What follows belongs to an exercise in optimizing a design on an open flow for small area; a production flow would make more cautious choices.
RTL that was checked went through simulation tests only; none was proved equivalent to the original.
Some runs may be left out. An edit can pass the tests and still lose a function that they never use.
Function not checked in run 8: the RTL went through the layout flow alone.
No activity file was given, so power comes from the tool's default toggle rates.

### design/flow/run.sh
#!/bin/bash
# synth_recipe.tcl (not shown) runs the flow's synth.tcl, then flattens the netlist and writes it again
# the make line also repeats each setting of config.mk as NAME=value (left out here)
make -C /OpenROAD-flow-scripts/flow DESIGN_CONFIG=/design/flow/config.mk WORK_HOME=/design/flow/orfs CLKGATE_MAP_FILE= SYNTH_SCRIPT=/design/flow/synth_recipe.tcl finish
### design/flow/config.mk
export PLATFORM = sky130hd
export DESIGN_NAME = top_full_design
export DESIGN_NICKNAME = top_full_design
export VERILOG_FILES = /design/flow/design.v
export SDC_FILE = /design/flow/constraint.sdc
export NUM_CORES = 4
export LEC_CHECK = 0
export CAP_MARGIN = 20
export CORE_MARGIN = 2
export CORE_UTILIZATION = 40
export CTS_BUF_LIST = sky130_fd_sc_hd__clkbuf_8
export CTS_CLUSTER_DIAMETER = 60
export CTS_CLUSTER_SIZE = 16
export SLEW_MARGIN = 20
export SYNTH_HIERARCHICAL = 1
export SYNTH_MEMORY_MAX_BITS = 16384
### design/flow/design.v
module fir_tree(input [7:0] x0, input [111:0] d, output [14:0] ra, output [14:0] rb);
wire [7:0] dl1 = d[7:0];
wire [7:0] dl2 = d[15:8];
wire [7:0] dl3 = d[23:16];
wire [7:0] dl4 = d[31:24];
wire [7:0] dl5 = d[39:32];
wire [7:0] dl6 = d[47:40];
wire [7:0] dl7 = d[55:48];
wire [7:0] dl8 = d[63:56];
wire [7:0] dl9 = d[71:64];
wire [7:0] dl10 = d[79:72];
wire [7:0] dl11 = d[87:80];
wire [7:0] dl12 = d[95:88];
wire [7:0] dl13 = d[103:96];
wire [7:0] dl14 = d[111:104];
wire s1, c1; my_ha u_s1(.a(dl4[0]), .b(dl10[0]), .s(s1), .co(c1));
wire s2, c2; my_fa u_s2(.a(dl4[1]), .b(dl10[1]), .c(c1), .s(s2), .co(c2));
wire s3, c3; my_fa u_s3(.a(dl4[2]), .b(dl10[2]), .c(c2), .s(s3), .co(c3));
wire s4, c4; my_fa u_s4(.a(dl4[3]), .b(dl10[3]), .c(c3), .s(s4), .co(c4));
wire s5, c5; my_fa u_s5(.a(dl4[4]), .b(dl10[4]), .c(c4), .s(s5), .co(c5));
wire s6, c6; my_fa u_s6(.a(dl4[5]), .b(dl10[5]), .c(c5), .s(s6), .co(c6));
wire s7, c7; my_fa u_s7(.a(dl4[6]), .b(dl10[6]), .c(c6), .s(s7), .co(c7));
wire s8, c8; my_fa u_s8(.a(dl4[7]), .b(dl10[7]), .c(c7), .s(s8), .co(c8));
wire s9, c9; my_ha u_s9(.a(dl6[0]), .b(dl8[0]), .s(s9), .co(c9));
wire s10, c10; my_fa u_s10(.a(dl6[1]), .b(dl8[1]), .c(c9), .s(s10), .co(c10));
wire s11, c11; my_fa u_s11(.a(dl6[2]), .b(dl8[2]), .c(c10), .s(s11), .co(c11));
wire s12, c12; my_fa u_s12(.a(dl6[3]), .b(dl8[3]), .c(c11), .s(s12), .co(c12));
wire s13, c13; my_fa u_s13(.a(dl6[4]), .b(dl8[4]), .c(c12), .s(s13), .co(c13));
wire s14, c14; my_fa u_s14(.a(dl6[5]), .b(dl8[5]), .c(c13), .s(s14), .co(c14));
wire s15, c15; my_fa u_s15(.a(dl6[6]), .b(dl8[6]), .c(c14), .s(s15), .co(c15));
wire s16, c16; my_fa u_s16(.a(dl6[7]), .b(dl8[7]), .c(c15), .s(s16), .co(c16));
wire s17, c17; my_fa u_s17(.a(dl1[0]), .b(dl2[0]), .c(dl12[0]), .s(s17), .co(c17));
wire s18, c18; my_fa u_s18(.a(dl13[0]), .b(dl14[0]), .c(s1), .s(s18), .co(c18));
wire s19, c19; my_ha u_s19(.a(s9), .b(s17), .s(s19), .co(c19));
wire s20 = ~(dl1[1] ^ dl2[1]); wire c20 = dl1[1] | dl2[1];
wire s21, c21; my_fa u_s21(.a(dl12[1]), .b(dl13[1]), .c(dl14[1]), .s(s21), .co(c21));
wire s22, c22; my_fa u_s22(.a(s1), .b(c17), .c(s20), .s(s22), .co(c22));
wire s23, c23; my_fa u_s23(.a(s21), .b(s2), .c(s10), .s(s23), .co(c23));
wire s24, c24; my_fa u_s24(.a(c18), .b(c19), .c(s22), .s(s24), .co(c24));
wire s25 = ~(dl1[2] ^ dl2[2]); wire c25 = dl1[2] | dl2[2];
wire s26, c26; my_fa u_s26(.a(dl12[2]), .b(dl13[2]), .c(dl14[2]), .s(s26), .co(c26));
wire s27, c27; my_fa u_s27(.a(s9), .b(c20), .c(c21), .s(s27), .co(c27));
wire s28, c28; my_fa u_s28(.a(s25), .b(s26), .c(s2), .s(s28), .co(c28));
wire s29, c29; my_fa u_s29(.a(c22), .b(s27), .c(s3), .s(s29), .co(c29));
wire s30, c30; my_fa u_s30(.a(s11), .b(c23), .c(c24), .s(s30), .co(c30));
wire s31, c31; my_ha u_s31(.a(s28), .b(s29), .s(s31), .co(c31));
wire s32, c32; my_fa u_s32(.a(dl1[3]), .b(dl2[3]), .c(dl5[0]), .s(s32), .co(c32));
wire s33, c33; my_fa u_s33(.a(dl9[0]), .b(dl12[3]), .c(dl13[3]), .s(s33), .co(c33));
wire s34, c34; my_fa u_s34(.a(dl14[3]), .b(s9), .c(c25), .s(s34), .co(c34));
wire s35, c35; my_fa u_s35(.a(c26), .b(s32), .c(s33), .s(s35), .co(c35));
wire s36, c36; my_fa u_s36(.a(s10), .b(c27), .c(s34), .s(s36), .co(c36));
wire s37, c37; my_fa u_s37(.a(s35), .b(s3), .c(c28), .s(s37), .co(c37));
wire s38, c38; my_fa u_s38(.a(s36), .b(s4), .c(s12), .s(s38), .co(c38));
wire s39, c39; my_fa u_s39(.a(c29), .b(c30), .c(s37), .s(s39), .co(c39));
wire s40, c40; my_ha u_s40(.a(c31), .b(s38), .s(s40), .co(c40));
wire s41, c41; my_fa u_s41(.a(dl1[4]), .b(dl2[4]), .c(dl5[1]), .s(s41), .co(c41));
wire s42, c42; my_fa u_s42(.a(dl7[0]), .b(dl9[1]), .c(dl12[4]), .s(s42), .co(c42));
wire s43, c43; my_fa u_s43(.a(dl13[4]), .b(dl14[4]), .c(c32), .s(s43), .co(c43));
wire s44, c44; my_fa u_s44(.a(c33), .b(s41), .c(s42), .s(s44), .co(c44));
wire s45, c45; my_fa u_s45(.a(s10), .b(c34), .c(c35), .s(s45), .co(c45));
wire s46, c46; my_fa u_s46(.a(s43), .b(s44), .c(s11), .s(s46), .co(c46));
wire s47, c47; my_fa u_s47(.a(c36), .b(s45), .c(s4), .s(s47), .co(c47));
wire s48, c48; my_fa u_s48(.a(c37), .b(s46), .c(s5), .s(s48), .co(c48));
wire s49, c49; my_fa u_s49(.a(s13), .b(c38), .c(c39), .s(s49), .co(c49));
wire s50, c50; my_fa u_s50(.a(s47), .b(c40), .c(s48), .s(s50), .co(c50));
wire s51, c51; my_fa u_s51(.a(dl1[5]), .b(dl2[5]), .c(dl5[2]), .s(s51), .co(c51));
wire s52, c52; my_fa u_s52(.a(dl7[1]), .b(dl9[2]), .c(dl12[5]), .s(s52), .co(c52));
wire s53, c53; my_fa u_s53(.a(dl13[5]), .b(dl14[5]), .c(c41), .s(s53), .co(c53));
wire s54, c54; my_fa u_s54(.a(c42), .b(s51), .c(s52), .s(s54), .co(c54));
wire s55, c55; my_fa u_s55(.a(c43), .b(c44), .c(s53), .s(s55), .co(c55));
wire s56, c56; my_fa u_s56(.a(s54), .b(s11), .c(c45), .s(s56), .co(c56));
wire s57, c57; my_fa u_s57(.a(s55), .b(s12), .c(c46), .s(s57), .co(c57));
wire s58, c58; my_fa u_s58(.a(s56), .b(s5), .c(c47), .s(s58), .co(c58));
wire s59, c59; my_fa u_s59(.a(s57), .b(s6), .c(s14), .s(s59), .co(c59));
wire s60, c60; my_fa u_s60(.a(c48), .b(c49), .c(s58), .s(s60), .co(c60));
wire s61, c61; my_ha u_s61(.a(c50), .b(s59), .s(s61), .co(c61));
wire s62, c62; my_fa u_s62(.a(dl1[6]), .b(dl2[6]), .c(dl5[3]), .s(s62), .co(c62));
wire s63, c63; my_fa u_s63(.a(dl7[2]), .b(dl9[3]), .c(dl12[6]), .s(s63), .co(c63));
wire s64, c64; my_fa u_s64(.a(dl13[6]), .b(dl14[6]), .c(c51), .s(s64), .co(c64));
wire s65, c65; my_fa u_s65(.a(c52), .b(s62), .c(s63), .s(s65), .co(c65));
wire s66, c66; my_fa u_s66(.a(c53), .b(c54), .c(s64), .s(s66), .co(c66));
wire s67, c67; my_fa u_s67(.a(s65), .b(c55), .c(s66), .s(s67), .co(c67));
wire s68, c68; my_fa u_s68(.a(s12), .b(c56), .c(s67), .s(s68), .co(c68));
wire s69, c69; my_fa u_s69(.a(s13), .b(c57), .c(s68), .s(s69), .co(c69));
wire s70, c70; my_fa u_s70(.a(s6), .b(c58), .c(s69), .s(s70), .co(c70));
wire s71, c71; my_fa u_s71(.a(s7), .b(s15), .c(c59), .s(s71), .co(c71));
wire s72, c72; my_fa u_s72(.a(c60), .b(s70), .c(c61), .s(s72), .co(c72));
wire s73, c73; my_fa u_s73(.a(dl1[7]), .b(dl2[7]), .c(dl5[4]), .s(s73), .co(c73));
wire s74, c74; my_fa u_s74(.a(dl7[3]), .b(dl9[4]), .c(dl12[7]), .s(s74), .co(c74));
wire s75, c75; my_fa u_s75(.a(dl13[7]), .b(dl14[7]), .c(c62), .s(s75), .co(c75));
wire s76, c76; my_fa u_s76(.a(c63), .b(s73), .c(s74), .s(s76), .co(c76));
wire s77, c77; my_fa u_s77(.a(c64), .b(c65), .c(s75), .s(s77), .co(c77));
wire s78, c78; my_fa u_s78(.a(s76), .b(c66), .c(s77), .s(s78), .co(c78));
wire s79, c79; my_fa u_s79(.a(c67), .b(s78), .c(s13), .s(s79), .co(c79));
wire s80, c80; my_fa u_s80(.a(c68), .b(s14), .c(c69), .s(s80), .co(c80));
wire s81, c81; my_fa u_s81(.a(s79), .b(s7), .c(c70), .s(s81), .co(c81));
wire s82, c82; my_fa u_s82(.a(s80), .b(s8), .c(s16), .s(s82), .co(c82));
wire s83, c83; my_fa u_s83(.a(c71), .b(s81), .c(c72), .s(s83), .co(c83));
wire s84 = ~(dl5[5] ^ dl7[4]); wire c84 = dl5[5] | dl7[4];
wire s85, c85; my_fa u_s85(.a(dl9[5]), .b(c73), .c(c74), .s(s85), .co(c85));
wire s86, c86; my_fa u_s86(.a(s84), .b(c75), .c(c76), .s(s86), .co(c86));
wire s87, c87; my_fa u_s87(.a(s85), .b(c77), .c(s86), .s(s87), .co(c87));
wire s88, c88; my_fa u_s88(.a(c78), .b(s87), .c(s14), .s(s88), .co(c88));
wire s89, c89; my_fa u_s89(.a(c79), .b(s15), .c(c80), .s(s89), .co(c89));
wire s90, c90; my_fa u_s90(.a(s88), .b(c8), .c(s8), .s(s90), .co(c90));
wire s91, c91; my_fa u_s91(.a(c16), .b(c81), .c(s89), .s(s91), .co(c91));
wire s92, c92; my_fa u_s92(.a(c82), .b(s90), .c(s91), .s(s92), .co(c92));
wire s93, c93; my_ha u_s93(.a(c83), .b(s92), .s(s93), .co(c93));
wire s94, c94; my_fa u_s94(.a(dl5[6]), .b(dl7[5]), .c(dl9[6]), .s(s94), .co(c94));
wire s95, c95; my_fa u_s95(.a(c84), .b(s94), .c(c85), .s(s95), .co(c95));
wire s96, c96; my_fa u_s96(.a(c86), .b(s95), .c(c87), .s(s96), .co(c96));
wire s97, c97; my_fa u_s97(.a(s96), .b(s15), .c(c88), .s(s97), .co(c97));
wire s98, c98; my_fa u_s98(.a(c8), .b(s16), .c(c89), .s(s98), .co(c98));
wire s99, c99; my_fa u_s99(.a(s97), .b(c90), .c(c91), .s(s99), .co(c99));
wire s100, c100; my_fa u_s100(.a(s98), .b(c92), .c(s99), .s(s100), .co(c100));
wire s101 = ~(dl5[7] ^ dl7[6]); wire c101 = dl5[7] | dl7[6];
wire s102, c102; my_fa u_s102(.a(dl9[7]), .b(c94), .c(s101), .s(s102), .co(c102));
wire s103, c103; my_fa u_s103(.a(s102), .b(c95), .c(c96), .s(s103), .co(c103));
wire s104, c104; my_fa u_s104(.a(s103), .b(c16), .c(s16), .s(s104), .co(c104));
wire s105, c105; my_fa u_s105(.a(c97), .b(c98), .c(s104), .s(s105), .co(c105));
wire s106, c106; my_ha u_s106(.a(c99), .b(s105), .s(s106), .co(c106));
wire s107 = ~(dl7[7] ^ c101); wire c107 = dl7[7] | c101;
wire s108, c108; my_fa u_s108(.a(c102), .b(s107), .c(c103), .s(s108), .co(c108));
wire s109, c109; my_fa u_s109(.a(s108), .b(c16), .c(c104), .s(s109), .co(c109));
wire s110, c110; my_ha u_s110(.a(c105), .b(s109), .s(s110), .co(c110));
wire s111 = ~(c107 ^ c108); wire c111 = c107 | c108;
wire s112, c112; my_ha u_s112(.a(s111), .b(c109), .s(s112), .co(c112));
wire s113, c113; my_ha u_s113(.a(s18), .b(s19), .s(s113), .co(c113));
wire s114, c114; my_fa u_s114(.a(s23), .b(s24), .c(c113), .s(s114), .co(c114));
wire s115, c115; my_fa u_s115(.a(s30), .b(c114), .c(s31), .s(s115), .co(c115));
wire s116, c116; my_fa u_s116(.a(s39), .b(s40), .c(c115), .s(s116), .co(c116));
wire s117, c117; my_fa u_s117(.a(s49), .b(s50), .c(c116), .s(s117), .co(c117));
wire s118, c118; my_fa u_s118(.a(s60), .b(s61), .c(c117), .s(s118), .co(c118));
wire s119, c119; my_fa u_s119(.a(s71), .b(s72), .c(c118), .s(s119), .co(c119));
wire s120, c120; my_fa u_s120(.a(s82), .b(s83), .c(c119), .s(s120), .co(c120));
assign ra = {1'b1, c111, c110, c106, c100, c93, s93, s120, s119, s118, s117, s116, s115, s114, s113};
assign rb = {1'b0, c112, s112, s110, s106, s100, c120, x0[7], x0[6], x0[5], x0[4], x0[3], x0[2], x0[1], x0[0]};
endmodule
module my_fa(input a, input b, input c, output s, output co);
assign s  = a ^ b ^ c;
assign co = (a & b) | (a & c) | (b & c);
endmodule
module my_ha(input a, input b, output s, output co);
assign s  = a ^ b;
assign co = a & b;
endmodule
module fir_cpa(input [14:0] a, input [14:0] b, output [14:0] s);
wire [15:0] c;
assign c[0] = 1'b0;
my_ha u_ha0(.a(a[0]), .b(b[0]), .s(s[0]), .co(c[1]));
genvar i;
generate for (i = 1; i < 15; i = i + 1) begin : g
    my_fa u_fa(.a(a[i]), .b(b[i]), .c(c[i]), .s(s[i]), .co(c[i+1]));
end endgenerate
endmodule
module sg_exc(input [9:0] n, input [1:0] sel, output reg inc, output reg dec);
always @* begin inc=0; dec=0; case({sel,n})
  12'd0: inc=1;
  12'd48: inc=1;
  12'd96: inc=1;
  12'd120: inc=1;
  12'd192: inc=1;
  12'd216: inc=1;
  12'd312: inc=1;
  12'd384: inc=1;
  12'd768: inc=1;
  12'd792: inc=1;
  12'd816: inc=1;
  12'd840: dec=1;
  12'd888: inc=1;
  12'd1008: inc=1;
  12'd1120: dec=1;
  12'd1264: dec=1;
  12'd1360: dec=1;
  12'd1488: dec=1;
  12'd1600: dec=1;
  12'd1712: dec=1;
  12'd1872: dec=1;
  12'd1904: dec=1;
  12'd2032: dec=1;
  12'd2264: inc=1;
  12'd2408: inc=1;
  12'd2480: dec=1;
  12'd2696: inc=1;
  12'd2768: dec=1;
  12'd2912: dec=1;
  12'd3072: inc=1;
  12'd3112: inc=1;
  12'd3120: dec=1;
  12'd3128: inc=1;
  12'd3168: inc=1;
  12'd3208: inc=1;
  12'd3264: inc=1;
  12'd3320: inc=1;
  12'd3400: inc=1;
  12'd3456: inc=1;
  12'd3512: inc=1;
  12'd3784: inc=1;
  12'd3832: dec=1;
  12'd3840: inc=1;
  12'd3888: dec=1;
  12'd3896: inc=1;
  12'd3944: dec=1;
  12'd4024: dec=1;
  12'd4080: dec=1;
  12'd4088: inc=1;
  default: ; endcase end
endmodule
module signal_generator(input [9:0] n, input [3:0] q9, input [1:0] sel, output [7:0] x);
reg [10:0] u; wire [4:0] a = n[4:0];
always @* case(a)
  5'd0: u = 11'h1;
  5'd1: u = 11'h61;
  5'd2: u = 11'hc4;
  5'd3: u = 11'h11c;
  5'd4: u = 11'h169;
  5'd5: u = 11'h1a8;
  5'd6: u = 11'h1d9;
  5'd7: u = 11'h1f7;
  5'd8: u = 11'h203;
  5'd9: u = 11'h1f8;
  5'd10: u = 11'h1d9;
  5'd11: u = 11'h1a9;
  5'd12: u = 11'h169;
  5'd13: u = 11'h11c;
  5'd14: u = 11'hc4;
  5'd15: u = 11'h64;
  5'd16: u = 11'h1;
  5'd17: u = 11'h79c;
  5'd18: u = 11'h73c;
  5'd19: u = 11'h6e1;
  5'd20: u = 11'h697;
  5'd21: u = 11'h657;
  5'd22: u = 11'h627;
  5'd23: u = 11'h608;
  5'd24: u = 11'h5fe;
  5'd25: u = 11'h609;
  5'd26: u = 11'h627;
  5'd27: u = 11'h658;
  5'd28: u = 11'h697;
  5'd29: u = 11'h6e3;
  5'd30: u = 11'h73c;
  5'd31: u = 11'h79c;
endcase
reg [1:0] q3; always @* case(q9)
  4'd0: q3 = 2'd0;
  4'd1: q3 = 2'd1;
  4'd2: q3 = 2'd2;
  4'd3: q3 = 2'd0;
  4'd4: q3 = 2'd1;
  4'd5: q3 = 2'd2;
  4'd6: q3 = 2'd0;
  4'd7: q3 = 2'd1;
  4'd8: q3 = 2'd2;
  4'd9: q3 = 2'd0;
  4'd10: q3 = 2'd0;
  4'd11: q3 = 2'd0;
  4'd12: q3 = 2'd0;
  4'd13: q3 = 2'd0;
  4'd14: q3 = 2'd0;
  4'd15: q3 = 2'd0;
  default: q3 = 0; endcase
wire [4:0] i0 = {q3, n[2:0]}; reg [9:0] v0;
always @* case(i0)
  5'd0: v0 = 10'h3fe;
  5'd1: v0 = 10'h313;
  5'd2: v0 = 10'hb4;
  5'd3: v0 = 10'h61;
  5'd4: v0 = 10'h2ff;
  5'd5: v0 = 10'h61;
  5'd6: v0 = 10'hb4;
  5'd7: v0 = 10'h313;
  5'd8: v0 = 10'h323;
  5'd9: v0 = 10'hc9;
  5'd10: v0 = 10'h43;
  5'd11: v0 = 10'h301;
  5'd12: v0 = 10'h80;
  5'd13: v0 = 10'h9b;
  5'd14: v0 = 10'h308;
  5'd15: v0 = 10'h20;
  5'd16: v0 = 10'hdd;
  5'd17: v0 = 10'h20;
  5'd18: v0 = 10'h308;
  5'd19: v0 = 10'h9e;
  5'd20: v0 = 10'h80;
  5'd21: v0 = 10'h301;
  5'd22: v0 = 10'h43;
  5'd23: v0 = 10'hc9;
  default: v0 = 0; endcase
wire [6:0] i1 = {q3, n[4:0]}; reg [9:0] v1;
always @* case(i1)
  7'd0: v1 = 10'h0;
  7'd1: v1 = 10'h77;
  7'd2: v1 = 10'h328;
  7'd3: v1 = 10'h100;
  7'd4: v1 = 10'h316;
  7'd5: v1 = 10'ha0;
  7'd6: v1 = 10'h3c9;
  7'd7: v1 = 10'h3b6;
  7'd8: v1 = 10'hb3;
  7'd9: v1 = 10'h308;
  7'd10: v1 = 10'hfe;
  7'd11: v1 = 10'h339;
  7'd12: v1 = 10'h60;
  7'd13: v1 = 10'h17;
  7'd14: v1 = 10'h370;
  7'd15: v1 = 10'he0;
  7'd16: v1 = 10'h2ff;
  7'd17: v1 = 10'he0;
  7'd18: v1 = 10'h370;
  7'd19: v1 = 10'h17;
  7'd20: v1 = 10'h60;
  7'd21: v1 = 10'h339;
  7'd22: v1 = 10'hfe;
  7'd23: v1 = 10'h308;
  7'd24: v1 = 10'hb2;
  7'd25: v1 = 10'h3b6;
  7'd26: v1 = 10'h3c9;
  7'd27: v1 = 10'ha0;
  7'd28: v1 = 10'h316;
  7'd29: v1 = 10'hfd;
  7'd30: v1 = 10'h328;
  7'd31: v1 = 10'h77;
  7'd32: v1 = 10'h321;
  7'd33: v1 = 10'h88;
  7'd34: v1 = 10'h3ef;
  7'd35: v1 = 10'h398;
  7'd36: v1 = 10'hc9;
  7'd37: v1 = 10'h307;
  7'd38: v1 = 10'hf1;
  7'd39: v1 = 10'h350;
  7'd40: v1 = 10'h44;
  7'd41: v1 = 10'h38;
  7'd42: v1 = 10'h358;
  7'd43: v1 = 10'hef;
  7'd44: v1 = 10'h301;
  7'd45: v1 = 10'hd0;
  7'd46: v1 = 10'h38f;
  7'd47: v1 = 10'h3f8;
  7'd48: v1 = 10'h80;
  7'd49: v1 = 10'h32b;
  7'd50: v1 = 10'h100;
  7'd51: v1 = 10'h318;
  7'd52: v1 = 10'h9e;
  7'd53: v1 = 10'h3d8;
  7'd54: v1 = 10'h3a9;
  7'd55: v1 = 10'hbf;
  7'd56: v1 = 10'h30a;
  7'd57: v1 = 10'hf8;
  7'd58: v1 = 10'h33f;
  7'd59: v1 = 10'h58;
  7'd60: v1 = 10'h20;
  7'd61: v1 = 10'h367;
  7'd62: v1 = 10'he4;
  7'd63: v1 = 10'h300;
  7'd64: v1 = 10'hde;
  7'd65: v1 = 10'h300;
  7'd66: v1 = 10'he8;
  7'd67: v1 = 10'h367;
  7'd68: v1 = 10'h1f;
  7'd69: v1 = 10'h58;
  7'd70: v1 = 10'h33f;
  7'd71: v1 = 10'hf8;
  7'd72: v1 = 10'h30b;
  7'd73: v1 = 10'hbf;
  7'd74: v1 = 10'h3a9;
  7'd75: v1 = 10'h3d8;
  7'd76: v1 = 10'h9e;
  7'd77: v1 = 10'h318;
  7'd78: v1 = 10'h100;
  7'd79: v1 = 10'h327;
  7'd80: v1 = 10'h80;
  7'd81: v1 = 10'h3f8;
  7'd82: v1 = 10'h393;
  7'd83: v1 = 10'hd0;
  7'd84: v1 = 10'h301;
  7'd85: v1 = 10'hef;
  7'd86: v1 = 10'h358;
  7'd87: v1 = 10'h38;
  7'd88: v1 = 10'h45;
  7'd89: v1 = 10'h350;
  7'd90: v1 = 10'hf1;
  7'd91: v1 = 10'h307;
  7'd92: v1 = 10'hc9;
  7'd93: v1 = 10'h398;
  7'd94: v1 = 10'h3ef;
  7'd95: v1 = 10'h84;
  default: v1 = 0; endcase
wire [6:0] i2 = {q9, n[2:0]}; reg [9:0] v2;
always @* case(i2)
  7'd0: v2 = 10'h3;
  7'd1: v2 = 10'h39f;
  7'd2: v2 = 10'hb4;
  7'd3: v2 = 10'h313;
  7'd4: v2 = 10'h100;
  7'd5: v2 = 10'h312;
  7'd6: v2 = 10'hb4;
  7'd7: v2 = 10'h39f;
  7'd8: v2 = 10'h3ab;
  7'd9: v2 = 10'haf;
  7'd10: v2 = 10'h317;
  7'd11: v2 = 10'h100;
  7'd12: v2 = 10'h30f;
  7'd13: v2 = 10'hbc;
  7'd14: v2 = 10'h393;
  7'd15: v2 = 10'h9;
  7'd16: v2 = 10'ha5;
  7'd17: v2 = 10'h31f;
  7'd18: v2 = 10'h100;
  7'd19: v2 = 10'h30e;
  7'd20: v2 = 10'hc1;
  7'd21: v2 = 10'h38a;
  7'd22: v2 = 10'h14;
  7'd23: v2 = 10'h4f;
  7'd24: v2 = 10'h323;
  7'd25: v2 = 10'hff;
  7'd26: v2 = 10'h308;
  7'd27: v2 = 10'hc9;
  7'd28: v2 = 10'h37f;
  7'd29: v2 = 10'h20;
  7'd30: v2 = 10'h43;
  7'd31: v2 = 10'h364;
  7'd32: v2 = 10'hfd;
  7'd33: v2 = 10'h307;
  7'd34: v2 = 10'hd3;
  7'd35: v2 = 10'h378;
  7'd36: v2 = 10'h29;
  7'd37: v2 = 10'h38;
  7'd38: v2 = 10'h36c;
  7'd39: v2 = 10'hd8;
  7'd40: v2 = 10'h303;
  7'd41: v2 = 10'hd8;
  7'd42: v2 = 10'h36c;
  7'd43: v2 = 10'h38;
  7'd44: v2 = 10'h29;
  7'd45: v2 = 10'h378;
  7'd46: v2 = 10'hd3;
  7'd47: v2 = 10'h304;
  7'd48: v2 = 10'hdd;
  7'd49: v2 = 10'h367;
  7'd50: v2 = 10'h43;
  7'd51: v2 = 10'h20;
  7'd52: v2 = 10'h37f;
  7'd53: v2 = 10'hc9;
  7'd54: v2 = 10'h308;
  7'd55: v2 = 10'hff;
  7'd56: v2 = 10'h35b;
  7'd57: v2 = 10'h4f;
  7'd58: v2 = 10'h14;
  7'd59: v2 = 10'h38b;
  7'd60: v2 = 10'hc1;
  7'd61: v2 = 10'h30b;
  7'd62: v2 = 10'h100;
  7'd63: v2 = 10'h31c;
  7'd64: v2 = 10'h55;
  7'd65: v2 = 10'h9;
  7'd66: v2 = 10'h393;
  7'd67: v2 = 10'hbf;
  7'd68: v2 = 10'h30f;
  7'd69: v2 = 10'h100;
  7'd70: v2 = 10'h317;
  7'd71: v2 = 10'hac;
  default: v2 = 0; endcase
wire [5:0] i3 = {q3, n[3:0]}; reg [9:0] v3;
always @* case(i3)
  6'd0: v3 = 10'h3f9;
  6'd1: v3 = 10'h328;
  6'd2: v3 = 10'h30f;
  6'd3: v3 = 10'h3d0;
  6'd4: v3 = 10'hb0;
  6'd5: v3 = 10'hfe;
  6'd6: v3 = 10'h60;
  6'd7: v3 = 10'h369;
  6'd8: v3 = 10'h2fd;
  6'd9: v3 = 10'h369;
  6'd10: v3 = 10'h60;
  6'd11: v3 = 10'hfe;
  6'd12: v3 = 10'hb0;
  6'd13: v3 = 10'h3d0;
  6'd14: v3 = 10'h30f;
  6'd15: v3 = 10'h328;
  6'd16: v3 = 10'hde;
  6'd17: v3 = 10'he8;
  6'd18: v3 = 10'h20;
  6'd19: v3 = 10'h33f;
  6'd20: v3 = 10'h308;
  6'd21: v3 = 10'h3a8;
  6'd22: v3 = 10'h97;
  6'd23: v3 = 10'hf9;
  6'd24: v3 = 10'h78;
  6'd25: v3 = 10'h38f;
  6'd26: v3 = 10'h300;
  6'd27: v3 = 10'h358;
  6'd28: v3 = 10'h3f;
  6'd29: v3 = 10'hf0;
  6'd30: v3 = 10'hc8;
  6'd31: v3 = 10'h3ef;
  6'd32: v3 = 10'h321;
  6'd33: v3 = 10'h3ef;
  6'd34: v3 = 10'hc8;
  6'd35: v3 = 10'hf0;
  6'd36: v3 = 10'h3f;
  6'd37: v3 = 10'h358;
  6'd38: v3 = 10'h300;
  6'd39: v3 = 10'h38f;
  6'd40: v3 = 10'h80;
  6'd41: v3 = 10'hf9;
  6'd42: v3 = 10'h97;
  6'd43: v3 = 10'h3a8;
  6'd44: v3 = 10'h308;
  6'd45: v3 = 10'h33f;
  6'd46: v3 = 10'h20;
  6'd47: v3 = 10'he8;
  default: v3 = 0; endcase
reg [9:0] vh; reg h; always @* case(sel) 0: begin vh=v0; h=n[3]; end 1: begin vh=v1; h=n[5]; end 2: begin vh=v2; h=n[3]; end default: begin vh=v3; h=n[4]; end endcase
wire inc, dec; sg_exc u_exc(.n(n), .sel(sel), .inc(inc), .dec(dec));
wire [9:0] v = vh ^ {10{h}};
wire [11:0] sum = {{1{u[10]}},u} + {{2{v[9]}},v};
assign x = (sum[10:3] + {{7{dec}},inc|dec}) ^ 8'h7f;
endmodule
module g_nand2(input a, input b, output y);  assign y = ~(a & b); endmodule
module g_nand3(input a, input b, input c, output y);  assign y = ~(a & b & c); endmodule
module g_nand4(input a, input b, input c, input d, output y);  assign y = ~(a & b & c & d); endmodule
module g_nor2(input a, input b, output y);  assign y = ~(a | b); endmodule
module g_nor4(input a, input b, input c, input d, output y);  assign y = ~(a | b | c | d); endmodule
module g_inv(input a, output y);  assign y = ~a; endmodule
module g_a222oi(input a1, input a2, input b1, input b2, input c1, input c2, output y);
    assign y = ~((a1 & a2) | (b1 & b2) | (c1 & c2));
endmodule
module ram_rdec(input [5:0] a, output [63:0] s);
wire [5:0] an;
wire [7:0] pl, ph;
genvar i, j;
generate
    for (i = 0; i < 6; i = i + 1) begin : ginv
        g_inv u(.a(a[i]), .y(an[i]));
    end
    for (i = 0; i < 8; i = i + 1) begin : gpre
        g_nand3 ul(.a((i & 1) != 0 ? a[0] : an[0]), .b((i & 2) != 0 ? a[1] : an[1]), .c((i & 4) != 0 ? a[2] : an[2]), .y(pl[i]));
        g_nand3 uh(.a((i & 1) != 0 ? a[3] : an[3]), .b((i & 2) != 0 ? a[4] : an[4]), .c((i & 4) != 0 ? a[5] : an[5]), .y(ph[i]));
    end
    for (j = 0; j < 8; j = j + 1) begin : gh
        for (i = 0; i < 8; i = i + 1) begin : gl
            g_nor2 u(.a(pl[i]), .b(ph[j]), .y(s[j*8+i]));
        end
    end
endgenerate
endmodule
module ram_rbit(input [63:0] d, input [63:0] s, output q);
wire [21:0] t;
wire [5:0] u;
wire [1:0] v;
genvar i;
generate
    for (i = 0; i < 21; i = i + 1) begin : ga
        g_a222oi ua(.a1(s[3*i]), .a2(d[3*i]), .b1(s[3*i+1]), .b2(d[3*i+1]), .c1(s[3*i+2]), .c2(d[3*i+2]), .y(t[i]));
    end
endgenerate
g_nand2 ul(.a(s[63]), .b(d[63]), .y(t[21]));
g_nand4 u0(.a(t[0]),  .b(t[1]),  .c(t[2]),  .d(t[3]),  .y(u[0]));
g_nand4 u1(.a(t[4]),  .b(t[5]),  .c(t[6]),  .d(t[7]),  .y(u[1]));
g_nand4 u2(.a(t[8]),  .b(t[9]),  .c(t[10]), .d(t[11]), .y(u[2]));
g_nand4 u3(.a(t[12]), .b(t[13]), .c(t[14]), .d(t[15]), .y(u[3]));
g_nand4 u4(.a(t[16]), .b(t[17]), .c(t[18]), .d(t[19]), .y(u[4]));
g_nand2 u5(.a(t[20]), .b(t[21]), .y(u[5]));
g_nor4  v0(.a(u[0]), .b(u[1]), .c(u[2]), .d(u[3]), .y(v[0]));
g_nor2  v1(.a(u[4]), .b(u[5]), .y(v[1]));
g_nand2 w0(.a(v[0]), .b(v[1]), .y(q));
endmodule
module top_full_design
    #(
        parameter NB_ADDR = 6,
        parameter NB_DATA = 8
    )
    (
        output [NB_DATA - 1 : 0] o_log_data_from_ram,
        output o_log_ram_full,
        input [2:0] i_enable,
        input [1:0] i_sel,
        input i_reset,
        input clock
    );
reg [9:0] gen_cnt;
reg [3:0] gen_q9;
wire gen_clr = ~i_reset | ~i_enable[0];
always @(posedge clock or posedge gen_clr) begin
    if (gen_clr) begin
        gen_cnt <= 10'd0;
        gen_q9  <= 4'd0;
    end else begin
        gen_cnt <= gen_cnt + 10'd1;
        gen_q9  <= (&gen_cnt || gen_q9 == 4'd8) ? 4'd0 : gen_q9 + 4'd1;
    end
end
reg [1:0] sel_prev;
reg [1:0] sel;
always @(posedge clock) begin
    if (~i_reset) begin
        sel_prev <= 2'b00;
        sel      <= 2'b00;
    end else begin
        sel_prev <= i_sel;
        sel      <= sel ^ (i_sel & ~sel_prev);
    end
end
wire [7:0] x0s;
signal_generator u_gen (.n(gen_cnt), .q9(gen_q9), .sel(sel), .x(x0s));
localparam [8*15-1:0] POL = {
    8'h7f, 8'h7f, 8'h7f,                       
    8'h80, 8'h80, 8'h80, 8'h80, 8'h80, 8'h80,  
    8'h80, 8'h80,                              
    8'h7f, 8'h7f, 8'h7f, 8'h7f };              
wire [7:0] dl [0:14];
assign dl[0] = x0s;
genvar gk, gi;
generate
    for (gk = 1; gk <= 14; gk = gk + 1) begin : gdl
        for (gi = 0; gi < 8; gi = gi + 1) begin : gbit
            localparam P  = POL[8*gk + gi];
            localparam FL = POL[8*gk + gi] ^ POL[8*(gk-1) + gi];
            reg q;
            if (FL) begin : gflip
                always @(posedge clock)
                    if (~i_reset | i_enable[0])
                        q <= i_reset ? ~dl[gk-1][gi] : P;
            end else begin : gkeep
                always @(posedge clock)
                    if (~i_reset)          q <= P;
                    else if (i_enable[0])  q <= dl[gk-1][gi];
            end
            assign dl[gk][gi] = q;
        end
    end
endgenerate
wire [14:0] ra, rb;
fir_tree u_tree(.x0(x0s), .d({dl[14], dl[13], dl[12], dl[11], dl[10], dl[9], dl[8],
                            dl[7], dl[6], dl[5], dl[4], dl[3], dl[2], dl[1]}),
                .ra(ra), .rb(rb));
reg [14:0] ra_r, rb_r;
always @(posedge clock) begin
    ra_r <= ra;
    rb_r <= rb;
end
wire [14:0] acc;
fir_cpa u_cpa(.a(ra_r), .b(rb_r), .s(acc));
wire sat_ok = (acc[14] == acc[13]);
wire [7:0] y = sat_ok ? {acc[14], acc[12:6]} : {acc[14], {7{~acc[14]}}};
reg [7:0] y2, y3;
always @(posedge clock) begin
    y2 <= y;
    y3 <= y2;
end
reg        run;
reg [5:0]  wc;
reg        full;
wire       wc_last = &wc;
always @(posedge clock) begin
    if (~i_reset)      run <= 1'b0;
    else if (~run)     run <= i_enable[1] & ~full;
    else               run <= ~wc_last;
    if (~run) wc <= 6'd0;
    else      wc <= wc + 6'd1;
    if (~i_reset | ~i_enable[1]) full <= 1'b0;
    else if (wc_last)            full <= 1'b1;
end
reg [7:0] mem [0:63];
always @(posedge clock) begin
    if (run) mem[wc] <= y3;
end
reg [5:0] rd_addr;
reg       rd_inc, rd_rstn;
wire [5:0] rd_cnt = rd_rstn ? rd_addr + {5'd0, rd_inc} : 6'd0;
reg [7:0] rd_data, dout;
wire [63:0] rd_sel;
wire [7:0] rd_mux;
wire [511:0] mem_flat;
genvar gw, gb;
generate
    for (gw = 0; gw < 64; gw = gw + 1) begin : gmem
        assign mem_flat[gw*8 +: 8] = mem[gw];
    end
    for (gb = 0; gb < 8; gb = gb + 1) begin : grd
        wire [63:0] col;
        for (gw = 0; gw < 64; gw = gw + 1) begin : gc
            assign col[gw] = mem_flat[gw*8 + gb];
        end
        ram_rbit u_rbit(.d(col), .s(rd_sel), .q(rd_mux[gb]));
    end
endgenerate
ram_rdec u_rdec(.a(rd_addr), .s(rd_sel));
always @(posedge clock) begin
    rd_rstn <= i_reset;
    rd_inc  <= i_enable[2];
    rd_addr <= rd_cnt;
    rd_data <= rd_mux;
    dout    <= rd_data;
end
assign o_log_data_from_ram = dout;
assign o_log_ram_full = full;
endmodule
### design/flow/constraint.sdc
create_clock -name core_clock -period 8.0 [get_ports {clock}]
set_input_delay 1.6000 -clock core_clock [delete_from_list [all_inputs] [get_ports {clock}]]
set_output_delay 1.6000 -clock core_clock [all_outputs]
set_load 0.01 [all_outputs]
**Run 1: I/O pins on the die edge**

Pins as bars across the die edge, other pins in grey.
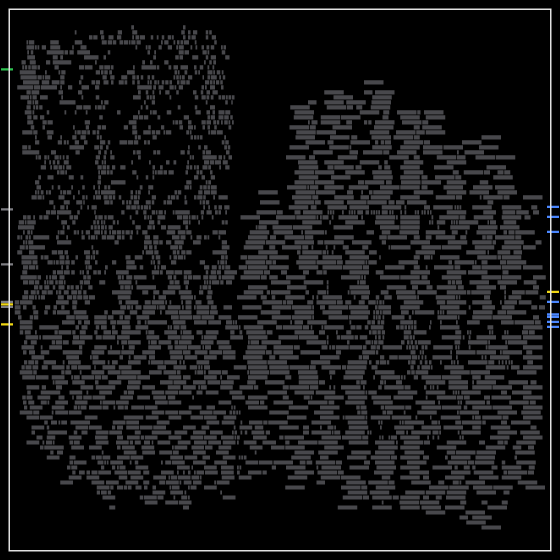
[green] clock | pins: 1 | direction: input | edge: west
[blue] o_log_data_from_ram | pins: 8 | direction: output | edge: east
[yellow] i_enable | pins: 3 | direction: input | edge: 2 west, 1 east
all pins by edge: 9 east, 7 west

**Run 1: gate-type map**

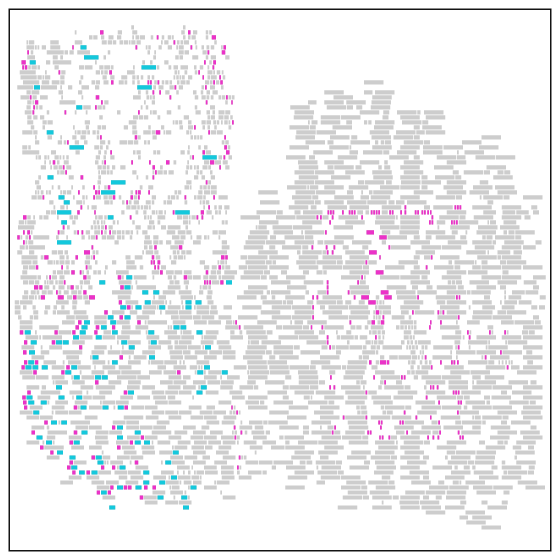
[cyan] multiplexers | cells: 117 | most used: mux2i_1
[magenta] NOR gates | cells: 372 | most used: nor2_1 | where: widely spread

**Run 1: clock distribution**

Bar = 100 um.
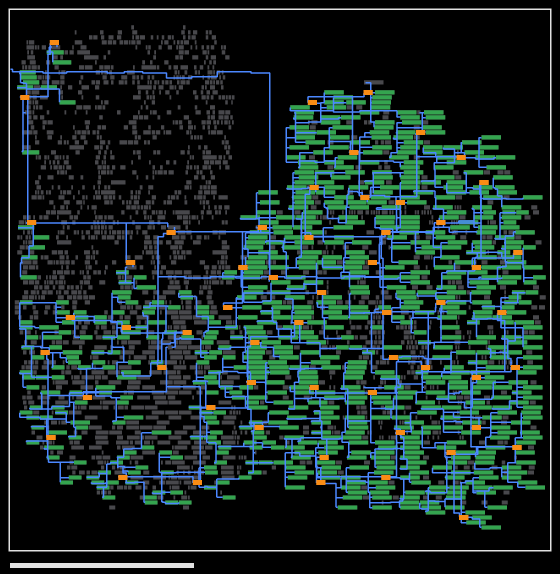
[blue] clock wires | length: 7970 um
[green] flip-flops | count: 720
[orange] cells driving clock nets | count: 56
routed clock nets: 57

**Run 1: IR drop map**

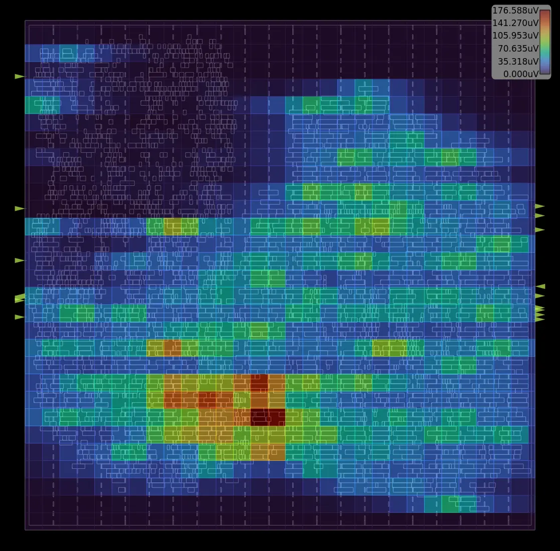
pwr dens: 236 nW/um^2
cell internal pwr: 0.00598 W
Tot Pwr: 0.00846 W

==> reports/qor.yml, run 1 <==
status: "timing/DRC/antenna clean"
drv_slew: 0
power_frac_comb_pct: 21.5
synth_area_leaders: "edfxtp_1, dfxtp_1, fa_1"
fin_util_pct: 42.9
multi_input_area_share_pct: 35.6
muxShareOfSynthArea_pct: 3.86
required_ns: 8.57
finalCritPeriodShare_pct: 86.1
synth.avg_cell_area_sq_um: 12.9
drive_gt1_share_pct: 7.24
reg2reg_slack_ns: 1.11
drt-initial-drc-count: 3338
place_area_sq_um: 34700
critical_path.top_delay_family: "compound AO/OA/AOI/OAI gates"
maxSlewHeadroom_pct: 25.1
wl_met2_um: 43500
r2r_end: "gdl[1].gbit[7].q$_SDFFE_PN0P_"
met3_usage_pct: 3.44
endpoint: "gdl[1].gbit[7].q$_SDFFE_PN0P_"
cts_resized: 0
synth_compound_area_share_pct: 12.5
initial_core_util_pct: 40.2
ff_latch_area_sq_um: 19800
die_x_um: 294
wl_per_cell_um: 25.3
multiInputGateArea_sq_um: 12700
grt_overflow: 0
wirelength_um: 93300
clock_path_buffers: 3
top_register: "mem"
grt_setup_unrepaired: "false"
hold_start: "y2[6]$_DFF_P_"
io_buffers: 15
finalHoldViolCount: 0
place.gp.congestion: 0.972
synth_top_cell_area_share_pct: 47.2
synthesis.nets: 2780
max_cap_violations: 0
**Run 1: placed standard cells**

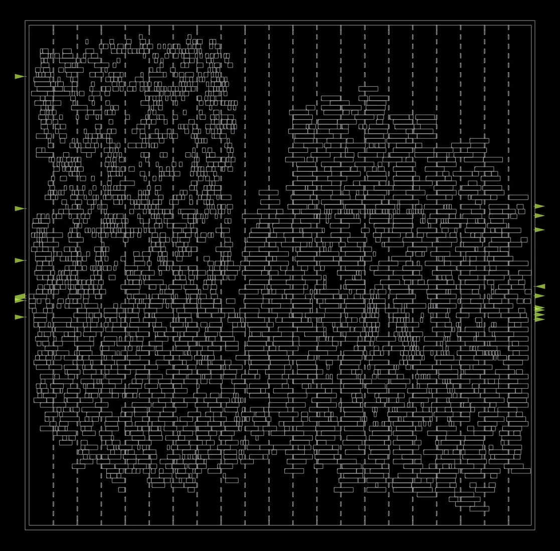

==> run 2: changes to the inputs <==
--- a/design/flow/config.mk
+++ b/design/flow/config.mk
@@ -7,5 +7,5 @@
 export LEC_CHECK = 0
-export CAP_MARGIN = 20
+export CAP_MARGIN = 0
 export CORE_MARGIN = 2
-export CORE_UTILIZATION = 40
+export CORE_UTILIZATION = 60
 export CTS_BUF_LIST = sky130_fd_sc_hd__clkbuf_8
@@ -13,3 +13,3 @@
 export CTS_CLUSTER_SIZE = 16
-export SLEW_MARGIN = 20
+export SLEW_MARGIN = 0
 export SYNTH_HIERARCHICAL = 1
**Run 2: placed standard cells**

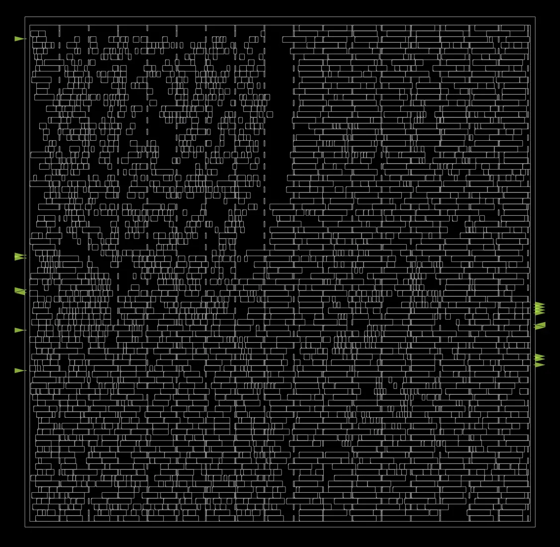
sequential cells: 720
Tapcells: 748
core area: 55200 sq um

==> run 2 against run 1 <==
Still clean. First-iteration DRC count shrank 0.78%. Flip-flop and latch count is the same. Sequential share of layout area grew 0.96 points. Count of clock-buffer cells in the layout shrank 2. Die area shrank 33%. Synthesized area is the same. Clock skew shrank 0.014 ns. Setup slack lost 0.10 ns. Non-clock buffer count shrank 16. Combinational power is essentially flat. Critical path type unchanged. Largest cell class unchanged. Highest routed layer unchanged.
==> reports/qor.yml, run 2 <==
status: "timing/DRC/antenna clean"
wirelength_um: 91200
synthesis.nets: 2780
cts_resized: 0
ff_latch_area_sq_um: 19800
grt_setup_unrepaired: "false"
drive_gt1_share_pct: 6.33
p_per_area_nw_per_um2: 240
critical_path.top_delay_family: "compound AO/OA/AOI/OAI gates"
power_frac_comb_pct: 21.1
die_x_um: 241
top_register: "mem"
clock_path_buffers: 3
endpoint: "gdl[1].gbit[7].q$_SDFFE_PN0P_"
met3_usage_pct: 6.22
multi_input_area_share_pct: 36.2
max_cap_violations: 0
io_buffers: 15
wl_met2_um: 41900
drv_slew: 0
synth_compound_area_share_pct: 12.5
synth.avg_cell_area_sq_um: 12.9
wl_per_cell_um: 27.3
grt_overflow: 0
r2r_end: "gdl[1].gbit[7].q$_SDFFE_PN0P_"
place_area_sq_um: 34200
reg2reg_slack_ns: 1.01
hold_start: "y2[7]$_DFF_P_"
synth_area_leaders: "edfxtp_1, dfxtp_1, fa_1"
**Run 2: clock distribution**

Bar = 50 um.
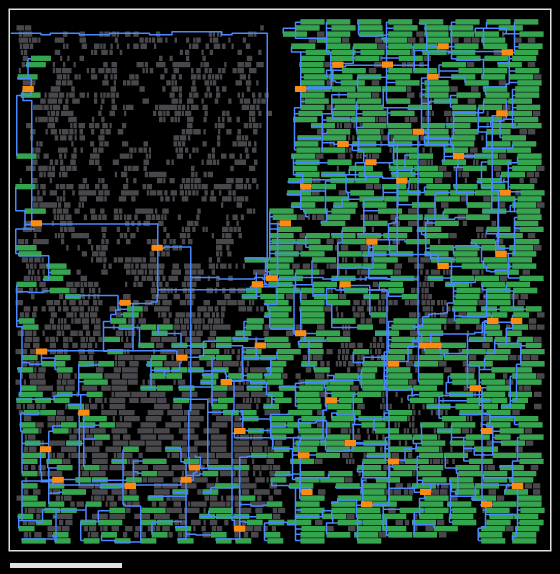
[blue] clock wires | length: 7290 um
[green] flip-flops | count: 720
[orange] cells driving clock nets | count: 54
flops lie: widely spread
routed clock nets: 55

**Run 2: routed metal, one colour a layer**

Bar = 50 um.
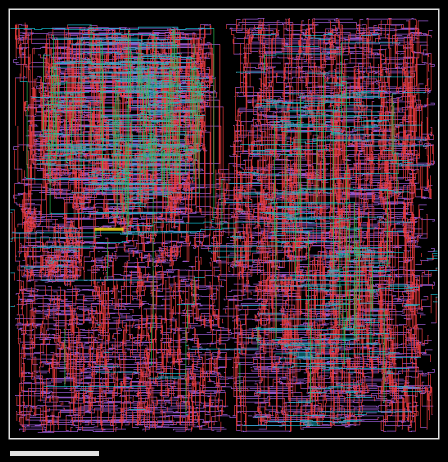

==> run 3: a larger rewrite; changed files in full <==
==> design/flow/design.v <==
module dl_keep0(input prev, input q, input en, input rst, output d);
wire m_n = ~(en ? prev : q);
assign d = ~(m_n | rst);
endmodule
module dl_keep1(input prev, input q, input en, input rst_n, output d);
wire m_n = ~(en ? prev : q);
assign d = ~(m_n & rst_n);
endmodule
module dl_flip0(input prev, input rst, output d);
assign d = ~(prev | rst);
endmodule
module dl_flip1(input prev, input rst_n, output d);
assign d = ~(prev & rst_n);
endmodule
module g_not(input a, output y);
assign y = ~a;
endmodule
module fir_tree(input [7:0] x0, input [111:0] d, output [14:0] ra, output [14:0] rb);
wire [7:0] dl1 = d[7:0];
wire [7:0] dl2 = d[15:8];
wire [7:0] dl3 = d[23:16];
wire [7:0] dl4 = d[31:24];
wire [7:0] dl5 = d[39:32];
wire [7:0] dl6 = d[47:40];
wire [7:0] dl7 = d[55:48];
wire [7:0] dl8 = d[63:56];
wire [7:0] dl9 = d[71:64];
wire [7:0] dl10 = d[79:72];
wire [7:0] dl11 = d[87:80];
wire [7:0] dl12 = d[95:88];
wire [7:0] dl13 = d[103:96];
wire [7:0] dl14 = d[111:104];
wire s1, c1; my_ha u_s1(.a(dl4[0]), .b(dl10[0]), .s(s1), .co(c1));
wire s2, c2; my_fa u_s2(.a(dl4[1]), .b(dl10[1]), .c(c1), .s(s2), .co(c2));
wire s3, c3; my_fa u_s3(.a(dl4[2]), .b(dl10[2]), .c(c2), .s(s3), .co(c3));
wire s4, c4; my_fa u_s4(.a(dl4[3]), .b(dl10[3]), .c(c3), .s(s4), .co(c4));
wire s5, c5; my_fa u_s5(.a(dl4[4]), .b(dl10[4]), .c(c4), .s(s5), .co(c5));
wire s6, c6; my_fa u_s6(.a(dl4[5]), .b(dl10[5]), .c(c5), .s(s6), .co(c6));
wire s7, c7; my_fa u_s7(.a(dl4[6]), .b(dl10[6]), .c(c6), .s(s7), .co(c7));
wire s8, c8; my_fa u_s8(.a(dl4[7]), .b(dl10[7]), .c(c7), .s(s8), .co(c8));
wire s9, c9; my_ha u_s9(.a(dl6[0]), .b(dl8[0]), .s(s9), .co(c9));
wire s10, c10; my_fa u_s10(.a(dl6[1]), .b(dl8[1]), .c(c9), .s(s10), .co(c10));
wire s11, c11; my_fa u_s11(.a(dl6[2]), .b(dl8[2]), .c(c10), .s(s11), .co(c11));
wire s12, c12; my_fa u_s12(.a(dl6[3]), .b(dl8[3]), .c(c11), .s(s12), .co(c12));
wire s13, c13; my_fa u_s13(.a(dl6[4]), .b(dl8[4]), .c(c12), .s(s13), .co(c13));
wire s14, c14; my_fa u_s14(.a(dl6[5]), .b(dl8[5]), .c(c13), .s(s14), .co(c14));
wire s15, c15; my_fa u_s15(.a(dl6[6]), .b(dl8[6]), .c(c14), .s(s15), .co(c15));
wire s16, c16; my_fa u_s16(.a(dl6[7]), .b(dl8[7]), .c(c15), .s(s16), .co(c16));
wire s17, c17; my_fa u_s17(.a(dl1[0]), .b(dl2[0]), .c(dl12[0]), .s(s17), .co(c17));
wire s18, c18; my_fa u_s18(.a(dl13[0]), .b(dl14[0]), .c(s1), .s(s18), .co(c18));
wire s19, c19; my_ha u_s19(.a(s9), .b(s17), .s(s19), .co(c19));
wire s20 = ~(dl1[1] ^ dl2[1]); wire c20 = dl1[1] | dl2[1];
wire s21, c21; my_fa u_s21(.a(dl12[1]), .b(dl13[1]), .c(dl14[1]), .s(s21), .co(c21));
wire s22, c22; my_fa u_s22(.a(s1), .b(c17), .c(s20), .s(s22), .co(c22));
wire s23, c23; my_fa u_s23(.a(s21), .b(s2), .c(s10), .s(s23), .co(c23));
wire s24, c24; my_fa u_s24(.a(c18), .b(c19), .c(s22), .s(s24), .co(c24));
wire s25 = ~(dl1[2] ^ dl2[2]); wire c25 = dl1[2] | dl2[2];
wire s26, c26; my_fa u_s26(.a(dl12[2]), .b(dl13[2]), .c(dl14[2]), .s(s26), .co(c26));
wire s27, c27; my_fa u_s27(.a(s9), .b(c20), .c(c21), .s(s27), .co(c27));
wire s28, c28; my_fa u_s28(.a(s25), .b(s26), .c(s2), .s(s28), .co(c28));
wire s29, c29; my_fa u_s29(.a(c22), .b(s27), .c(s3), .s(s29), .co(c29));
wire s30, c30; my_fa u_s30(.a(s11), .b(c23), .c(c24), .s(s30), .co(c30));
wire s31, c31; my_ha u_s31(.a(s28), .b(s29), .s(s31), .co(c31));
wire s32, c32; my_fa u_s32(.a(dl1[3]), .b(dl2[3]), .c(dl5[0]), .s(s32), .co(c32));
wire s33, c33; my_fa u_s33(.a(dl9[0]), .b(dl12[3]), .c(dl13[3]), .s(s33), .co(c33));
wire s34, c34; my_fa u_s34(.a(dl14[3]), .b(s9), .c(c25), .s(s34), .co(c34));
wire s35, c35; my_fa u_s35(.a(c26), .b(s32), .c(s33), .s(s35), .co(c35));
wire s36, c36; my_fa u_s36(.a(s10), .b(c27), .c(s34), .s(s36), .co(c36));
wire s37, c37; my_fa u_s37(.a(s35), .b(s3), .c(c28), .s(s37), .co(c37));
wire s38, c38; my_fa u_s38(.a(s36), .b(s4), .c(s12), .s(s38), .co(c38));
wire s39, c39; my_fa u_s39(.a(c29), .b(c30), .c(s37), .s(s39), .co(c39));
wire s40, c40; my_ha u_s40(.a(c31), .b(s38), .s(s40), .co(c40));
wire s41, c41; my_fa u_s41(.a(dl1[4]), .b(dl2[4]), .c(dl5[1]), .s(s41), .co(c41));
wire s42, c42; my_fa u_s42(.a(dl7[0]), .b(dl9[1]), .c(dl12[4]), .s(s42), .co(c42));
wire s43, c43; my_fa u_s43(.a(dl13[4]), .b(dl14[4]), .c(c32), .s(s43), .co(c43));
wire s44, c44; my_fa u_s44(.a(c33), .b(s41), .c(s42), .s(s44), .co(c44));
wire s45, c45; my_fa u_s45(.a(s10), .b(c34), .c(c35), .s(s45), .co(c45));
wire s46, c46; my_fa u_s46(.a(s43), .b(s44), .c(s11), .s(s46), .co(c46));
wire s47, c47; my_fa u_s47(.a(c36), .b(s45), .c(s4), .s(s47), .co(c47));
wire s48, c48; my_fa u_s48(.a(c37), .b(s46), .c(s5), .s(s48), .co(c48));
wire s49, c49; my_fa u_s49(.a(s13), .b(c38), .c(c39), .s(s49), .co(c49));
wire s50, c50; my_fa u_s50(.a(s47), .b(c40), .c(s48), .s(s50), .co(c50));
wire s51, c51; my_fa u_s51(.a(dl1[5]), .b(dl2[5]), .c(dl5[2]), .s(s51), .co(c51));
wire s52, c52; my_fa u_s52(.a(dl7[1]), .b(dl9[2]), .c(dl12[5]), .s(s52), .co(c52));
wire s53, c53; my_fa u_s53(.a(dl13[5]), .b(dl14[5]), .c(c41), .s(s53), .co(c53));
wire s54, c54; my_fa u_s54(.a(c42), .b(s51), .c(s52), .s(s54), .co(c54));
wire s55, c55; my_fa u_s55(.a(c43), .b(c44), .c(s53), .s(s55), .co(c55));
wire s56, c56; my_fa u_s56(.a(s54), .b(s11), .c(c45), .s(s56), .co(c56));
wire s57, c57; my_fa u_s57(.a(s55), .b(s12), .c(c46), .s(s57), .co(c57));
wire s58, c58; my_fa u_s58(.a(s56), .b(s5), .c(c47), .s(s58), .co(c58));
wire s59, c59; my_fa u_s59(.a(s57), .b(s6), .c(s14), .s(s59), .co(c59));
wire s60, c60; my_fa u_s60(.a(c48), .b(c49), .c(s58), .s(s60), .co(c60));
wire s61, c61; my_ha u_s61(.a(c50), .b(s59), .s(s61), .co(c61));
wire s62, c62; my_fa u_s62(.a(dl1[6]), .b(dl2[6]), .c(dl5[3]), .s(s62), .co(c62));
wire s63, c63; my_fa u_s63(.a(dl7[2]), .b(dl9[3]), .c(dl12[6]), .s(s63), .co(c63));
wire s64, c64; my_fa u_s64(.a(dl13[6]), .b(dl14[6]), .c(c51), .s(s64), .co(c64));
wire s65, c65; my_fa u_s65(.a(c52), .b(s62), .c(s63), .s(s65), .co(c65));
wire s66, c66; my_fa u_s66(.a(c53), .b(c54), .c(s64), .s(s66), .co(c66));
wire s67, c67; my_fa u_s67(.a(s65), .b(c55), .c(s66), .s(s67), .co(c67));
wire s68, c68; my_fa u_s68(.a(s12), .b(c56), .c(s67), .s(s68), .co(c68));
wire s69, c69; my_fa u_s69(.a(s13), .b(c57), .c(s68), .s(s69), .co(c69));
wire s70, c70; my_fa u_s70(.a(s6), .b(c58), .c(s69), .s(s70), .co(c70));
wire s71, c71; my_fa u_s71(.a(s7), .b(s15), .c(c59), .s(s71), .co(c71));
wire s72, c72; my_fa u_s72(.a(c60), .b(s70), .c(c61), .s(s72), .co(c72));
wire s73, c73; my_fa u_s73(.a(dl1[7]), .b(dl2[7]), .c(dl5[4]), .s(s73), .co(c73));
wire s74, c74; my_fa u_s74(.a(dl7[3]), .b(dl9[4]), .c(dl12[7]), .s(s74), .co(c74));
wire s75, c75; my_fa u_s75(.a(dl13[7]), .b(dl14[7]), .c(c62), .s(s75), .co(c75));
wire s76, c76; my_fa u_s76(.a(c63), .b(s73), .c(s74), .s(s76), .co(c76));
wire s77, c77; my_fa u_s77(.a(c64), .b(c65), .c(s75), .s(s77), .co(c77));
wire s78, c78; my_fa u_s78(.a(s76), .b(c66), .c(s77), .s(s78), .co(c78));
wire s79, c79; my_fa u_s79(.a(c67), .b(s78), .c(s13), .s(s79), .co(c79));
wire s80, c80; my_fa u_s80(.a(c68), .b(s14), .c(c69), .s(s80), .co(c80));
wire s81, c81; my_fa u_s81(.a(s79), .b(s7), .c(c70), .s(s81), .co(c81));
wire s82, c82; my_fa u_s82(.a(s80), .b(s8), .c(s16), .s(s82), .co(c82));
wire s83, c83; my_fa u_s83(.a(c71), .b(s81), .c(c72), .s(s83), .co(c83));
wire s84 = ~(dl5[5] ^ dl7[4]); wire c84 = dl5[5] | dl7[4];
wire s85, c85; my_fa u_s85(.a(dl9[5]), .b(c73), .c(c74), .s(s85), .co(c85));
wire s86, c86; my_fa u_s86(.a(s84), .b(c75), .c(c76), .s(s86), .co(c86));
wire s87, c87; my_fa u_s87(.a(s85), .b(c77), .c(s86), .s(s87), .co(c87));
wire s88, c88; my_fa u_s88(.a(c78), .b(s87), .c(s14), .s(s88), .co(c88));
wire s89, c89; my_fa u_s89(.a(c79), .b(s15), .c(c80), .s(s89), .co(c89));
wire s90, c90; my_fa u_s90(.a(s88), .b(c8), .c(s8), .s(s90), .co(c90));
wire s91, c91; my_fa u_s91(.a(c16), .b(c81), .c(s89), .s(s91), .co(c91));
wire s92, c92; my_fa u_s92(.a(c82), .b(s90), .c(s91), .s(s92), .co(c92));
wire s93, c93; my_ha u_s93(.a(c83), .b(s92), .s(s93), .co(c93));
wire s94, c94; my_fa u_s94(.a(dl5[6]), .b(dl7[5]), .c(dl9[6]), .s(s94), .co(c94));
wire s95, c95; my_fa u_s95(.a(c84), .b(s94), .c(c85), .s(s95), .co(c95));
wire s96, c96; my_fa u_s96(.a(c86), .b(s95), .c(c87), .s(s96), .co(c96));
wire s97, c97; my_fa u_s97(.a(s96), .b(s15), .c(c88), .s(s97), .co(c97));
wire s98, c98; my_fa u_s98(.a(c8), .b(s16), .c(c89), .s(s98), .co(c98));
wire s99, c99; my_fa u_s99(.a(s97), .b(c90), .c(c91), .s(s99), .co(c99));
wire s100, c100; my_fa u_s100(.a(s98), .b(c92), .c(s99), .s(s100), .co(c100));
wire s101 = ~(dl5[7] ^ dl7[6]); wire c101 = dl5[7] | dl7[6];
wire s102, c102; my_fa u_s102(.a(dl9[7]), .b(c94), .c(s101), .s(s102), .co(c102));
wire s103, c103; my_fa u_s103(.a(s102), .b(c95), .c(c96), .s(s103), .co(c103));
wire s104, c104; my_fa u_s104(.a(s103), .b(c16), .c(s16), .s(s104), .co(c104));
wire s105, c105; my_fa u_s105(.a(c97), .b(c98), .c(s104), .s(s105), .co(c105));
wire s106, c106; my_ha u_s106(.a(c99), .b(s105), .s(s106), .co(c106));
wire s107 = ~(dl7[7] ^ c101); wire c107 = dl7[7] | c101;
wire s108, c108; my_fa u_s108(.a(c102), .b(s107), .c(c103), .s(s108), .co(c108));
wire s109, c109; my_fa u_s109(.a(s108), .b(c16), .c(c104), .s(s109), .co(c109));
wire s110, c110; my_ha u_s110(.a(c105), .b(s109), .s(s110), .co(c110));
wire s111 = ~(c107 ^ c108); wire c111 = c107 | c108;
wire s112, c112; my_ha u_s112(.a(s111), .b(c109), .s(s112), .co(c112));
wire s113, c113; my_ha u_s113(.a(s18), .b(s19), .s(s113), .co(c113));
wire s114, c114; my_fa u_s114(.a(s23), .b(s24), .c(c113), .s(s114), .co(c114));
wire s115, c115; my_fa u_s115(.a(s30), .b(c114), .c(s31), .s(s115), .co(c115));
wire s116, c116; my_fa u_s116(.a(s39), .b(s40), .c(c115), .s(s116), .co(c116));
wire s117, c117; my_fa u_s117(.a(s49), .b(s50), .c(c116), .s(s117), .co(c117));
wire s118, c118; my_fa u_s118(.a(s60), .b(s61), .c(c117), .s(s118), .co(c118));
wire s119, c119; my_fa u_s119(.a(s71), .b(s72), .c(c118), .s(s119), .co(c119));
wire s120, c120; my_fa u_s120(.a(s82), .b(s83), .c(c119), .s(s120), .co(c120));
assign ra = {1'b1, c111, c110, c106, c100, c93, s93, s120, s119, s118, s117, s116, s115, s114, s113};
assign rb = {1'b0, c112, s112, s110, s106, s100, c120, x0[7], x0[6], x0[5], x0[4], x0[3], x0[2], x0[1], x0[0]};
endmodule
module my_fa(input a, input b, input c, output s, output co);
assign s  = a ^ b ^ c;
assign co = (a & b) | (a & c) | (b & c);
endmodule
module my_ha(input a, input b, output s, output co);
assign s  = a ^ b;
assign co = a & b;
endmodule
module fir_cpa(input [14:0] a, input [14:0] b, output [14:0] s);
wire [15:0] c;
assign c[0] = 1'b0;
my_ha u_ha0(.a(a[0]), .b(b[0]), .s(s[0]), .co(c[1]));
genvar i;
generate for (i = 1; i < 15; i = i + 1) begin : g
    my_fa u_fa(.a(a[i]), .b(b[i]), .c(c[i]), .s(s[i]), .co(c[i+1]));
end endgenerate
endmodule
module sg_exc(input [9:0] n, input [1:0] sel, output reg inc, output reg dec);
always @* begin inc=0; dec=0; case({sel,n})
  12'd0: inc=1;
  12'd48: inc=1;
  12'd96: inc=1;
  12'd120: inc=1;
  12'd192: inc=1;
  12'd216: inc=1;
  12'd312: inc=1;
  12'd384: inc=1;
  12'd768: inc=1;
  12'd792: inc=1;
  12'd816: inc=1;
  12'd840: dec=1;
  12'd888: inc=1;
  12'd1008: inc=1;
  12'd1120: dec=1;
  12'd1264: dec=1;
  12'd1360: dec=1;
  12'd1488: dec=1;
  12'd1600: dec=1;
  12'd1712: dec=1;
  12'd1872: dec=1;
  12'd1904: dec=1;
  12'd2032: dec=1;
  12'd2264: inc=1;
  12'd2408: inc=1;
  12'd2480: dec=1;
  12'd2696: inc=1;
  12'd2768: dec=1;
  12'd2912: dec=1;
  12'd3072: inc=1;
  12'd3112: inc=1;
  12'd3120: dec=1;
  12'd3128: inc=1;
  12'd3168: inc=1;
  12'd3208: inc=1;
  12'd3264: inc=1;
  12'd3320: inc=1;
  12'd3400: inc=1;
  12'd3456: inc=1;
  12'd3512: inc=1;
  12'd3784: inc=1;
  12'd3832: dec=1;
  12'd3840: inc=1;
  12'd3888: dec=1;
  12'd3896: inc=1;
  12'd3944: dec=1;
  12'd4024: dec=1;
  12'd4080: dec=1;
  12'd4088: inc=1;
  default: ; endcase end
endmodule
module signal_generator(input [9:0] n, input [3:0] q9, input [1:0] sel, output [7:0] x);
reg [10:0] uh; always @* case(n[3:0])
  4'd0: uh = 11'h0;
  4'd1: uh = 11'h64;
  4'd2: uh = 11'hc4;
  4'd3: uh = 11'h11d;
  4'd4: uh = 11'h16b;
  4'd5: uh = 11'h1a9;
  4'd6: uh = 11'h1d9;
  4'd7: uh = 11'h1f7;
  4'd8: uh = 11'h202;
  4'd9: uh = 11'h1f7;
  4'd10: uh = 11'h1d9;
  4'd11: uh = 11'h1a9;
  4'd12: uh = 11'h16b;
  4'd13: uh = 11'h11d;
  4'd14: uh = 11'hc4;
  4'd15: uh = 11'h64;
endcase
reg [1:0] q3; always @* case(q9)
  4'd0: q3 = 2'd0;
  4'd1: q3 = 2'd1;
  4'd2: q3 = 2'd2;
  4'd3: q3 = 2'd0;
  4'd4: q3 = 2'd1;
  4'd5: q3 = 2'd2;
  4'd6: q3 = 2'd0;
  4'd7: q3 = 2'd1;
  4'd8: q3 = 2'd2;
  4'd9: q3 = 2'd0;
  4'd10: q3 = 2'd0;
  4'd11: q3 = 2'd0;
  4'd12: q3 = 2'd0;
  4'd13: q3 = 2'd0;
  4'd14: q3 = 2'd0;
  4'd15: q3 = 2'd0;
  default: q3 = 0; endcase
wire [4:0] i0 = {q3, n[2:0]}; reg [9:0] v0; always @* case(i0)
  5'd0: v0 = 10'h3ff;
  5'd1: v0 = 10'h312;
  5'd2: v0 = 10'hb4;
  5'd3: v0 = 10'h62;
  5'd4: v0 = 10'h302;
  5'd5: v0 = 10'h63;
  5'd6: v0 = 10'hb5;
  5'd7: v0 = 10'h311;
  5'd8: v0 = 10'h326;
  5'd9: v0 = 10'hcb;
  5'd10: v0 = 10'h42;
  5'd11: v0 = 10'h302;
  5'd12: v0 = 10'h7e;
  5'd13: v0 = 10'h9d;
  5'd14: v0 = 10'h307;
  5'd15: v0 = 10'h1f;
  5'd16: v0 = 10'hdb;
  5'd17: v0 = 10'h20;
  5'd18: v0 = 10'h309;
  5'd19: v0 = 10'h9b;
  5'd20: v0 = 10'h82;
  5'd21: v0 = 10'h303;
  5'd22: v0 = 10'h44;
  5'd23: v0 = 10'hc9;
  default: v0 = 0; endcase
wire [6:0] i1 = {q3, n[4:0]}; reg [9:0] v1; always @* case(i1)
  7'd0: v1 = 10'h0;
  7'd1: v1 = 10'h7b;
  7'd2: v1 = 10'h32b;
  7'd3: v1 = 10'h102;
  7'd4: v1 = 10'h314;
  7'd5: v1 = 10'ha6;
  7'd6: v1 = 10'h3ca;
  7'd7: v1 = 10'h3b1;
  7'd8: v1 = 10'hb5;
  7'd9: v1 = 10'h309;
  7'd10: v1 = 10'hfa;
  7'd11: v1 = 10'h33a;
  7'd12: v1 = 10'h5d;
  7'd13: v1 = 10'h1a;
  7'd14: v1 = 10'h373;
  7'd15: v1 = 10'he3;
  7'd16: v1 = 10'h300;
  7'd17: v1 = 10'he3;
  7'd18: v1 = 10'h373;
  7'd19: v1 = 10'h1b;
  7'd20: v1 = 10'h5e;
  7'd21: v1 = 10'h339;
  7'd22: v1 = 10'hff;
  7'd23: v1 = 10'h30a;
  7'd24: v1 = 10'hb2;
  7'd25: v1 = 10'h3b6;
  7'd26: v1 = 10'h3cf;
  7'd27: v1 = 10'ha1;
  7'd28: v1 = 10'h313;
  7'd29: v1 = 10'hfd;
  7'd30: v1 = 10'h325;
  7'd31: v1 = 10'h7b;
  7'd32: v1 = 10'h321;
  7'd33: v1 = 10'h8b;
  7'd34: v1 = 10'h3f3;
  7'd35: v1 = 10'h39a;
  7'd36: v1 = 10'hcc;
  7'd37: v1 = 10'h302;
  7'd38: v1 = 10'hf6;
  7'd39: v1 = 10'h350;
  7'd40: v1 = 10'h45;
  7'd41: v1 = 10'h39;
  7'd42: v1 = 10'h357;
  7'd43: v1 = 10'hef;
  7'd44: v1 = 10'h304;
  7'd45: v1 = 10'hd2;
  7'd46: v1 = 10'h38d;
  7'd47: v1 = 10'h3f5;
  7'd48: v1 = 10'h80;
  7'd49: v1 = 10'h32b;
  7'd50: v1 = 10'h103;
  7'd51: v1 = 10'h31b;
  7'd52: v1 = 10'h9b;
  7'd53: v1 = 10'h3d8;
  7'd54: v1 = 10'h3af;
  7'd55: v1 = 10'hba;
  7'd56: v1 = 10'h30e;
  7'd57: v1 = 10'hf9;
  7'd58: v1 = 10'h340;
  7'd59: v1 = 10'h59;
  7'd60: v1 = 10'h22;
  7'd61: v1 = 10'h36b;
  7'd62: v1 = 10'heb;
  7'd63: v1 = 10'h303;
  7'd64: v1 = 10'hd9;
  7'd65: v1 = 10'h2fd;
  7'd66: v1 = 10'heb;
  7'd67: v1 = 10'h36a;
  7'd68: v1 = 10'h1d;
  7'd69: v1 = 10'h5a;
  7'd70: v1 = 10'h33f;
  7'd71: v1 = 10'hf8;
  7'd72: v1 = 10'h30b;
  7'd73: v1 = 10'hbf;
  7'd74: v1 = 10'h3aa;
  7'd75: v1 = 10'h3d9;
  7'd76: v1 = 10'h9c;
  7'd77: v1 = 10'h316;
  7'd78: v1 = 10'hfd;
  7'd79: v1 = 10'h325;
  7'd80: v1 = 10'h80;
  7'd81: v1 = 10'h3fb;
  7'd82: v1 = 10'h393;
  7'd83: v1 = 10'hcd;
  7'd84: v1 = 10'h303;
  7'd85: v1 = 10'hf0;
  7'd86: v1 = 10'h358;
  7'd87: v1 = 10'h3e;
  7'd88: v1 = 10'h42;
  7'd89: v1 = 10'h351;
  7'd90: v1 = 10'hf1;
  7'd91: v1 = 10'h307;
  7'd92: v1 = 10'hcd;
  7'd93: v1 = 10'h395;
  7'd94: v1 = 10'h3ed;
  7'd95: v1 = 10'h8b;
  default: v1 = 0; endcase
wire [6:0] i2 = {q9, n[2:0]}; reg [9:0] v2; always @* case(i2)
  7'd0: v2 = 10'h6;
  7'd1: v2 = 10'h39c;
  7'd2: v2 = 10'hb7;
  7'd3: v2 = 10'h312;
  7'd4: v2 = 10'h102;
  7'd5: v2 = 10'h313;
  7'd6: v2 = 10'hb6;
  7'd7: v2 = 10'h39d;
  7'd8: v2 = 10'h3ab;
  7'd9: v2 = 10'haf;
  7'd10: v2 = 10'h318;
  7'd11: v2 = 10'h100;
  7'd12: v2 = 10'h312;
  7'd13: v2 = 10'hbe;
  7'd14: v2 = 10'h391;
  7'd15: v2 = 10'h9;
  7'd16: v2 = 10'ha6;
  7'd17: v2 = 10'h31c;
  7'd18: v2 = 10'h100;
  7'd19: v2 = 10'h30c;
  7'd20: v2 = 10'hc4;
  7'd21: v2 = 10'h38b;
  7'd22: v2 = 10'h16;
  7'd23: v2 = 10'h4e;
  7'd24: v2 = 10'h323;
  7'd25: v2 = 10'hfc;
  7'd26: v2 = 10'h309;
  7'd27: v2 = 10'hca;
  7'd28: v2 = 10'h382;
  7'd29: v2 = 10'h1f;
  7'd30: v2 = 10'h44;
  7'd31: v2 = 10'h365;
  7'd32: v2 = 10'hfb;
  7'd33: v2 = 10'h307;
  7'd34: v2 = 10'hd3;
  7'd35: v2 = 10'h378;
  7'd36: v2 = 10'h2c;
  7'd37: v2 = 10'h37;
  7'd38: v2 = 10'h36e;
  7'd39: v2 = 10'hd8;
  7'd40: v2 = 10'h306;
  7'd41: v2 = 10'hd8;
  7'd42: v2 = 10'h36f;
  7'd43: v2 = 10'h38;
  7'd44: v2 = 10'h2c;
  7'd45: v2 = 10'h377;
  7'd46: v2 = 10'hd4;
  7'd47: v2 = 10'h306;
  7'd48: v2 = 10'hde;
  7'd49: v2 = 10'h367;
  7'd50: v2 = 10'h43;
  7'd51: v2 = 10'h20;
  7'd52: v2 = 10'h382;
  7'd53: v2 = 10'hcb;
  7'd54: v2 = 10'h308;
  7'd55: v2 = 10'hfd;
  7'd56: v2 = 10'h35e;
  7'd57: v2 = 10'h4c;
  7'd58: v2 = 10'h17;
  7'd59: v2 = 10'h38a;
  7'd60: v2 = 10'hc4;
  7'd61: v2 = 10'h30d;
  7'd62: v2 = 10'h100;
  7'd63: v2 = 10'h31e;
  7'd64: v2 = 10'h56;
  7'd65: v2 = 10'hb;
  7'd66: v2 = 10'h392;
  7'd67: v2 = 10'hbd;
  7'd68: v2 = 10'h312;
  7'd69: v2 = 10'hff;
  7'd70: v2 = 10'h318;
  7'd71: v2 = 10'had;
  default: v2 = 0; endcase
wire [5:0] i3 = {q3, n[3:0]}; reg [9:0] v3; always @* case(i3)
  6'd0: v3 = 10'h3ff;
  6'd1: v3 = 10'h32b;
  6'd2: v3 = 10'h30d;
  6'd3: v3 = 10'h3d2;
  6'd4: v3 = 10'hae;
  6'd5: v3 = 10'hf8;
  6'd6: v3 = 10'h66;
  6'd7: v3 = 10'h36a;
  6'd8: v3 = 10'h2fe;
  6'd9: v3 = 10'h370;
  6'd10: v3 = 10'h66;
  6'd11: v3 = 10'hfe;
  6'd12: v3 = 10'hb4;
  6'd13: v3 = 10'h3d2;
  6'd14: v3 = 10'h30d;
  6'd15: v3 = 10'h32b;
  6'd16: v3 = 10'hd9;
  6'd17: v3 = 10'heb;
  6'd18: v3 = 10'h1d;
  6'd19: v3 = 10'h342;
  6'd20: v3 = 10'h30c;
  6'd21: v3 = 10'h3ae;
  6'd22: v3 = 10'h9e;
  6'd23: v3 = 10'h100;
  6'd24: v3 = 10'h7d;
  6'd25: v3 = 10'h38a;
  6'd26: v3 = 10'h306;
  6'd27: v3 = 10'h35e;
  6'd28: v3 = 10'h3e;
  6'd29: v3 = 10'hec;
  6'd30: v3 = 10'hc5;
  6'd31: v3 = 10'h3ed;
  6'd32: v3 = 10'h321;
  6'd33: v3 = 10'h3ed;
  6'd34: v3 = 10'hc5;
  6'd35: v3 = 10'hf2;
  6'd36: v3 = 10'h3e;
  6'd37: v3 = 10'h35e;
  6'd38: v3 = 10'h306;
  6'd39: v3 = 10'h390;
  6'd40: v3 = 10'h85;
  6'd41: v3 = 10'hfa;
  6'd42: v3 = 10'h9e;
  6'd43: v3 = 10'h3a8;
  6'd44: v3 = 10'h306;
  6'd45: v3 = 10'h342;
  6'd46: v3 = 10'h23;
  6'd47: v3 = 10'heb;
  default: v3 = 0; endcase
reg [9:0] vh; reg h; always @* case(sel) 0: begin vh=v0; h=n[3]; end 1: begin vh=v1; h=n[5]; end 2: begin vh=v2; h=n[3]; end default: begin vh=v3; h=n[4]; end endcase
wire inc, dec; sg_exc u_exc(.n(n), .sel(sel), .inc(inc), .dec(dec));
wire [11:0] un = {12{n[4]}} ^ {{1{uh[10]}}, uh};
wire [11:0] vn = {12{h}} ^ {{2{vh[9]}}, vh};
wire [11:0] sum = un + vn + {11'd0, n[4]} + {11'd0, h};
assign x = (sum[10:3] + {{7{dec}},inc|dec}) ^ 8'h7f;
endmodule
module g_nand2(input a, input b, output y);  assign y = ~(a & b); endmodule
module g_nand3(input a, input b, input c, output y);  assign y = ~(a & b & c); endmodule
module g_nand4(input a, input b, input c, input d, output y);  assign y = ~(a & b & c & d); endmodule
module g_nor2(input a, input b, output y);  assign y = ~(a | b); endmodule
module g_nor4(input a, input b, input c, input d, output y);  assign y = ~(a | b | c | d); endmodule
module g_inv(input a, output y);  assign y = ~a; endmodule
module g_a222oi(input a1, input a2, input b1, input b2, input c1, input c2, output y);
    assign y = ~((a1 & a2) | (b1 & b2) | (c1 & c2));
endmodule
module ram_rdec(input [5:0] a, output [63:0] s);
wire [5:0] an;
wire [7:0] pl, ph;
genvar i, j;
generate
    for (i = 0; i < 6; i = i + 1) begin : ginv
        g_inv u(.a(a[i]), .y(an[i]));
    end
    for (i = 0; i < 8; i = i + 1) begin : gpre
        g_nand3 ul(.a((i & 1) != 0 ? a[0] : an[0]), .b((i & 2) != 0 ? a[1] : an[1]), .c((i & 4) != 0 ? a[2] : an[2]), .y(pl[i]));
        g_nand3 uh(.a((i & 1) != 0 ? a[3] : an[3]), .b((i & 2) != 0 ? a[4] : an[4]), .c((i & 4) != 0 ? a[5] : an[5]), .y(ph[i]));
    end
    for (j = 0; j < 8; j = j + 1) begin : gh
        for (i = 0; i < 8; i = i + 1) begin : gl
            g_nor2 u(.a(pl[i]), .b(ph[j]), .y(s[j*8+i]));
        end
    end
endgenerate
endmodule
module ram_rbit(input [63:0] d, input [63:0] s, output q);
wire [21:0] t;
wire [5:0] u;
wire [1:0] v;
genvar i;
generate
    for (i = 0; i < 21; i = i + 1) begin : ga
        g_a222oi ua(.a1(s[3*i]), .a2(d[3*i]), .b1(s[3*i+1]), .b2(d[3*i+1]), .c1(s[3*i+2]), .c2(d[3*i+2]), .y(t[i]));
    end
endgenerate
g_nand2 ul(.a(s[63]), .b(d[63]), .y(t[21]));
g_nand4 u0(.a(t[0]),  .b(t[1]),  .c(t[2]),  .d(t[3]),  .y(u[0]));
g_nand4 u1(.a(t[4]),  .b(t[5]),  .c(t[6]),  .d(t[7]),  .y(u[1]));
g_nand4 u2(.a(t[8]),  .b(t[9]),  .c(t[10]), .d(t[11]), .y(u[2]));
g_nand4 u3(.a(t[12]), .b(t[13]), .c(t[14]), .d(t[15]), .y(u[3]));
g_nand4 u4(.a(t[16]), .b(t[17]), .c(t[18]), .d(t[19]), .y(u[4]));
g_nand2 u5(.a(t[20]), .b(t[21]), .y(u[5]));
g_nor4  v0(.a(u[0]), .b(u[1]), .c(u[2]), .d(u[3]), .y(v[0]));
g_nor2  v1(.a(u[4]), .b(u[5]), .y(v[1]));
g_nand2 w0(.a(v[0]), .b(v[1]), .y(q));
endmodule
module top_full_design
    #(
        parameter NB_ADDR = 6,
        parameter NB_DATA = 8
    )
    (
        output [NB_DATA - 1 : 0] o_log_data_from_ram,
        output o_log_ram_full,
        input [2:0] i_enable,
        input [1:0] i_sel,
        input i_reset,
        input clock
    );
reg [9:0] gen_cnt;
reg [3:0] gen_q9;
wire gen_clr = ~i_reset | ~i_enable[0];
always @(posedge clock or posedge gen_clr) begin
    if (gen_clr) begin
        gen_cnt <= 10'd0;
        gen_q9  <= 4'd0;
    end else begin
        gen_cnt <= gen_cnt + 10'd1;
        gen_q9  <= (&gen_cnt || gen_q9 == 4'd8) ? 4'd0 : gen_q9 + 4'd1;
    end
end
reg [1:0] sel_prev;
reg [1:0] sel;
always @(posedge clock) begin
    if (~i_reset) begin
        sel_prev <= 2'b00;
        sel      <= 2'b00;
    end else begin
        sel_prev <= i_sel;
        sel      <= sel ^ (i_sel & ~sel_prev);
    end
end
wire [7:0] x0s;
signal_generator u_gen (.n(gen_cnt), .q9(gen_q9), .sel(sel), .x(x0s));
localparam [8*15-1:0] POL = {
    8'h7f, 8'h7f, 8'h7f,                       
    8'h80, 8'h80, 8'h80, 8'h80, 8'h80, 8'h80,  
    8'h80, 8'h80,                              
    8'h7f, 8'h7f, 8'h7f, 8'h7f };              
wire [7:0] dl [0:14];
assign dl[0] = x0s;
wire dl_rst;
g_not u_dl_rst(.a(i_reset), .y(dl_rst));
genvar gk, gi;
generate
    for (gk = 1; gk <= 14; gk = gk + 1) begin : gdl
        for (gi = 0; gi < 8; gi = gi + 1) begin : gbit
            localparam P  = POL[8*gk + gi];
            localparam FL = POL[8*gk + gi] ^ POL[8*(gk-1) + gi];
            reg q;
            wire d;
            if (FL) begin : gflip
                if (P) begin : g1
                    dl_flip1 u(.prev(dl[gk-1][gi]), .rst_n(i_reset), .d(d));
                end else begin : g0
                    dl_flip0 u(.prev(dl[gk-1][gi]), .rst(dl_rst), .d(d));
                end
                always @(posedge clock)
                    if (dl_rst | i_enable[0]) q <= d;
            end else begin : gkeep
                if (P) begin : g1
                    dl_keep1 u(.prev(dl[gk-1][gi]), .q(q), .en(i_enable[0]), .rst_n(i_reset), .d(d));
                end else begin : g0
                    dl_keep0 u(.prev(dl[gk-1][gi]), .q(q), .en(i_enable[0]), .rst(dl_rst), .d(d));
                end
                always @(posedge clock) q <= d;
            end
            assign dl[gk][gi] = q;
        end
    end
endgenerate
wire [14:0] ra, rb;
fir_tree u_tree(.x0(x0s), .d({dl[14], dl[13], dl[12], dl[11], dl[10], dl[9], dl[8],
                            dl[7], dl[6], dl[5], dl[4], dl[3], dl[2], dl[1]}),
                .ra(ra), .rb(rb));
reg [14:0] ra_r, rb_r;
always @(posedge clock) begin
    ra_r <= ra;
    rb_r <= rb;
end
wire [14:0] acc;
fir_cpa u_cpa(.a(ra_r), .b(rb_r), .s(acc));
wire sat_ok = (acc[14] == acc[13]);
wire [7:0] y = sat_ok ? {acc[14], acc[12:6]} : {acc[14], {7{~acc[14]}}};
reg [7:0] y2, y3;
always @(posedge clock) begin
    y2 <= y;
    y3 <= y2;
end
reg        run;
reg [5:0]  wc;
reg        full;
wire       wc_last = &wc;
always @(posedge clock) begin
    if (~i_reset)      run <= 1'b0;
    else if (~run)     run <= i_enable[1] & ~full;
    else               run <= ~wc_last;
    if (~run) wc <= 6'd0;
    else      wc <= wc + 6'd1;
    if (~i_reset | ~i_enable[1]) full <= 1'b0;
    else if (wc_last)            full <= 1'b1;
end
reg [7:0] mem [0:63];
always @(posedge clock) begin
    if (run) mem[wc] <= y3;
end
reg [5:0] rd_addr;
reg       rd_inc, rd_rstn;
wire [5:0] rd_cnt = rd_rstn ? rd_addr + {5'd0, rd_inc} : 6'd0;
reg [7:0] rd_data, dout;
wire [63:0] rd_sel;
wire [7:0] rd_mux;
wire [511:0] mem_flat;
genvar gw, gb;
generate
    for (gw = 0; gw < 64; gw = gw + 1) begin : gmem
        assign mem_flat[gw*8 +: 8] = mem[gw];
    end
    for (gb = 0; gb < 8; gb = gb + 1) begin : grd
        wire [63:0] col;
        for (gw = 0; gw < 64; gw = gw + 1) begin : gc
            assign col[gw] = mem_flat[gw*8 + gb];
        end
        ram_rbit u_rbit(.d(col), .s(rd_sel), .q(rd_mux[gb]));
    end
endgenerate
ram_rdec u_rdec(.a(rd_addr), .s(rd_sel));
always @(posedge clock) begin
    rd_rstn <= i_reset;
    rd_inc  <= i_enable[2];
    rd_addr <= rd_cnt;
    rd_data <= rd_mux;
    dout    <= rd_data;
end
assign o_log_data_from_ram = dout;
assign o_log_ram_full = full;
endmodule
**Run 3: routed metal, one colour a layer**

Bar = 50 um.
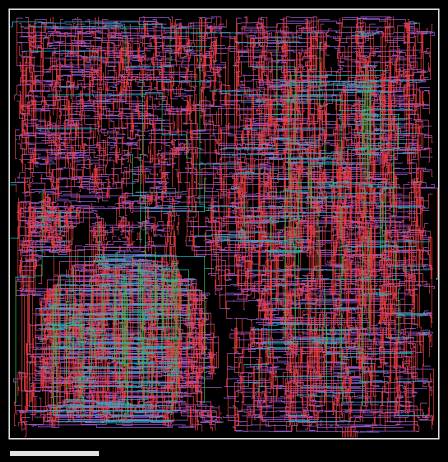
[cyan] met3 | wire length: 7060 um
[purple] met1 | wire length: 34.7 mm
[red] met2 | wire length: 41.2 mm
[green] met4 | wire length: 3780 um
drt wl/cell: 26.4 um
Total Routing Usage GR: 30.3%
final wirelength: 86800 um

**Run 3: IR drop map**

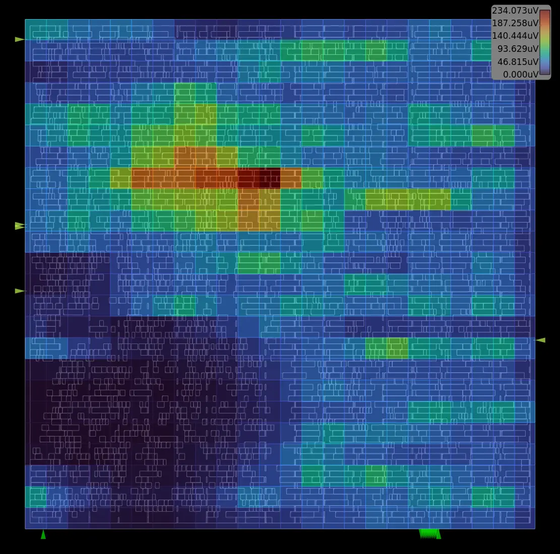
Sw Pwr: 0.00257 W
cell internal pwr: 0.00609 W

==> run 3 against run 2 <==
Maximum frequency grew 0.21%. Still clean. Critical path depth shrank 4. Global-route usage shrank 1.4 points. Synthesized cell count shrank 3.3%. Hold slack lost 0.0023 ns. Count of clock-buffer cells in the layout grew 2. Sequential power shrank 2%. Setup slack gained 0.015 ns. Final cell count shrank 1.8%. Flip-flop and latch count is the same. Sequential share of layout area grew 0.26 points. Critical path type unchanged.
==> reports/qor.yml, run 3 <==
status: "timing/DRC/antenna clean"
max_cap_violations: 0
place.gp.congestion: 1.02
place_area_sq_um: 34000
drive_gt1_share_pct: 7.38
initial_core_util_pct: 60.6
hold_start: "y2[4]$_DFF_P_"
synth.avg_cell_area_sq_um: 13.2
synth_fa_ha_area_share_pct: 9.72
r2r_end: "gdl[1].gbit[7].q$_DFF_P_"
grt_overflow: 0
reg2reg_slack_ns: 1.03
finalHoldViolCount: 0
syn_area_sq_um: 33300
power_frac_comb_pct: 23.1
cts_resized: 0
nFlopsAndLatches: 720
async_flop_share_pct: 1.94
wl_met2_um: 41200
endpoint: "gdl[1].gbit[7].q$_DFF_P_"
muxShareOfSynthArea_pct: 4.24
drv_slew: 0
fin_util_pct: 63.7
core_area_sq_um: 55000
cp.arrival_ns: 7.55
synth-seq-cells: 720
swShare_pct: 29.6
met3_usage_pct: 4.73
multi_input_area_share_pct: 36.0
top_register: "mem"
synth_top_cell_area_share_pct: 47.6
ff_latch_area_sq_um: 19800
multiInputGateArea_sq_um: 12600
nWellTaps: 748
synthesis.nets: 2710
synth_area_leaders: "edfxtp_1, dfxtp_1, fa_1"
power_w: 0.00866
fin_cells: 3282
required_ns: 8.58
seqPwrFrac_pct: 54.2
cts.sinks: 720
drc: 0
holdWs_ns: 0.328
path_class: "flop to flop"
maxSlewHeadroom_pct: 19.9
p_per_area_nw_per_um2: 247
io_buffers: 15
cp_num_cells: 28
clk_latency_ns: 0.72
drt-initial-drc-count: 2889
die_x_um: 240
synth_compound_area_share_pct: 11.7
min_period_ns: 6.97
critical_path.top_delay_family: "compound AO/OA/AOI/OAI gates"
clock_path_buffers: 3
**Run 3: clock distribution**

Bar = 50 um.
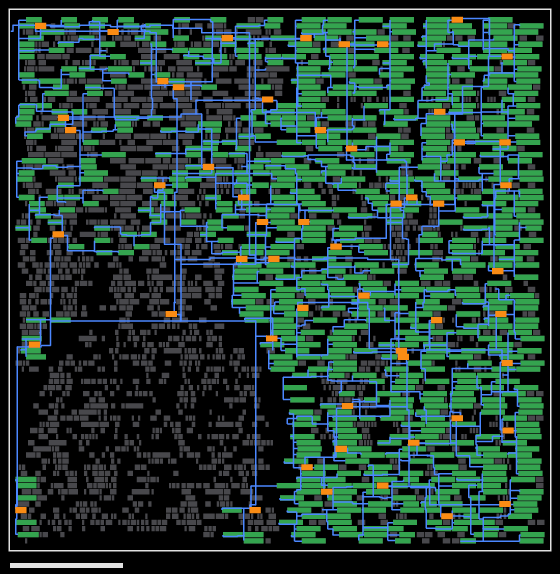

## Run 4: files that changed since run 3, shown whole
==> design/flow/design.v <==
module dl_keep0(input prev, input q, input en, input rst, output d);
wire m_n = ~(en ? prev : q);
assign d = ~(m_n | rst);
endmodule
module dl_keep1(input prev, input q, input en, input rst_n, output d);
wire m_n = ~(en ? prev : q);
assign d = ~(m_n & rst_n);
endmodule
module dl_flip0(input prev, input rst, output d);
assign d = ~(prev | rst);
endmodule
module dl_flip1(input prev, input rst_n, output d);
assign d = ~(prev & rst_n);
endmodule
module g_not(input a, output y);
assign y = ~a;
endmodule
module fir_tree(input [7:0] x0, input [111:0] d, output [14:0] ra, output [14:0] rb);
wire [7:0] dl1 = d[7:0];
wire [7:0] dl2 = d[15:8];
wire [7:0] dl3 = d[23:16];
wire [7:0] dl4 = d[31:24];
wire [7:0] dl5 = d[39:32];
wire [7:0] dl6 = d[47:40];
wire [7:0] dl7 = d[55:48];
wire [7:0] dl8 = d[63:56];
wire [7:0] dl9 = d[71:64];
wire [7:0] dl10 = d[79:72];
wire [7:0] dl11 = d[87:80];
wire [7:0] dl12 = d[95:88];
wire [7:0] dl13 = d[103:96];
wire [7:0] dl14 = d[111:104];
wire s1, c1; my_ha u_s1(.a(dl4[0]), .b(dl10[0]), .s(s1), .co(c1));
wire s2, c2; my_fa u_s2(.a(dl4[1]), .b(dl10[1]), .c(c1), .s(s2), .co(c2));
wire s3, c3; my_fa u_s3(.a(dl4[2]), .b(dl10[2]), .c(c2), .s(s3), .co(c3));
wire s4, c4; my_fa u_s4(.a(dl4[3]), .b(dl10[3]), .c(c3), .s(s4), .co(c4));
wire s5, c5; my_fa u_s5(.a(dl4[4]), .b(dl10[4]), .c(c4), .s(s5), .co(c5));
wire s6, c6; my_fa u_s6(.a(dl4[5]), .b(dl10[5]), .c(c5), .s(s6), .co(c6));
wire s7, c7; my_fa u_s7(.a(dl4[6]), .b(dl10[6]), .c(c6), .s(s7), .co(c7));
wire s8, c8; my_fa u_s8(.a(dl4[7]), .b(dl10[7]), .c(c7), .s(s8), .co(c8));
wire s9, c9; my_ha u_s9(.a(dl6[0]), .b(dl8[0]), .s(s9), .co(c9));
wire s10, c10; my_fa u_s10(.a(dl6[1]), .b(dl8[1]), .c(c9), .s(s10), .co(c10));
wire s11, c11; my_fa u_s11(.a(dl6[2]), .b(dl8[2]), .c(c10), .s(s11), .co(c11));
wire s12, c12; my_fa u_s12(.a(dl6[3]), .b(dl8[3]), .c(c11), .s(s12), .co(c12));
wire s13, c13; my_fa u_s13(.a(dl6[4]), .b(dl8[4]), .c(c12), .s(s13), .co(c13));
wire s14, c14; my_fa u_s14(.a(dl6[5]), .b(dl8[5]), .c(c13), .s(s14), .co(c14));
wire s15, c15; my_fa u_s15(.a(dl6[6]), .b(dl8[6]), .c(c14), .s(s15), .co(c15));
wire s16, c16; my_fa u_s16(.a(dl6[7]), .b(dl8[7]), .c(c15), .s(s16), .co(c16));
wire s17, c17; my_fa u_s17(.a(dl1[0]), .b(dl2[0]), .c(dl12[0]), .s(s17), .co(c17));
wire s18, c18; my_fa u_s18(.a(dl13[0]), .b(dl14[0]), .c(s1), .s(s18), .co(c18));
wire s19, c19; my_ha u_s19(.a(s9), .b(s17), .s(s19), .co(c19));
wire s20 = ~(dl1[1] ^ dl2[1]); wire c20 = dl1[1] | dl2[1];
wire s21, c21; my_fa u_s21(.a(dl12[1]), .b(dl13[1]), .c(dl14[1]), .s(s21), .co(c21));
wire s22, c22; my_fa u_s22(.a(s1), .b(c17), .c(s20), .s(s22), .co(c22));
wire s23, c23; my_fa u_s23(.a(s21), .b(s2), .c(s10), .s(s23), .co(c23));
wire s24, c24; my_fa u_s24(.a(c18), .b(c19), .c(s22), .s(s24), .co(c24));
wire s25 = ~(dl1[2] ^ dl2[2]); wire c25 = dl1[2] | dl2[2];
wire s26, c26; my_fa u_s26(.a(dl12[2]), .b(dl13[2]), .c(dl14[2]), .s(s26), .co(c26));
wire s27, c27; my_fa u_s27(.a(s9), .b(c20), .c(c21), .s(s27), .co(c27));
wire s28, c28; my_fa u_s28(.a(s25), .b(s26), .c(s2), .s(s28), .co(c28));
wire s29, c29; my_fa u_s29(.a(c22), .b(s27), .c(s3), .s(s29), .co(c29));
wire s30, c30; my_fa u_s30(.a(s11), .b(c23), .c(c24), .s(s30), .co(c30));
wire s31, c31; my_ha u_s31(.a(s28), .b(s29), .s(s31), .co(c31));
wire s32, c32; my_fa u_s32(.a(dl1[3]), .b(dl2[3]), .c(dl5[0]), .s(s32), .co(c32));
wire s33, c33; my_fa u_s33(.a(dl9[0]), .b(dl12[3]), .c(dl13[3]), .s(s33), .co(c33));
wire s34, c34; my_fa u_s34(.a(dl14[3]), .b(s9), .c(c25), .s(s34), .co(c34));
wire s35, c35; my_fa u_s35(.a(c26), .b(s32), .c(s33), .s(s35), .co(c35));
wire s36, c36; my_fa u_s36(.a(s10), .b(c27), .c(s34), .s(s36), .co(c36));
wire s37, c37; my_fa u_s37(.a(s35), .b(s3), .c(c28), .s(s37), .co(c37));
wire s38, c38; my_fa u_s38(.a(s36), .b(s4), .c(s12), .s(s38), .co(c38));
wire s39, c39; my_fa u_s39(.a(c29), .b(c30), .c(s37), .s(s39), .co(c39));
wire s40, c40; my_ha u_s40(.a(c31), .b(s38), .s(s40), .co(c40));
wire s41, c41; my_fa u_s41(.a(dl1[4]), .b(dl2[4]), .c(dl5[1]), .s(s41), .co(c41));
wire s42, c42; my_fa u_s42(.a(dl7[0]), .b(dl9[1]), .c(dl12[4]), .s(s42), .co(c42));
wire s43, c43; my_fa u_s43(.a(dl13[4]), .b(dl14[4]), .c(c32), .s(s43), .co(c43));
wire s44, c44; my_fa u_s44(.a(c33), .b(s41), .c(s42), .s(s44), .co(c44));
wire s45, c45; my_fa u_s45(.a(s10), .b(c34), .c(c35), .s(s45), .co(c45));
wire s46, c46; my_fa u_s46(.a(s43), .b(s44), .c(s11), .s(s46), .co(c46));
wire s47, c47; my_fa u_s47(.a(c36), .b(s45), .c(s4), .s(s47), .co(c47));
wire s48, c48; my_fa u_s48(.a(c37), .b(s46), .c(s5), .s(s48), .co(c48));
wire s49, c49; my_fa u_s49(.a(s13), .b(c38), .c(c39), .s(s49), .co(c49));
wire s50, c50; my_fa u_s50(.a(s47), .b(c40), .c(s48), .s(s50), .co(c50));
wire s51, c51; my_fa u_s51(.a(dl1[5]), .b(dl2[5]), .c(dl5[2]), .s(s51), .co(c51));
wire s52, c52; my_fa u_s52(.a(dl7[1]), .b(dl9[2]), .c(dl12[5]), .s(s52), .co(c52));
wire s53, c53; my_fa u_s53(.a(dl13[5]), .b(dl14[5]), .c(c41), .s(s53), .co(c53));
wire s54, c54; my_fa u_s54(.a(c42), .b(s51), .c(s52), .s(s54), .co(c54));
wire s55, c55; my_fa u_s55(.a(c43), .b(c44), .c(s53), .s(s55), .co(c55));
wire s56, c56; my_fa u_s56(.a(s54), .b(s11), .c(c45), .s(s56), .co(c56));
wire s57, c57; my_fa u_s57(.a(s55), .b(s12), .c(c46), .s(s57), .co(c57));
wire s58, c58; my_fa u_s58(.a(s56), .b(s5), .c(c47), .s(s58), .co(c58));
wire s59, c59; my_fa u_s59(.a(s57), .b(s6), .c(s14), .s(s59), .co(c59));
wire s60, c60; my_fa u_s60(.a(c48), .b(c49), .c(s58), .s(s60), .co(c60));
wire s61, c61; my_ha u_s61(.a(c50), .b(s59), .s(s61), .co(c61));
wire s62, c62; my_fa u_s62(.a(dl1[6]), .b(dl2[6]), .c(dl5[3]), .s(s62), .co(c62));
wire s63, c63; my_fa u_s63(.a(dl7[2]), .b(dl9[3]), .c(dl12[6]), .s(s63), .co(c63));
wire s64, c64; my_fa u_s64(.a(dl13[6]), .b(dl14[6]), .c(c51), .s(s64), .co(c64));
wire s65, c65; my_fa u_s65(.a(c52), .b(s62), .c(s63), .s(s65), .co(c65));
wire s66, c66; my_fa u_s66(.a(c53), .b(c54), .c(s64), .s(s66), .co(c66));
wire s67, c67; my_fa u_s67(.a(s65), .b(c55), .c(s66), .s(s67), .co(c67));
wire s68, c68; my_fa u_s68(.a(s12), .b(c56), .c(s67), .s(s68), .co(c68));
wire s69, c69; my_fa u_s69(.a(s13), .b(c57), .c(s68), .s(s69), .co(c69));
wire s70, c70; my_fa u_s70(.a(s6), .b(c58), .c(s69), .s(s70), .co(c70));
wire s71, c71; my_fa u_s71(.a(s7), .b(s15), .c(c59), .s(s71), .co(c71));
wire s72, c72; my_fa u_s72(.a(c60), .b(s70), .c(c61), .s(s72), .co(c72));
wire s73, c73; my_fa u_s73(.a(dl1[7]), .b(dl2[7]), .c(dl5[4]), .s(s73), .co(c73));
wire s74, c74; my_fa u_s74(.a(dl7[3]), .b(dl9[4]), .c(dl12[7]), .s(s74), .co(c74));
wire s75, c75; my_fa u_s75(.a(dl13[7]), .b(dl14[7]), .c(c62), .s(s75), .co(c75));
wire s76, c76; my_fa u_s76(.a(c63), .b(s73), .c(s74), .s(s76), .co(c76));
wire s77, c77; my_fa u_s77(.a(c64), .b(c65), .c(s75), .s(s77), .co(c77));
wire s78, c78; my_fa u_s78(.a(s76), .b(c66), .c(s77), .s(s78), .co(c78));
wire s79, c79; my_fa u_s79(.a(c67), .b(s78), .c(s13), .s(s79), .co(c79));
wire s80, c80; my_fa u_s80(.a(c68), .b(s14), .c(c69), .s(s80), .co(c80));
wire s81, c81; my_fa u_s81(.a(s79), .b(s7), .c(c70), .s(s81), .co(c81));
wire s82, c82; my_fa u_s82(.a(s80), .b(s8), .c(s16), .s(s82), .co(c82));
wire s83, c83; my_fa u_s83(.a(c71), .b(s81), .c(c72), .s(s83), .co(c83));
wire s84 = ~(dl5[5] ^ dl7[4]); wire c84 = dl5[5] | dl7[4];
wire s85, c85; my_fa u_s85(.a(dl9[5]), .b(c73), .c(c74), .s(s85), .co(c85));
wire s86, c86; my_fa u_s86(.a(s84), .b(c75), .c(c76), .s(s86), .co(c86));
wire s87, c87; my_fa u_s87(.a(s85), .b(c77), .c(s86), .s(s87), .co(c87));
wire s88, c88; my_fa u_s88(.a(c78), .b(s87), .c(s14), .s(s88), .co(c88));
wire s89, c89; my_fa u_s89(.a(c79), .b(s15), .c(c80), .s(s89), .co(c89));
wire s90, c90; my_fa u_s90(.a(s88), .b(c8), .c(s8), .s(s90), .co(c90));
wire s91, c91; my_fa u_s91(.a(c16), .b(c81), .c(s89), .s(s91), .co(c91));
wire s92, c92; my_fa u_s92(.a(c82), .b(s90), .c(s91), .s(s92), .co(c92));
wire s93, c93; my_ha u_s93(.a(c83), .b(s92), .s(s93), .co(c93));
wire s94, c94; my_fa u_s94(.a(dl5[6]), .b(dl7[5]), .c(dl9[6]), .s(s94), .co(c94));
wire s95, c95; my_fa u_s95(.a(c84), .b(s94), .c(c85), .s(s95), .co(c95));
wire s96, c96; my_fa u_s96(.a(c86), .b(s95), .c(c87), .s(s96), .co(c96));
wire s97, c97; my_fa u_s97(.a(s96), .b(s15), .c(c88), .s(s97), .co(c97));
wire s98, c98; my_fa u_s98(.a(c8), .b(s16), .c(c89), .s(s98), .co(c98));
wire s99, c99; my_fa u_s99(.a(s97), .b(c90), .c(c91), .s(s99), .co(c99));
wire s100, c100; my_fa u_s100(.a(s98), .b(c92), .c(s99), .s(s100), .co(c100));
wire s101 = ~(dl5[7] ^ dl7[6]); wire c101 = dl5[7] | dl7[6];
wire s102, c102; my_fa u_s102(.a(dl9[7]), .b(c94), .c(s101), .s(s102), .co(c102));
wire s103, c103; my_fa u_s103(.a(s102), .b(c95), .c(c96), .s(s103), .co(c103));
wire s104, c104; my_fa u_s104(.a(s103), .b(c16), .c(s16), .s(s104), .co(c104));
wire s105, c105; my_fa u_s105(.a(c97), .b(c98), .c(s104), .s(s105), .co(c105));
wire s106, c106; my_ha u_s106(.a(c99), .b(s105), .s(s106), .co(c106));
wire s107 = ~(dl7[7] ^ c101); wire c107 = dl7[7] | c101;
wire s108, c108; my_fa u_s108(.a(c102), .b(s107), .c(c103), .s(s108), .co(c108));
wire s109, c109; my_fa u_s109(.a(s108), .b(c16), .c(c104), .s(s109), .co(c109));
wire s110, c110; my_ha u_s110(.a(c105), .b(s109), .s(s110), .co(c110));
wire s111 = ~(c107 ^ c108); wire c111 = c107 | c108;
wire s112, c112; my_ha u_s112(.a(s111), .b(c109), .s(s112), .co(c112));
wire s113, c113; my_ha u_s113(.a(s18), .b(s19), .s(s113), .co(c113));
wire s114, c114; my_fa u_s114(.a(s23), .b(s24), .c(c113), .s(s114), .co(c114));
wire s115, c115; my_fa u_s115(.a(s30), .b(c114), .c(s31), .s(s115), .co(c115));
wire s116, c116; my_fa u_s116(.a(s39), .b(s40), .c(c115), .s(s116), .co(c116));
wire s117, c117; my_fa u_s117(.a(s49), .b(s50), .c(c116), .s(s117), .co(c117));
wire s118, c118; my_fa u_s118(.a(s60), .b(s61), .c(c117), .s(s118), .co(c118));
wire s119, c119; my_fa u_s119(.a(s71), .b(s72), .c(c118), .s(s119), .co(c119));
wire s120, c120; my_fa u_s120(.a(s82), .b(s83), .c(c119), .s(s120), .co(c120));
assign ra = {1'b1, c111, c110, c106, c100, c93, s93, s120, s119, s118, s117, s116, s115, s114, s113};
assign rb = {1'b0, c112, s112, s110, s106, s100, c120, x0[7], x0[6], x0[5], x0[4], x0[3], x0[2], x0[1], x0[0]};
endmodule
module my_fa(input a, input b, input c, output s, output co);
assign s  = a ^ b ^ c;
assign co = (a & b) | (a & c) | (b & c);
endmodule
module my_ha(input a, input b, output s, output co);
assign s  = a ^ b;
assign co = a & b;
endmodule
module fir_cpa(input [14:0] a, input [14:0] b, output [14:0] s);
wire [15:0] c;
assign c[0] = 1'b0;
my_ha u_ha0(.a(a[0]), .b(b[0]), .s(s[0]), .co(c[1]));
genvar i;
generate for (i = 1; i < 15; i = i + 1) begin : g
    my_fa u_fa(.a(a[i]), .b(b[i]), .c(c[i]), .s(s[i]), .co(c[i+1]));
end endgenerate
endmodule
module sg_exc(input [9:0] n, input [1:0] sel, output reg inc, output reg dec);
always @* begin inc=0; dec=0; case({sel,n})
  12'd0: inc=1;
  12'd48: inc=1;
  12'd96: inc=1;
  12'd120: inc=1;
  12'd192: inc=1;
  12'd216: inc=1;
  12'd312: inc=1;
  12'd384: inc=1;
  12'd768: inc=1;
  12'd792: inc=1;
  12'd816: inc=1;
  12'd840: dec=1;
  12'd888: inc=1;
  12'd1008: inc=1;
  12'd1120: dec=1;
  12'd1264: dec=1;
  12'd1360: dec=1;
  12'd1488: dec=1;
  12'd1600: dec=1;
  12'd1712: dec=1;
  12'd1872: dec=1;
  12'd1904: dec=1;
  12'd2032: dec=1;
  12'd2264: inc=1;
  12'd2408: inc=1;
  12'd2480: dec=1;
  12'd2696: inc=1;
  12'd2768: dec=1;
  12'd2912: dec=1;
  12'd3072: inc=1;
  12'd3112: inc=1;
  12'd3120: dec=1;
  12'd3128: inc=1;
  12'd3168: inc=1;
  12'd3208: inc=1;
  12'd3264: inc=1;
  12'd3320: inc=1;
  12'd3400: inc=1;
  12'd3456: inc=1;
  12'd3512: inc=1;
  12'd3784: inc=1;
  12'd3832: dec=1;
  12'd3840: inc=1;
  12'd3888: dec=1;
  12'd3896: inc=1;
  12'd3944: dec=1;
  12'd4024: dec=1;
  12'd4080: dec=1;
  12'd4088: inc=1;
  default: ; endcase end
endmodule
module signal_generator(input [9:0] n, input [3:0] q9, input [1:0] sel, output [7:0] x);
reg [9:0] u; always @* case(n[4:0])
  5'd0: u = 10'h1;
  5'd1: u = 10'h32;
  5'd2: u = 10'h63;
  5'd3: u = 10'h8f;
  5'd4: u = 10'hb6;
  5'd5: u = 10'hd5;
  5'd6: u = 10'hed;
  5'd7: u = 10'hfc;
  5'd8: u = 10'h102;
  5'd9: u = 10'hfd;
  5'd10: u = 10'hed;
  5'd11: u = 10'hd6;
  5'd12: u = 10'hb5;
  5'd13: u = 10'h90;
  5'd14: u = 10'h63;
  5'd15: u = 10'h33;
  5'd16: u = 10'h1;
  5'd17: u = 10'h3cf;
  5'd18: u = 10'h39f;
  5'd19: u = 10'h372;
  5'd20: u = 10'h34c;
  5'd21: u = 10'h32c;
  5'd22: u = 10'h314;
  5'd23: u = 10'h305;
  5'd24: u = 10'h300;
  5'd25: u = 10'h306;
  5'd26: u = 10'h314;
  5'd27: u = 10'h32d;
  5'd28: u = 10'h34c;
  5'd29: u = 10'h373;
  5'd30: u = 10'h39f;
  5'd31: u = 10'h3cf;
endcase
reg [1:0] q3; always @* case(q9)
  4'd0: q3 = 2'd0;
  4'd1: q3 = 2'd1;
  4'd2: q3 = 2'd2;
  4'd3: q3 = 2'd0;
  4'd4: q3 = 2'd1;
  4'd5: q3 = 2'd2;
  4'd6: q3 = 2'd0;
  4'd7: q3 = 2'd1;
  4'd8: q3 = 2'd2;
  4'd9: q3 = 2'd0;
  4'd10: q3 = 2'd0;
  4'd11: q3 = 2'd0;
  4'd12: q3 = 2'd0;
  4'd13: q3 = 2'd0;
  4'd14: q3 = 2'd0;
  4'd15: q3 = 2'd0;
  default: q3 = 0; endcase
wire [4:0] i0 = {q3, n[2:0]}; reg [8:0] v0; always @* case(i0)
  5'd0: v0 = 9'h1fe;
  5'd1: v0 = 9'h188;
  5'd2: v0 = 9'h59;
  5'd3: v0 = 9'h30;
  5'd4: v0 = 9'h17e;
  5'd5: v0 = 9'h30;
  5'd6: v0 = 9'h59;
  5'd7: v0 = 9'h188;
  5'd8: v0 = 9'h190;
  5'd9: v0 = 9'h64;
  5'd10: v0 = 9'h1f;
  5'd11: v0 = 9'h180;
  5'd12: v0 = 9'h3e;
  5'd13: v0 = 9'h4d;
  5'd14: v0 = 9'h183;
  5'd15: v0 = 9'hf;
  5'd16: v0 = 9'h6c;
  5'd17: v0 = 9'hf;
  5'd18: v0 = 9'h182;
  5'd19: v0 = 9'h4d;
  5'd20: v0 = 9'h3e;
  5'd21: v0 = 9'h180;
  5'd22: v0 = 9'h20;
  5'd23: v0 = 9'h64;
  default: v0 = 0; endcase
wire [6:0] i1 = {q3, n[4:0]}; reg [8:0] v1; always @* case(i1)
  7'd0: v1 = 9'h1ff;
  7'd1: v1 = 9'h3c;
  7'd2: v1 = 9'h192;
  7'd3: v1 = 9'h80;
  7'd4: v1 = 9'h189;
  7'd5: v1 = 9'h50;
  7'd6: v1 = 9'h1e4;
  7'd7: v1 = 9'h1d8;
  7'd8: v1 = 9'h59;
  7'd9: v1 = 9'h186;
  7'd10: v1 = 9'h7e;
  7'd11: v1 = 9'h19d;
  7'd12: v1 = 9'h2f;
  7'd13: v1 = 9'hb;
  7'd14: v1 = 9'h1b6;
  7'd15: v1 = 9'h6e;
  7'd16: v1 = 9'h17f;
  7'd17: v1 = 9'h70;
  7'd18: v1 = 9'h1b6;
  7'd19: v1 = 9'hc;
  7'd20: v1 = 9'h2f;
  7'd21: v1 = 9'h19c;
  7'd22: v1 = 9'h7c;
  7'd23: v1 = 9'h186;
  7'd24: v1 = 9'h58;
  7'd25: v1 = 9'h1d9;
  7'd26: v1 = 9'h1e4;
  7'd27: v1 = 9'h52;
  7'd28: v1 = 9'h18a;
  7'd29: v1 = 9'h80;
  7'd30: v1 = 9'h192;
  7'd31: v1 = 9'h3a;
  7'd32: v1 = 9'h190;
  7'd33: v1 = 9'h42;
  7'd34: v1 = 9'h1f8;
  7'd35: v1 = 9'h1ca;
  7'd36: v1 = 9'h65;
  7'd37: v1 = 9'h182;
  7'd38: v1 = 9'h7a;
  7'd39: v1 = 9'h1a7;
  7'd40: v1 = 9'h21;
  7'd41: v1 = 9'h1e;
  7'd42: v1 = 9'h1ab;
  7'd43: v1 = 9'h76;
  7'd44: v1 = 9'h180;
  7'd45: v1 = 9'h67;
  7'd46: v1 = 9'h1c6;
  7'd47: v1 = 9'h1fc;
  7'd48: v1 = 9'h3f;
  7'd49: v1 = 9'h192;
  7'd50: v1 = 9'h80;
  7'd51: v1 = 9'h18c;
  7'd52: v1 = 9'h4e;
  7'd53: v1 = 9'h1eb;
  7'd54: v1 = 9'h1d6;
  7'd55: v1 = 9'h5c;
  7'd56: v1 = 9'h186;
  7'd57: v1 = 9'h7c;
  7'd58: v1 = 9'h19f;
  7'd59: v1 = 9'h2c;
  7'd60: v1 = 9'hf;
  7'd61: v1 = 9'h1b2;
  7'd62: v1 = 9'h74;
  7'd63: v1 = 9'h180;
  7'd64: v1 = 9'h6c;
  7'd65: v1 = 9'h17e;
  7'd66: v1 = 9'h74;
  7'd67: v1 = 9'h1b4;
  7'd68: v1 = 9'h10;
  7'd69: v1 = 9'h2e;
  7'd70: v1 = 9'h19f;
  7'd71: v1 = 9'h7b;
  7'd72: v1 = 9'h185;
  7'd73: v1 = 9'h5e;
  7'd74: v1 = 9'h1d4;
  7'd75: v1 = 9'h1ea;
  7'd76: v1 = 9'h4c;
  7'd77: v1 = 9'h18b;
  7'd78: v1 = 9'h7e;
  7'd79: v1 = 9'h194;
  7'd80: v1 = 9'h3f;
  7'd81: v1 = 9'h1fa;
  7'd82: v1 = 9'h1c8;
  7'd83: v1 = 9'h68;
  7'd84: v1 = 9'h182;
  7'd85: v1 = 9'h77;
  7'd86: v1 = 9'h1ab;
  7'd87: v1 = 9'h1c;
  7'd88: v1 = 9'h22;
  7'd89: v1 = 9'h1a8;
  7'd90: v1 = 9'h7a;
  7'd91: v1 = 9'h180;
  7'd92: v1 = 9'h64;
  7'd93: v1 = 9'h1ca;
  7'd94: v1 = 9'h1f6;
  7'd95: v1 = 9'h42;
  default: v1 = 0; endcase
wire [6:0] i2 = {q9, n[2:0]}; reg [8:0] v2; always @* case(i2)
  7'd0: v2 = 9'h0;
  7'd1: v2 = 9'h1ce;
  7'd2: v2 = 9'h59;
  7'd3: v2 = 9'h188;
  7'd4: v2 = 9'h7e;
  7'd5: v2 = 9'h188;
  7'd6: v2 = 9'h59;
  7'd7: v2 = 9'h1ce;
  7'd8: v2 = 9'h1d5;
  7'd9: v2 = 9'h56;
  7'd10: v2 = 9'h18a;
  7'd11: v2 = 9'h7f;
  7'd12: v2 = 9'h186;
  7'd13: v2 = 9'h5e;
  7'd14: v2 = 9'h1c8;
  7'd15: v2 = 9'h4;
  7'd16: v2 = 9'h51;
  7'd17: v2 = 9'h18e;
  7'd18: v2 = 9'h7e;
  7'd19: v2 = 9'h185;
  7'd20: v2 = 9'h61;
  7'd21: v2 = 9'h1c4;
  7'd22: v2 = 9'ha;
  7'd23: v2 = 9'h26;
  7'd24: v2 = 9'h190;
  7'd25: v2 = 9'h7e;
  7'd26: v2 = 9'h182;
  7'd27: v2 = 9'h64;
  7'd28: v2 = 9'h1be;
  7'd29: v2 = 9'hf;
  7'd30: v2 = 9'h20;
  7'd31: v2 = 9'h1b1;
  7'd32: v2 = 9'h7c;
  7'd33: v2 = 9'h182;
  7'd34: v2 = 9'h67;
  7'd35: v2 = 9'h1bb;
  7'd36: v2 = 9'h14;
  7'd37: v2 = 9'h1b;
  7'd38: v2 = 9'h1b6;
  7'd39: v2 = 9'h6b;
  7'd40: v2 = 9'h180;
  7'd41: v2 = 9'h6b;
  7'd42: v2 = 9'h1b5;
  7'd43: v2 = 9'h1b;
  7'd44: v2 = 9'h14;
  7'd45: v2 = 9'h1bb;
  7'd46: v2 = 9'h68;
  7'd47: v2 = 9'h181;
  7'd48: v2 = 9'h6d;
  7'd49: v2 = 9'h1b2;
  7'd50: v2 = 9'h1f;
  7'd51: v2 = 9'hf;
  7'd52: v2 = 9'h1be;
  7'd53: v2 = 9'h64;
  7'd54: v2 = 9'h183;
  7'd55: v2 = 9'h7e;
  7'd56: v2 = 9'h1ac;
  7'd57: v2 = 9'h26;
  7'd58: v2 = 9'h9;
  7'd59: v2 = 9'h1c4;
  7'd60: v2 = 9'h60;
  7'd61: v2 = 9'h185;
  7'd62: v2 = 9'h7f;
  7'd63: v2 = 9'h18d;
  7'd64: v2 = 9'h29;
  7'd65: v2 = 9'h4;
  7'd66: v2 = 9'h1c7;
  7'd67: v2 = 9'h5e;
  7'd68: v2 = 9'h186;
  7'd69: v2 = 9'h7f;
  7'd70: v2 = 9'h18b;
  7'd71: v2 = 9'h56;
  default: v2 = 0; endcase
wire [5:0] i3 = {q3, n[3:0]}; reg [8:0] v3; always @* case(i3)
  6'd0: v3 = 9'h1fe;
  6'd1: v3 = 9'h195;
  6'd2: v3 = 9'h188;
  6'd3: v3 = 9'h1e5;
  6'd4: v3 = 9'h57;
  6'd5: v3 = 9'h7e;
  6'd6: v3 = 9'h32;
  6'd7: v3 = 9'h1b4;
  6'd8: v3 = 9'h17e;
  6'd9: v3 = 9'h1b5;
  6'd10: v3 = 9'h2f;
  6'd11: v3 = 9'h7d;
  6'd12: v3 = 9'h57;
  6'd13: v3 = 9'h1e7;
  6'd14: v3 = 9'h188;
  6'd15: v3 = 9'h194;
  6'd16: v3 = 9'h6c;
  6'd17: v3 = 9'h75;
  6'd18: v3 = 9'he;
  6'd19: v3 = 9'h1a0;
  6'd20: v3 = 9'h185;
  6'd21: v3 = 9'h1d6;
  6'd22: v3 = 9'h4e;
  6'd23: v3 = 9'h7f;
  6'd24: v3 = 9'h3b;
  6'd25: v3 = 9'h1c5;
  6'd26: v3 = 9'h182;
  6'd27: v3 = 9'h1ad;
  6'd28: v3 = 9'h22;
  6'd29: v3 = 9'h77;
  6'd30: v3 = 9'h62;
  6'd31: v3 = 9'h1f8;
  6'd32: v3 = 9'h190;
  6'd33: v3 = 9'h1f6;
  6'd34: v3 = 9'h62;
  6'd35: v3 = 9'h78;
  6'd36: v3 = 9'h1f;
  6'd37: v3 = 9'h1ab;
  6'd38: v3 = 9'h182;
  6'd39: v3 = 9'h1c7;
  6'd40: v3 = 9'h3f;
  6'd41: v3 = 9'h7e;
  6'd42: v3 = 9'h4e;
  6'd43: v3 = 9'h1d4;
  6'd44: v3 = 9'h186;
  6'd45: v3 = 9'h19e;
  6'd46: v3 = 9'h10;
  6'd47: v3 = 9'h72;
  default: v3 = 0; endcase
reg [8:0] vh; reg h; reg [2:0] ac; always @* case(sel)
  0: begin vh=v0; h=n[3]; ac=3'h6; end
  1: begin vh=v1; h=n[5]; ac=3'h7; end
  2: begin vh=v2; h=n[3]; ac=3'h6; end
  3: begin vh=v3; h=n[4]; ac=3'h7; end
endcase
wire inc, dec; sg_exc u_exc(.n(n), .sel(sel), .inc(inc), .dec(dec));
wire [10:0] vn = {11{h}} ^ {{2{vh[8]}}, vh};
wire [10:0] sum = {{1{u[9]}}, u} + vn + ({{8{ac[2]}}, ac} & {11{h}});
assign x = (sum[9:2] + {{7{dec}},inc|dec}) ^ 8'h7f;
endmodule
module g_nand2(input a, input b, output y);  assign y = ~(a & b); endmodule
module g_nand3(input a, input b, input c, output y);  assign y = ~(a & b & c); endmodule
module g_nand4(input a, input b, input c, input d, output y);  assign y = ~(a & b & c & d); endmodule
module g_nor2(input a, input b, output y);  assign y = ~(a | b); endmodule
module g_nor4(input a, input b, input c, input d, output y);  assign y = ~(a | b | c | d); endmodule
module g_inv(input a, output y);  assign y = ~a; endmodule
module g_a222oi(input a1, input a2, input b1, input b2, input c1, input c2, output y);
    assign y = ~((a1 & a2) | (b1 & b2) | (c1 & c2));
endmodule
module ram_rdec(input [5:0] a, output [63:0] s);
wire [5:0] an;
wire [7:0] pl, ph;
genvar i, j;
generate
    for (i = 0; i < 6; i = i + 1) begin : ginv
        g_inv u(.a(a[i]), .y(an[i]));
    end
    for (i = 0; i < 8; i = i + 1) begin : gpre
        g_nand3 ul(.a((i & 1) != 0 ? a[0] : an[0]), .b((i & 2) != 0 ? a[1] : an[1]), .c((i & 4) != 0 ? a[2] : an[2]), .y(pl[i]));
        g_nand3 uh(.a((i & 1) != 0 ? a[3] : an[3]), .b((i & 2) != 0 ? a[4] : an[4]), .c((i & 4) != 0 ? a[5] : an[5]), .y(ph[i]));
    end
    for (j = 0; j < 8; j = j + 1) begin : gh
        for (i = 0; i < 8; i = i + 1) begin : gl
            g_nor2 u(.a(pl[i]), .b(ph[j]), .y(s[j*8+i]));
        end
    end
endgenerate
endmodule
module ram_rbit(input [63:0] d, input [63:0] s, output q);
wire [21:0] t;
wire [5:0] u;
wire [1:0] v;
genvar i;
generate
    for (i = 0; i < 21; i = i + 1) begin : ga
        g_a222oi ua(.a1(s[3*i]), .a2(d[3*i]), .b1(s[3*i+1]), .b2(d[3*i+1]), .c1(s[3*i+2]), .c2(d[3*i+2]), .y(t[i]));
    end
endgenerate
g_nand2 ul(.a(s[63]), .b(d[63]), .y(t[21]));
g_nand4 u0(.a(t[0]),  .b(t[1]),  .c(t[2]),  .d(t[3]),  .y(u[0]));
g_nand4 u1(.a(t[4]),  .b(t[5]),  .c(t[6]),  .d(t[7]),  .y(u[1]));
g_nand4 u2(.a(t[8]),  .b(t[9]),  .c(t[10]), .d(t[11]), .y(u[2]));
g_nand4 u3(.a(t[12]), .b(t[13]), .c(t[14]), .d(t[15]), .y(u[3]));
g_nand4 u4(.a(t[16]), .b(t[17]), .c(t[18]), .d(t[19]), .y(u[4]));
g_nand2 u5(.a(t[20]), .b(t[21]), .y(u[5]));
g_nor4  v0(.a(u[0]), .b(u[1]), .c(u[2]), .d(u[3]), .y(v[0]));
g_nor2  v1(.a(u[4]), .b(u[5]), .y(v[1]));
g_nand2 w0(.a(v[0]), .b(v[1]), .y(q));
endmodule
module top_full_design
    #(
        parameter NB_ADDR = 6,
        parameter NB_DATA = 8
    )
    (
        output [NB_DATA - 1 : 0] o_log_data_from_ram,
        output o_log_ram_full,
        input [2:0] i_enable,
        input [1:0] i_sel,
        input i_reset,
        input clock
    );
reg [9:0] gen_cnt;
reg [3:0] gen_q9;
wire gen_clr = ~i_reset | ~i_enable[0];
always @(posedge clock or posedge gen_clr) begin
    if (gen_clr) begin
        gen_cnt <= 10'd0;
        gen_q9  <= 4'd0;
    end else begin
        gen_cnt <= gen_cnt + 10'd1;
        gen_q9  <= (&gen_cnt || gen_q9 == 4'd8) ? 4'd0 : gen_q9 + 4'd1;
    end
end
reg [1:0] sel_prev;
reg [1:0] sel;
always @(posedge clock) begin
    if (~i_reset) begin
        sel_prev <= 2'b00;
        sel      <= 2'b00;
    end else begin
        sel_prev <= i_sel;
        sel      <= sel ^ (i_sel & ~sel_prev);
    end
end
wire [7:0] x0s;
signal_generator u_gen (.n(gen_cnt), .q9(gen_q9), .sel(sel), .x(x0s));
localparam [8*15-1:0] POL = {
    8'h7f, 8'h7f, 8'h7f,                       
    8'h80, 8'h80, 8'h80, 8'h80, 8'h80, 8'h80,  
    8'h80, 8'h80,                              
    8'h7f, 8'h7f, 8'h7f, 8'h7f };              
wire [7:0] dl [0:14];
assign dl[0] = x0s;
wire dl_rst;
g_not u_dl_rst(.a(i_reset), .y(dl_rst));
genvar gk, gi;
generate
    for (gk = 1; gk <= 14; gk = gk + 1) begin : gdl
        for (gi = 0; gi < 8; gi = gi + 1) begin : gbit
            localparam P  = POL[8*gk + gi];
            localparam FL = POL[8*gk + gi] ^ POL[8*(gk-1) + gi];
            reg q;
            wire d;
            if (FL) begin : gflip
                if (P) begin : g1
                    dl_flip1 u(.prev(dl[gk-1][gi]), .rst_n(i_reset), .d(d));
                end else begin : g0
                    dl_flip0 u(.prev(dl[gk-1][gi]), .rst(dl_rst), .d(d));
                end
                always @(posedge clock)
                    if (dl_rst | i_enable[0]) q <= d;
            end else begin : gkeep
                if (P) begin : g1
                    dl_keep1 u(.prev(dl[gk-1][gi]), .q(q), .en(i_enable[0]), .rst_n(i_reset), .d(d));
                end else begin : g0
                    dl_keep0 u(.prev(dl[gk-1][gi]), .q(q), .en(i_enable[0]), .rst(dl_rst), .d(d));
                end
                always @(posedge clock) q <= d;
            end
            assign dl[gk][gi] = q;
        end
    end
endgenerate
wire [14:0] ra, rb;
fir_tree u_tree(.x0(x0s), .d({dl[14], dl[13], dl[12], dl[11], dl[10], dl[9], dl[8],
                            dl[7], dl[6], dl[5], dl[4], dl[3], dl[2], dl[1]}),
                .ra(ra), .rb(rb));
reg [14:0] ra_r, rb_r;
always @(posedge clock) begin
    ra_r <= ra;
    rb_r <= rb;
end
wire [14:0] acc;
fir_cpa u_cpa(.a(ra_r), .b(rb_r), .s(acc));
wire sat_ok = (acc[14] == acc[13]);
wire [7:0] y = sat_ok ? {acc[14], acc[12:6]} : {acc[14], {7{~acc[14]}}};
reg [7:0] y2, y3;
always @(posedge clock) begin
    y2 <= y;
    y3 <= y2;
end
reg        run;
reg [5:0]  wc;
reg        full;
wire       wc_last = &wc;
always @(posedge clock) begin
    if (~i_reset)      run <= 1'b0;
    else if (~run)     run <= i_enable[1] & ~full;
    else               run <= ~wc_last;
    if (~run) wc <= 6'd0;
    else      wc <= wc + 6'd1;
    if (~i_reset | ~i_enable[1]) full <= 1'b0;
    else if (wc_last)            full <= 1'b1;
end
reg [7:0] mem [0:63];
always @(posedge clock) begin
    if (run) mem[wc] <= y3;
end
reg [5:0] rd_addr;
reg       rd_inc, rd_rstn;
wire [5:0] rd_cnt = rd_rstn ? rd_addr + {5'd0, rd_inc} : 6'd0;
reg [7:0] rd_data, dout;
wire [63:0] rd_sel;
wire [7:0] rd_mux;
wire [511:0] mem_flat;
genvar gw, gb;
generate
    for (gw = 0; gw < 64; gw = gw + 1) begin : gmem
        assign mem_flat[gw*8 +: 8] = mem[gw];
    end
    for (gb = 0; gb < 8; gb = gb + 1) begin : grd
        wire [63:0] col;
        for (gw = 0; gw < 64; gw = gw + 1) begin : gc
            assign col[gw] = mem_flat[gw*8 + gb];
        end
        ram_rbit u_rbit(.d(col), .s(rd_sel), .q(rd_mux[gb]));
    end
endgenerate
ram_rdec u_rdec(.a(rd_addr), .s(rd_sel));
always @(posedge clock) begin
    rd_rstn <= i_reset;
    rd_inc  <= i_enable[2];
    rd_addr <= rd_cnt;
    rd_data <= rd_mux;
    dout    <= rd_data;
end
assign o_log_data_from_ram = dout;
assign o_log_ram_full = full;
endmodule
**Run 4: clock distribution**

Bar = 50 um.
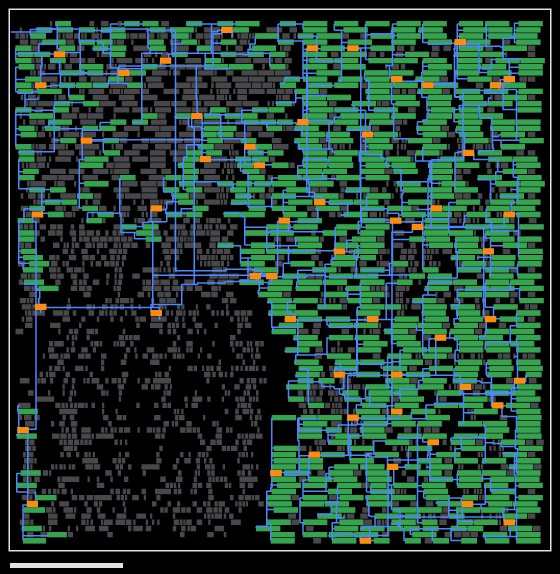
[blue] clock wires | length: 7140 um
[orange] cells driving clock nets | count: 54
[green] flip-flops | count: 720
routed clock nets: 55
flops lie: widely spread

**Run 4: placed standard cells**

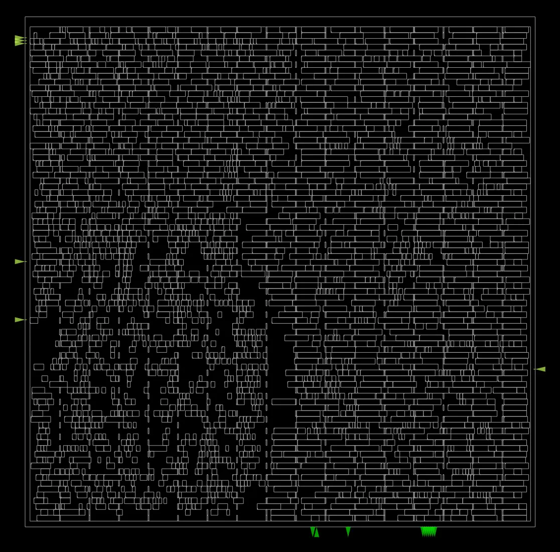
Finished Core Util: 64.0%
Tapcells: 696

==> run 4 against run 3 <==
Flip-flop and latch count stayed put. Clock skew is 0.028 ns higher. Core utilization is 0.26 points higher. Clock power is 5% lower. First-iteration DRC count is 5.1% higher. Register-to-register slack better by 0.39 ns. Via count is 0.47% higher. Synthesized cell count hardly changed. Critical path depth is 1 lower. Largest cell class unchanged. Highest routed layer unchanged.
==> reports/qor.yml, run 4 <==
status: "timing/DRC/antenna clean"
required_ns: 8.56
p_switching_w: 0.00251
drc: 0
synth-seq-cells: 720
critical_path.top_delay_family: "compound AO/OA/AOI/OAI gates"
nFlopsAndLatches: 720
wl_per_cell_um: 26.8
cts.sinks: 720
cts_resized: 0
endpoint: "gdl[1].gbit[7].q$_DFF_P_"
power_frac_comb_pct: 23.1
drive_gt1_share_pct: 6.62
syn_area_sq_um: 33000
drt-initial-drc-count: 3035
cp_num_cells: 27
drv_slew: 0
grt_overflow: 0
core_area_sq_um: 54100
io_buffers: 15
path_class: "flop to flop"
p_per_area_nw_per_um2: 246
synth.avg_cell_area_sq_um: 13.1
power_w: 0.00851
top_register: "mem"
place.gp.congestion: 1.00
clk_latency_ns: 0.72
wl_met2_um: 41100
synth_fa_ha_area_share_pct: 9.49
wirelength_um: 86800
cp.arrival_ns: 7.14
max_cap_violations: 0
async_flop_share_pct: 1.94
finalHoldViolCount: 0
fin_cells: 3234
finalCritPeriodShare_pct: 82.3
met3_usage_pct: 4.34
synth_area_leaders: "edfxtp_1, dfxtp_1, fa_1"
swShare_pct: 29.4
synth_compound_area_share_pct: 11.9
initial_core_util_pct: 61.0
internal_power_w: 0.00601
**Run 4: routed metal, one colour a layer**

Bar = 50 um.
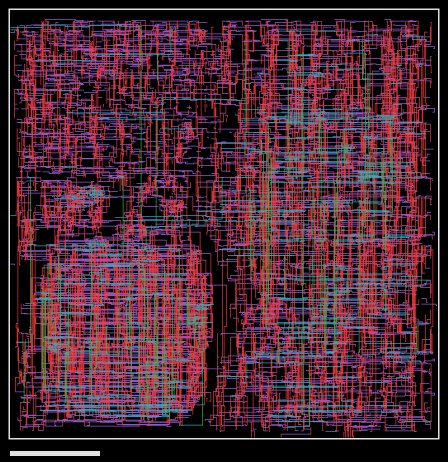

==> run 5: changes to the inputs <==
==> design/flow/flow/run.sh (new file) <==
#!/bin/bash
# The standard layout (standard.sh, unchanged synthesis, floorplan, placement,
# routing), with clock tree synthesis told not to add dummy loads for balancing.
set -euo pipefail
export CTS_ARGS="-sink_clustering_enable -repair_clock_nets -sink_clustering_size 16 -sink_clustering_max_diameter 60 -buf_list sky130_fd_sc_hd__clkbuf_8 -dont_use_dummy_load"
bash standard.sh finish > standard.log 2>&1
==> design/flow/standard.sh (new file) <==
#!/bin/bash
# synth_recipe.tcl (not shown) runs the flow's synth.tcl, then flattens the netlist and writes it again
# the make line also repeats each setting of config.mk as NAME=value (left out here)
make -C /OpenROAD-flow-scripts/flow DESIGN_CONFIG=/design/flow/config.mk WORK_HOME=/design/flow/orfs CLKGATE_MAP_FILE= SYNTH_SCRIPT=/design/flow/synth_recipe.tcl "${@:-finish}"
--- a/design/flow/config.mk
+++ b/design/flow/config.mk
@@ -9,3 +9,3 @@
 export CORE_MARGIN = 2
-export CORE_UTILIZATION = 60
+export CORE_UTILIZATION = 72
 export CTS_BUF_LIST = sky130_fd_sc_hd__clkbuf_8
removed: design/flow/run.sh
**Run 5: routed metal, one colour a layer**

Bar = 50 um.
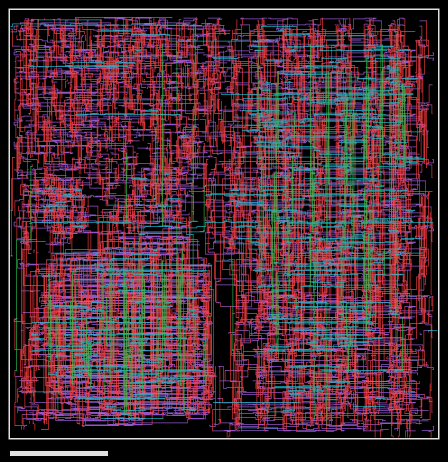
[green] met4 | wire length: 5900 um
[cyan] met3 | wire length: 9510 um
[purple] met1 | wire length: 30.9 mm
[red] met2 | wire length: 40.7 mm
drt wl/cell: 28.2 um
final wirelength: 87000 um
Total Routing Usage GR: 37.4%
via count: 22400

==> run 5 against run 4 <==
Still clean. Sequential share of layout area grew 0.73 points. Final cell count decreased by 4.6%. Critical path depth unchanged.
==> reports/qor.yml, run 5 <==
min_period_ns: 6.92
multiInputGateArea_sq_um: 12300
cts_resized: 0
drive_gt1_share_pct: 6.12
nFlopsAndLatches: 720
nWellTaps: 600
wl_met2_um: 40700
synth-seq-cells: 720
synth.avg_cell_area_sq_um: 13.1
async_flop_share_pct: 1.94
synth_area_leaders: "edfxtp_1, dfxtp_1, fa_1"
drv_slew: 0
hold_start: "y2[0]$_DFF_P_"
path_class: "flop to flop"
grt_overflow: 0
fin_cells: 3086
maxSlewHeadroom_pct: 10.7
fin_util_pct: 75.5
swShare_pct: 29.3
top_register: "mem"
status: "timing/DRC/antenna clean"
ff_latch_area_sq_um: 19800
cp_num_cells: 27
drc: 0
reg2reg_slack_ns: 1.08
cp.arrival_ns: 7.41
p_per_area_nw_per_um2: 246
**Run 5: I/O pins on the die edge**

Pins as bars across the die edge, other pins in grey.
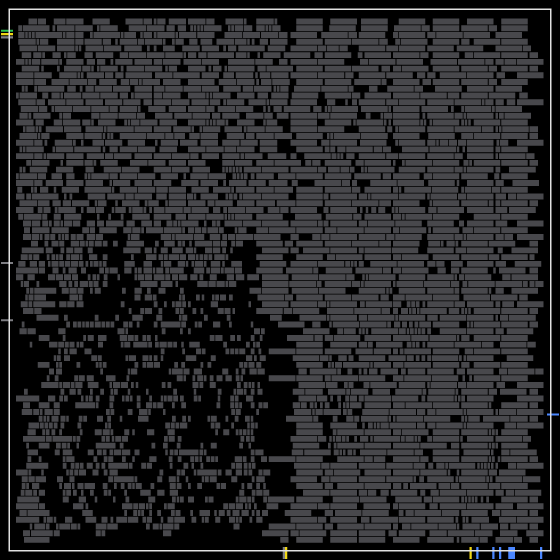
[green] clock | pins: 1 | direction: input | edge: west
[blue] o_log_data_from_ram | pins: 8 | direction: output | edge: 7 south, 1 east
[yellow] i_enable | pins: 3 | direction: input | edge: 2 south, 1 west
all pins by edge: 10 south, 5 west, 1 east
port bufs: 15
Chip Width: 218 um
die height: 218 um

**Run 5: placed standard cells**

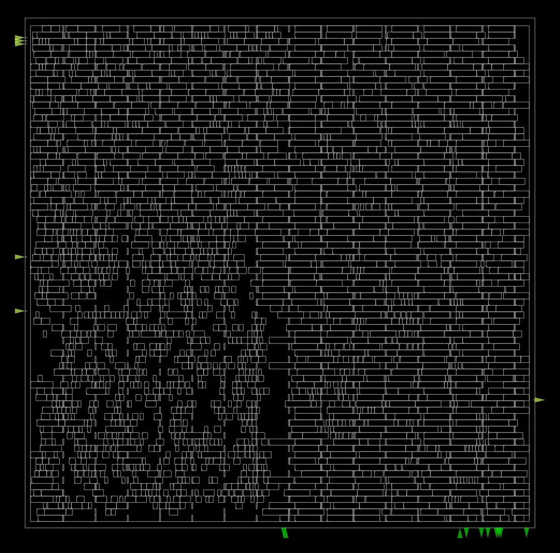

==> run 6: changes to the inputs <==
--- a/design/flow/config.mk
+++ b/design/flow/config.mk
@@ -9,3 +9,3 @@
 export CORE_MARGIN = 2
-export CORE_UTILIZATION = 72
+export CORE_UTILIZATION = 60
 export CTS_BUF_LIST = sky130_fd_sc_hd__clkbuf_8
**Run 6: placed standard cells**

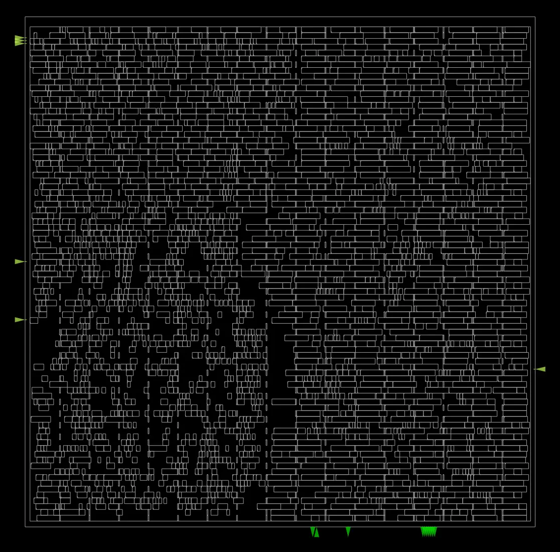
final std cells w/o fill: 3188
# rows: 85
# fillers: 4129
Seq area share: 57.6%
Finished Core Util: 63.5%

==> run 6 against run 5 <==
Still clean. Maximum frequency grew 6.0%. Global-route usage decreased by 6.6 points. Synthesized cell count unchanged. Clock skew decreased by 0.026 ns. Count of clock-buffer cells in the layout unchanged. Critical endpoint unchanged.
==> reports/qor.yml, run 6 <==
status: "timing/DRC/antenna clean"
endpoint: "gdl[1].gbit[7].q$_DFF_P_"
die_x_um: 239
clk_latency_ns: 0.73
async_flop_share_pct: 1.94
cp_num_cells: 27
critical_path.top_delay_family: "compound AO/OA/AOI/OAI gates"
fp.dieH_um: 239
synth_fa_ha_area_share_pct: 9.49
path_class: "flop to flop"
max_cap_violations: 0
synthesis.nets: 2699
ff_latch_area_sq_um: 19800
drt-initial-drc-count: 2984
finalHoldViolCount: 0
vias: 21700
cts_resized: 0
nFlopsAndLatches: 720
drive_gt1_share_pct: 6.31
hold_start: "y2[7]$_DFF_P_"
reg2reg_slack_ns: 1.47
core_area_sq_um: 54100
top_register: "mem"
synth.avg_cell_area_sq_um: 13.1
cp.arrival_ns: 7.03
multi_input_area_share_pct: 35.8
multiInputGateArea_sq_um: 12300
io_buffers: 15
place.gp.congestion: 1.00
maxSlewHeadroom_pct: 18.2
r2r_end: "gdl[1].gbit[7].q$_DFF_P_"
met3_usage_pct: 4.18
synth_compound_area_share_pct: 11.9
wirelength_um: 87000
grt_usage_pct: 30.8
seqPwrFrac_pct: 56.3
grt_setup_unrepaired: "false"
swShare_pct: 28.8
required_ns: 8.50
grt_overflow: 0
synth-seq-cells: 720
**Run 6: IR drop map**

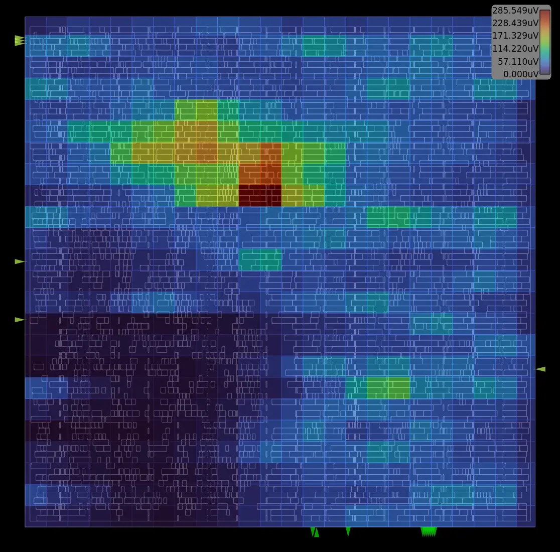
cell internal pwr: 0.00593 W
Sw Pwr: 0.00240 W
pwr dens: 242 nW/um^2

**Run 6: routed metal, one colour a layer**

Bar = 50 um.
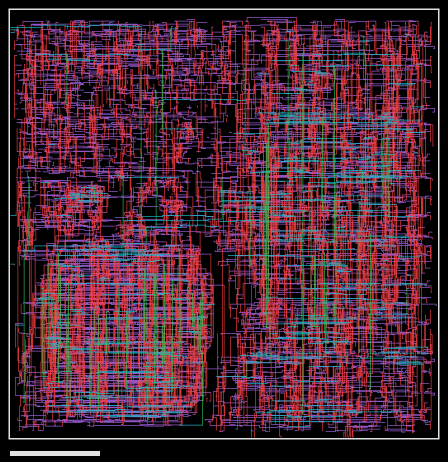

==> run 7: changes to the inputs <==
--- a/design/flow/design.v
+++ b/design/flow/design.v
@@ -227,34 +227,34 @@
 reg [9:0] u; always @* case(n[4:0])
-  5'd0: u = 10'h1;
-  5'd1: u = 10'h32;
-  5'd2: u = 10'h63;
-  5'd3: u = 10'h8f;
-  5'd4: u = 10'hb6;
-  5'd5: u = 10'hd5;
-  5'd6: u = 10'hed;
-  5'd7: u = 10'hfc;
-  5'd8: u = 10'h102;
-  5'd9: u = 10'hfd;
-  5'd10: u = 10'hed;
-  5'd11: u = 10'hd6;
-  5'd12: u = 10'hb5;
-  5'd13: u = 10'h90;
-  5'd14: u = 10'h63;
-  5'd15: u = 10'h33;
-  5'd16: u = 10'h1;
-  5'd17: u = 10'h3cf;
-  5'd18: u = 10'h39f;
-  5'd19: u = 10'h372;
-  5'd20: u = 10'h34c;
-  5'd21: u = 10'h32c;
-  5'd22: u = 10'h314;
-  5'd23: u = 10'h305;
-  5'd24: u = 10'h300;
-  5'd25: u = 10'h306;
-  5'd26: u = 10'h314;
-  5'd27: u = 10'h32d;
-  5'd28: u = 10'h34c;
-  5'd29: u = 10'h373;
-  5'd30: u = 10'h39f;
-  5'd31: u = 10'h3cf;
+  5'd0: u = 10'h3ff;
+  5'd1: u = 10'h31;
+  5'd2: u = 10'h61;
+  5'd3: u = 10'h8d;
+  5'd4: u = 10'hb3;
+  5'd5: u = 10'hd3;
+  5'd6: u = 10'heb;
+  5'd7: u = 10'hf9;
+  5'd8: u = 10'h100;
+  5'd9: u = 10'hfa;
+  5'd10: u = 10'heb;
+  5'd11: u = 10'hd4;
+  5'd12: u = 10'hb4;
+  5'd13: u = 10'h8e;
+  5'd14: u = 10'h61;
+  5'd15: u = 10'h32;
+  5'd16: u = 10'h3ff;
+  5'd17: u = 10'h3cd;
+  5'd18: u = 10'h39d;
+  5'd19: u = 10'h370;
+  5'd20: u = 10'h34a;
+  5'd21: u = 10'h32a;
+  5'd22: u = 10'h312;
+  5'd23: u = 10'h302;
+  5'd24: u = 10'h2fe;
+  5'd25: u = 10'h303;
+  5'd26: u = 10'h312;
+  5'd27: u = 10'h32b;
+  5'd28: u = 10'h349;
+  5'd29: u = 10'h371;
+  5'd30: u = 10'h39d;
+  5'd31: u = 10'h3ce;
 endcase
@@ -279,254 +279,254 @@
 wire [4:0] i0 = {q3, n[2:0]}; reg [8:0] v0; always @* case(i0)
-  5'd0: v0 = 9'h1fe;
-  5'd1: v0 = 9'h188;
-  5'd2: v0 = 9'h59;
-  5'd3: v0 = 9'h30;
-  5'd4: v0 = 9'h17e;
-  5'd5: v0 = 9'h30;
-  5'd6: v0 = 9'h59;
-  5'd7: v0 = 9'h188;
-  5'd8: v0 = 9'h190;
-  5'd9: v0 = 9'h64;
-  5'd10: v0 = 9'h1f;
-  5'd11: v0 = 9'h180;
-  5'd12: v0 = 9'h3e;
-  5'd13: v0 = 9'h4d;
-  5'd14: v0 = 9'h183;
-  5'd15: v0 = 9'hf;
-  5'd16: v0 = 9'h6c;
-  5'd17: v0 = 9'hf;
-  5'd18: v0 = 9'h182;
-  5'd19: v0 = 9'h4d;
-  5'd20: v0 = 9'h3e;
-  5'd21: v0 = 9'h180;
-  5'd22: v0 = 9'h20;
-  5'd23: v0 = 9'h64;
+  5'd0: v0 = 9'h0;
+  5'd1: v0 = 9'h18a;
+  5'd2: v0 = 9'h5b;
+  5'd3: v0 = 9'h32;
+  5'd4: v0 = 9'h181;
+  5'd5: v0 = 9'h32;
+  5'd6: v0 = 9'h5b;
+  5'd7: v0 = 9'h18b;
+  5'd8: v0 = 9'h192;
+  5'd9: v0 = 9'h65;
+  5'd10: v0 = 9'h21;
+  5'd11: v0 = 9'h182;
+  5'd12: v0 = 9'h41;
+  5'd13: v0 = 9'h4f;
+  5'd14: v0 = 9'h185;
+  5'd15: v0 = 9'h12;
+  5'd16: v0 = 9'h6e;
+  5'd17: v0 = 9'h10;
+  5'd18: v0 = 9'h184;
+  5'd19: v0 = 9'h4f;
+  5'd20: v0 = 9'h41;
+  5'd21: v0 = 9'h182;
+  5'd22: v0 = 9'h22;
+  5'd23: v0 = 9'h67;
   default: v0 = 0; endcase
 wire [6:0] i1 = {q3, n[4:0]}; reg [8:0] v1; always @* case(i1)
-  7'd0: v1 = 9'h1ff;
+  7'd0: v1 = 9'h1;
   7'd1: v1 = 9'h3c;
-  7'd2: v1 = 9'h192;
-  7'd3: v1 = 9'h80;
-  7'd4: v1 = 9'h189;
-  7'd5: v1 = 9'h50;
-  7'd6: v1 = 9'h1e4;
-  7'd7: v1 = 9'h1d8;
-  7'd8: v1 = 9'h59;
-  7'd9: v1 = 9'h186;
+  7'd2: v1 = 9'h196;
+  7'd3: v1 = 9'h82;
+  7'd4: v1 = 9'h18a;
+  7'd5: v1 = 9'h52;
+  7'd6: v1 = 9'h1e8;
+  7'd7: v1 = 9'h1db;
+  7'd8: v1 = 9'h5b;
+  7'd9: v1 = 9'h188;
   7'd10: v1 = 9'h7e;
-  7'd11: v1 = 9'h19d;
-  7'd12: v1 = 9'h2f;
-  7'd13: v1 = 9'hb;
-  7'd14: v1 = 9'h1b6;
-  7'd15: v1 = 9'h6e;
-  7'd16: v1 = 9'h17f;
-  7'd17: v1 = 9'h70;
-  7'd18: v1 = 9'h1b6;
+  7'd11: v1 = 9'h19f;
+  7'd12: v1 = 9'h30;
+  7'd13: v1 = 9'hd;
+  7'd14: v1 = 9'h1b8;
+  7'd15: v1 = 9'h71;
+  7'd16: v1 = 9'h181;
+  7'd17: v1 = 9'h72;
+  7'd18: v1 = 9'h1ba;
   7'd19: v1 = 9'hc;
-  7'd20: v1 = 9'h2f;
-  7'd21: v1 = 9'h19c;
-  7'd22: v1 = 9'h7c;
-  7'd23: v1 = 9'h186;
-  7'd24: v1 = 9'h58;
-  7'd25: v1 = 9'h1d9;
-  7'd26: v1 = 9'h1e4;
-  7'd27: v1 = 9'h52;
-  7'd28: v1 = 9'h18a;
-  7'd29: v1 = 9'h80;
-  7'd30: v1 = 9'h192;
-  7'd31: v1 = 9'h3a;
-  7'd32: v1 = 9'h190;
-  7'd33: v1 = 9'h42;
-  7'd34: v1 = 9'h1f8;
-  7'd35: v1 = 9'h1ca;
-  7'd36: v1 = 9'h65;
-  7'd37: v1 = 9'h182;
-  7'd38: v1 = 9'h7a;
-  7'd39: v1 = 9'h1a7;
-  7'd40: v1 = 9'h21;
-  7'd41: v1 = 9'h1e;
-  7'd42: v1 = 9'h1ab;
-  7'd43: v1 = 9'h76;
-  7'd44: v1 = 9'h180;
-  7'd45: v1 = 9'h67;
-  7'd46: v1 = 9'h1c6;
-  7'd47: v1 = 9'h1fc;
-  7'd48: v1 = 9'h3f;
-  7'd49: v1 = 9'h192;
-  7'd50: v1 = 9'h80;
-  7'd51: v1 = 9'h18c;
+  7'd20: v1 = 9'h31;
+  7'd21: v1 = 9'h1a0;
+  7'd22: v1 = 9'h80;
+  7'd23: v1 = 9'h188;
+  7'd24: v1 = 9'h5c;
+  7'd25: v1 = 9'h1da;
+  7'd26: v1 = 9'h1e6;
+  7'd27: v1 = 9'h54;
+  7'd28: v1 = 9'h18b;
+  7'd29: v1 = 9'h82;
+  7'd30: v1 = 9'h196;
+  7'd31: v1 = 9'h3d;
+  7'd32: v1 = 9'h194;
+  7'd33: v1 = 9'h46;
+  7'd34: v1 = 9'h1fa;
+  7'd35: v1 = 9'h1ce;
+  7'd36: v1 = 9'h68;
+  7'd37: v1 = 9'h184;
+  7'd38: v1 = 9'h7c;
+  7'd39: v1 = 9'h1a8;
+  7'd40: v1 = 9'h23;
+  7'd41: v1 = 9'h20;
+  7'd42: v1 = 9'h1ad;
+  7'd43: v1 = 9'h78;
+  7'd44: v1 = 9'h183;
+  7'd45: v1 = 9'h69;
+  7'd46: v1 = 9'h1ca;
+  7'd47: v1 = 9'h1fd;
+  7'd48: v1 = 9'h41;
+  7'd49: v1 = 9'h196;
+  7'd50: v1 = 9'h82;
+  7'd51: v1 = 9'h18e;
   7'd52: v1 = 9'h4e;
-  7'd53: v1 = 9'h1eb;
+  7'd53: v1 = 9'h1ed;
   7'd54: v1 = 9'h1d6;
-  7'd55: v1 = 9'h5c;
-  7'd56: v1 = 9'h186;
-  7'd57: v1 = 9'h7c;
-  7'd58: v1 = 9'h19f;
-  7'd59: v1 = 9'h2c;
-  7'd60: v1 = 9'hf;
-  7'd61: v1 = 9'h1b2;
-  7'd62: v1 = 9'h74;
-  7'd63: v1 = 9'h180;
-  7'd64: v1 = 9'h6c;
-  7'd65: v1 = 9'h17e;
-  7'd66: v1 = 9'h74;
+  7'd55: v1 = 9'h60;
+  7'd56: v1 = 9'h188;
+  7'd57: v1 = 9'h7d;
+  7'd58: v1 = 9'h1a1;
+  7'd59: v1 = 9'h30;
+  7'd60: v1 = 9'h10;
+  7'd61: v1 = 9'h1b6;
+  7'd62: v1 = 9'h76;
+  7'd63: v1 = 9'h181;
+  7'd64: v1 = 9'h6e;
+  7'd65: v1 = 9'h182;
+  7'd66: v1 = 9'h76;
   7'd67: v1 = 9'h1b4;
-  7'd68: v1 = 9'h10;
+  7'd68: v1 = 9'h11;
   7'd69: v1 = 9'h2e;
-  7'd70: v1 = 9'h19f;
-  7'd71: v1 = 9'h7b;
-  7'd72: v1 = 9'h185;
-  7'd73: v1 = 9'h5e;
-  7'd74: v1 = 9'h1d4;
-  7'd75: v1 = 9'h1ea;
-  7'd76: v1 = 9'h4c;
-  7'd77: v1 = 9'h18b;
-  7'd78: v1 = 9'h7e;
-  7'd79: v1 = 9'h194;
-  7'd80: v1 = 9'h3f;
-  7'd81: v1 = 9'h1fa;
+  7'd70: v1 = 9'h1a1;
+  7'd71: v1 = 9'h7c;
+  7'd72: v1 = 9'h187;
+  7'd73: v1 = 9'h60;
+  7'd74: v1 = 9'h1d8;
+  7'd75: v1 = 9'h1ec;
+  7'd76: v1 = 9'h4f;
+  7'd77: v1 = 9'h18d;
+  7'd78: v1 = 9'h80;
+  7'd79: v1 = 9'h195;
+  7'd80: v1 = 9'h41;
+  7'd81: v1 = 9'h1fc;
   7'd82: v1 = 9'h1c8;
   7'd83: v1 = 9'h68;
-  7'd84: v1 = 9'h182;
-  7'd85: v1 = 9'h77;
-  7'd86: v1 = 9'h1ab;
-  7'd87: v1 = 9'h1c;
+  7'd84: v1 = 9'h184;
+  7'd85: v1 = 9'h79;
+  7'd86: v1 = 9'h1ad;
+  7'd87: v1 = 9'h1e;
   7'd88: v1 = 9'h22;
-  7'd89: v1 = 9'h1a8;
-  7'd90: v1 = 9'h7a;
-  7'd91: v1 = 9'h180;
-  7'd92: v1 = 9'h64;
-  7'd93: v1 = 9'h1ca;
-  7'd94: v1 = 9'h1f6;
-  7'd95: v1 = 9'h42;
+  7'd89: v1 = 9'h1a9;
+  7'd90: v1 = 9'h7c;
+  7'd91: v1 = 9'h184;
+  7'd92: v1 = 9'h67;
+  7'd93: v1 = 9'h1ce;
+  7'd94: v1 = 9'h1fa;
+  7'd95: v1 = 9'h45;
   default: v1 = 0; endcase
 wire [6:0] i2 = {q9, n[2:0]}; reg [8:0] v2; always @* case(i2)
-  7'd0: v2 = 9'h0;
-  7'd1: v2 = 9'h1ce;
-  7'd2: v2 = 9'h59;
-  7'd3: v2 = 9'h188;
-  7'd4: v2 = 9'h7e;
-  7'd5: v2 = 9'h188;
-  7'd6: v2 = 9'h59;
-  7'd7: v2 = 9'h1ce;
-  7'd8: v2 = 9'h1d5;
-  7'd9: v2 = 9'h56;
-  7'd10: v2 = 9'h18a;
-  7'd11: v2 = 9'h7f;
-  7'd12: v2 = 9'h186;
-  7'd13: v2 = 9'h5e;
-  7'd14: v2 = 9'h1c8;
-  7'd15: v2 = 9'h4;
-  7'd16: v2 = 9'h51;
-  7'd17: v2 = 9'h18e;
-  7'd18: v2 = 9'h7e;
-  7'd19: v2 = 9'h185;
-  7'd20: v2 = 9'h61;
-  7'd21: v2 = 9'h1c4;
-  7'd22: v2 = 9'ha;
-  7'd23: v2 = 9'h26;
-  7'd24: v2 = 9'h190;
-  7'd25: v2 = 9'h7e;
-  7'd26: v2 = 9'h182;
-  7'd27: v2 = 9'h64;
-  7'd28: v2 = 9'h1be;
-  7'd29: v2 = 9'hf;
-  7'd30: v2 = 9'h20;
-  7'd31: v2 = 9'h1b1;
-  7'd32: v2 = 9'h7c;
-  7'd33: v2 = 9'h182;
-  7'd34: v2 = 9'h67;
-  7'd35: v2 = 9'h1bb;
-  7'd36: v2 = 9'h14;
-  7'd37: v2 = 9'h1b;
-  7'd38: v2 = 9'h1b6;
-  7'd39: v2 = 9'h6b;
-  7'd40: v2 = 9'h180;
-  7'd41: v2 = 9'h6b;
-  7'd42: v2 = 9'h1b5;
-  7'd43: v2 = 9'h1b;
-  7'd44: v2 = 9'h14;
-  7'd45: v2 = 9'h1bb;
-  7'd46: v2 = 9'h68;
-  7'd47: v2 = 9'h181;
-  7'd48: v2 = 9'h6d;
-  7'd49: v2 = 9'h1b2;
-  7'd50: v2 = 9'h1f;
-  7'd51: v2 = 9'hf;
-  7'd52: v2 = 9'h1be;
-  7'd53: v2 = 9'h64;
-  7'd54: v2 = 9'h183;
-  7'd55: v2 = 9'h7e;
-  7'd56: v2 = 9'h1ac;
-  7'd57: v2 = 9'h26;
-  7'd58: v2 = 9'h9;
-  7'd59: v2 = 9'h1c4;
-  7'd60: v2 = 9'h60;
-  7'd61: v2 = 9'h185;
-  7'd62: v2 = 9'h7f;
-  7'd63: v2 = 9'h18d;
-  7'd64: v2 = 9'h29;
-  7'd65: v2 = 9'h4;
-  7'd66: v2 = 9'h1c7;
-  7'd67: v2 = 9'h5e;
-  7'd68: v2 = 9'h186;
-  7'd69: v2 = 9'h7f;
-  7'd70: v2 = 9'h18b;
-  7'd71: v2 = 9'h56;
+  7'd0: v2 = 9'h3;
+  7'd1: v2 = 9'h1cf;
+  7'd2: v2 = 9'h5b;
+  7'd3: v2 = 9'h18a;
+  7'd4: v2 = 9'h81;
+  7'd5: v2 = 9'h18a;
+  7'd6: v2 = 9'h5b;
+  7'd7: v2 = 9'h1d1;
+  7'd8: v2 = 9'h1d7;
+  7'd9: v2 = 9'h57;
+  7'd10: v2 = 9'h18c;
+  7'd11: v2 = 9'h81;
+  7'd12: v2 = 9'h189;
+  7'd13: v2 = 9'h60;
+  7'd14: v2 = 9'h1ca;
+  7'd15: v2 = 9'h7;
+  7'd16: v2 = 9'h52;
+  7'd17: v2 = 9'h18f;
+  7'd18: v2 = 9'h80;
+  7'd19: v2 = 9'h187;
+  7'd20: v2 = 9'h62;
+  7'd21: v2 = 9'h1c6;
+  7'd22: v2 = 9'hc;
+  7'd23: v2 = 9'h28;
+  7'd24: v2 = 9'h193;
+  7'd25: v2 = 9'h7f;
+  7'd26: v2 = 9'h184;
+  7'd27: v2 = 9'h66;
+  7'd28: v2 = 9'h1c1;
+  7'd29: v2 = 9'h11;
+  7'd30: v2 = 9'h22;
+  7'd31: v2 = 9'h1b5;
+  7'd32: v2 = 9'h7e;
+  7'd33: v2 = 9'h183;
+  7'd34: v2 = 9'h69;
+  7'd35: v2 = 9'h1bd;
+  7'd36: v2 = 9'h16;
+  7'd37: v2 = 9'h1d;
+  7'd38: v2 = 9'h1b8;
+  7'd39: v2 = 9'h6e;
+  7'd40: v2 = 9'h183;
+  7'd41: v2 = 9'h6c;
+  7'd42: v2 = 9'h1b7;
+  7'd43: v2 = 9'h1d;
+  7'd44: v2 = 9'h16;
+  7'd45: v2 = 9'h1bd;
+  7'd46: v2 = 9'h6a;
+  7'd47: v2 = 9'h185;
+  7'd48: v2 = 9'h6e;
+  7'd49: v2 = 9'h1b3;
+  7'd50: v2 = 9'h21;
+  7'd51: v2 = 9'h11;
+  7'd52: v2 = 9'h1c1;
+  7'd53: v2 = 9'h66;
+  7'd54: v2 = 9'h185;
+  7'd55: v2 = 9'h81;
+  7'd56: v2 = 9'h1af;
+  7'd57: v2 = 9'h27;
+  7'd58: v2 = 9'hb;
+  7'd59: v2 = 9'h1c6;
+  7'd60: v2 = 9'h62;
+  7'd61: v2 = 9'h187;
+  7'd62: v2 = 9'h81;
+  7'd63: v2 = 9'h190;
+  7'd64: v2 = 9'h2b;
+  7'd65: v2 = 9'h6;
+  7'd66: v2 = 9'h1ca;
+  7'd67: v2 = 9'h60;
+  7'd68: v2 = 9'h189;
+  7'd69: v2 = 9'h81;
+  7'd70: v2 = 9'h18d;
+  7'd71: v2 = 9'h59;
   default: v2 = 0; endcase
 wire [5:0] i3 = {q3, n[3:0]}; reg [8:0] v3; always @* case(i3)
-  6'd0: v3 = 9'h1fe;
-  6'd1: v3 = 9'h195;
-  6'd2: v3 = 9'h188;
-  6'd3: v3 = 9'h1e5;
-  6'd4: v3 = 9'h57;
-  6'd5: v3 = 9'h7e;
-  6'd6: v3 = 9'h32;
-  6'd7: v3 = 9'h1b4;
-  6'd8: v3 = 9'h17e;
-  6'd9: v3 = 9'h1b5;
-  6'd10: v3 = 9'h2f;
-  6'd11: v3 = 9'h7d;
-  6'd12: v3 = 9'h57;
-  6'd13: v3 = 9'h1e7;
+  6'd0: v3 = 9'h0;
+  6'd1: v3 = 9'h196;
+  6'd2: v3 = 9'h18a;
+  6'd3: v3 = 9'h1e7;
+  6'd4: v3 = 9'h5c;
+  6'd5: v3 = 9'h7d;
+  6'd6: v3 = 9'h31;
+  6'd7: v3 = 9'h1b8;
+  6'd8: v3 = 9'h180;
+  6'd9: v3 = 9'h1b6;
+  6'd10: v3 = 9'h34;
+  6'd11: v3 = 9'h7e;
+  6'd12: v3 = 9'h58;
+  6'd13: v3 = 9'h1e9;
   6'd14: v3 = 9'h188;
-  6'd15: v3 = 9'h194;
-  6'd16: v3 = 9'h6c;
-  6'd17: v3 = 9'h75;
-  6'd18: v3 = 9'he;
-  6'd19: v3 = 9'h1a0;
+  6'd15: v3 = 9'h195;
+  6'd16: v3 = 9'h70;
+  6'd17: v3 = 9'h74;
+  6'd18: v3 = 9'h12;
+  6'd19: v3 = 9'h1a2;
   6'd20: v3 = 9'h185;
-  6'd21: v3 = 9'h1d6;
-  6'd22: v3 = 9'h4e;
-  6'd23: v3 = 9'h7f;
-  6'd24: v3 = 9'h3b;
-  6'd25: v3 = 9'h1c5;
-  6'd26: v3 = 9'h182;
-  6'd27: v3 = 9'h1ad;
-  6'd28: v3 = 9'h22;
-  6'd29: v3 = 9'h77;
-  6'd30: v3 = 9'h62;
-  6'd31: v3 = 9'h1f8;
-  6'd32: v3 = 9'h190;
-  6'd33: v3 = 9'h1f6;
-  6'd34: v3 = 9'h62;
-  6'd35: v3 = 9'h78;
-  6'd36: v3 = 9'h1f;
-  6'd37: v3 = 9'h1ab;
-  6'd38: v3 = 9'h182;
+  6'd21: v3 = 9'h1d8;
+  6'd22: v3 = 9'h50;
+  6'd23: v3 = 9'h80;
+  6'd24: v3 = 9'h3d;
+  6'd25: v3 = 9'h1c6;
+  6'd26: v3 = 9'h181;
+  6'd27: v3 = 9'h1ae;
+  6'd28: v3 = 9'h20;
+  6'd29: v3 = 9'h79;
+  6'd30: v3 = 9'h64;
+  6'd31: v3 = 9'h1f9;
+  6'd32: v3 = 9'h194;
+  6'd33: v3 = 9'h1fa;
+  6'd34: v3 = 9'h66;
+  6'd35: v3 = 9'h7a;
+  6'd36: v3 = 9'h21;
+  6'd37: v3 = 9'h1ad;
+  6'd38: v3 = 9'h184;
   6'd39: v3 = 9'h1c7;
-  6'd40: v3 = 9'h3f;
-  6'd41: v3 = 9'h7e;
-  6'd42: v3 = 9'h4e;
-  6'd43: v3 = 9'h1d4;
-  6'd44: v3 = 9'h186;
-  6'd45: v3 = 9'h19e;
+  6'd40: v3 = 9'h43;
+  6'd41: v3 = 9'h81;
+  6'd42: v3 = 9'h4d;
+  6'd43: v3 = 9'h1d6;
+  6'd44: v3 = 9'h184;
+  6'd45: v3 = 9'h1a0;
   6'd46: v3 = 9'h10;
-  6'd47: v3 = 9'h72;
+  6'd47: v3 = 9'h75;
   default: v3 = 0; endcase
 reg [8:0] vh; reg h; reg [2:0] ac; always @* case(sel)
-  0: begin vh=v0; h=n[3]; ac=3'h6; end
-  1: begin vh=v1; h=n[5]; ac=3'h7; end
-  2: begin vh=v2; h=n[3]; ac=3'h6; end
-  3: begin vh=v3; h=n[4]; ac=3'h7; end
+  0: begin vh=v0; h=n[3]; ac=3'h2; end
+  1: begin vh=v1; h=n[5]; ac=3'h3; end
+  2: begin vh=v2; h=n[3]; ac=3'h2; end
+  3: begin vh=v3; h=n[4]; ac=3'h3; end
 endcase
**Run 7: routed metal, one colour a layer**

Bar = 50 um.
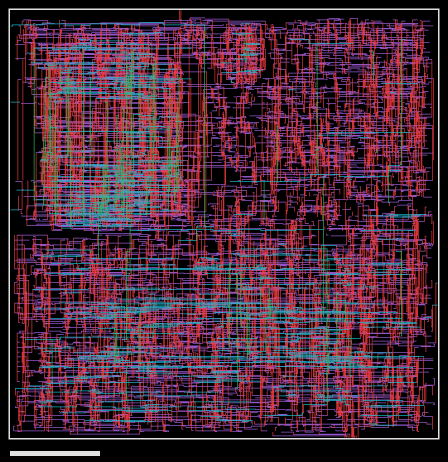
[purple] met1 | wire length: 36.5 mm
[red] met2 | wire length: 39.2 mm
[green] met4 | wire length: 2880 um
[cyan] met3 | wire length: 9650 um
final wirelength: 88200 um
via count: 21800
drt wl/cell: 28.0 um
Total Routing Usage GR: 31.3%

==> run 7 against run 6 <==
Synthesized cell count is 1.4% lower. Sequential share of layout area increased by 0.37 points. Via count increased by 0.16%. Count of clock-buffer cells in the layout is the same. First-iteration DRC count up 7.2%. Register-to-register slack worse by 0.43 ns. Sequential power about the same. Core utilization decreased by 0.16 points. Final area down 0.64%. Global-route usage up 0.52 points.
==> reports/qor.yml, run 7 <==
nWellTaps: 696
critical_path.top_delay_family: "compound AO/OA/AOI/OAI gates"
path_class: "flop to flop"
top_register: "mem"
synthesis.nets: 2669
drc: 0
internal_power_w: 0.00608
synth_top_cell_area_share_pct: 48.3
multiInputGateArea_sq_um: 12100
hold_start: "y2[5]$_DFF_P_"
nFlopsAndLatches: 720
seqPwrFrac_pct: 54.7
status: "timing/DRC/antenna clean"
swShare_pct: 29.5
maxSlewHeadroom_pct: 17.7
place.gp.congestion: 0.954
final.fill_count: 4047
reg2reg_slack_ns: 1.04
fp.dieH_um: 238
cts_resized: 0
async_flop_share_pct: 1.94
synth_area_leaders: "edfxtp_1, dfxtp_1, fa_1"
rows: 85
p_per_area_nw_per_um2: 252
place_area_sq_um: 33400
p_switching_w: 0.00254
drv_slew: 0
initial_core_util_pct: 60.8
power_frac_comb_pct: 25.9
wl_met2_um: 39200
grt_overflow: 0
**Run 7: I/O pins on the die edge**

Pins as bars across the die edge, other pins in grey.
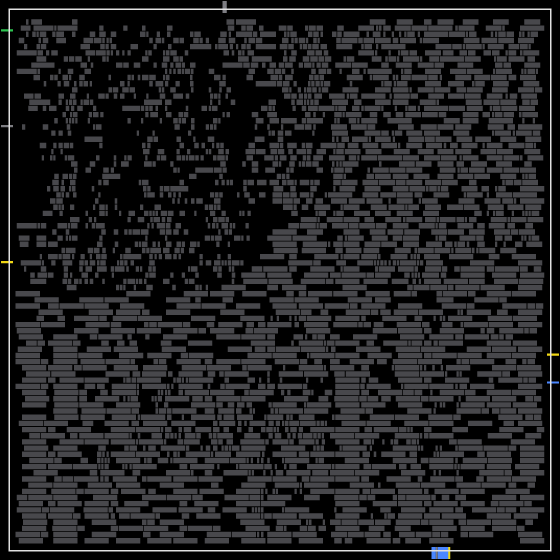
[green] clock | pins: 1 | direction: input | edge: west
[yellow] i_enable | pins: 3 | direction: input | edge: 1 west, 1 south, 1 east
[blue] o_log_data_from_ram | pins: 8 | direction: output | edge: 7 south, 1 east

**Run 7: clock distribution**

Bar = 50 um.
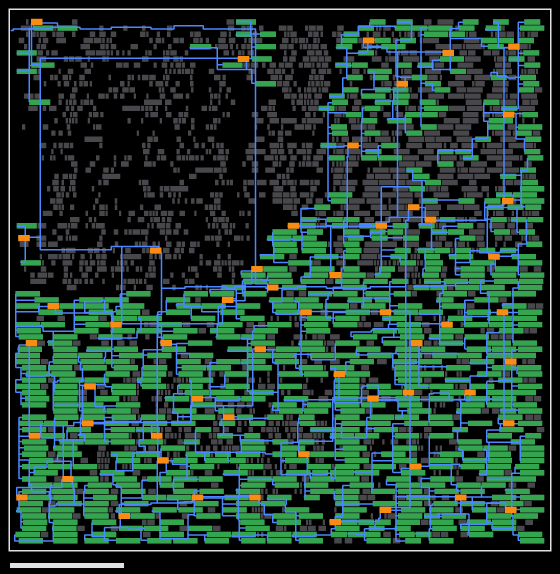

==> run 8: a larger rewrite; changed files in full <==
removed: design/flow/flow/run.sh
removed: design/flow/standard.sh
==> design/flow/design.v <==
module SatTruncFP
    #(
     parameter NB_XI = 20,
     parameter NBF_XI = 12,
     parameter NB_XO = 8,
     parameter NBF_XO = 6
    )
    (
        input [(NB_XI)-1:0]  i_data,
        output [(NB_XO)-1:0] o_data
    );
localparam NBI_XI = NB_XI - NBF_XI;
localparam NBI_XO = NB_XO - NBF_XO;
wire [NB_XO-1:0] aux_Sat;
wire [NBF_XO-1:0] aux_trunc;
wire condicion;
wire [NB_XO-1:0] resultado1;
wire [NB_XO-1:0] resultado2;
generate
    if (NBF_XI >= NBF_XO) begin
        assign aux_trunc = i_data[(NBF_XI-1):(NBF_XI - NBF_XO)];
    end else begin
        assign aux_trunc = {i_data[NBF_XI-1:0],{(NBF_XO - NBF_XI){1'b0}}};
    end
    if (NBI_XI > NBI_XO) begin
        assign condicion  = (i_data[(NB_XI-2)-:(NBI_XI-NBI_XO)] == {(NBI_XI-NBI_XO){i_data[NB_XI-1]}});
        assign resultado1 = {i_data[(NB_XI-1)],{(NB_XO-1){~i_data[(NB_XI-1)]}}};
        assign resultado2 = {i_data[(NB_XI-1)],i_data[NBF_XI +:NBI_XO-1],aux_trunc};
        assign aux_Sat    = (condicion) ? resultado2 : resultado1;
    end else begin
        if (NBI_XO == NBI_XI)
            assign aux_Sat = {i_data[(NB_XI-1)-:NBI_XI],aux_trunc};
        else
            assign aux_Sat = {{(NBI_XO - NBI_XI){i_data[NB_XI-1]}},i_data[(NB_XI-1)-:NBI_XI],aux_trunc};
    end
endgenerate
assign o_data=aux_Sat;
endmodule
module filtro_fir
#(
    parameter WW_INPUT  = 8,
    parameter WW_OUTPUT = 8
)
(
    input  clk,
    input  i_en,
    input  i_srst,
    input signed [ WW_INPUT-1:0]  i_data,
    output signed [WW_OUTPUT-1:0] o_data
);
localparam WW_COEFF = 8;
reg  signed [WW_INPUT           -1:0] register [14:1];
wire signed [         WW_COEFF  -1:0] coeff    [14:0];
wire signed [WW_INPUT+WW_COEFF  -1:0] prod     [14:0];
wire signed [WW_INPUT+WW_COEFF+1-1:0] sum      [8:1] ;
wire signed [WW_INPUT+WW_COEFF+2-1:0] sum1     [4:1] ;
wire signed [WW_INPUT+WW_COEFF+3-1:0] sum2     [2:1] ;
wire signed [WW_INPUT+WW_COEFF+4-1:0] sum3           ;
reg  signed [WW_INPUT+WW_COEFF  -1:0] prod_d   [14:0];
reg  signed [WW_INPUT+WW_COEFF+4-1:0] sum3_d         ;
reg  signed [WW_INPUT+WW_COEFF+1-1:0] sum_d    [8:1] ;
assign coeff[ 0] = 8'hFF;
assign coeff[ 1] = 8'hFF;
assign coeff[ 2] = 8'hFF;
assign coeff[ 3] = 8'h00;
assign coeff[ 4] = 8'h03;
assign coeff[ 5] = 8'h08;
assign coeff[ 6] = 8'h0D;
assign coeff[ 7] = 8'h10;
assign coeff[ 8] = 8'h0D;
assign coeff[ 9] = 8'h08;
assign coeff[10] = 8'h03;
assign coeff[11] = 8'h00;
assign coeff[12] = 8'hFF;
assign coeff[13] = 8'hFF;
assign coeff[14] = 8'hFF;
integer i;
always @(posedge clk) begin
    if (i_srst == 1'b1) begin
        for (i=0; i<=14; i=i+1)
            register[i] <= {WW_INPUT{1'b0}};
    end else begin
      if (i_en == 1'b1) begin
        register[ 1] <= i_data;
        for (i=1; i<=13; i=i+1) 
            register[i+1] <= register[i];
      end
    end
  end
assign prod[0] = coeff[0] * i_data;
genvar j;
generate
for (j=1; j<=14; j=j+1) begin
    assign prod[j] = coeff[j] * register[j];
end
endgenerate
always@(posedge clk) begin
    for (i=0; i<=14; i=i+1)
        prod_d[i] <= prod[i];
end
assign sum[1] = prod_d[0] + prod_d[1]; 
assign sum[2] = prod_d[2] + prod_d[3];
assign sum[3] = prod_d[4] + prod_d[5];
assign sum[4] = prod_d[6] + prod_d[7];
assign sum[5] = prod_d[8] + prod_d[9];
assign sum[6] = prod_d[10] + prod_d[11];
assign sum[7] = prod_d[12] + prod_d[13];
assign sum[8] = {prod_d[14][WW_INPUT+WW_COEFF-1],prod_d[14]};
always@(posedge clk) begin
    for(i=1; i<=8; i=i+1) begin
        sum_d[i] <= sum[i];
    end
end
assign sum1[1] = sum_d[1] + sum_d[2]; 
assign sum1[2] = sum_d[3] + sum_d[4];
assign sum1[3] = sum_d[5] + sum_d[6];
assign sum1[4] = sum_d[7] + sum_d[8];
assign sum2[1] = sum1[1] + sum1[2]; 
assign sum2[2] = sum1[3] + sum1[4];
assign sum3 = sum2[1] + sum2[2]; 
always@(posedge clk)
    sum3_d <= sum3;
SatTruncFP
    inst_SatTruncFP_dataB
    (
        .i_data(sum3_d),
        .o_data(o_data)
    );
endmodule 
module signal_generator
#(
    parameter NB_DATA = 8,
    parameter NB_SEL = 2,
    parameter NB_COUNT = 10,
    parameter SIGNAL_ID = 0  
)
(
    input i_clock,
    input i_reset,
    output [NB_DATA - 1 : 0] o_signal
);
integer i;
reg [NB_COUNT - 1 : 0] counter;
reg [NB_DATA - 1 : 0] data[1023:0];
generate
    if (SIGNAL_ID == 0) begin : g_rom0
        initial $readmemh("mem17khz.hex", data);
    end else if (SIGNAL_ID == 1) begin : g_rom1
        initial $readmemh("mem4p25khz.hex", data);
    end else if (SIGNAL_ID == 2) begin : g_rom2
        initial $readmemh("mem5p666khz.hex", data);
    end else begin : g_rom3
        initial $readmemh("mem8p5khz.hex", data);
    end
endgenerate
always@(posedge i_clock or posedge i_reset) begin
    if(i_reset) begin
        counter <= {NB_COUNT{1'b0}};
    end
    else begin
        counter <= counter + {{NB_COUNT-1{1'b0}},{1'b1}};
    end
end
assign o_signal = data[counter];
endmodule
(* ram_style="block" *)
module bram 
  #(
	parameter NB_ADDR   = 15,  
	parameter NB_DATA   = 14   
	) 
    (
    output reg [NB_DATA  - 1 : 0] o_data         ,  
    input [NB_DATA       - 1 : 0] i_data         ,  
    input [NB_ADDR       - 1 : 0] i_write_addr   ,
    input [NB_ADDR       - 1 : 0] i_read_addr    ,
    input                         i_write_enable ,
    input                         i_read_enable  ,
    input                         clock
     );
   reg [NB_DATA-1:0]         ram [2**NB_ADDR-1:0];
   always @(posedge clock) begin:writecycle
      if (i_write_enable)
	    ram[i_write_addr] <= i_data;       
   end
   always @(posedge clock) begin:readcycle
      if (i_read_enable)
        o_data <= ram[i_read_addr];
   end
endmodule  
module ram_fsm
  (
    output reg o_rst_cnt      ,
    output reg o_en_cnt       ,
    input      i_run          ,
    input      i_run_complete ,
    input      clock          ,
    input      i_reset	       
   );
   reg [1:0]   state;
   reg [1:0]   next_state;
   always@(posedge clock) begin:state_clock
	  if(i_reset)
        state<=2'b00;
	  else
	    state<=next_state;				 	
   end
   always@(*) begin
	  if(i_reset)
	    next_state=2'b00;
      else begin 
	     case(state) 
	       2'b00: begin:state00
		      if(i_run)
		        next_state=2'b01;	
		      else
		        next_state=2'b00;
	       end
	       2'b01: begin:state01
		      if(i_run_complete)
		        next_state=2'b00;
		      else
		        next_state=2'b01;
	       end
	       default: begin
		      if(i_run)
		        next_state=2'b01;	
		      else
		        next_state=2'b00;
	       end
	     endcase  
	  end  
   end  
   always@(*) begin
	  case(state)	
	    2'b00: begin  
	       o_rst_cnt = 1'b1;
	       o_en_cnt  = 1'b0;
	    end
	    2'b01: begin  
	       o_rst_cnt = 1'b0;
	       o_en_cnt  = 1'b1;
	    end
	    default: begin  
	       o_rst_cnt = 1'b1;
	       o_en_cnt  = 1'b0;
	    end
	  endcase  
   end  
endmodule  
module ram_save
  #(
	  parameter NB_ADDR   = 11,
	  parameter NB_DATA   = 16
  	)
    (
    output reg [NB_DATA  - 1 : 0] out_data_from_ram     ,
    output reg                    out_full_from_ram     ,
    input                         in_log_ram_run  ,
    input [NB_DATA       - 1 : 0] in_data   ,
    input [NB_ADDR       - 1 : 0] in_ram_read_addr ,
    input                         ctrl_valid            ,
    input                         clock                 ,  
    input                         cpu_reset                
     );
   localparam                     NB_COUNTER = NB_ADDR;   
   wire                           counter_rst;
   wire                           counter_en;
   wire                           counter_full;
   reg [NB_COUNTER - 1 : 0]       counter;
   wire [NB_DATA   - 1 : 0]       data_from_ram;
   reg [NB_ADDR    - 1 : 0]       ram_addr_from;
   always@(posedge clock) begin
      out_data_from_ram     <= data_from_ram;
      ram_addr_from         <= in_ram_read_addr;
   end
   always @(posedge clock) begin:adccnt
	  if(counter_rst)
	    counter <=  {NB_COUNTER{1'b0}};
	  else if(counter_en && ctrl_valid) 
	    counter <= counter + {{NB_COUNTER-1{1'b0}},1'b1};	
   end
   assign counter_full = (counter == {NB_COUNTER{1'b1}})? 1'b1 : 1'b0;
   always @ (posedge clock) begin
      if(cpu_reset  | !in_log_ram_run)
        out_full_from_ram<=1'b0;
      else begin
         if(counter_full)
	       out_full_from_ram<=1'b1;
      end 
   end
   ram_fsm
     u_ram_fsm 
       ( 
	    .o_rst_cnt      (counter_rst                                ),
	    .o_en_cnt       (counter_en                                 ),
	    .i_run          (in_log_ram_run && !out_full_from_ram ),
	    .i_run_complete (counter_full                               ),
	    .clock          (clock                                      ),
	    .i_reset        (cpu_reset                                  )	       
	    );
   bram
     #(
       .NB_ADDR   (NB_ADDR   ),
       .NB_DATA   (NB_DATA   )
       ) 
       u_bram
         (
          .o_data         (data_from_ram       ),
          .i_data         (in_data             ),
          .i_write_addr   (counter             ),
          .i_read_addr    (ram_addr_from       ),
          .i_write_enable (counter_en          ),
          .i_read_enable  (1'b1                ),
          .clock          (clock               )
          );
endmodule 	     
module fsmRam
    #(
        parameter NB_ADDR = 10,
        parameter NB_DATA = 16
    )
    (
        output [NB_DATA-1 : 0] o_log_data_from_ram,
        output o_log_ram_full,
        input [NB_DATA-1 : 0] i_data,
        input [2:0] i_enable,
        input i_reset, 
        input clock
    );
reg  [NB_ADDR-1 : 0] countReadAddr;
wire log_in_ram_run;
assign log_in_ram_run = i_enable[1];
always@(posedge clock)begin
    if(!i_reset)
        countReadAddr <= 0;
    else
        if(i_enable[2])
            countReadAddr <= countReadAddr + 1;
        else
            countReadAddr <= countReadAddr;
end  
ram_save
    #(
        .NB_ADDR   (NB_ADDR),
        .NB_DATA   (NB_DATA)
    )
    u_ram_save
    (
        .out_data_from_ram (o_log_data_from_ram),  
        .out_full_from_ram (o_log_ram_full),  
        .in_log_ram_run (log_in_ram_run),  
        .in_data (i_data),  
        .in_ram_read_addr (countReadAddr),  
        .ctrl_valid (1'b1), 
        .clock (clock),  
        .cpu_reset (~i_reset)  
    );
endmodule  
module top_full_design
    #(
        parameter NB_ADDR = 6,
        parameter NB_DATA = 8
    )
    (
        output [NB_DATA - 1 : 0] o_log_data_from_ram,  
        output o_log_ram_full,  
        input [2:0] i_enable,
        input [1:0] i_sel,  
        input i_reset,
        input clock
    );
wire [NB_DATA - 1 : 0] gen_signals [3:0];
wire [NB_DATA - 1 : 0] mux_o_signal;
wire [NB_DATA - 1 : 0] filtered_signal;
wire i_reset_neg;
assign i_reset_neg = ~i_reset;
reg [1:0] i_sel_prevstate;
reg [1:0] i_sel_picker;
signal_generator
    #(
        .SIGNAL_ID (0)
    )
    u_signal_generator_0
    (
        .i_clock(clock),
        .i_reset(i_reset_neg || ~i_enable[0]),
        .o_signal(gen_signals[0])
    );
signal_generator
    #(
        .SIGNAL_ID (1)
    )
    u_signal_generator_1
    (
        .i_clock(clock),
        .i_reset(i_reset_neg || ~i_enable[0]),
        .o_signal(gen_signals[1])
    );
signal_generator
    #(
        .SIGNAL_ID (2)
    )
    u_signal_generator_2
    (
        .i_clock(clock),
        .i_reset(i_reset_neg || ~i_enable[0]),
        .o_signal(gen_signals[2])
    );
signal_generator
    #(
        .SIGNAL_ID (3)
    )
    u_signal_generator_3
    (
        .i_clock(clock),
        .i_reset(i_reset_neg || ~i_enable[0]),
        .o_signal(gen_signals[3])
    );
filtro_fir
    u_filtro_fir
    (
        .clk (clock),
        .i_srst (i_reset_neg),
        .i_en (i_enable[0]),
        .i_data (mux_o_signal),
        .o_data (filtered_signal)
    );
fsmRam
    #(
        .NB_ADDR (NB_ADDR),
        .NB_DATA (NB_DATA)
    )
    u_fsmRam
    (
        .o_log_data_from_ram(o_log_data_from_ram),
        .o_log_ram_full (o_log_ram_full),
        .i_data(filtered_signal),
        .i_enable (i_enable),
        .i_reset (i_reset),
        .clock (clock)
    );
always @ (posedge clock) begin  
    if (i_reset_neg == 1'b1) begin
        i_sel_prevstate <= 2'b00;
        i_sel_picker    <= 2'b00;
    end else begin
        i_sel_prevstate <= i_sel;
        i_sel_picker[0] <= (i_sel[0] && (!i_sel_prevstate[0])) ? ~i_sel_picker[0]:
                                                                  i_sel_picker[0]; 
        i_sel_picker[1] <= (i_sel[1] && (!i_sel_prevstate[1])) ? ~i_sel_picker[1]:
                                                                  i_sel_picker[1]; 
    end  
end  
assign mux_o_signal =  (i_sel_picker == 2'b00) ? gen_signals[0] :
                       (i_sel_picker == 2'b01) ? gen_signals[1] :
                       (i_sel_picker == 2'b10) ? gen_signals[2] :
                                                 gen_signals[3] ;
endmodule 
==> design/flow/mem17khz.hex <==
00
25
F9
2F
3D
15
51
42
24
5C
32
21
4D
10
10
2A
E4
F7
FE
BC
E2
D7
A5
DA
BF
A7
E3
BE
C2
FC
D0
EF
1B
EE
20
37
0D
48
43
21
5B
3A
24
54
1D
17
37
F3
00
0C
C8
E8
E2
AB
DB
C5
A4
DE
BC
B7
F2
C8
DF
11
E4
10
2F
03
3D
41
1C
58
40
25
5A
28
1D
43
01
08
1B
D5
EF
EF
B2
DE
CD
A3
DB
BD
AE
EA
C2
D0
06
DA
00
25
F9
2F
3D
15
51
42
24
5C
32
21
4D
10
10
2A
E4
F7
FE
BC
E2
D7
A5
DA
C0
A7
E3
BE
C2
FC
D0
EF
1B
EE
20
37
0D
48
43
21
5B
3A
24
54
1D
17
37
F3
FF
0C
C8
E8
E2
AB
DB
C5
A4
DE
BC
B7
F2
C8
DF
11
E4
10
2F
03
3D
41
1C
58
40
25
5A
28
1D
43
01
08
1B
D5
EF
EF
B2
DE
CD
A3
DB
BD
AE
EA
C2
D0
06
DA
00
25
F9
2F
3D
15
51
42
24
5C
32
21
4D
10
10
2A
E4
F7
FE
BC
E2
D7
A5
DA
C0
A7
E3
BE
C2
FC
D0
EF
1B
EE
20
37
0D
48
43
21
5B
3A
24
54
1D
17
37
F3
FF
0C
C8
E8
E2
AB
DB
C5
A4
DE
BC
B7
F2
C8
DF
11
E4
10
2F
03
3D
41
1C
58
40
25
5A
28
1D
43
01
08
1B
D5
EF
EF
B2
DE
CD
A3
DB
BD
AE
EA
C2
D0
06
DA
FF
25
F9
2F
3D
15
51
42
24
5C
32
21
4D
10
10
2A
E4
F7
FE
BC
E2
D7
A5
DA
C0
A7
E3
BE
C2
FC
D0
EF
1B
EE
20
37
0D
48
43
21
5B
3A
24
54
1D
17
37
F3
FF
0C
C8
E8
E2
AB
DB
C5
A4
DE
BC
B7
F2
C8
DF
11
E4
10
2F
03
3D
41
1C
58
40
25
5A
28
1D
43
01
08
1B
D5
EF
EF
B2
DE
CD
A3
DB
BD
AE
EA
C2
D0
06
DA
00
25
F9
2F
3D
15
51
42
24
5C
32
21
4D
10
10
2A
E4
F7
FE
BC
E2
D7
A5
DA
BF
A7
E3
BE
C2
FC
D0
EF
1B
EE
20
37
0D
48
43
21
5B
3A
24
54
1D
17
37
F3
FF
0C
C8
E8
E2
AB
DB
C5
A4
DE
BC
B7
F2
C8
DF
11
E4
10
2F
03
3D
41
1C
58
40
25
5A
28
1D
43
01
08
1B
D5
EF
EF
B2
DE
CD
A3
DB
BD
AE
EA
C2
D0
06
DA
FF
25
F9
2F
3D
15
51
42
24
5C
32
21
4D
10
10
2A
E4
F7
FE
BC
E2
D7
A5
DA
BF
A7
E3
BE
C2
FC
D0
EF
1B
EE
20
37
0D
48
43
21
5B
3A
24
54
1D
17
37
F3
FF
0C
C8
E8
E2
AB
DB
C5
A4
DE
BC
B7
F2
C8
DF
11
E4
10
2F
03
3D
41
1C
58
40
25
5A
28
1D
43
01
08
1B
D5
EF
EF
B2
DE
CD
A3
DB
BD
AE
EA
C2
D0
06
DA
FF
25
F9
2F
3D
15
51
42
24
5C
32
21
4D
10
10
2A
E4
F7
FE
BC
E2
D7
A5
DA
BF
A7
E3
BE
C2
FC
D0
EF
1B
EE
20
37
0D
48
43
21
5B
3A
24
54
1D
17
37
F3
FF
0C
C8
E8
E2
AB
DB
C5
A4
DE
BC
B7
F2
C8
DF
11
E4
10
2F
03
3D
41
1C
58
40
25
5A
28
1D
43
01
08
1B
D5
EF
EF
B2
DE
CD
A3
DB
BD
AE
EA
C2
D0
06
DA
FF
25
F9
2F
3D
15
51
42
24
5C
32
21
4D
10
10
2A
E4
F7
FE
BC
E2
D7
A5
DA
BF
A7
E3
BE
C2
FC
D0
EF
1B
EE
20
37
0D
48
43
21
5B
3A
24
54
1D
17
37
F3
FF
0C
C8
E8
E2
AB
DB
C5
A4
DE
BC
B7
F2
C8
DF
11
E4
10
2F
03
3D
41
1C
58
40
25
5A
28
1D
43
01
08
1B
D5
EF
EF
B2
DE
CD
A3
DB
BD
AE
EA
C2
D0
06
DA
00
25
F9
2F
3D
15
51
42
24
5C
32
21
4D
10
10
2A
E4
F7
FE
BC
E2
D7
A5
DA
C0
A7
E3
BE
C2
FC
D0
EF
1B
EE
20
37
0D
48
43
21
5B
3A
24
54
1D
17
37
F3
00
0C
C8
E8
E2
AB
DB
C5
A4
DE
BC
B7
F2
C8
DF
11
E4
10
2F
03
3D
41
1C
58
3F
25
5A
28
1D
43
01
08
1B
D5
EF
EF
B2
DE
CD
A3
DB
BD
AE
EA
C2
D0
06
DA
FF
25
F9
2F
3D
15
51
42
24
5C
32
21
4D
10
10
2A
E4
F7
FE
BC
E2
D7
A5
DA
C0
A7
E3
BE
C2
FC
D0
EF
1B
EE
20
37
0D
48
43
21
5B
3A
24
54
1D
17
37
F3
FF
0C
C8
E8
E2
AB
DB
C5
A4
DE
BC
B7
F2
C8
DF
11
E4
10
2F
03
3D
41
1C
58
40
25
5A
28
1D
43
01
08
1B
D5
EF
EF
B2
DE
CD
A3
DB
BD
AE
EA
C2
D0
06
DA
FF
25
F9
2F
3D
15
51
42
24
5C
32
21
4D
10
10
2A
E4
F7
FE
BC
E2
D7
A5
DA
BF
A7
E3
BE
C2
FC
D0
EF
1B
EE
20
37
0D
48
43
21
5B
3A
24
54
1D
17
37
F3
00
0C
C8
E8
E2
AB
DB
C5
A4
DE
BC
B7
F2
C8
DF
11
==> design/flow/mem4p25khz.hex <==
00
1D
35
43
46
40
34
28
21
20
26
30
39
3D
38
28
10
F2
D5
BF
B3
B2
BA
C8
D6
E0
E3
DF
D6
CF
CC
D3
E4
FD
1A
36
4A
54
53
48
37
27
1B
17
19
20
26
27
20
0E
F5
D9
BF
AC
A5
A9
B7
CA
DC
EA
F0
EF
E9
E4
E4
EC
FD
16
31
49
59
5D
56
46
30
1C
0D
06
06
0B
10
0F
07
F6
DE
C5
AF
A2
A1
AB
BE
D6
EC
FC
04
04
FF
FB
FB
03
13
29
41
54
5E
5D
50
3A
21
09
F8
F0
F0
F4
F9
F9
F2
E3
CF
B9
A9
A2
A6
B6
CE
E9
02
13
1B
1B
16
10
0F
15
23
35
48
56
5A
53
40
26
0A
F1
E0
D8
D9
DF
E6
E8
E4
D8
C8
B7
AC
AB
B5
C9
E5
02
1B
2C
33
30
29
20
1C
1F
29
37
45
4D
4C
40
2A
0D
F0
D7
C7
C2
C6
CF
D9
DF
DE
D7
CB
BF
B9
BC
CA
E2
00
1D
35
43
46
40
34
28
21
20
26
30
39
3D
38
28
10
F2
D5
BF
B3
B2
BA
C8
D6
E0
E3
DF
D6
CF
CC
D3
E4
FD
1A
36
4A
54
53
48
37
27
1B
17
19
20
26
27
1F
0E
F5
D9
BF
AC
A5
A9
B7
CA
DC
EA
F0
EF
E9
E4
E4
EC
FD
16
31
49
59
5D
56
46
30
1C
0D
06
06
0B
10
0F
07
F6
DE
C5
AF
A2
A1
AB
BE
D6
EC
FC
04
04
00
FB
FB
03
13
29
41
54
5E
5D
50
3A
21
09
F8
F0
F0
F4
F9
F9
F2
E3
CF
B9
A9
A2
A6
B6
CE
E9
02
13
1B
1B
16
10
0F
15
23
35
48
56
5A
53
40
26
0A
F1
DF
D8
D9
DF
E6
E8
E4
D8
C8
B7
AC
AB
B5
C9
E5
02
1B
2C
33
30
29
20
1C
1F
29
37
45
4D
4C
40
2A
0D
F0
D7
C7
C2
C6
CF
D9
DF
DE
D7
CB
BF
B9
BC
CA
E2
00
1D
35
43
46
40
34
28
21
20
26
30
39
3D
38
28
10
F2
D5
BF
B3
B2
BA
C8
D6
E0
E3
DF
D6
CF
CC
D3
E4
FD
1A
36
4A
54
53
48
37
27
1B
17
19
20
26
27
20
0E
F5
D9
BF
AC
A5
A9
B7
CA
DC
EA
F0
EF
E9
E4
E4
EC
FD
16
31
49
59
5D
56
46
30
1C
0D
06
06
0B
0F
0F
07
F6
DE
C5
AF
A2
A1
AB
BE
D6
EC
FC
04
04
00
FB
FB
03
13
29
41
54
5E
5D
50
3A
21
09
F8
F0
F0
F4
F9
F9
F2
E3
CF
B9
A9
A2
A6
B6
CE
E9
02
13
1B
1B
16
10
0F
15
23
35
48
56
5A
53
40
26
0A
F1
E0
D8
D9
DF
E6
E8
E4
D8
C8
B7
AC
AB
B5
C9
E5
02
1B
2C
33
30
29
20
1C
1F
29
37
45
4D
4C
40
2A
0D
F0
D7
C7
C2
C6
CF
D9
DF
DE
D7
CB
BF
B9
BC
CA
E2
FF
1D
35
43
46
40
34
28
21
20
26
30
39
3D
38
28
10
F2
D5
BF
B3
B2
BA
C8
D6
E0
E3
DF
D6
CF
CC
D3
E4
FD
1A
36
4A
54
53
48
37
27
1B
17
19
20
26
27
20
0E
F5
D9
BF
AC
A5
A9
B7
CA
DC
EA
F0
EF
E9
E4
E4
EC
FD
16
31
49
59
5D
56
46
30
1C
0D
06
06
0B
10
0F
07
F6
DE
C5
AF
A2
A1
AB
BE
D6
EC
FC
04
04
00
FB
FB
03
13
29
41
54
5E
5D
50
3A
21
09
F8
F0
EF
F4
F9
F9
F2
E3
CF
B9
A9
A2
A6
B6
CE
E9
02
13
1B
1B
16
10
0F
15
23
35
48
56
5A
53
40
26
0A
F1
E0
D8
D9
DF
E6
E8
E4
D8
C8
B7
AC
AB
B5
C9
E5
02
1B
2C
33
30
29
20
1C
1F
29
37
45
4D
4C
40
2A
0D
F0
D7
C7
C2
C6
CF
D9
DF
DE
D7
CB
BF
B9
BC
CA
E2
00
1D
35
43
46
40
34
28
21
20
26
30
39
3D
38
28
10
F2
D5
BF
B3
B2
BA
C8
D6
E0
E3
DF
D6
CF
CC
D3
E4
FD
1A
36
4A
54
53
48
37
27
1B
17
19
20
26
27
20
0E
F5
D9
BF
AC
A5
A9
B7
CA
DC
EA
F0
EF
E9
E4
E4
EC
FD
16
31
49
59
5D
56
46
30
1C
0D
06
06
0B
0F
0F
07
F6
DE
C5
AF
A2
A1
AB
BE
D6
EC
FC
04
04
00
FB
FB
03
13
29
41
54
5E
5D
50
3A
21
09
F8
F0
EF
F4
F9
F9
F2
E3
CF
B9
A9
A2
A6
B6
CE
E9
02
13
1B
1B
16
10
0F
15
23
35
48
56
5A
53
40
26
0A
F1
E0
D8
D9
DF
E6
E8
E4
D8
C8
B7
AC
AB
B5
C9
E5
02
1B
2C
33
30
29
20
1C
1F
29
37
45
4D
4C
40
2A
0D
F0
D7
C7
C2
C6
CF
D9
DF
DE
D7
CB
BF
B9
BC
CA
E2
00
1D
35
43
46
40
34
28
21
20
26
30
39
3D
38
28
10
F2
D5
BF
B3
B2
BA
C8
D6
E0
E3
DF
D6
CF
CC
D3
E4
FD
1A
36
4A
54
53
48
37
27
1B
17
19
20
26
27
1F
0E
F5
D9
BF
AC
A5
A9
B7
CA
DC
EA
F0
EF
E9
E4
==> design/flow/mem5p666khz.hex <==
00
22
38
3C
32
24
1C
22
35
4B
58
53
3D
1C
FE
EC
EB
F4
FE
FC
EB
CE
B2
A1
A4
B7
D2
E8
F0
EB
DF
D8
E0
F9
1B
3B
4D
4C
3D
2B
20
23
32
43
4B
41
26
02
E4
D4
D5
E0
EB
EA
DB
C2
AB
A1
AA
C3
E2
FA
04
FF
F5
F0
F9
12
32
4E
5B
54
3F
29
1B
1B
27
34
37
28
0A
E7
CA
BD
C2
D1
DF
E0
D4
BF
AE
AA
BA
D8
F9
12
1B
16
0A
05
0F
26
43
59
5F
52
38
1D
0D
0B
15
1F
1F
0E
EF
CD
B4
AD
B7
CA
DB
E0
D7
C6
BA
BC
D0
F2
14
2C
32
2A
1D
16
1E
32
4A
5B
5A
46
27
0A
F8
F6
00
09
07
F5
D8
B9
A5
A4
B5
CD
E1
E9
E2
D5
CD
D3
EB
0D
2F
43
45
39
28
1F
24
35
48
52
4B
32
10
F1
E0
E0
EA
F4
F2
E2
C7
AD
A0
A6
BC
D9
F0
FA
F5
E9
E4
ED
06
27
45
55
51
40
2B
1F
20
2E
3D
42
35
18
F5
D7
C8
CB
D8
E4
E4
D6
C0
AB
A4
B1
CD
ED
06
0F
0A
00
FB
05
1D
3C
55
5E
54
3D
24
15
14
1F
2A
2B
1B
FD
D9
BE
B4
BC
CD
DC
DF
D4
C2
B3
B2
C4
E4
06
1F
27
20
14
0F
17
2D
48
5B
5E
4D
31
14
03
01
0B
14
13
01
E3
C2
AC
A7
B4
CA
DD
E3
DB
CD
C3
C7
DD
00
22
38
3C
32
24
1C
22
35
4B
58
53
3D
1C
FE
EC
EB
F4
FE
FC
EB
CE
B2
A1
A4
B7
D2
E8
F0
EB
DF
D8
E0
F9
1B
3B
4D
4C
3D
2B
20
23
32
43
4B
41
26
02
E4
D4
D5
E0
EB
EA
DB
C2
AB
A1
AA
C3
E2
FA
04
FF
F5
F0
F9
12
32
4E
5B
54
40
29
1B
1B
27
34
37
28
0A
E7
CA
BD
C2
D1
DF
E0
D4
BF
AE
AA
BA
D8
F9
12
1B
16
0A
05
0F
26
43
59
5F
52
38
1D
0D
0B
15
1F
1F
0E
EF
CD
B4
AD
B7
CA
DB
E0
D7
C6
BA
BC
D0
F2
14
2C
32
2A
1D
16
1E
32
4A
5B
5A
46
27
0A
F8
F6
FF
09
07
F5
D8
B9
A5
A4
B5
CD
E1
E9
E2
D5
CD
D3
EB
0D
2F
43
45
39
28
1F
24
35
48
52
4B
32
10
F1
E0
E0
EA
F4
F2
E2
C7
AD
A0
A6
BC
D9
F0
FA
F5
E9
E4
ED
06
27
45
55
51
40
2B
1F
20
2E
3D
42
35
18
F5
D7
C8
CB
D8
E4
E4
D6
BF
AB
A4
B1
CD
ED
06
0F
0A
00
FB
05
1D
3C
55
5E
54
3D
24
15
14
1F
2A
2B
1B
FD
D9
BE
B4
BC
CD
DC
DF
D4
C2
B3
B2
C4
E4
06
1F
27
20
14
0F
17
2D
48
5B
5E
4D
31
14
03
01
0B
14
13
01
E3
C2
AC
A7
B4
CA
DD
E3
DB
CD
C3
C7
DD
00
22
38
3C
32
24
1C
22
35
4B
58
53
3D
1C
FE
EC
EB
F4
FE
FC
EB
CE
B2
A1
A4
B7
D2
E8
F0
EB
DF
D8
E0
F9
1B
3B
4D
4C
3D
2B
20
23
32
43
4B
41
26
02
E4
D4
D5
E0
EB
EA
DB
C2
AB
A1
AA
C3
E2
FA
04
FF
F5
F0
F9
12
32
4E
5B
54
40
29
1B
1B
27
34
37
28
0A
E7
CA
BD
C2
D1
DF
E0
D4
BF
AE
AA
BA
D8
F9
12
1B
16
0A
05
0F
26
43
59
5F
52
38
1D
0D
0B
15
1F
1F
0E
EF
CD
B4
AD
B7
CA
DB
E0
D7
C6
BA
BC
D0
F2
14
2C
32
2A
1D
16
1E
32
4A
5B
5A
46
27
0A
F8
F6
FF
09
07
F5
D8
B9
A5
A4
B5
CD
E1
E9
E2
D5
CD
D3
EB
0D
2F
43
45
39
28
1F
24
35
48
52
4B
32
10
F1
E0
E0
EA
F4
F2
E2
C7
AD
A0
A6
BC
D9
F0
FA
F5
E9
E4
ED
06
27
45
55
51
40
2B
1F
20
2E
3D
42
35
18
F5
D7
C8
CB
D8
E4
E4
D6
BF
AB
A4
B1
CD
ED
06
0F
0A
00
FB
05
1D
3C
55
5E
54
3D
24
15
14
1F
2A
2B
1B
FD
D9
BE
B4
BC
CD
DC
DF
D4
C2
B3
B2
C4
E4
06
1F
27
20
14
0F
17
2D
48
5B
5E
4D
31
14
03
01
0B
14
13
01
E3
C2
AC
A7
B4
CA
DD
E3
DB
CD
C3
C7
DD
FF
22
38
3C
32
24
1C
22
35
4B
58
53
3D
1C
FE
EC
EB
F4
FE
FC
EB
CE
B2
A1
A4
B7
D2
E8
F0
EB
DF
D8
E0
F9
1B
3B
4D
4C
3D
2B
20
23
32
43
4B
41
26
02
E4
D4
D5
E0
EB
EA
DB
C2
AB
A1
AA
C3
E2
FA
04
FF
F5
F0
F9
12
32
4E
5B
54
3F
29
1B
1B
27
34
37
28
0A
E7
CA
BD
C2
D1
DF
E0
D4
BF
AE
AA
BA
D8
F9
12
1B
16
0A
05
0F
26
43
59
5F
52
38
1D
0D
0B
15
1F
1F
0E
EF
CD
B4
AD
B7
CA
DB
E0
D7
C6
BA
BC
D0
F2
14
2C
32
2A
1D
16
1E
32
4A
5B
5A
46
27
0A
F8
F6
00
09
07
F5
D8
B9
A5
A4
B5
CD
E1
E9
E2
D5
CD
D3
==> design/flow/mem8p5khz.hex <==
00
29
31
1D
0E
20
47
5E
50
2C
1B
2A
43
41
1C
F1
E4
F5
05
F4
CA
AB
B1
CF
E0
CF
B1
AB
CA
F4
05
F5
E4
F1
1C
41
43
2A
1B
2C
50
5E
47
20
0E
1D
31
29
FF
D6
CE
E2
F1
DF
B8
A1
B0
D3
E4
D5
BC
BE
E3
0E
1B
0A
FA
0B
35
54
4E
30
20
30
4E
54
35
0B
FA
0A
1B
0E
E3
BE
BC
D5
E4
D3
B0
A1
B8
DF
F1
E2
CE
D6
00
29
31
1D
0E
20
47
5E
50
2C
1B
2A
43
41
1C
F1
E4
F5
05
F4
CA
AB
B1
CF
E0
CF
B1
AB
CA
F4
05
F5
E4
F1
1C
41
43
2A
1B
2C
50
5E
47
20
0E
1D
31
29
00
D6
CE
E2
F1
DF
B8
A1
AF
D3
E4
D5
BC
BE
E3
0E
1B
0A
FA
0B
35
54
4E
30
20
30
4E
54
35
0B
FA
0A
1B
0E
E3
BE
BC
D5
E4
D3
B0
A1
B8
DF
F1
E2
CE
D6
00
29
31
1D
0E
20
47
5E
50
2C
1B
2A
43
41
1C
F1
E4
F5
05
F4
CA
AB
B1
CF
E0
CF
B1
AB
CA
F4
05
F5
E4
F1
1C
41
43
2A
1B
2C
4F
5E
47
20
0E
1D
31
29
00
D6
CE
E2
F1
DF
B8
A1
B0
D3
E4
D5
BC
BE
E3
0E
1B
0A
FA
0B
35
54
4E
30
20
30
4E
54
35
0B
FA
0A
1B
0E
E3
BE
BC
D5
E4
D3
B0
A1
B8
DF
F1
E2
CE
D6
FF
29
31
1D
0E
20
47
5E
50
2C
1B
2A
43
41
1C
F1
E4
F5
05
F4
CA
AB
B1
CF
E0
CF
B1
AB
CA
F4
05
F5
E4
F1
1C
41
43
2A
1B
2C
50
5E
47
20
0E
1D
31
29
00
D6
CE
E2
F1
DF
B8
A1
AF
D3
E4
D5
BC
BE
E3
0E
1B
0A
FA
0B
35
54
4E
30
20
30
4E
54
35
0B
FA
0A
1B
0E
E3
BE
BC
D5
E4
D3
B0
A1
B8
DF
F1
E2
CE
D6
00
29
31
1D
0E
20
47
5E
50
2C
1B
2A
43
41
1C
F1
E4
F5
05
F4
CA
AB
B1
CF
E0
CF
B1
AB
CA
F4
05
F5
E4
F1
1C
41
43
2A
1B
2C
4F
5E
47
20
0E
1D
31
29
00
D6
CE
E2
F1
DF
B8
A1
B0
D3
E4
D5
BC
BE
E3
0E
1B
0A
FA
0B
35
54
4E
30
20
30
4E
54
35
0B
FA
0A
1B
0E
E3
BE
BC
D5
E4
D3
B0
A1
B8
DF
F1
E2
CE
D6
FF
29
31
1D
0E
20
47
5E
50
2C
1B
2A
43
41
1C
F1
E4
F5
05
F4
CA
AB
B1
CF
E0
CF
B1
AB
CA
F4
05
F5
E4
F1
1C
41
43
2A
1B
2C
4F
5E
47
20
0E
1D
31
29
00
D6
CE
E2
F1
DF
B8
A1
AF
D3
E4
D5
BC
BE
E3
0E
1B
0A
FA
0B
35
54
4E
30
20
30
4E
54
35
0B
FA
0A
1B
0E
E3
BE
BC
D5
E4
D3
B0
A1
B8
DF
F1
E2
CE
D6
FF
29
31
1D
0E
20
47
5E
50
2C
1B
2A
43
41
1C
F1
E4
F5
05
F4
CA
AB
B1
CF
E0
CF
B1
AB
CA
F4
05
F5
E4
F1
1C
41
43
2A
1B
2C
4F
5E
47
20
0E
1D
31
29
00
D6
CE
E2
F1
DF
B8
A1
AF
D3
E4
D5
BC
BE
E3
0E
1B
0A
FA
0B
35
54
4E
30
20
30
4E
54
35
0B
FA
0A
1B
0E
E3
BE
BC
D5
E4
D3
B0
A1
B8
DF
F1
E2
CE
D6
FF
29
31
1D
0E
20
47
5E
50
2C
1B
2A
43
41
1C
F1
E4
F5
05
F4
CA
AB
B1
CF
E0
CF
B1
AB
CA
F4
05
F5
E4
F1
1C
41
43
2A
1B
2C
50
5E
47
20
0E
1D
31
29
00
D6
CE
E2
F1
DF
B8
A1
AF
D3
E4
D5
BC
BE
E3
0E
1B
0A
FA
0B
35
54
4E
30
20
30
4E
54
35
0B
FA
0A
1B
0E
E3
BE
BC
D5
E4
D3
AF
A1
B8
DF
F1
E2
CE
D6
00
29
31
1D
0E
20
47
5E
50
2C
1B
2A
43
41
1C
F1
E4
F5
05
F4
CA
AB
B1
CF
E0
CF
B1
AB
CA
F4
05
F5
E4
F1
1C
41
43
2A
1B
2C
4F
5E
47
20
0E
1D
31
29
FF
D6
CE
E2
F1
DF
B8
A1
B0
D3
E4
D5
BC
BE
E3
0E
1B
0A
FA
0B
35
54
4E
30
20
30
4E
54
35
0B
FA
0A
1B
0E
E3
BE
BC
D5
E4
D3
B0
A1
B8
DF
F1
E2
CE
D6
FF
29
31
1D
0E
20
47
5E
4F
2C
1B
2A
43
41
1C
F1
E4
F5
05
F4
CA
AB
B1
CF
E0
CF
B1
AB
CA
F4
05
F5
E4
F1
1C
41
43
2A
1B
2C
4F
5E
47
20
0E
1D
31
29
00
D6
CE
E2
F1
DF
B8
A1
AF
D3
E4
D5
BC
BE
E3
0E
1B
0A
FA
0B
35
54
4E
30
20
30
4E
54
35
0B
FA
0A
1B
0E
E3
BE
BC
D5
E4
D3
AF
A1
B8
DF
F1
E2
CE
D6
FF
29
31
1D
0E
20
47
5E
50
2C
1B
2A
43
41
1C
F1
E4
F5
05
F4
CA
AB
B1
CF
E0
CF
B1
AB
CA
F4
05
F5
E4
F1
1C
41
43
2A
1B
2C
4F
5E
47
20
0E
1D
31
29
FF
D6
CE
E2
F1
DF
B8
A1
B0
D3
E4
D5
BC
BE
E3
0E
==> design/flow/run.sh <==
#!/bin/bash
# synth_recipe.tcl (not shown) runs the flow's synth.tcl, then flattens the netlist and writes it again
# the make line also repeats each setting of config.mk as NAME=value (left out here)
make -C /OpenROAD-flow-scripts/flow DESIGN_CONFIG=/design/flow/config.mk WORK_HOME=/design/flow/orfs CLKGATE_MAP_FILE= SYNTH_SCRIPT=/design/flow/synth_recipe.tcl finish
==> design/flow/config.mk <==
export PLATFORM = sky130hd
export DESIGN_NAME = top_full_design
export DESIGN_NICKNAME = top_full_design
export VERILOG_FILES = /design/flow/design.v
export SDC_FILE = /design/flow/constraint.sdc
export NUM_CORES = 4
export LEC_CHECK = 0
export CAP_MARGIN = 20
export CORE_MARGIN = 2
export CORE_UTILIZATION = 40
export SLEW_MARGIN = 20
export SYNTH_MEMORY_MAX_BITS = 16384
**Run 8: clock distribution**

Bar = 100 um.
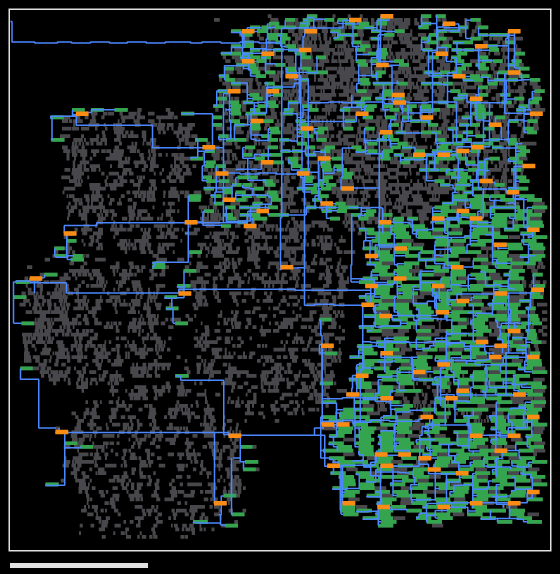
[blue] clock wires | length: 12800 um
[green] flip-flops | count: 1014
[orange] cells driving clock nets | count: 106
routed clock nets: 107

**Run 8: I/O pins on the die edge**

Pins as bars across the die edge, other pins in grey.
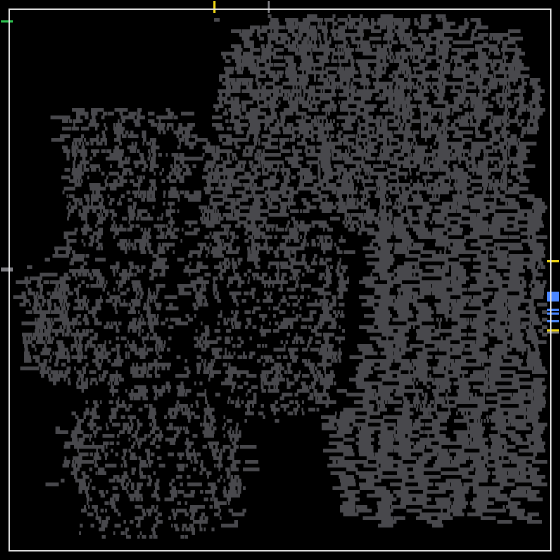
[green] clock | pins: 1 | direction: input | edge: west
[yellow] i_enable | pins: 3 | direction: input | edge: 2 east, 1 north
[blue] o_log_data_from_ram | pins: 8 | direction: output | edge: east

==> run 8 against run 7 <==
Routed wire length is 110% higher. Maximum frequency is 19% higher. First-iteration DRC count is 66% higher. Combinational power is 13% lower. Critical path depth is 14 lower. Critical endpoint is now u_filtro_fir.prod_d[0][7]$_DFF_P_. Largest cell class is now multi-input combinational cells.
==> reports/qor.yml, run 8 <==
status: "timing/DRC/antenna clean"
swShare_pct: 26.7
muxShareOfSynthArea_pct: 11.4
required_ns: 8.61
clock_path_buffers: 3
top_register: "u_fsmRam.u_ram_save.u_bram.ram"
rows: 142
die_x_um: 392
initial_core_util_pct: 40.2
grt_setup_unrepaired: "false"
finalHoldViolCount: 0
power_frac_comb_pct: 14.6
drive_gt1_share_pct: 11.0
async_flop_share_pct: 3.94
critical_path.top_delay_family: "simple AND/OR/NAND/NOR gates"
wl_per_cell_um: 24.4
clk_latency_ns: 0.75
syn_area_sq_um: 60300
multiInputGateArea_sq_um: 31200
seqPwrFrac_pct: 47.6
power_w: 0.0132
grt_usage_pct: 23.9
place.gp.congestion: 1.01
finalCritPeriodShare_pct: 73.0
synth_area_leaders: "edfxtp_1, dfxtp_1, mux4_2"
cp_num_cells: 15
nFlopsAndLatches: 1014
synth_compound_area_share_pct: 15.7
path_class: "flop to flop"
**Run 8: gate-type map**

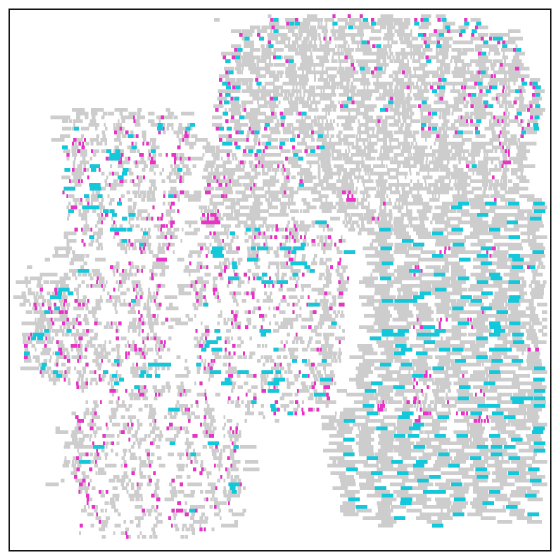

## Run 9: large edit since run 8, in outline
design/flow/design.v: 459 -> 2281 lines; modules unchanged: 0
  dl_keep0: new, 4 lines
  dl_keep1: new, 4 lines
  dl_flip0: new, 3 lines
  dl_flip1: new, 3 lines
  g_not: new, 3 lines
  fir_tree: new, 138 lines
  my_fa: new, 4 lines
  my_ha: new, 4 lines
  fir_cpa: new, 9 lines
  signal_generator: edited, 36 -> 1920 lines
  g_nand2: new, 1 lines
  g_nand3: new, 1 lines
  g_nand4: new, 1 lines
  g_nor2: new, 1 lines
  g_nor4: new, 1 lines
  g_inv: new, 1 lines
  g_a222oi: new, 3 lines
  ram_rdec: new, 19 lines
  ram_rbit: new, 21 lines
  top_full_design: edited, 100 -> 140 lines
  removed: SatTruncFP, filtro_fir, bram, ram_fsm, ram_save, fsmRam
==> module ram_rdec as of run 9 <==
module ram_rdec(input [5:0] a, output [63:0] s);
wire [5:0] an;
wire [7:0] pl, ph;
genvar i, j;
generate
    for (i = 0; i < 6; i = i + 1) begin : ginv
        g_inv u(.a(a[i]), .y(an[i]));
    end
    for (i = 0; i < 8; i = i + 1) begin : gpre
        g_nand3 ul(.a((i & 1) != 0 ? a[0] : an[0]), .b((i & 2) != 0 ? a[1] : an[1]), .c((i & 4) != 0 ? a[2] : an[2]), .y(pl[i]));
        g_nand3 uh(.a((i & 1) != 0 ? a[3] : an[3]), .b((i & 2) != 0 ? a[4] : an[4]), .c((i & 4) != 0 ? a[5] : an[5]), .y(ph[i]));
    end
    for (j = 0; j < 8; j = j + 1) begin : gh
        for (i = 0; i < 8; i = i + 1) begin : gl
            g_nor2 u(.a(pl[i]), .b(ph[j]), .y(s[j*8+i]));
        end
    end
endgenerate
endmodule
==> module my_ha as of run 9 <==
module my_ha(input a, input b, output s, output co);
assign s  = a ^ b;
assign co = a & b;
endmodule
==> module g_inv as of run 9 <==
module g_inv(input a, output y);  assign y = ~a; endmodule
==> module g_nand4 as of run 9 <==
module g_nand4(input a, input b, input c, input d, output y);  assign y = ~(a & b & c & d); endmodule
==> module g_nor4 as of run 9 <==
module g_nor4(input a, input b, input c, input d, output y);  assign y = ~(a | b | c | d); endmodule
==> module g_nand3 as of run 9 <==
module g_nand3(input a, input b, input c, output y);  assign y = ~(a & b & c); endmodule
==> module my_fa as of run 9 <==
module my_fa(input a, input b, input c, output s, output co);
assign s  = a ^ b ^ c;
assign co = (a & b) | (a & c) | (b & c);
endmodule
==> module g_a222oi as of run 9 <==
module g_a222oi(input a1, input a2, input b1, input b2, input c1, input c2, output y);
    assign y = ~((a1 & a2) | (b1 & b2) | (c1 & c2));
endmodule
==> module dl_keep0 as of run 9 <==
module dl_keep0(input prev, input q, input en, input rst, output d);
wire m_n = ~(en ? prev : q);
assign d = ~(m_n | rst);
endmodule
==> module g_not as of run 9 <==
module g_not(input a, output y);
assign y = ~a;
endmodule
==> module ram_rbit as of run 9 <==
module ram_rbit(input [63:0] d, input [63:0] s, output q);
wire [21:0] t;
wire [5:0] u;
wire [1:0] v;
genvar i;
generate
    for (i = 0; i < 21; i = i + 1) begin : ga
        g_a222oi ua(.a1(s[3*i]), .a2(d[3*i]), .b1(s[3*i+1]), .b2(d[3*i+1]), .c1(s[3*i+2]), .c2(d[3*i+2]), .y(t[i]));
    end
endgenerate
g_nand2 ul(.a(s[63]), .b(d[63]), .y(t[21]));
g_nand4 u0(.a(t[0]),  .b(t[1]),  .c(t[2]),  .d(t[3]),  .y(u[0]));
g_nand4 u1(.a(t[4]),  .b(t[5]),  .c(t[6]),  .d(t[7]),  .y(u[1]));
g_nand4 u2(.a(t[8]),  .b(t[9]),  .c(t[10]), .d(t[11]), .y(u[2]));
g_nand4 u3(.a(t[12]), .b(t[13]), .c(t[14]), .d(t[15]), .y(u[3]));
g_nand4 u4(.a(t[16]), .b(t[17]), .c(t[18]), .d(t[19]), .y(u[4]));
g_nand2 u5(.a(t[20]), .b(t[21]), .y(u[5]));
g_nor4  v0(.a(u[0]), .b(u[1]), .c(u[2]), .d(u[3]), .y(v[0]));
g_nor2  v1(.a(u[4]), .b(u[5]), .y(v[1]));
g_nand2 w0(.a(v[0]), .b(v[1]), .y(q));
endmodule
==> module dl_keep1 as of run 9 <==
module dl_keep1(input prev, input q, input en, input rst_n, output d);
wire m_n = ~(en ? prev : q);
assign d = ~(m_n & rst_n);
endmodule
==> module fir_cpa as of run 9 <==
module fir_cpa(input [13:0] a, input [13:0] b, output [13:0] s);
wire [14:0] c;
assign c[0] = 1'b0;
my_ha u_ha0(.a(a[0]), .b(b[0]), .s(s[0]), .co(c[1]));
genvar i;
generate for (i = 1; i < 14; i = i + 1) begin : g
    my_fa u_fa(.a(a[i]), .b(b[i]), .c(c[i]), .s(s[i]), .co(c[i+1]));
end endgenerate
endmodule
==> module dl_flip0 as of run 9 <==
module dl_flip0(input prev, input rst, output d);
assign d = ~(prev | rst);
endmodule
==> module top_full_design as of run 9 <==
module top_full_design
    #(
        parameter NB_ADDR = 6,
        parameter NB_DATA = 8
    )
    (
        output [NB_DATA - 1 : 0] o_log_data_from_ram,
        output o_log_ram_full,
        input [2:0] i_enable,
        input [1:0] i_sel,
        input i_reset,
        input clock
    );
reg [9:0] gen_cnt;
reg [3:0] gen_q9;
wire gen_clr = ~i_reset | ~i_enable[0];
always @(posedge clock or posedge gen_clr) begin
    if (gen_clr) begin
        gen_cnt <= 10'd0;
        gen_q9  <= 4'd0;
    end else begin
        gen_cnt <= gen_cnt + 10'd1;
        gen_q9  <= (&gen_cnt || gen_q9 == 4'd8) ? 4'd0 : gen_q9 + 4'd1;
    end
end
reg [1:0] sel_prev;
reg [1:0] sel;
always @(posedge clock) begin
    if (~i_reset) begin
        sel_prev <= 2'b00;
        sel      <= 2'b00;
    end else begin
        sel_prev <= i_sel;
        sel      <= sel ^ (i_sel & ~sel_prev);
    end
end
wire [7:0] x0s;
signal_generator u_gen (.n(gen_cnt), .q9(gen_q9), .sel(sel), .x(x0s));
localparam [8*15-1:0] POL = {
    8'h7f, 8'h7f, 8'h7f,                       
    8'h80, 8'h80, 8'h80, 8'h80, 8'h80, 8'h80,  
    8'h80, 8'h80,                              
    8'h7f, 8'h7f, 8'h7f, 8'h7f };              
wire [7:0] dl [0:14];
assign dl[0] = x0s;
wire dl_rst;
g_not u_dl_rst(.a(i_reset), .y(dl_rst));
genvar gk, gi;
generate
    for (gk = 1; gk <= 14; gk = gk + 1) begin : gdl
        for (gi = 0; gi < 8; gi = gi + 1) begin : gbit
            localparam P  = POL[8*gk + gi];
            localparam FL = POL[8*gk + gi] ^ POL[8*(gk-1) + gi];
            reg q;
            wire d;
            if (FL) begin : gflip
                if (P) begin : g1
                    dl_flip1 u(.prev(dl[gk-1][gi]), .rst_n(i_reset), .d(d));
                end else begin : g0
                    dl_flip0 u(.prev(dl[gk-1][gi]), .rst(dl_rst), .d(d));
                end
                always @(posedge clock)
                    if (dl_rst | i_enable[0]) q <= d;
            end else begin : gkeep
                if (P) begin : g1
                    dl_keep1 u(.prev(dl[gk-1][gi]), .q(q), .en(i_enable[0]), .rst_n(i_reset), .d(d));
                end else begin : g0
                    dl_keep0 u(.prev(dl[gk-1][gi]), .q(q), .en(i_enable[0]), .rst(dl_rst), .d(d));
                end
                always @(posedge clock) q <= d;
            end
            assign dl[gk][gi] = q;
        end
    end
endgenerate
wire [13:0] ra, rb;
fir_tree u_tree(.x0(x0s), .d({dl[14], dl[13], dl[12], dl[11], dl[10], dl[9], dl[8],
                             dl[7], dl[6], dl[5], dl[4], dl[3], dl[2], dl[1]}),
                .ra(ra), .rb(rb));
reg [13:0] ra_r, rb_r;
always @(posedge clock) begin
    ra_r <= ra;
    rb_r <= rb;
end
wire [13:0] acc;
fir_cpa u_cpa(.a(ra_r), .b(rb_r), .s(acc));
wire [7:0] y = acc[13:6];
reg [7:0] y2, y3;
always @(posedge clock) begin
    y2 <= y;
    y3 <= y2;
end
reg        run;
reg [5:0]  wc;
reg        full;
wire       wc_last = &wc;
always @(posedge clock) begin
    if (~i_reset)      run <= 1'b0;
    else if (~run)     run <= i_enable[1] & ~full;
    else               run <= ~wc_last;
    if (~run) wc <= 6'd0;
    else      wc <= wc + 6'd1;
    if (~i_reset | ~i_enable[1]) full <= 1'b0;
    else if (wc_last)            full <= 1'b1;
end
reg [7:0] mem [0:63];
always @(posedge clock) begin
    if (run) mem[wc] <= y3;
end
reg [5:0] rd_addr;
reg       rd_inc, rd_rstn;
wire [5:0] rd_cnt = rd_rstn ? rd_addr + {5'd0, rd_inc} : 6'd0;
reg [7:0] rd_data, dout;
wire [63:0] rd_sel;
wire [7:0] rd_mux;
wire [511:0] mem_flat;
genvar gw, gb;
generate
    for (gw = 0; gw < 64; gw = gw + 1) begin : gmem
        assign mem_flat[gw*8 +: 8] = mem[gw];
    end
    for (gb = 0; gb < 8; gb = gb + 1) begin : grd
        wire [63:0] col;
        for (gw = 0; gw < 64; gw = gw + 1) begin : gc
            assign col[gw] = mem_flat[gw*8 + gb];
        end
        ram_rbit u_rbit(.d(col), .s(rd_sel), .q(rd_mux[gb]));
    end
endgenerate
ram_rdec u_rdec(.a(rd_addr), .s(rd_sel));
always @(posedge clock) begin
    rd_rstn <= i_reset;
    rd_inc  <= i_enable[2];
    rd_addr <= rd_cnt;
    rd_data <= rd_mux;
    dout    <= rd_data;
end
assign o_log_data_from_ram = dout;
assign o_log_ram_full = full;
endmodule
==> module g_nand2 as of run 9 <==
module g_nand2(input a, input b, output y);  assign y = ~(a & b); endmodule
==> module g_nor2 as of run 9 <==
module g_nor2(input a, input b, output y);  assign y = ~(a | b); endmodule
==> module dl_flip1 as of run 9 <==
module dl_flip1(input prev, input rst_n, output d);
assign d = ~(prev & rst_n);
endmodule
==> design/flow/flow/run.sh (new file) <==
#!/bin/bash
# The standard layout (standard.sh, unchanged synthesis, floorplan, placement,
# routing), with clock tree synthesis told not to add dummy loads for balancing.
set -euo pipefail
export CTS_ARGS="-sink_clustering_enable -repair_clock_nets -sink_clustering_size 16 -sink_clustering_max_diameter 60 -buf_list sky130_fd_sc_hd__clkbuf_8 -dont_use_dummy_load"
bash standard.sh finish > standard.log 2>&1
==> design/flow/standard.sh (new file) <==
#!/bin/bash
# synth_recipe.tcl (not shown) runs the flow's synth.tcl, then flattens the netlist and writes it again
# the make line also repeats each setting of config.mk as NAME=value (left out here)
make -C /OpenROAD-flow-scripts/flow DESIGN_CONFIG=/design/flow/config.mk WORK_HOME=/design/flow/orfs CLKGATE_MAP_FILE= SYNTH_SCRIPT=/design/flow/synth_recipe.tcl "${@:-finish}"
--- a/design/flow/config.mk
+++ b/design/flow/config.mk
@@ -6,7 +6,11 @@
 export NUM_CORES = 4
 export LEC_CHECK = 0
-export CAP_MARGIN = 20
+export CAP_MARGIN = 0
 export CORE_MARGIN = 2
-export CORE_UTILIZATION = 40
-export SLEW_MARGIN = 20
+export CORE_UTILIZATION = 60
+export CTS_BUF_LIST = sky130_fd_sc_hd__clkbuf_8
+export CTS_CLUSTER_DIAMETER = 60
+export CTS_CLUSTER_SIZE = 16
+export SLEW_MARGIN = 0
+export SYNTH_HIERARCHICAL = 1
 export SYNTH_MEMORY_MAX_BITS = 16384
removed: design/flow/mem17khz.hex
removed: design/flow/mem4p25khz.hex
removed: design/flow/mem5p666khz.hex
removed: design/flow/mem8p5khz.hex
removed: design/flow/run.sh
**Run 9: gate-type map**

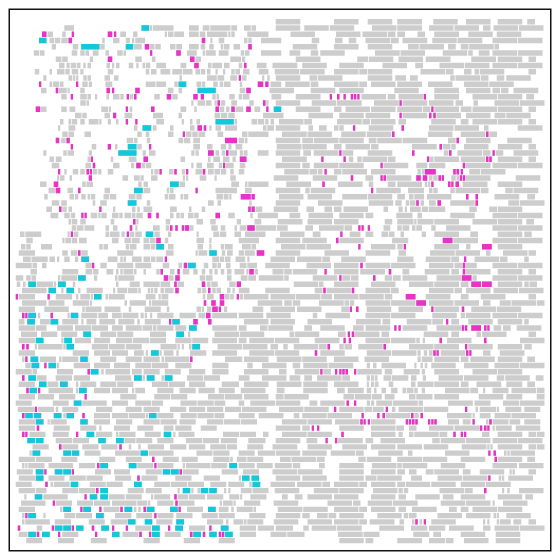
[magenta] NOR gates | cells: 329 | most used: nor2_1 | where: widely spread
[cyan] multiplexers | cells: 115 | most used: mux2i_1

==> run 9 against run 8 <==
Sequential power fell by 23%. Count of clock-buffer cells in the layout fell by 81. Critical path depth rose by 14. Sequential share of layout area rose by 20 points. Final area fell by 49%. Maximum frequency fell by 20%. Combinational power barely moved. Final cell count fell by 60%.
==> reports/qor.yml, run 9 <==
status: "timing/DRC/antenna clean"
synthesis.nets: 2505
clk_latency_ns: 0.67
p_per_area_nw_per_um2: 250
fin_util_pct: 63.8
multi_input_area_share_pct: 34.0
place_area_sq_um: 32800
async_flop_share_pct: 1.95
multiInputGateArea_sq_um: 11400
swShare_pct: 28.7
seqPwrFrac_pct: 57.3
synth_area_leaders: "edfxtp_1, dfxtp_1, fa_1"
wirelength_um: 81700
finalCritPeriodShare_pct: 91.2
cp_num_cells: 29
grt_overflow: 0
fin_cells: 3015
vias: 20300
power_frac_comb_pct: 22.8
core_area_sq_um: 52700
final.fill_count: 3918
holdWs_ns: 0.327
wl_met2_um: 39000
synth-seq-cells: 718
power_w: 0.00838
hold_start: "y2[7]$_DFF_P_"
clock_path_buffers: 3
cts.sinks: 718
top_register: "mem"
place.gp.congestion: 0.986
synth_compound_area_share_pct: 11.2
drt-initial-drc-count: 2882
rows: 84
drc: 0
wl_per_cell_um: 27.1
min_period_ns: 7.30
cp.arrival_ns: 7.91
nFlopsAndLatches: 718
drive_gt1_share_pct: 6.57
critical_path.top_delay_family: "adder cells"
grt_setup_unrepaired: "false"
met3_usage_pct: 4.28
finalHoldViolCount: 0
muxShareOfSynthArea_pct: 3.77
reg2reg_slack_ns: 0.70
path_class: "flop to flop"
ff_latch_area_sq_um: 19700
die_x_um: 235
**Run 9: I/O pins on the die edge**

Pins as bars across the die edge, other pins in grey.
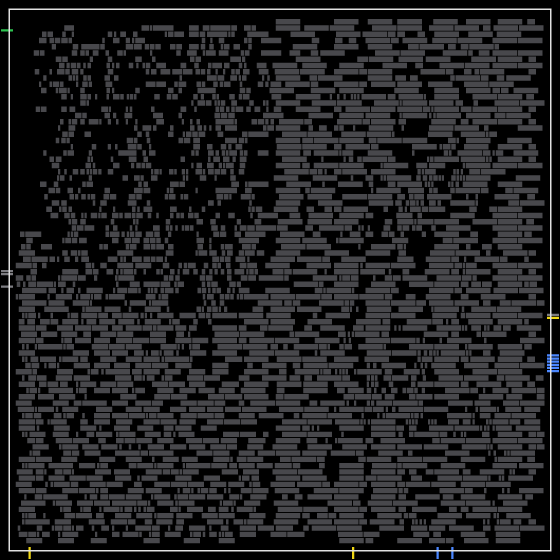
[yellow] i_enable | pins: 3 | direction: input | edge: 2 south, 1 east
[blue] o_log_data_from_ram | pins: 8 | direction: output | edge: 6 east, 2 south
[green] clock | pins: 1 | direction: input | edge: west
all pins by edge: 8 east, 4 west, 4 south

**Run 9: clock distribution**

Bar = 50 um.
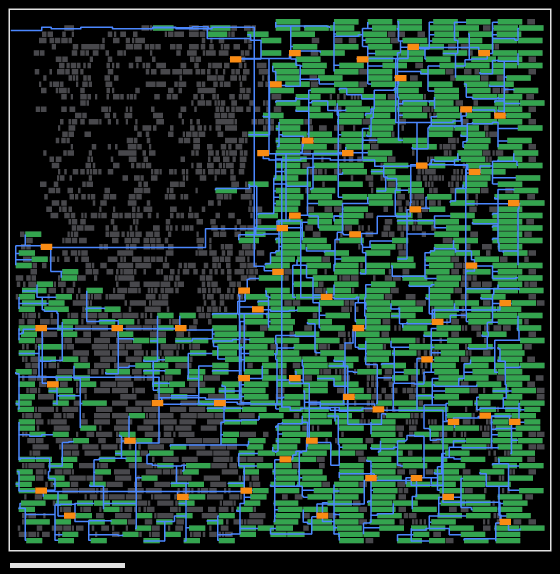

==> run 10: too many edits to list; what changed since run 9 <==
design/flow/design.v: 2281 -> 4805 lines; modules unchanged: 19
  cw_a2111o_1: new, 1 lines
  cw_a21o_1: new, 1 lines
  cw_a222oi_1: new, 1 lines
  cw_a32o_1: new, 1 lines
  cw_and2_0: new, 1 lines
  cw_and3_1: new, 1 lines
  cw_and3b_1: new, 1 lines
  cw_and4_1: new, 1 lines
  cw_clkinv_1: new, 1 lines
  cw_nand2_1: new, 1 lines
  cw_nand2b_1: new, 1 lines
  cw_nand3_1: new, 1 lines
  cw_nand3b_1: new, 1 lines
  cw_nand4_1: new, 1 lines
  cw_nor2_1: new, 1 lines
  cw_o2111ai_1: new, 1 lines
  cw_o211a_1: new, 1 lines
  cw_o21a_1: new, 1 lines
  cw_o21ai_0: new, 1 lines
  cw_o221a_1: new, 1 lines
  cw_o22a_1: new, 1 lines
  cw_o22ai_1: new, 1 lines
  cw_o311a_1: new, 1 lines
  cw_o311ai_1: new, 1 lines
  cw_o31a_1: new, 1 lines
  cw_o32a_1: new, 1 lines
  cw_or2_0: new, 1 lines
  cw_or3_1: new, 1 lines
  cw_xor2_1: new, 1 lines
  signal_generator: edited, 1920 -> 4415 lines
==> module cw_nand2b_1 as of run 10 <==
module cw_nand2b_1(input A_N, input B, output Y); assign Y = (A_N) | (~B); endmodule
==> module cw_o311ai_1 as of run 10 <==
module cw_o311ai_1(input A1, input A2, input A3, input B1, input C1, output Y); assign Y = (~A1&~A2&~A3) | (~B1) | (~C1); endmodule
==> module cw_o21a_1 as of run 10 <==
module cw_o21a_1(input A1, input A2, input B1, output X); assign X = (A1&B1) | (A2&B1); endmodule
==> module cw_and3b_1 as of run 10 <==
module cw_and3b_1(input A_N, input B, input C, output X); assign X = (~A_N&B&C); endmodule
==> module cw_o22a_1 as of run 10 <==
module cw_o22a_1(input A1, input A2, input B1, input B2, output X); assign X = (A1&B1) | (A2&B1) | (A1&B2) | (A2&B2); endmodule
==> module cw_o221a_1 as of run 10 <==
module cw_o221a_1(input A1, input A2, input B1, input B2, input C1, output X); assign X = (A1&B1&C1) | (A2&B1&C1) | (A1&B2&C1) | (A2&B2&C1); endmodule
==> module cw_o21ai_0 as of run 10 <==
module cw_o21ai_0(input A1, input A2, input B1, output Y); assign Y = (~A1&~A2) | (~B1); endmodule
==> module cw_nand2_1 as of run 10 <==
module cw_nand2_1(input A, input B, output Y); assign Y = (~A) | (~B); endmodule
==> module cw_a2111o_1 as of run 10 <==
module cw_a2111o_1(input A1, input A2, input B1, input C1, input D1, output X); assign X = (A1&A2) | (B1) | (C1) | (D1); endmodule
==> module cw_o311a_1 as of run 10 <==
module cw_o311a_1(input A1, input A2, input A3, input B1, input C1, output X); assign X = (A1&B1&C1) | (A2&B1&C1) | (A3&B1&C1); endmodule
==> module cw_o2111ai_1 as of run 10 <==
module cw_o2111ai_1(input A1, input A2, input B1, input C1, input D1, output Y); assign Y = (~A1&~A2) | (~B1) | (~C1) | (~D1); endmodule
==> module cw_a222oi_1 as of run 10 <==
module cw_a222oi_1(input A1, input A2, input B1, input B2, input C1, input C2, output Y); assign Y = (~A1&~B1&~C1) | (~A1&~B1&~C2) | (~A1&~B2&~C1) | (~A2&~B1&~C1) | (~A1&~B2&~C2) | (~A2&~B1&~C2) | (~A2&~B2&~C1) | (~A2&~B2&~C2); endmodule
==> module cw_and2_0 as of run 10 <==
module cw_and2_0(input A, input B, output X); assign X = (A&B); endmodule
==> module cw_clkinv_1 as of run 10 <==
module cw_clkinv_1(input A, output Y); assign Y = (~A); endmodule
==> module cw_xor2_1 as of run 10 <==
module cw_xor2_1(input A, input B, output X); assign X = (A&~B) | (~A&B); endmodule
==> module cw_a32o_1 as of run 10 <==
module cw_a32o_1(input A1, input A2, input A3, input B1, input B2, output X); assign X = (A1&A2&A3) | (B1&B2); endmodule
==> module cw_o31a_1 as of run 10 <==
module cw_o31a_1(input A1, input A2, input A3, input B1, output X); assign X = (A1&B1) | (A2&B1) | (A3&B1); endmodule
==> module cw_o32a_1 as of run 10 <==
module cw_o32a_1(input A1, input A2, input A3, input B1, input B2, output X); assign X = (A1&B1) | (A1&B2) | (A2&B1) | (A3&B1) | (A2&B2) | (A3&B2); endmodule
==> module cw_o211a_1 as of run 10 <==
module cw_o211a_1(input A1, input A2, input B1, input C1, output X); assign X = (A1&B1&C1) | (A2&B1&C1); endmodule
==> module cw_a21o_1 as of run 10 <==
module cw_a21o_1(input A1, input A2, input B1, output X); assign X = (A1&A2) | (B1); endmodule
==> module cw_nand4_1 as of run 10 <==
module cw_nand4_1(input A, input B, input C, input D, output Y); assign Y = (~A) | (~B) | (~C) | (~D); endmodule
==> module cw_nor2_1 as of run 10 <==
module cw_nor2_1(input A, input B, output Y); assign Y = (~A&~B); endmodule
==> module cw_or3_1 as of run 10 <==
module cw_or3_1(input A, input B, input C, output X); assign X = (A) | (B) | (C); endmodule
==> module cw_nand3b_1 as of run 10 <==
module cw_nand3b_1(input A_N, input B, input C, output Y); assign Y = (A_N) | (~B) | (~C); endmodule
==> module cw_or2_0 as of run 10 <==
module cw_or2_0(input A, input B, output X); assign X = (A) | (B); endmodule
==> module cw_nand3_1 as of run 10 <==
module cw_nand3_1(input A, input B, input C, output Y); assign Y = (~A) | (~B) | (~C); endmodule
==> module cw_and3_1 as of run 10 <==
module cw_and3_1(input A, input B, input C, output X); assign X = (A&B&C); endmodule
==> module cw_o22ai_1 as of run 10 <==
module cw_o22ai_1(input A1, input A2, input B1, input B2, output Y); assign Y = (~B1&~B2) | (~A1&~A2); endmodule
==> module cw_and4_1 as of run 10 <==
module cw_and4_1(input A, input B, input C, input D, output X); assign X = (A&B&C&D); endmodule
==> design/flow/flow/run.sh (replaced) <==
#!/bin/bash
# The standard layout (standard.sh, unchanged synthesis, floorplan, placement,
# routing), with clock tree synthesis told not to add dummy loads for balancing.
set -euo pipefail
export CTS_ARGS="-sink_clustering_enable -repair_clock_nets -sink_clustering_size 20 -sink_clustering_max_diameter 60 -buf_list sky130_fd_sc_hd__clkbuf_8 -dont_use_dummy_load"
bash standard.sh finish > standard.log 2>&1
--- a/design/flow/config.mk
+++ b/design/flow/config.mk
@@ -11,5 +11,5 @@
 export CTS_BUF_LIST = sky130_fd_sc_hd__clkbuf_8
 export CTS_CLUSTER_DIAMETER = 60
-export CTS_CLUSTER_SIZE = 16
+export CTS_CLUSTER_SIZE = 20
 export SLEW_MARGIN = 0
 export SYNTH_HIERARCHICAL = 1
**Run 10: clock distribution**

Bar = 50 um.
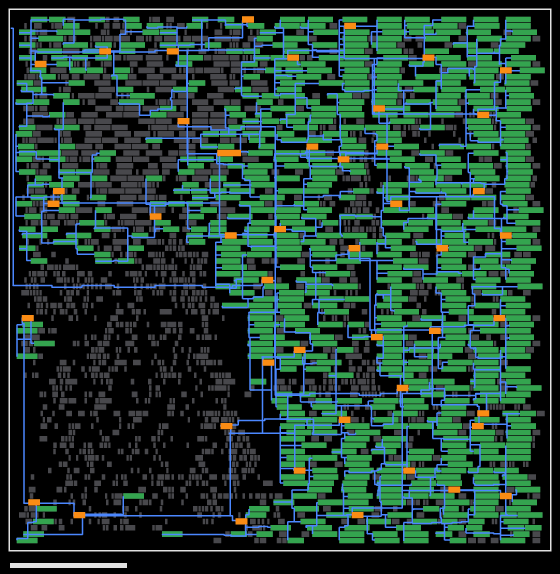
[blue] clock wires | length: 6830 um
[orange] cells driving clock nets | count: 46
[green] flip-flops | count: 718
flops lie: widely spread
routed clock nets: 47
Clk. pwr: 0.00155 W
Max Clock Skew: 0.0816 ns
Clock Latency Late Sink: 0.65 ns
clock network power share: 19.5%

**Run 10: placed standard cells**

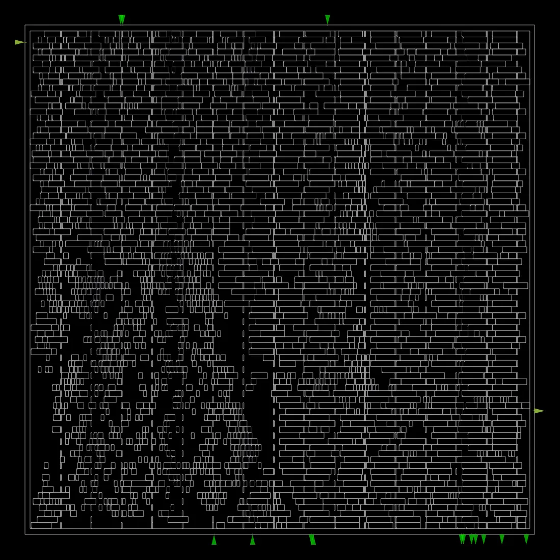
Seq area share: 60.6%
Tapcells: 680
core area: 51200 sq um
# fillers: 3805

==> run 10 against run 9 <==
Largest cell class unchanged. Synthesized cell count decreased by 0.39%. Largest power group unchanged. Critical path type unchanged. Total power shrank 4.9%. Non-clock buffer count fell by 23.
==> reports/qor.yml, run 10 <==
status: "timing/DRC/antenna clean"
synth_fa_ha_area_share_pct: 8.47
met3_usage_pct: 3.84
wirelength_um: 79200
required_ns: 8.51
multiInputGateArea_sq_um: 10600
place_area_sq_um: 31900
synth.avg_cell_area_sq_um: 13.4
r2r_end: "gdl[1].gbit[7].q$_DFF_P_"
fp.dieH_um: 231
initial_core_util_pct: 60.5
place.gp.congestion: 1.01
synthMostInstantiatedCell: "edfxtp_1"
power_leader: "sequential cells"
fin_cells: 3036
cp_num_cells: 37
power_w: 0.00797
async_flop_share_pct: 1.95
swShare_pct: 28.1
seqPwrFrac_pct: 59.8
cts.sinks: 718
grt_usage_pct: 30.0
path_class: "flop to flop"
drive_gt1_share_pct: 4.80
internal_power_w: 0.00573
drv_slew: 0
grt_overflow: 0
die_x_um: 231
hold_start: "y2[3]$_DFF_P_"
multi_input_area_share_pct: 32.5
synth_compound_area_share_pct: 10.7
power_frac_comb_pct: 20.7
top_register: "mem"
drc: 0
endpoint: "gdl[1].gbit[7].q$_DFF_P_"
holdWs_ns: 0.298
synth_area_leaders: "edfxtp_1, dfxtp_1, fa_1"
maxSlewHeadroom_pct: 10.0
finalHoldViolCount: 0
cts_resized: 0
muxShareOfSynthArea_pct: 3.13
nFlopsAndLatches: 718
wl_met2_um: 37700
finalCritPeriodShare_pct: 85.6
p_per_area_nw_per_um2: 245
fin_util_pct: 63.6
grt-busiest-layer: "met2"
drt-initial-drc-count: 2811
critical_path.top_delay_family: "compound AO/OA/AOI/OAI gates"
wl_per_cell_um: 26.1
rows: 83
io_buffers: 15
cp.arrival_ns: 7.36
grt_setup_unrepaired: "false"
**Run 10: routed metal, one colour a layer**

Bar = 50 um.
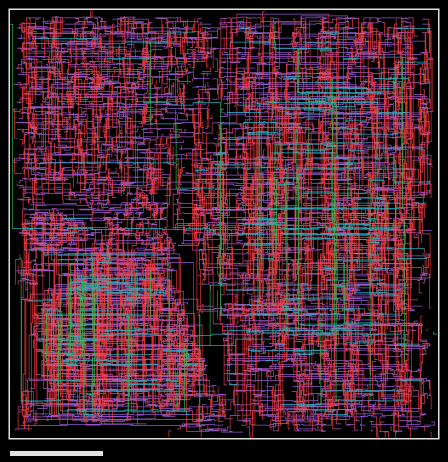

==> run 11: changes to the inputs <==
==> design/flow/flow/run.sh (replaced) <==
#!/bin/bash
# The standard layout (standard.sh, unchanged synthesis, floorplan, placement,
# routing), with clock tree synthesis told not to add dummy loads for balancing.
set -euo pipefail
export CTS_ARGS="-sink_clustering_enable -repair_clock_nets -sink_clustering_size 16 -sink_clustering_max_diameter 60 -buf_list sky130_fd_sc_hd__clkbuf_8 -dont_use_dummy_load"
bash standard.sh finish > standard.log 2>&1
--- a/design/flow/config.mk
+++ b/design/flow/config.mk
@@ -12,3 +12,3 @@
 export CTS_CLUSTER_DIAMETER = 60
-export CTS_CLUSTER_SIZE = 20
+export CTS_CLUSTER_SIZE = 16
 export SLEW_MARGIN = 0
**Run 11: routed metal, one colour a layer**

Bar = 50 um.
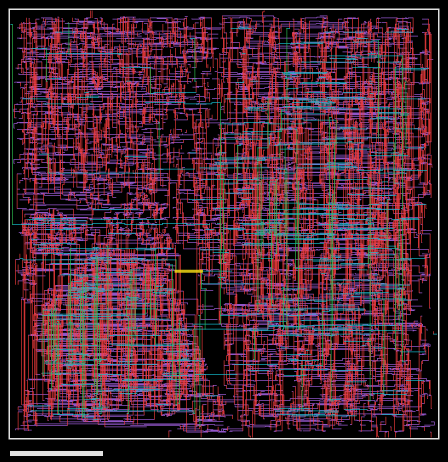
[yellow] met5 | wire length: 13.8 um
[green] met4 | wire length: 3400 um
[cyan] met3 | wire length: 6270 um
[red] met2 | wire length: 37.9 mm
[purple] met1 | wire length: 31.9 mm
final wirelength: 79600 um
drt wl/cell: 26.1 um
Total Routing Usage GR: 30.2%

**Run 11: I/O pins on the die edge**

Pins as bars across the die edge, other pins in grey.
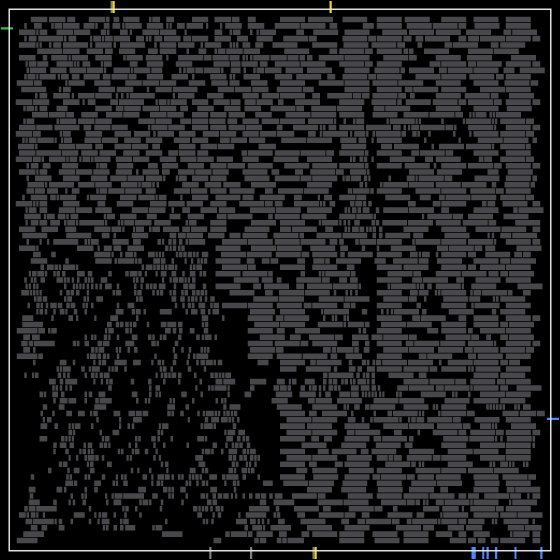
[green] clock | pins: 1 | direction: input | edge: west
[blue] o_log_data_from_ram | pins: 8 | direction: output | edge: 7 south, 1 east
[yellow] i_enable | pins: 3 | direction: input | edge: 2 north, 1 south
all pins by edge: 11 south, 3 north, 1 west, 1 east

==> run 11 against run 10 <==
Final cell count is 0.26% higher. Combinational power hardly changed. Total power up 1.4%. Count of clock-buffer cells in the layout increased by 8. Sequential power is essentially flat. Critical endpoint unchanged. Largest cell class unchanged. Highest routed layer is now met5.
==> reports/qor.yml, run 11 <==
synth_top_cell_area_share_pct: 51.2
cts_resized: 0
finalCritPeriodShare_pct: 85.4
clockPowerShare_pct: 20.6
power_leader: "sequential cells"
p_per_area_nw_per_um2: 248
synth_area_leaders: "edfxtp_1, dfxtp_1, fa_1"
maxSlewHeadroom_pct: 9.36
io_buffers: 15
holdWs_ns: 0.254
clk_latency_ns: 0.71
seqPwrFrac_pct: 59.0
synthesis.nets: 2452
ff_latch_area_sq_um: 19700
synthMostInstantiatedCell: "edfxtp_1"
nFlopsAndLatches: 718
seq_share_pct: 60.4
status: "timing/DRC/antenna clean"
vias: 20000
endpoint: "gdl[1].gbit[7].q$_DFF_P_"
met3_usage_pct: 4.43
fin_cells: 3044
syn_area_sq_um: 31000
r2r_end: "gdl[1].gbit[7].q$_DFF_P_"
grt_setup_unrepaired: "false"
multi_input_area_share_pct: 32.4
rows: 83
initial_core_util_pct: 60.5
grt-busiest-layer: "met2"
synth.avg_cell_area_sq_um: 13.4
die_x_um: 231
p_switching_w: 0.00227
skew_ns: 0.0909
synth-seq-cells: 718
cp.arrival_ns: 7.36
wl_met2_um: 37900
power_clock_w: 0.00167
max_cap_violations: 0
synth_compound_area_share_pct: 10.7
top_register: "mem"
cp_num_cells: 37
core_area_sq_um: 51200
**Run 11: placed standard cells**

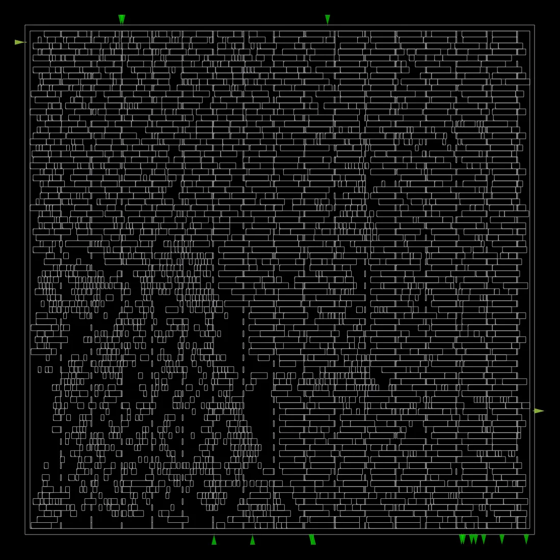

==> run 12: changes to the inputs <==
--- a/design/flow/design.v
+++ b/design/flow/design.v
@@ -4620,4 +4620,5 @@
 module g_nor2(input a, input b, output y);  assign y = ~(a | b); endmodule
-module g_nor4(input a, input b, input c, input d, output y);  assign y = ~(a | b | c | d); endmodule
 module g_inv(input a, output y);  assign y = ~a; endmodule
+module g_or4(input a, input b, input c, input d, output y);  assign y = a | b | c | d; endmodule
+module g_or3(input a, input b, input c, output y);  assign y = a | b | c; endmodule
 module g_a222oi(input a1, input a2, input b1, input b2, input c1, input c2, output y);
@@ -4647,3 +4648,3 @@
 wire [5:0] u;
-wire [1:0] v;
+wire v;
 genvar i;
@@ -4661,5 +4662,4 @@
 g_nand2 u5(.a(t[20]), .b(t[21]), .y(u[5]));
-g_nor4  v0(.a(u[0]), .b(u[1]), .c(u[2]), .d(u[3]), .y(v[0]));
-g_nor2  v1(.a(u[4]), .b(u[5]), .y(v[1]));
-g_nand2 w0(.a(v[0]), .b(v[1]), .y(q));
+g_or4   v0(.a(u[0]), .b(u[1]), .c(u[2]), .d(u[3]), .y(v));
+g_or3   w0(.a(v), .b(u[4]), .c(u[5]), .y(q));
 endmodule
**Run 12: placed standard cells**

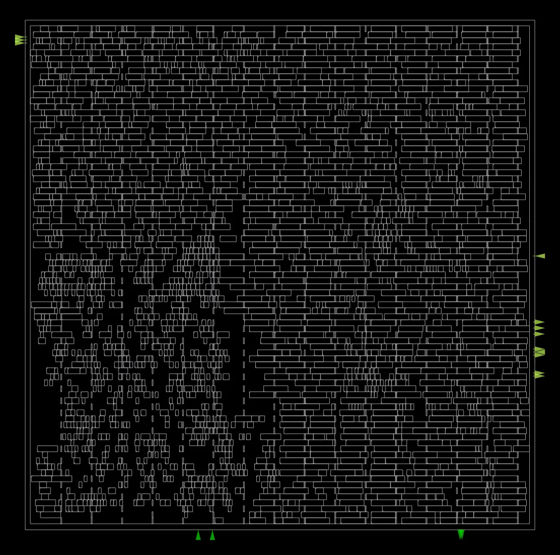
final std cells w/o fill: 3033
core area: 51100 sq um
sequential cells: 718

**Run 12: I/O pins on the die edge**

Pins as bars across the die edge, other pins in grey.
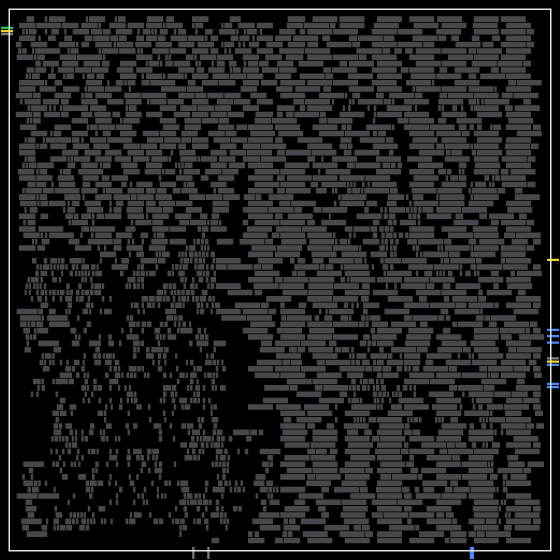
[green] clock | pins: 1 | direction: input | edge: west
[blue] o_log_data_from_ram | pins: 8 | direction: output | edge: 6 east, 2 south
[yellow] i_enable | pins: 3 | direction: input | edge: 2 east, 1 west

==> run 12 against run 11 <==
Count of clock-buffer cells in the layout fell by 1. Flip-flop and latch count did not move. Largest cell class unchanged. Highest routed layer is now met4. Synthesized area fell by 0.16%. Maximum frequency rose by 0.22%. Combinational power barely moved.
==> reports/qor.yml, run 12 <==
seq_share_pct: 60.6
met3_usage_pct: 4.33
place_area_sq_um: 31900
hold_start: "y2[2]$_DFF_P_"
drv_slew: 0
nWellTaps: 680
seqPwrFrac_pct: 59.3
internal_power_w: 0.00583
p_switching_w: 0.00232
drt-initial-drc-count: 2663
top_register: "mem"
path_class: "flop to flop"
critical_path.top_delay_family: "compound AO/OA/AOI/OAI gates"
status: "timing/DRC/antenna clean"
grt_setup_unrepaired: "false"
power_leader: "sequential cells"
grt-busiest-layer: "met2"
multi_input_area_share_pct: 32.3
synthMostInstantiatedCell: "edfxtp_1"
finalCritPeriodShare_pct: 85.2
skew_ns: 0.0811
maxSlewHeadroom_pct: 7.45
synthesis.nets: 2444
endpoint: "gdl[1].gbit[7].q$_DFF_P_"
ff_latch_area_sq_um: 19700
fin_util_pct: 63.8
cts.sinks: 718
power_w: 0.00815
synth-seq-cells: 718
holdWs_ns: 0.330
min_period_ns: 6.82
synth_fa_ha_area_share_pct: 8.48
initial_core_util_pct: 60.5
cp_num_cells: 36
synth.avg_cell_area_sq_um: 13.5
syn_area_sq_um: 30900
wl_met2_um: 38000
clk_latency_ns: 0.69
power_frac_comb_pct: 20.3
rows: 83
muxShareOfSynthArea_pct: 3.14
multiInputGateArea_sq_um: 10500
power_clock_w: 0.00166
drc: 0
drive_gt1_share_pct: 4.67
clock_path_buffers: 3
clockPowerShare_pct: 20.4
wl_per_cell_um: 26.5
async_flop_share_pct: 1.95
io_buffers: 15
vias: 20000
r2r_end: "gdl[1].gbit[7].q$_DFF_P_"
finalHoldViolCount: 0
synth_area_leaders: "edfxtp_1, dfxtp_1, fa_1"
final.fill_count: 3873
**Run 12: IR drop map**

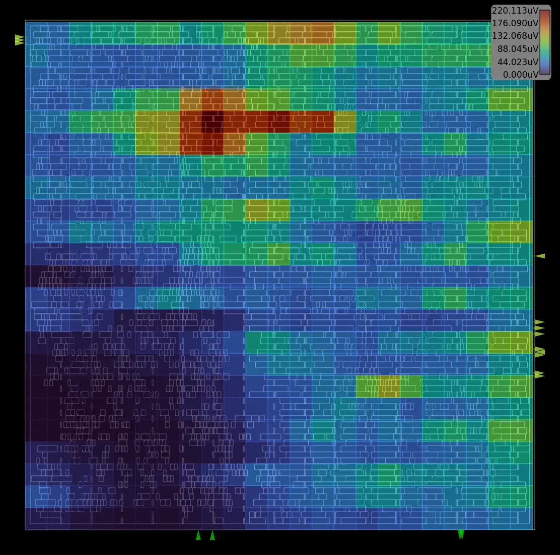

==> run 13: changes to the inputs <==
==> design/flow/flow/run.sh (replaced) <==
#!/bin/bash
# The standard layout (standard.sh, unchanged synthesis, floorplan, placement,
# routing), with clock tree synthesis told not to add dummy loads for balancing.
set -euo pipefail
export CTS_ARGS="-sink_clustering_enable -repair_clock_nets -sink_clustering_size 20 -sink_clustering_max_diameter 60 -buf_list sky130_fd_sc_hd__clkbuf_8 -dont_use_dummy_load"
bash standard.sh finish > standard.log 2>&1
--- a/design/flow/config.mk
+++ b/design/flow/config.mk
@@ -12,3 +12,3 @@
 export CTS_CLUSTER_DIAMETER = 60
-export CTS_CLUSTER_SIZE = 16
+export CTS_CLUSTER_SIZE = 20
 export SLEW_MARGIN = 0
**Run 13: IR drop map**

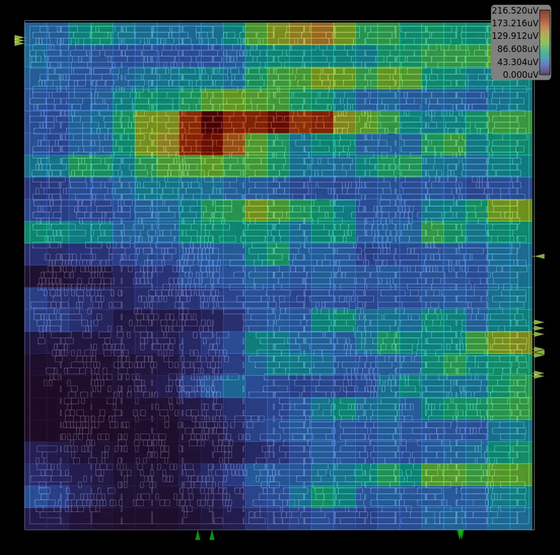
cell internal pwr: 0.00577 W
Sw Pwr: 0.00228 W
pwr dens: 248 nW/um^2

**Run 13: I/O pins on the die edge**

Pins as bars across the die edge, other pins in grey.
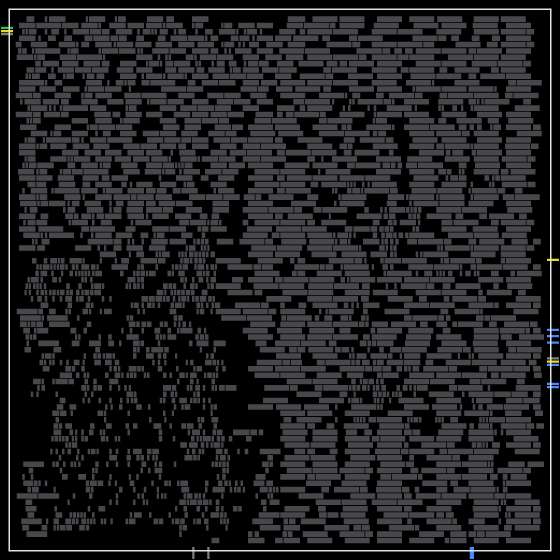
[yellow] i_enable | pins: 3 | direction: input | edge: 2 east, 1 west
[green] clock | pins: 1 | direction: input | edge: west
[blue] o_log_data_from_ram | pins: 8 | direction: output | edge: 6 east, 2 south
die height: 231 um
Chip Width: 231 um

==> run 13 against run 12 <==
Core utilization is 0.16 points lower. Maximum frequency is 0.42% higher. Setup slack better by 0.029 ns. Largest power group unchanged.
==> reports/qor.yml, run 13 <==
path_class: "flop to flop"
nWellTaps: 680
nFlopsAndLatches: 718
cp_num_cells: 36
core_area_sq_um: 51100
cts.sinks: 718
swShare_pct: 28.4
met3_usage_pct: 4.50
vias: 20000
cp.arrival_ns: 7.29
grt_usage_pct: 30.3
max_cap_violations: 0
required_ns: 8.50
ff_latch_area_sq_um: 19700
finalCritPeriodShare_pct: 84.8
synth_area_leaders: "edfxtp_1, dfxtp_1, fa_1"
min_period_ns: 6.79
endpoint: "gdl[1].gbit[7].q$_DFF_P_"
place_area_sq_um: 31900
synth_fa_ha_area_share_pct: 8.48
multi_input_area_share_pct: 32.4
drv_slew: 0
status: "timing/DRC/antenna clean"
drc: 0
clk_latency_ns: 0.68
fin_cells: 3028
seq_share_pct: 60.7
clock_path_buffers: 3
maxSlewHeadroom_pct: 8.00
rows: 83
reg2reg_slack_ns: 1.21
muxShareOfSynthArea_pct: 3.14
skew_ns: 0.0884
critical_path.top_delay_family: "compound AO/OA/AOI/OAI gates"
power_clock_w: 0.00157
seqPwrFrac_pct: 60.0
initial_core_util_pct: 60.5
holdWs_ns: 0.320
top_register: "mem"
async_flop_share_pct: 1.95
syn_area_sq_um: 30900
wl_per_cell_um: 26.4
multiInputGateArea_sq_um: 10500
drive_gt1_share_pct: 4.43
io_buffers: 15
power_frac_comb_pct: 20.5
grt_overflow: 0

==> notes/layouts.md <==
Pictures saved along the way, in no particular order.

Gate-type map.
picture 1
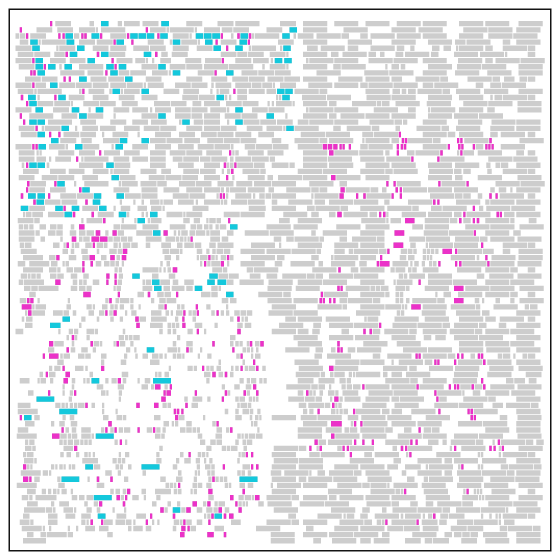
picture 2
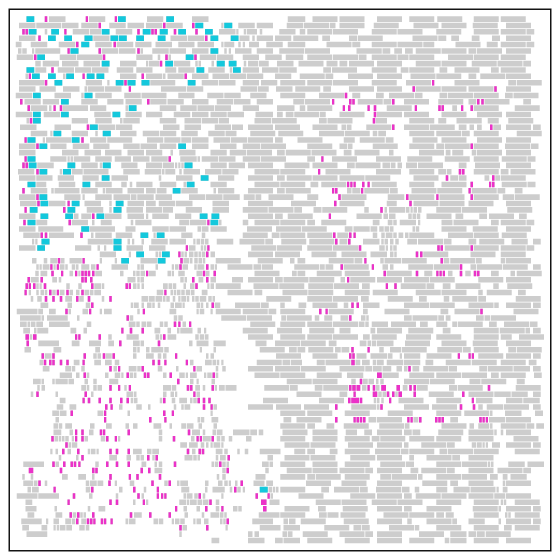
picture 3
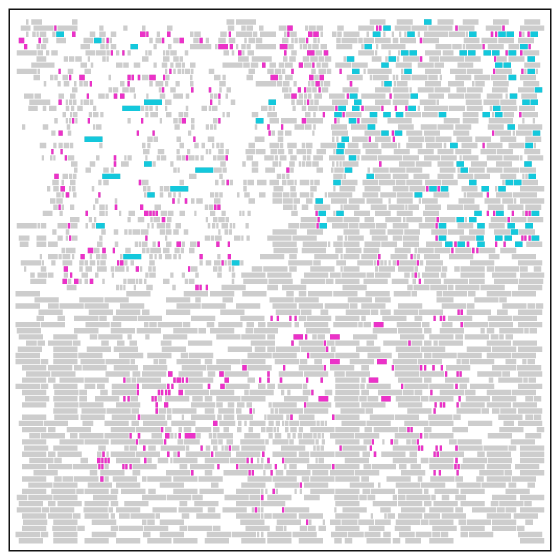
picture 4
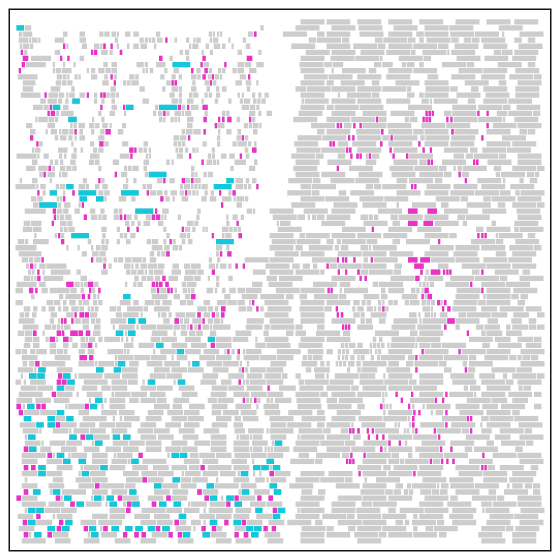
Picture 2 comes from run 13.
Picture 3 comes from run 7.
Picture 4 comes from run 2.
Picture 1 comes from run 4.


==> screenshots <==
IR drop map.
Plate I
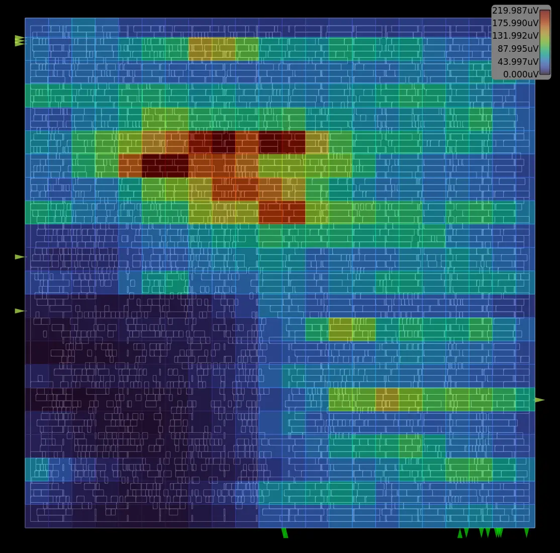
Plate II
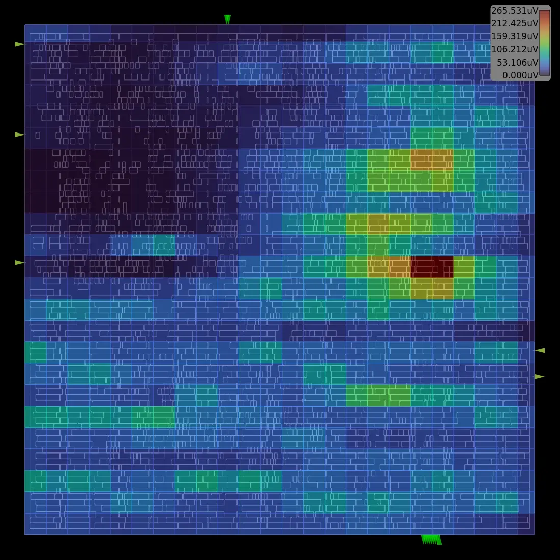
Plate III
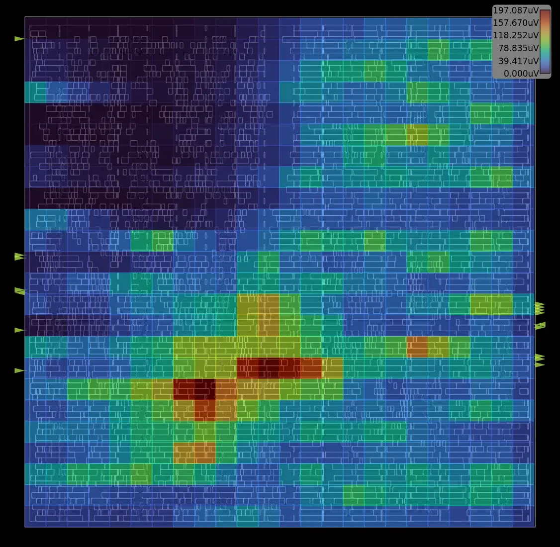
Plate IV
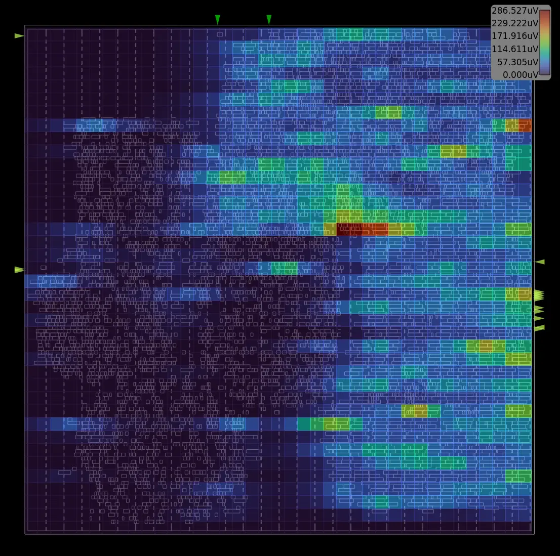
Plate V
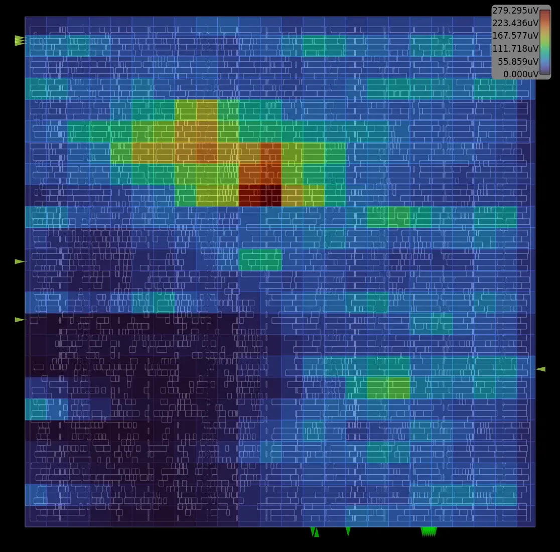
Run 7 is Plate II.
Run 8 is Plate IV.
Run 5 is Plate I.
Run 2 is Plate III.
Run 4 is Plate V.

what the ideal ports hide:
The flow's constraints put no driver on any port. The routed layouts listed below were extracted and timed again, unchanged, in two steps. Step 1 assumes that a clkbuf_16 drives the clock port and a buf_2 every other input. Step 2 adds t to the input delays and takes it off the output delays; t is the mean of the earliest and latest rising clock arrival at the registers after step 1. Input paths then give back, and output paths get back, about the clock's delay inside the block. Three values: no drivers, after step 1, after step 2; two values: the first two.
run | t (ns) | setup WS [ns] | worst setup path after step 2
run 1 | 0.763 | 1.114 / 1.114 / 1.114 | register to register
run 2 | 0.768 | 1.013 / 1.013 / 1.013 | register to register
run 3 | 0.762 | 1.028 / 1.028 / 1.028 | register to register
run 4 | 0.748 | 1.420 / 1.420 / 1.420 | register to register
run 5 | 0.692 | 1.076 / 1.076 / 1.076 | register to register
run 6 | 0.705 | 1.470 / 1.470 / 1.470 | register to register
run 7 | 0.707 | 1.043 / 1.043 / 1.043 | register to register
run 8 | 0.799 | 2.157 / 2.157 / 2.157 | register to register
run 9 | 0.677 | 0.701 / 0.701 / 0.701 | register to register
run 10 | 0.674 | 1.148 / 1.148 / 1.148 | register to register
run 11 | 0.705 | 1.168 / 1.168 / 1.168 | register to register
run 12 | 0.701 | 1.183 / 1.183 / 1.183 | register to register
run 13 | 0.690 | 1.212 / 1.212 / 1.212 | register to register
After both steps setup and hold are still met in every run listed.
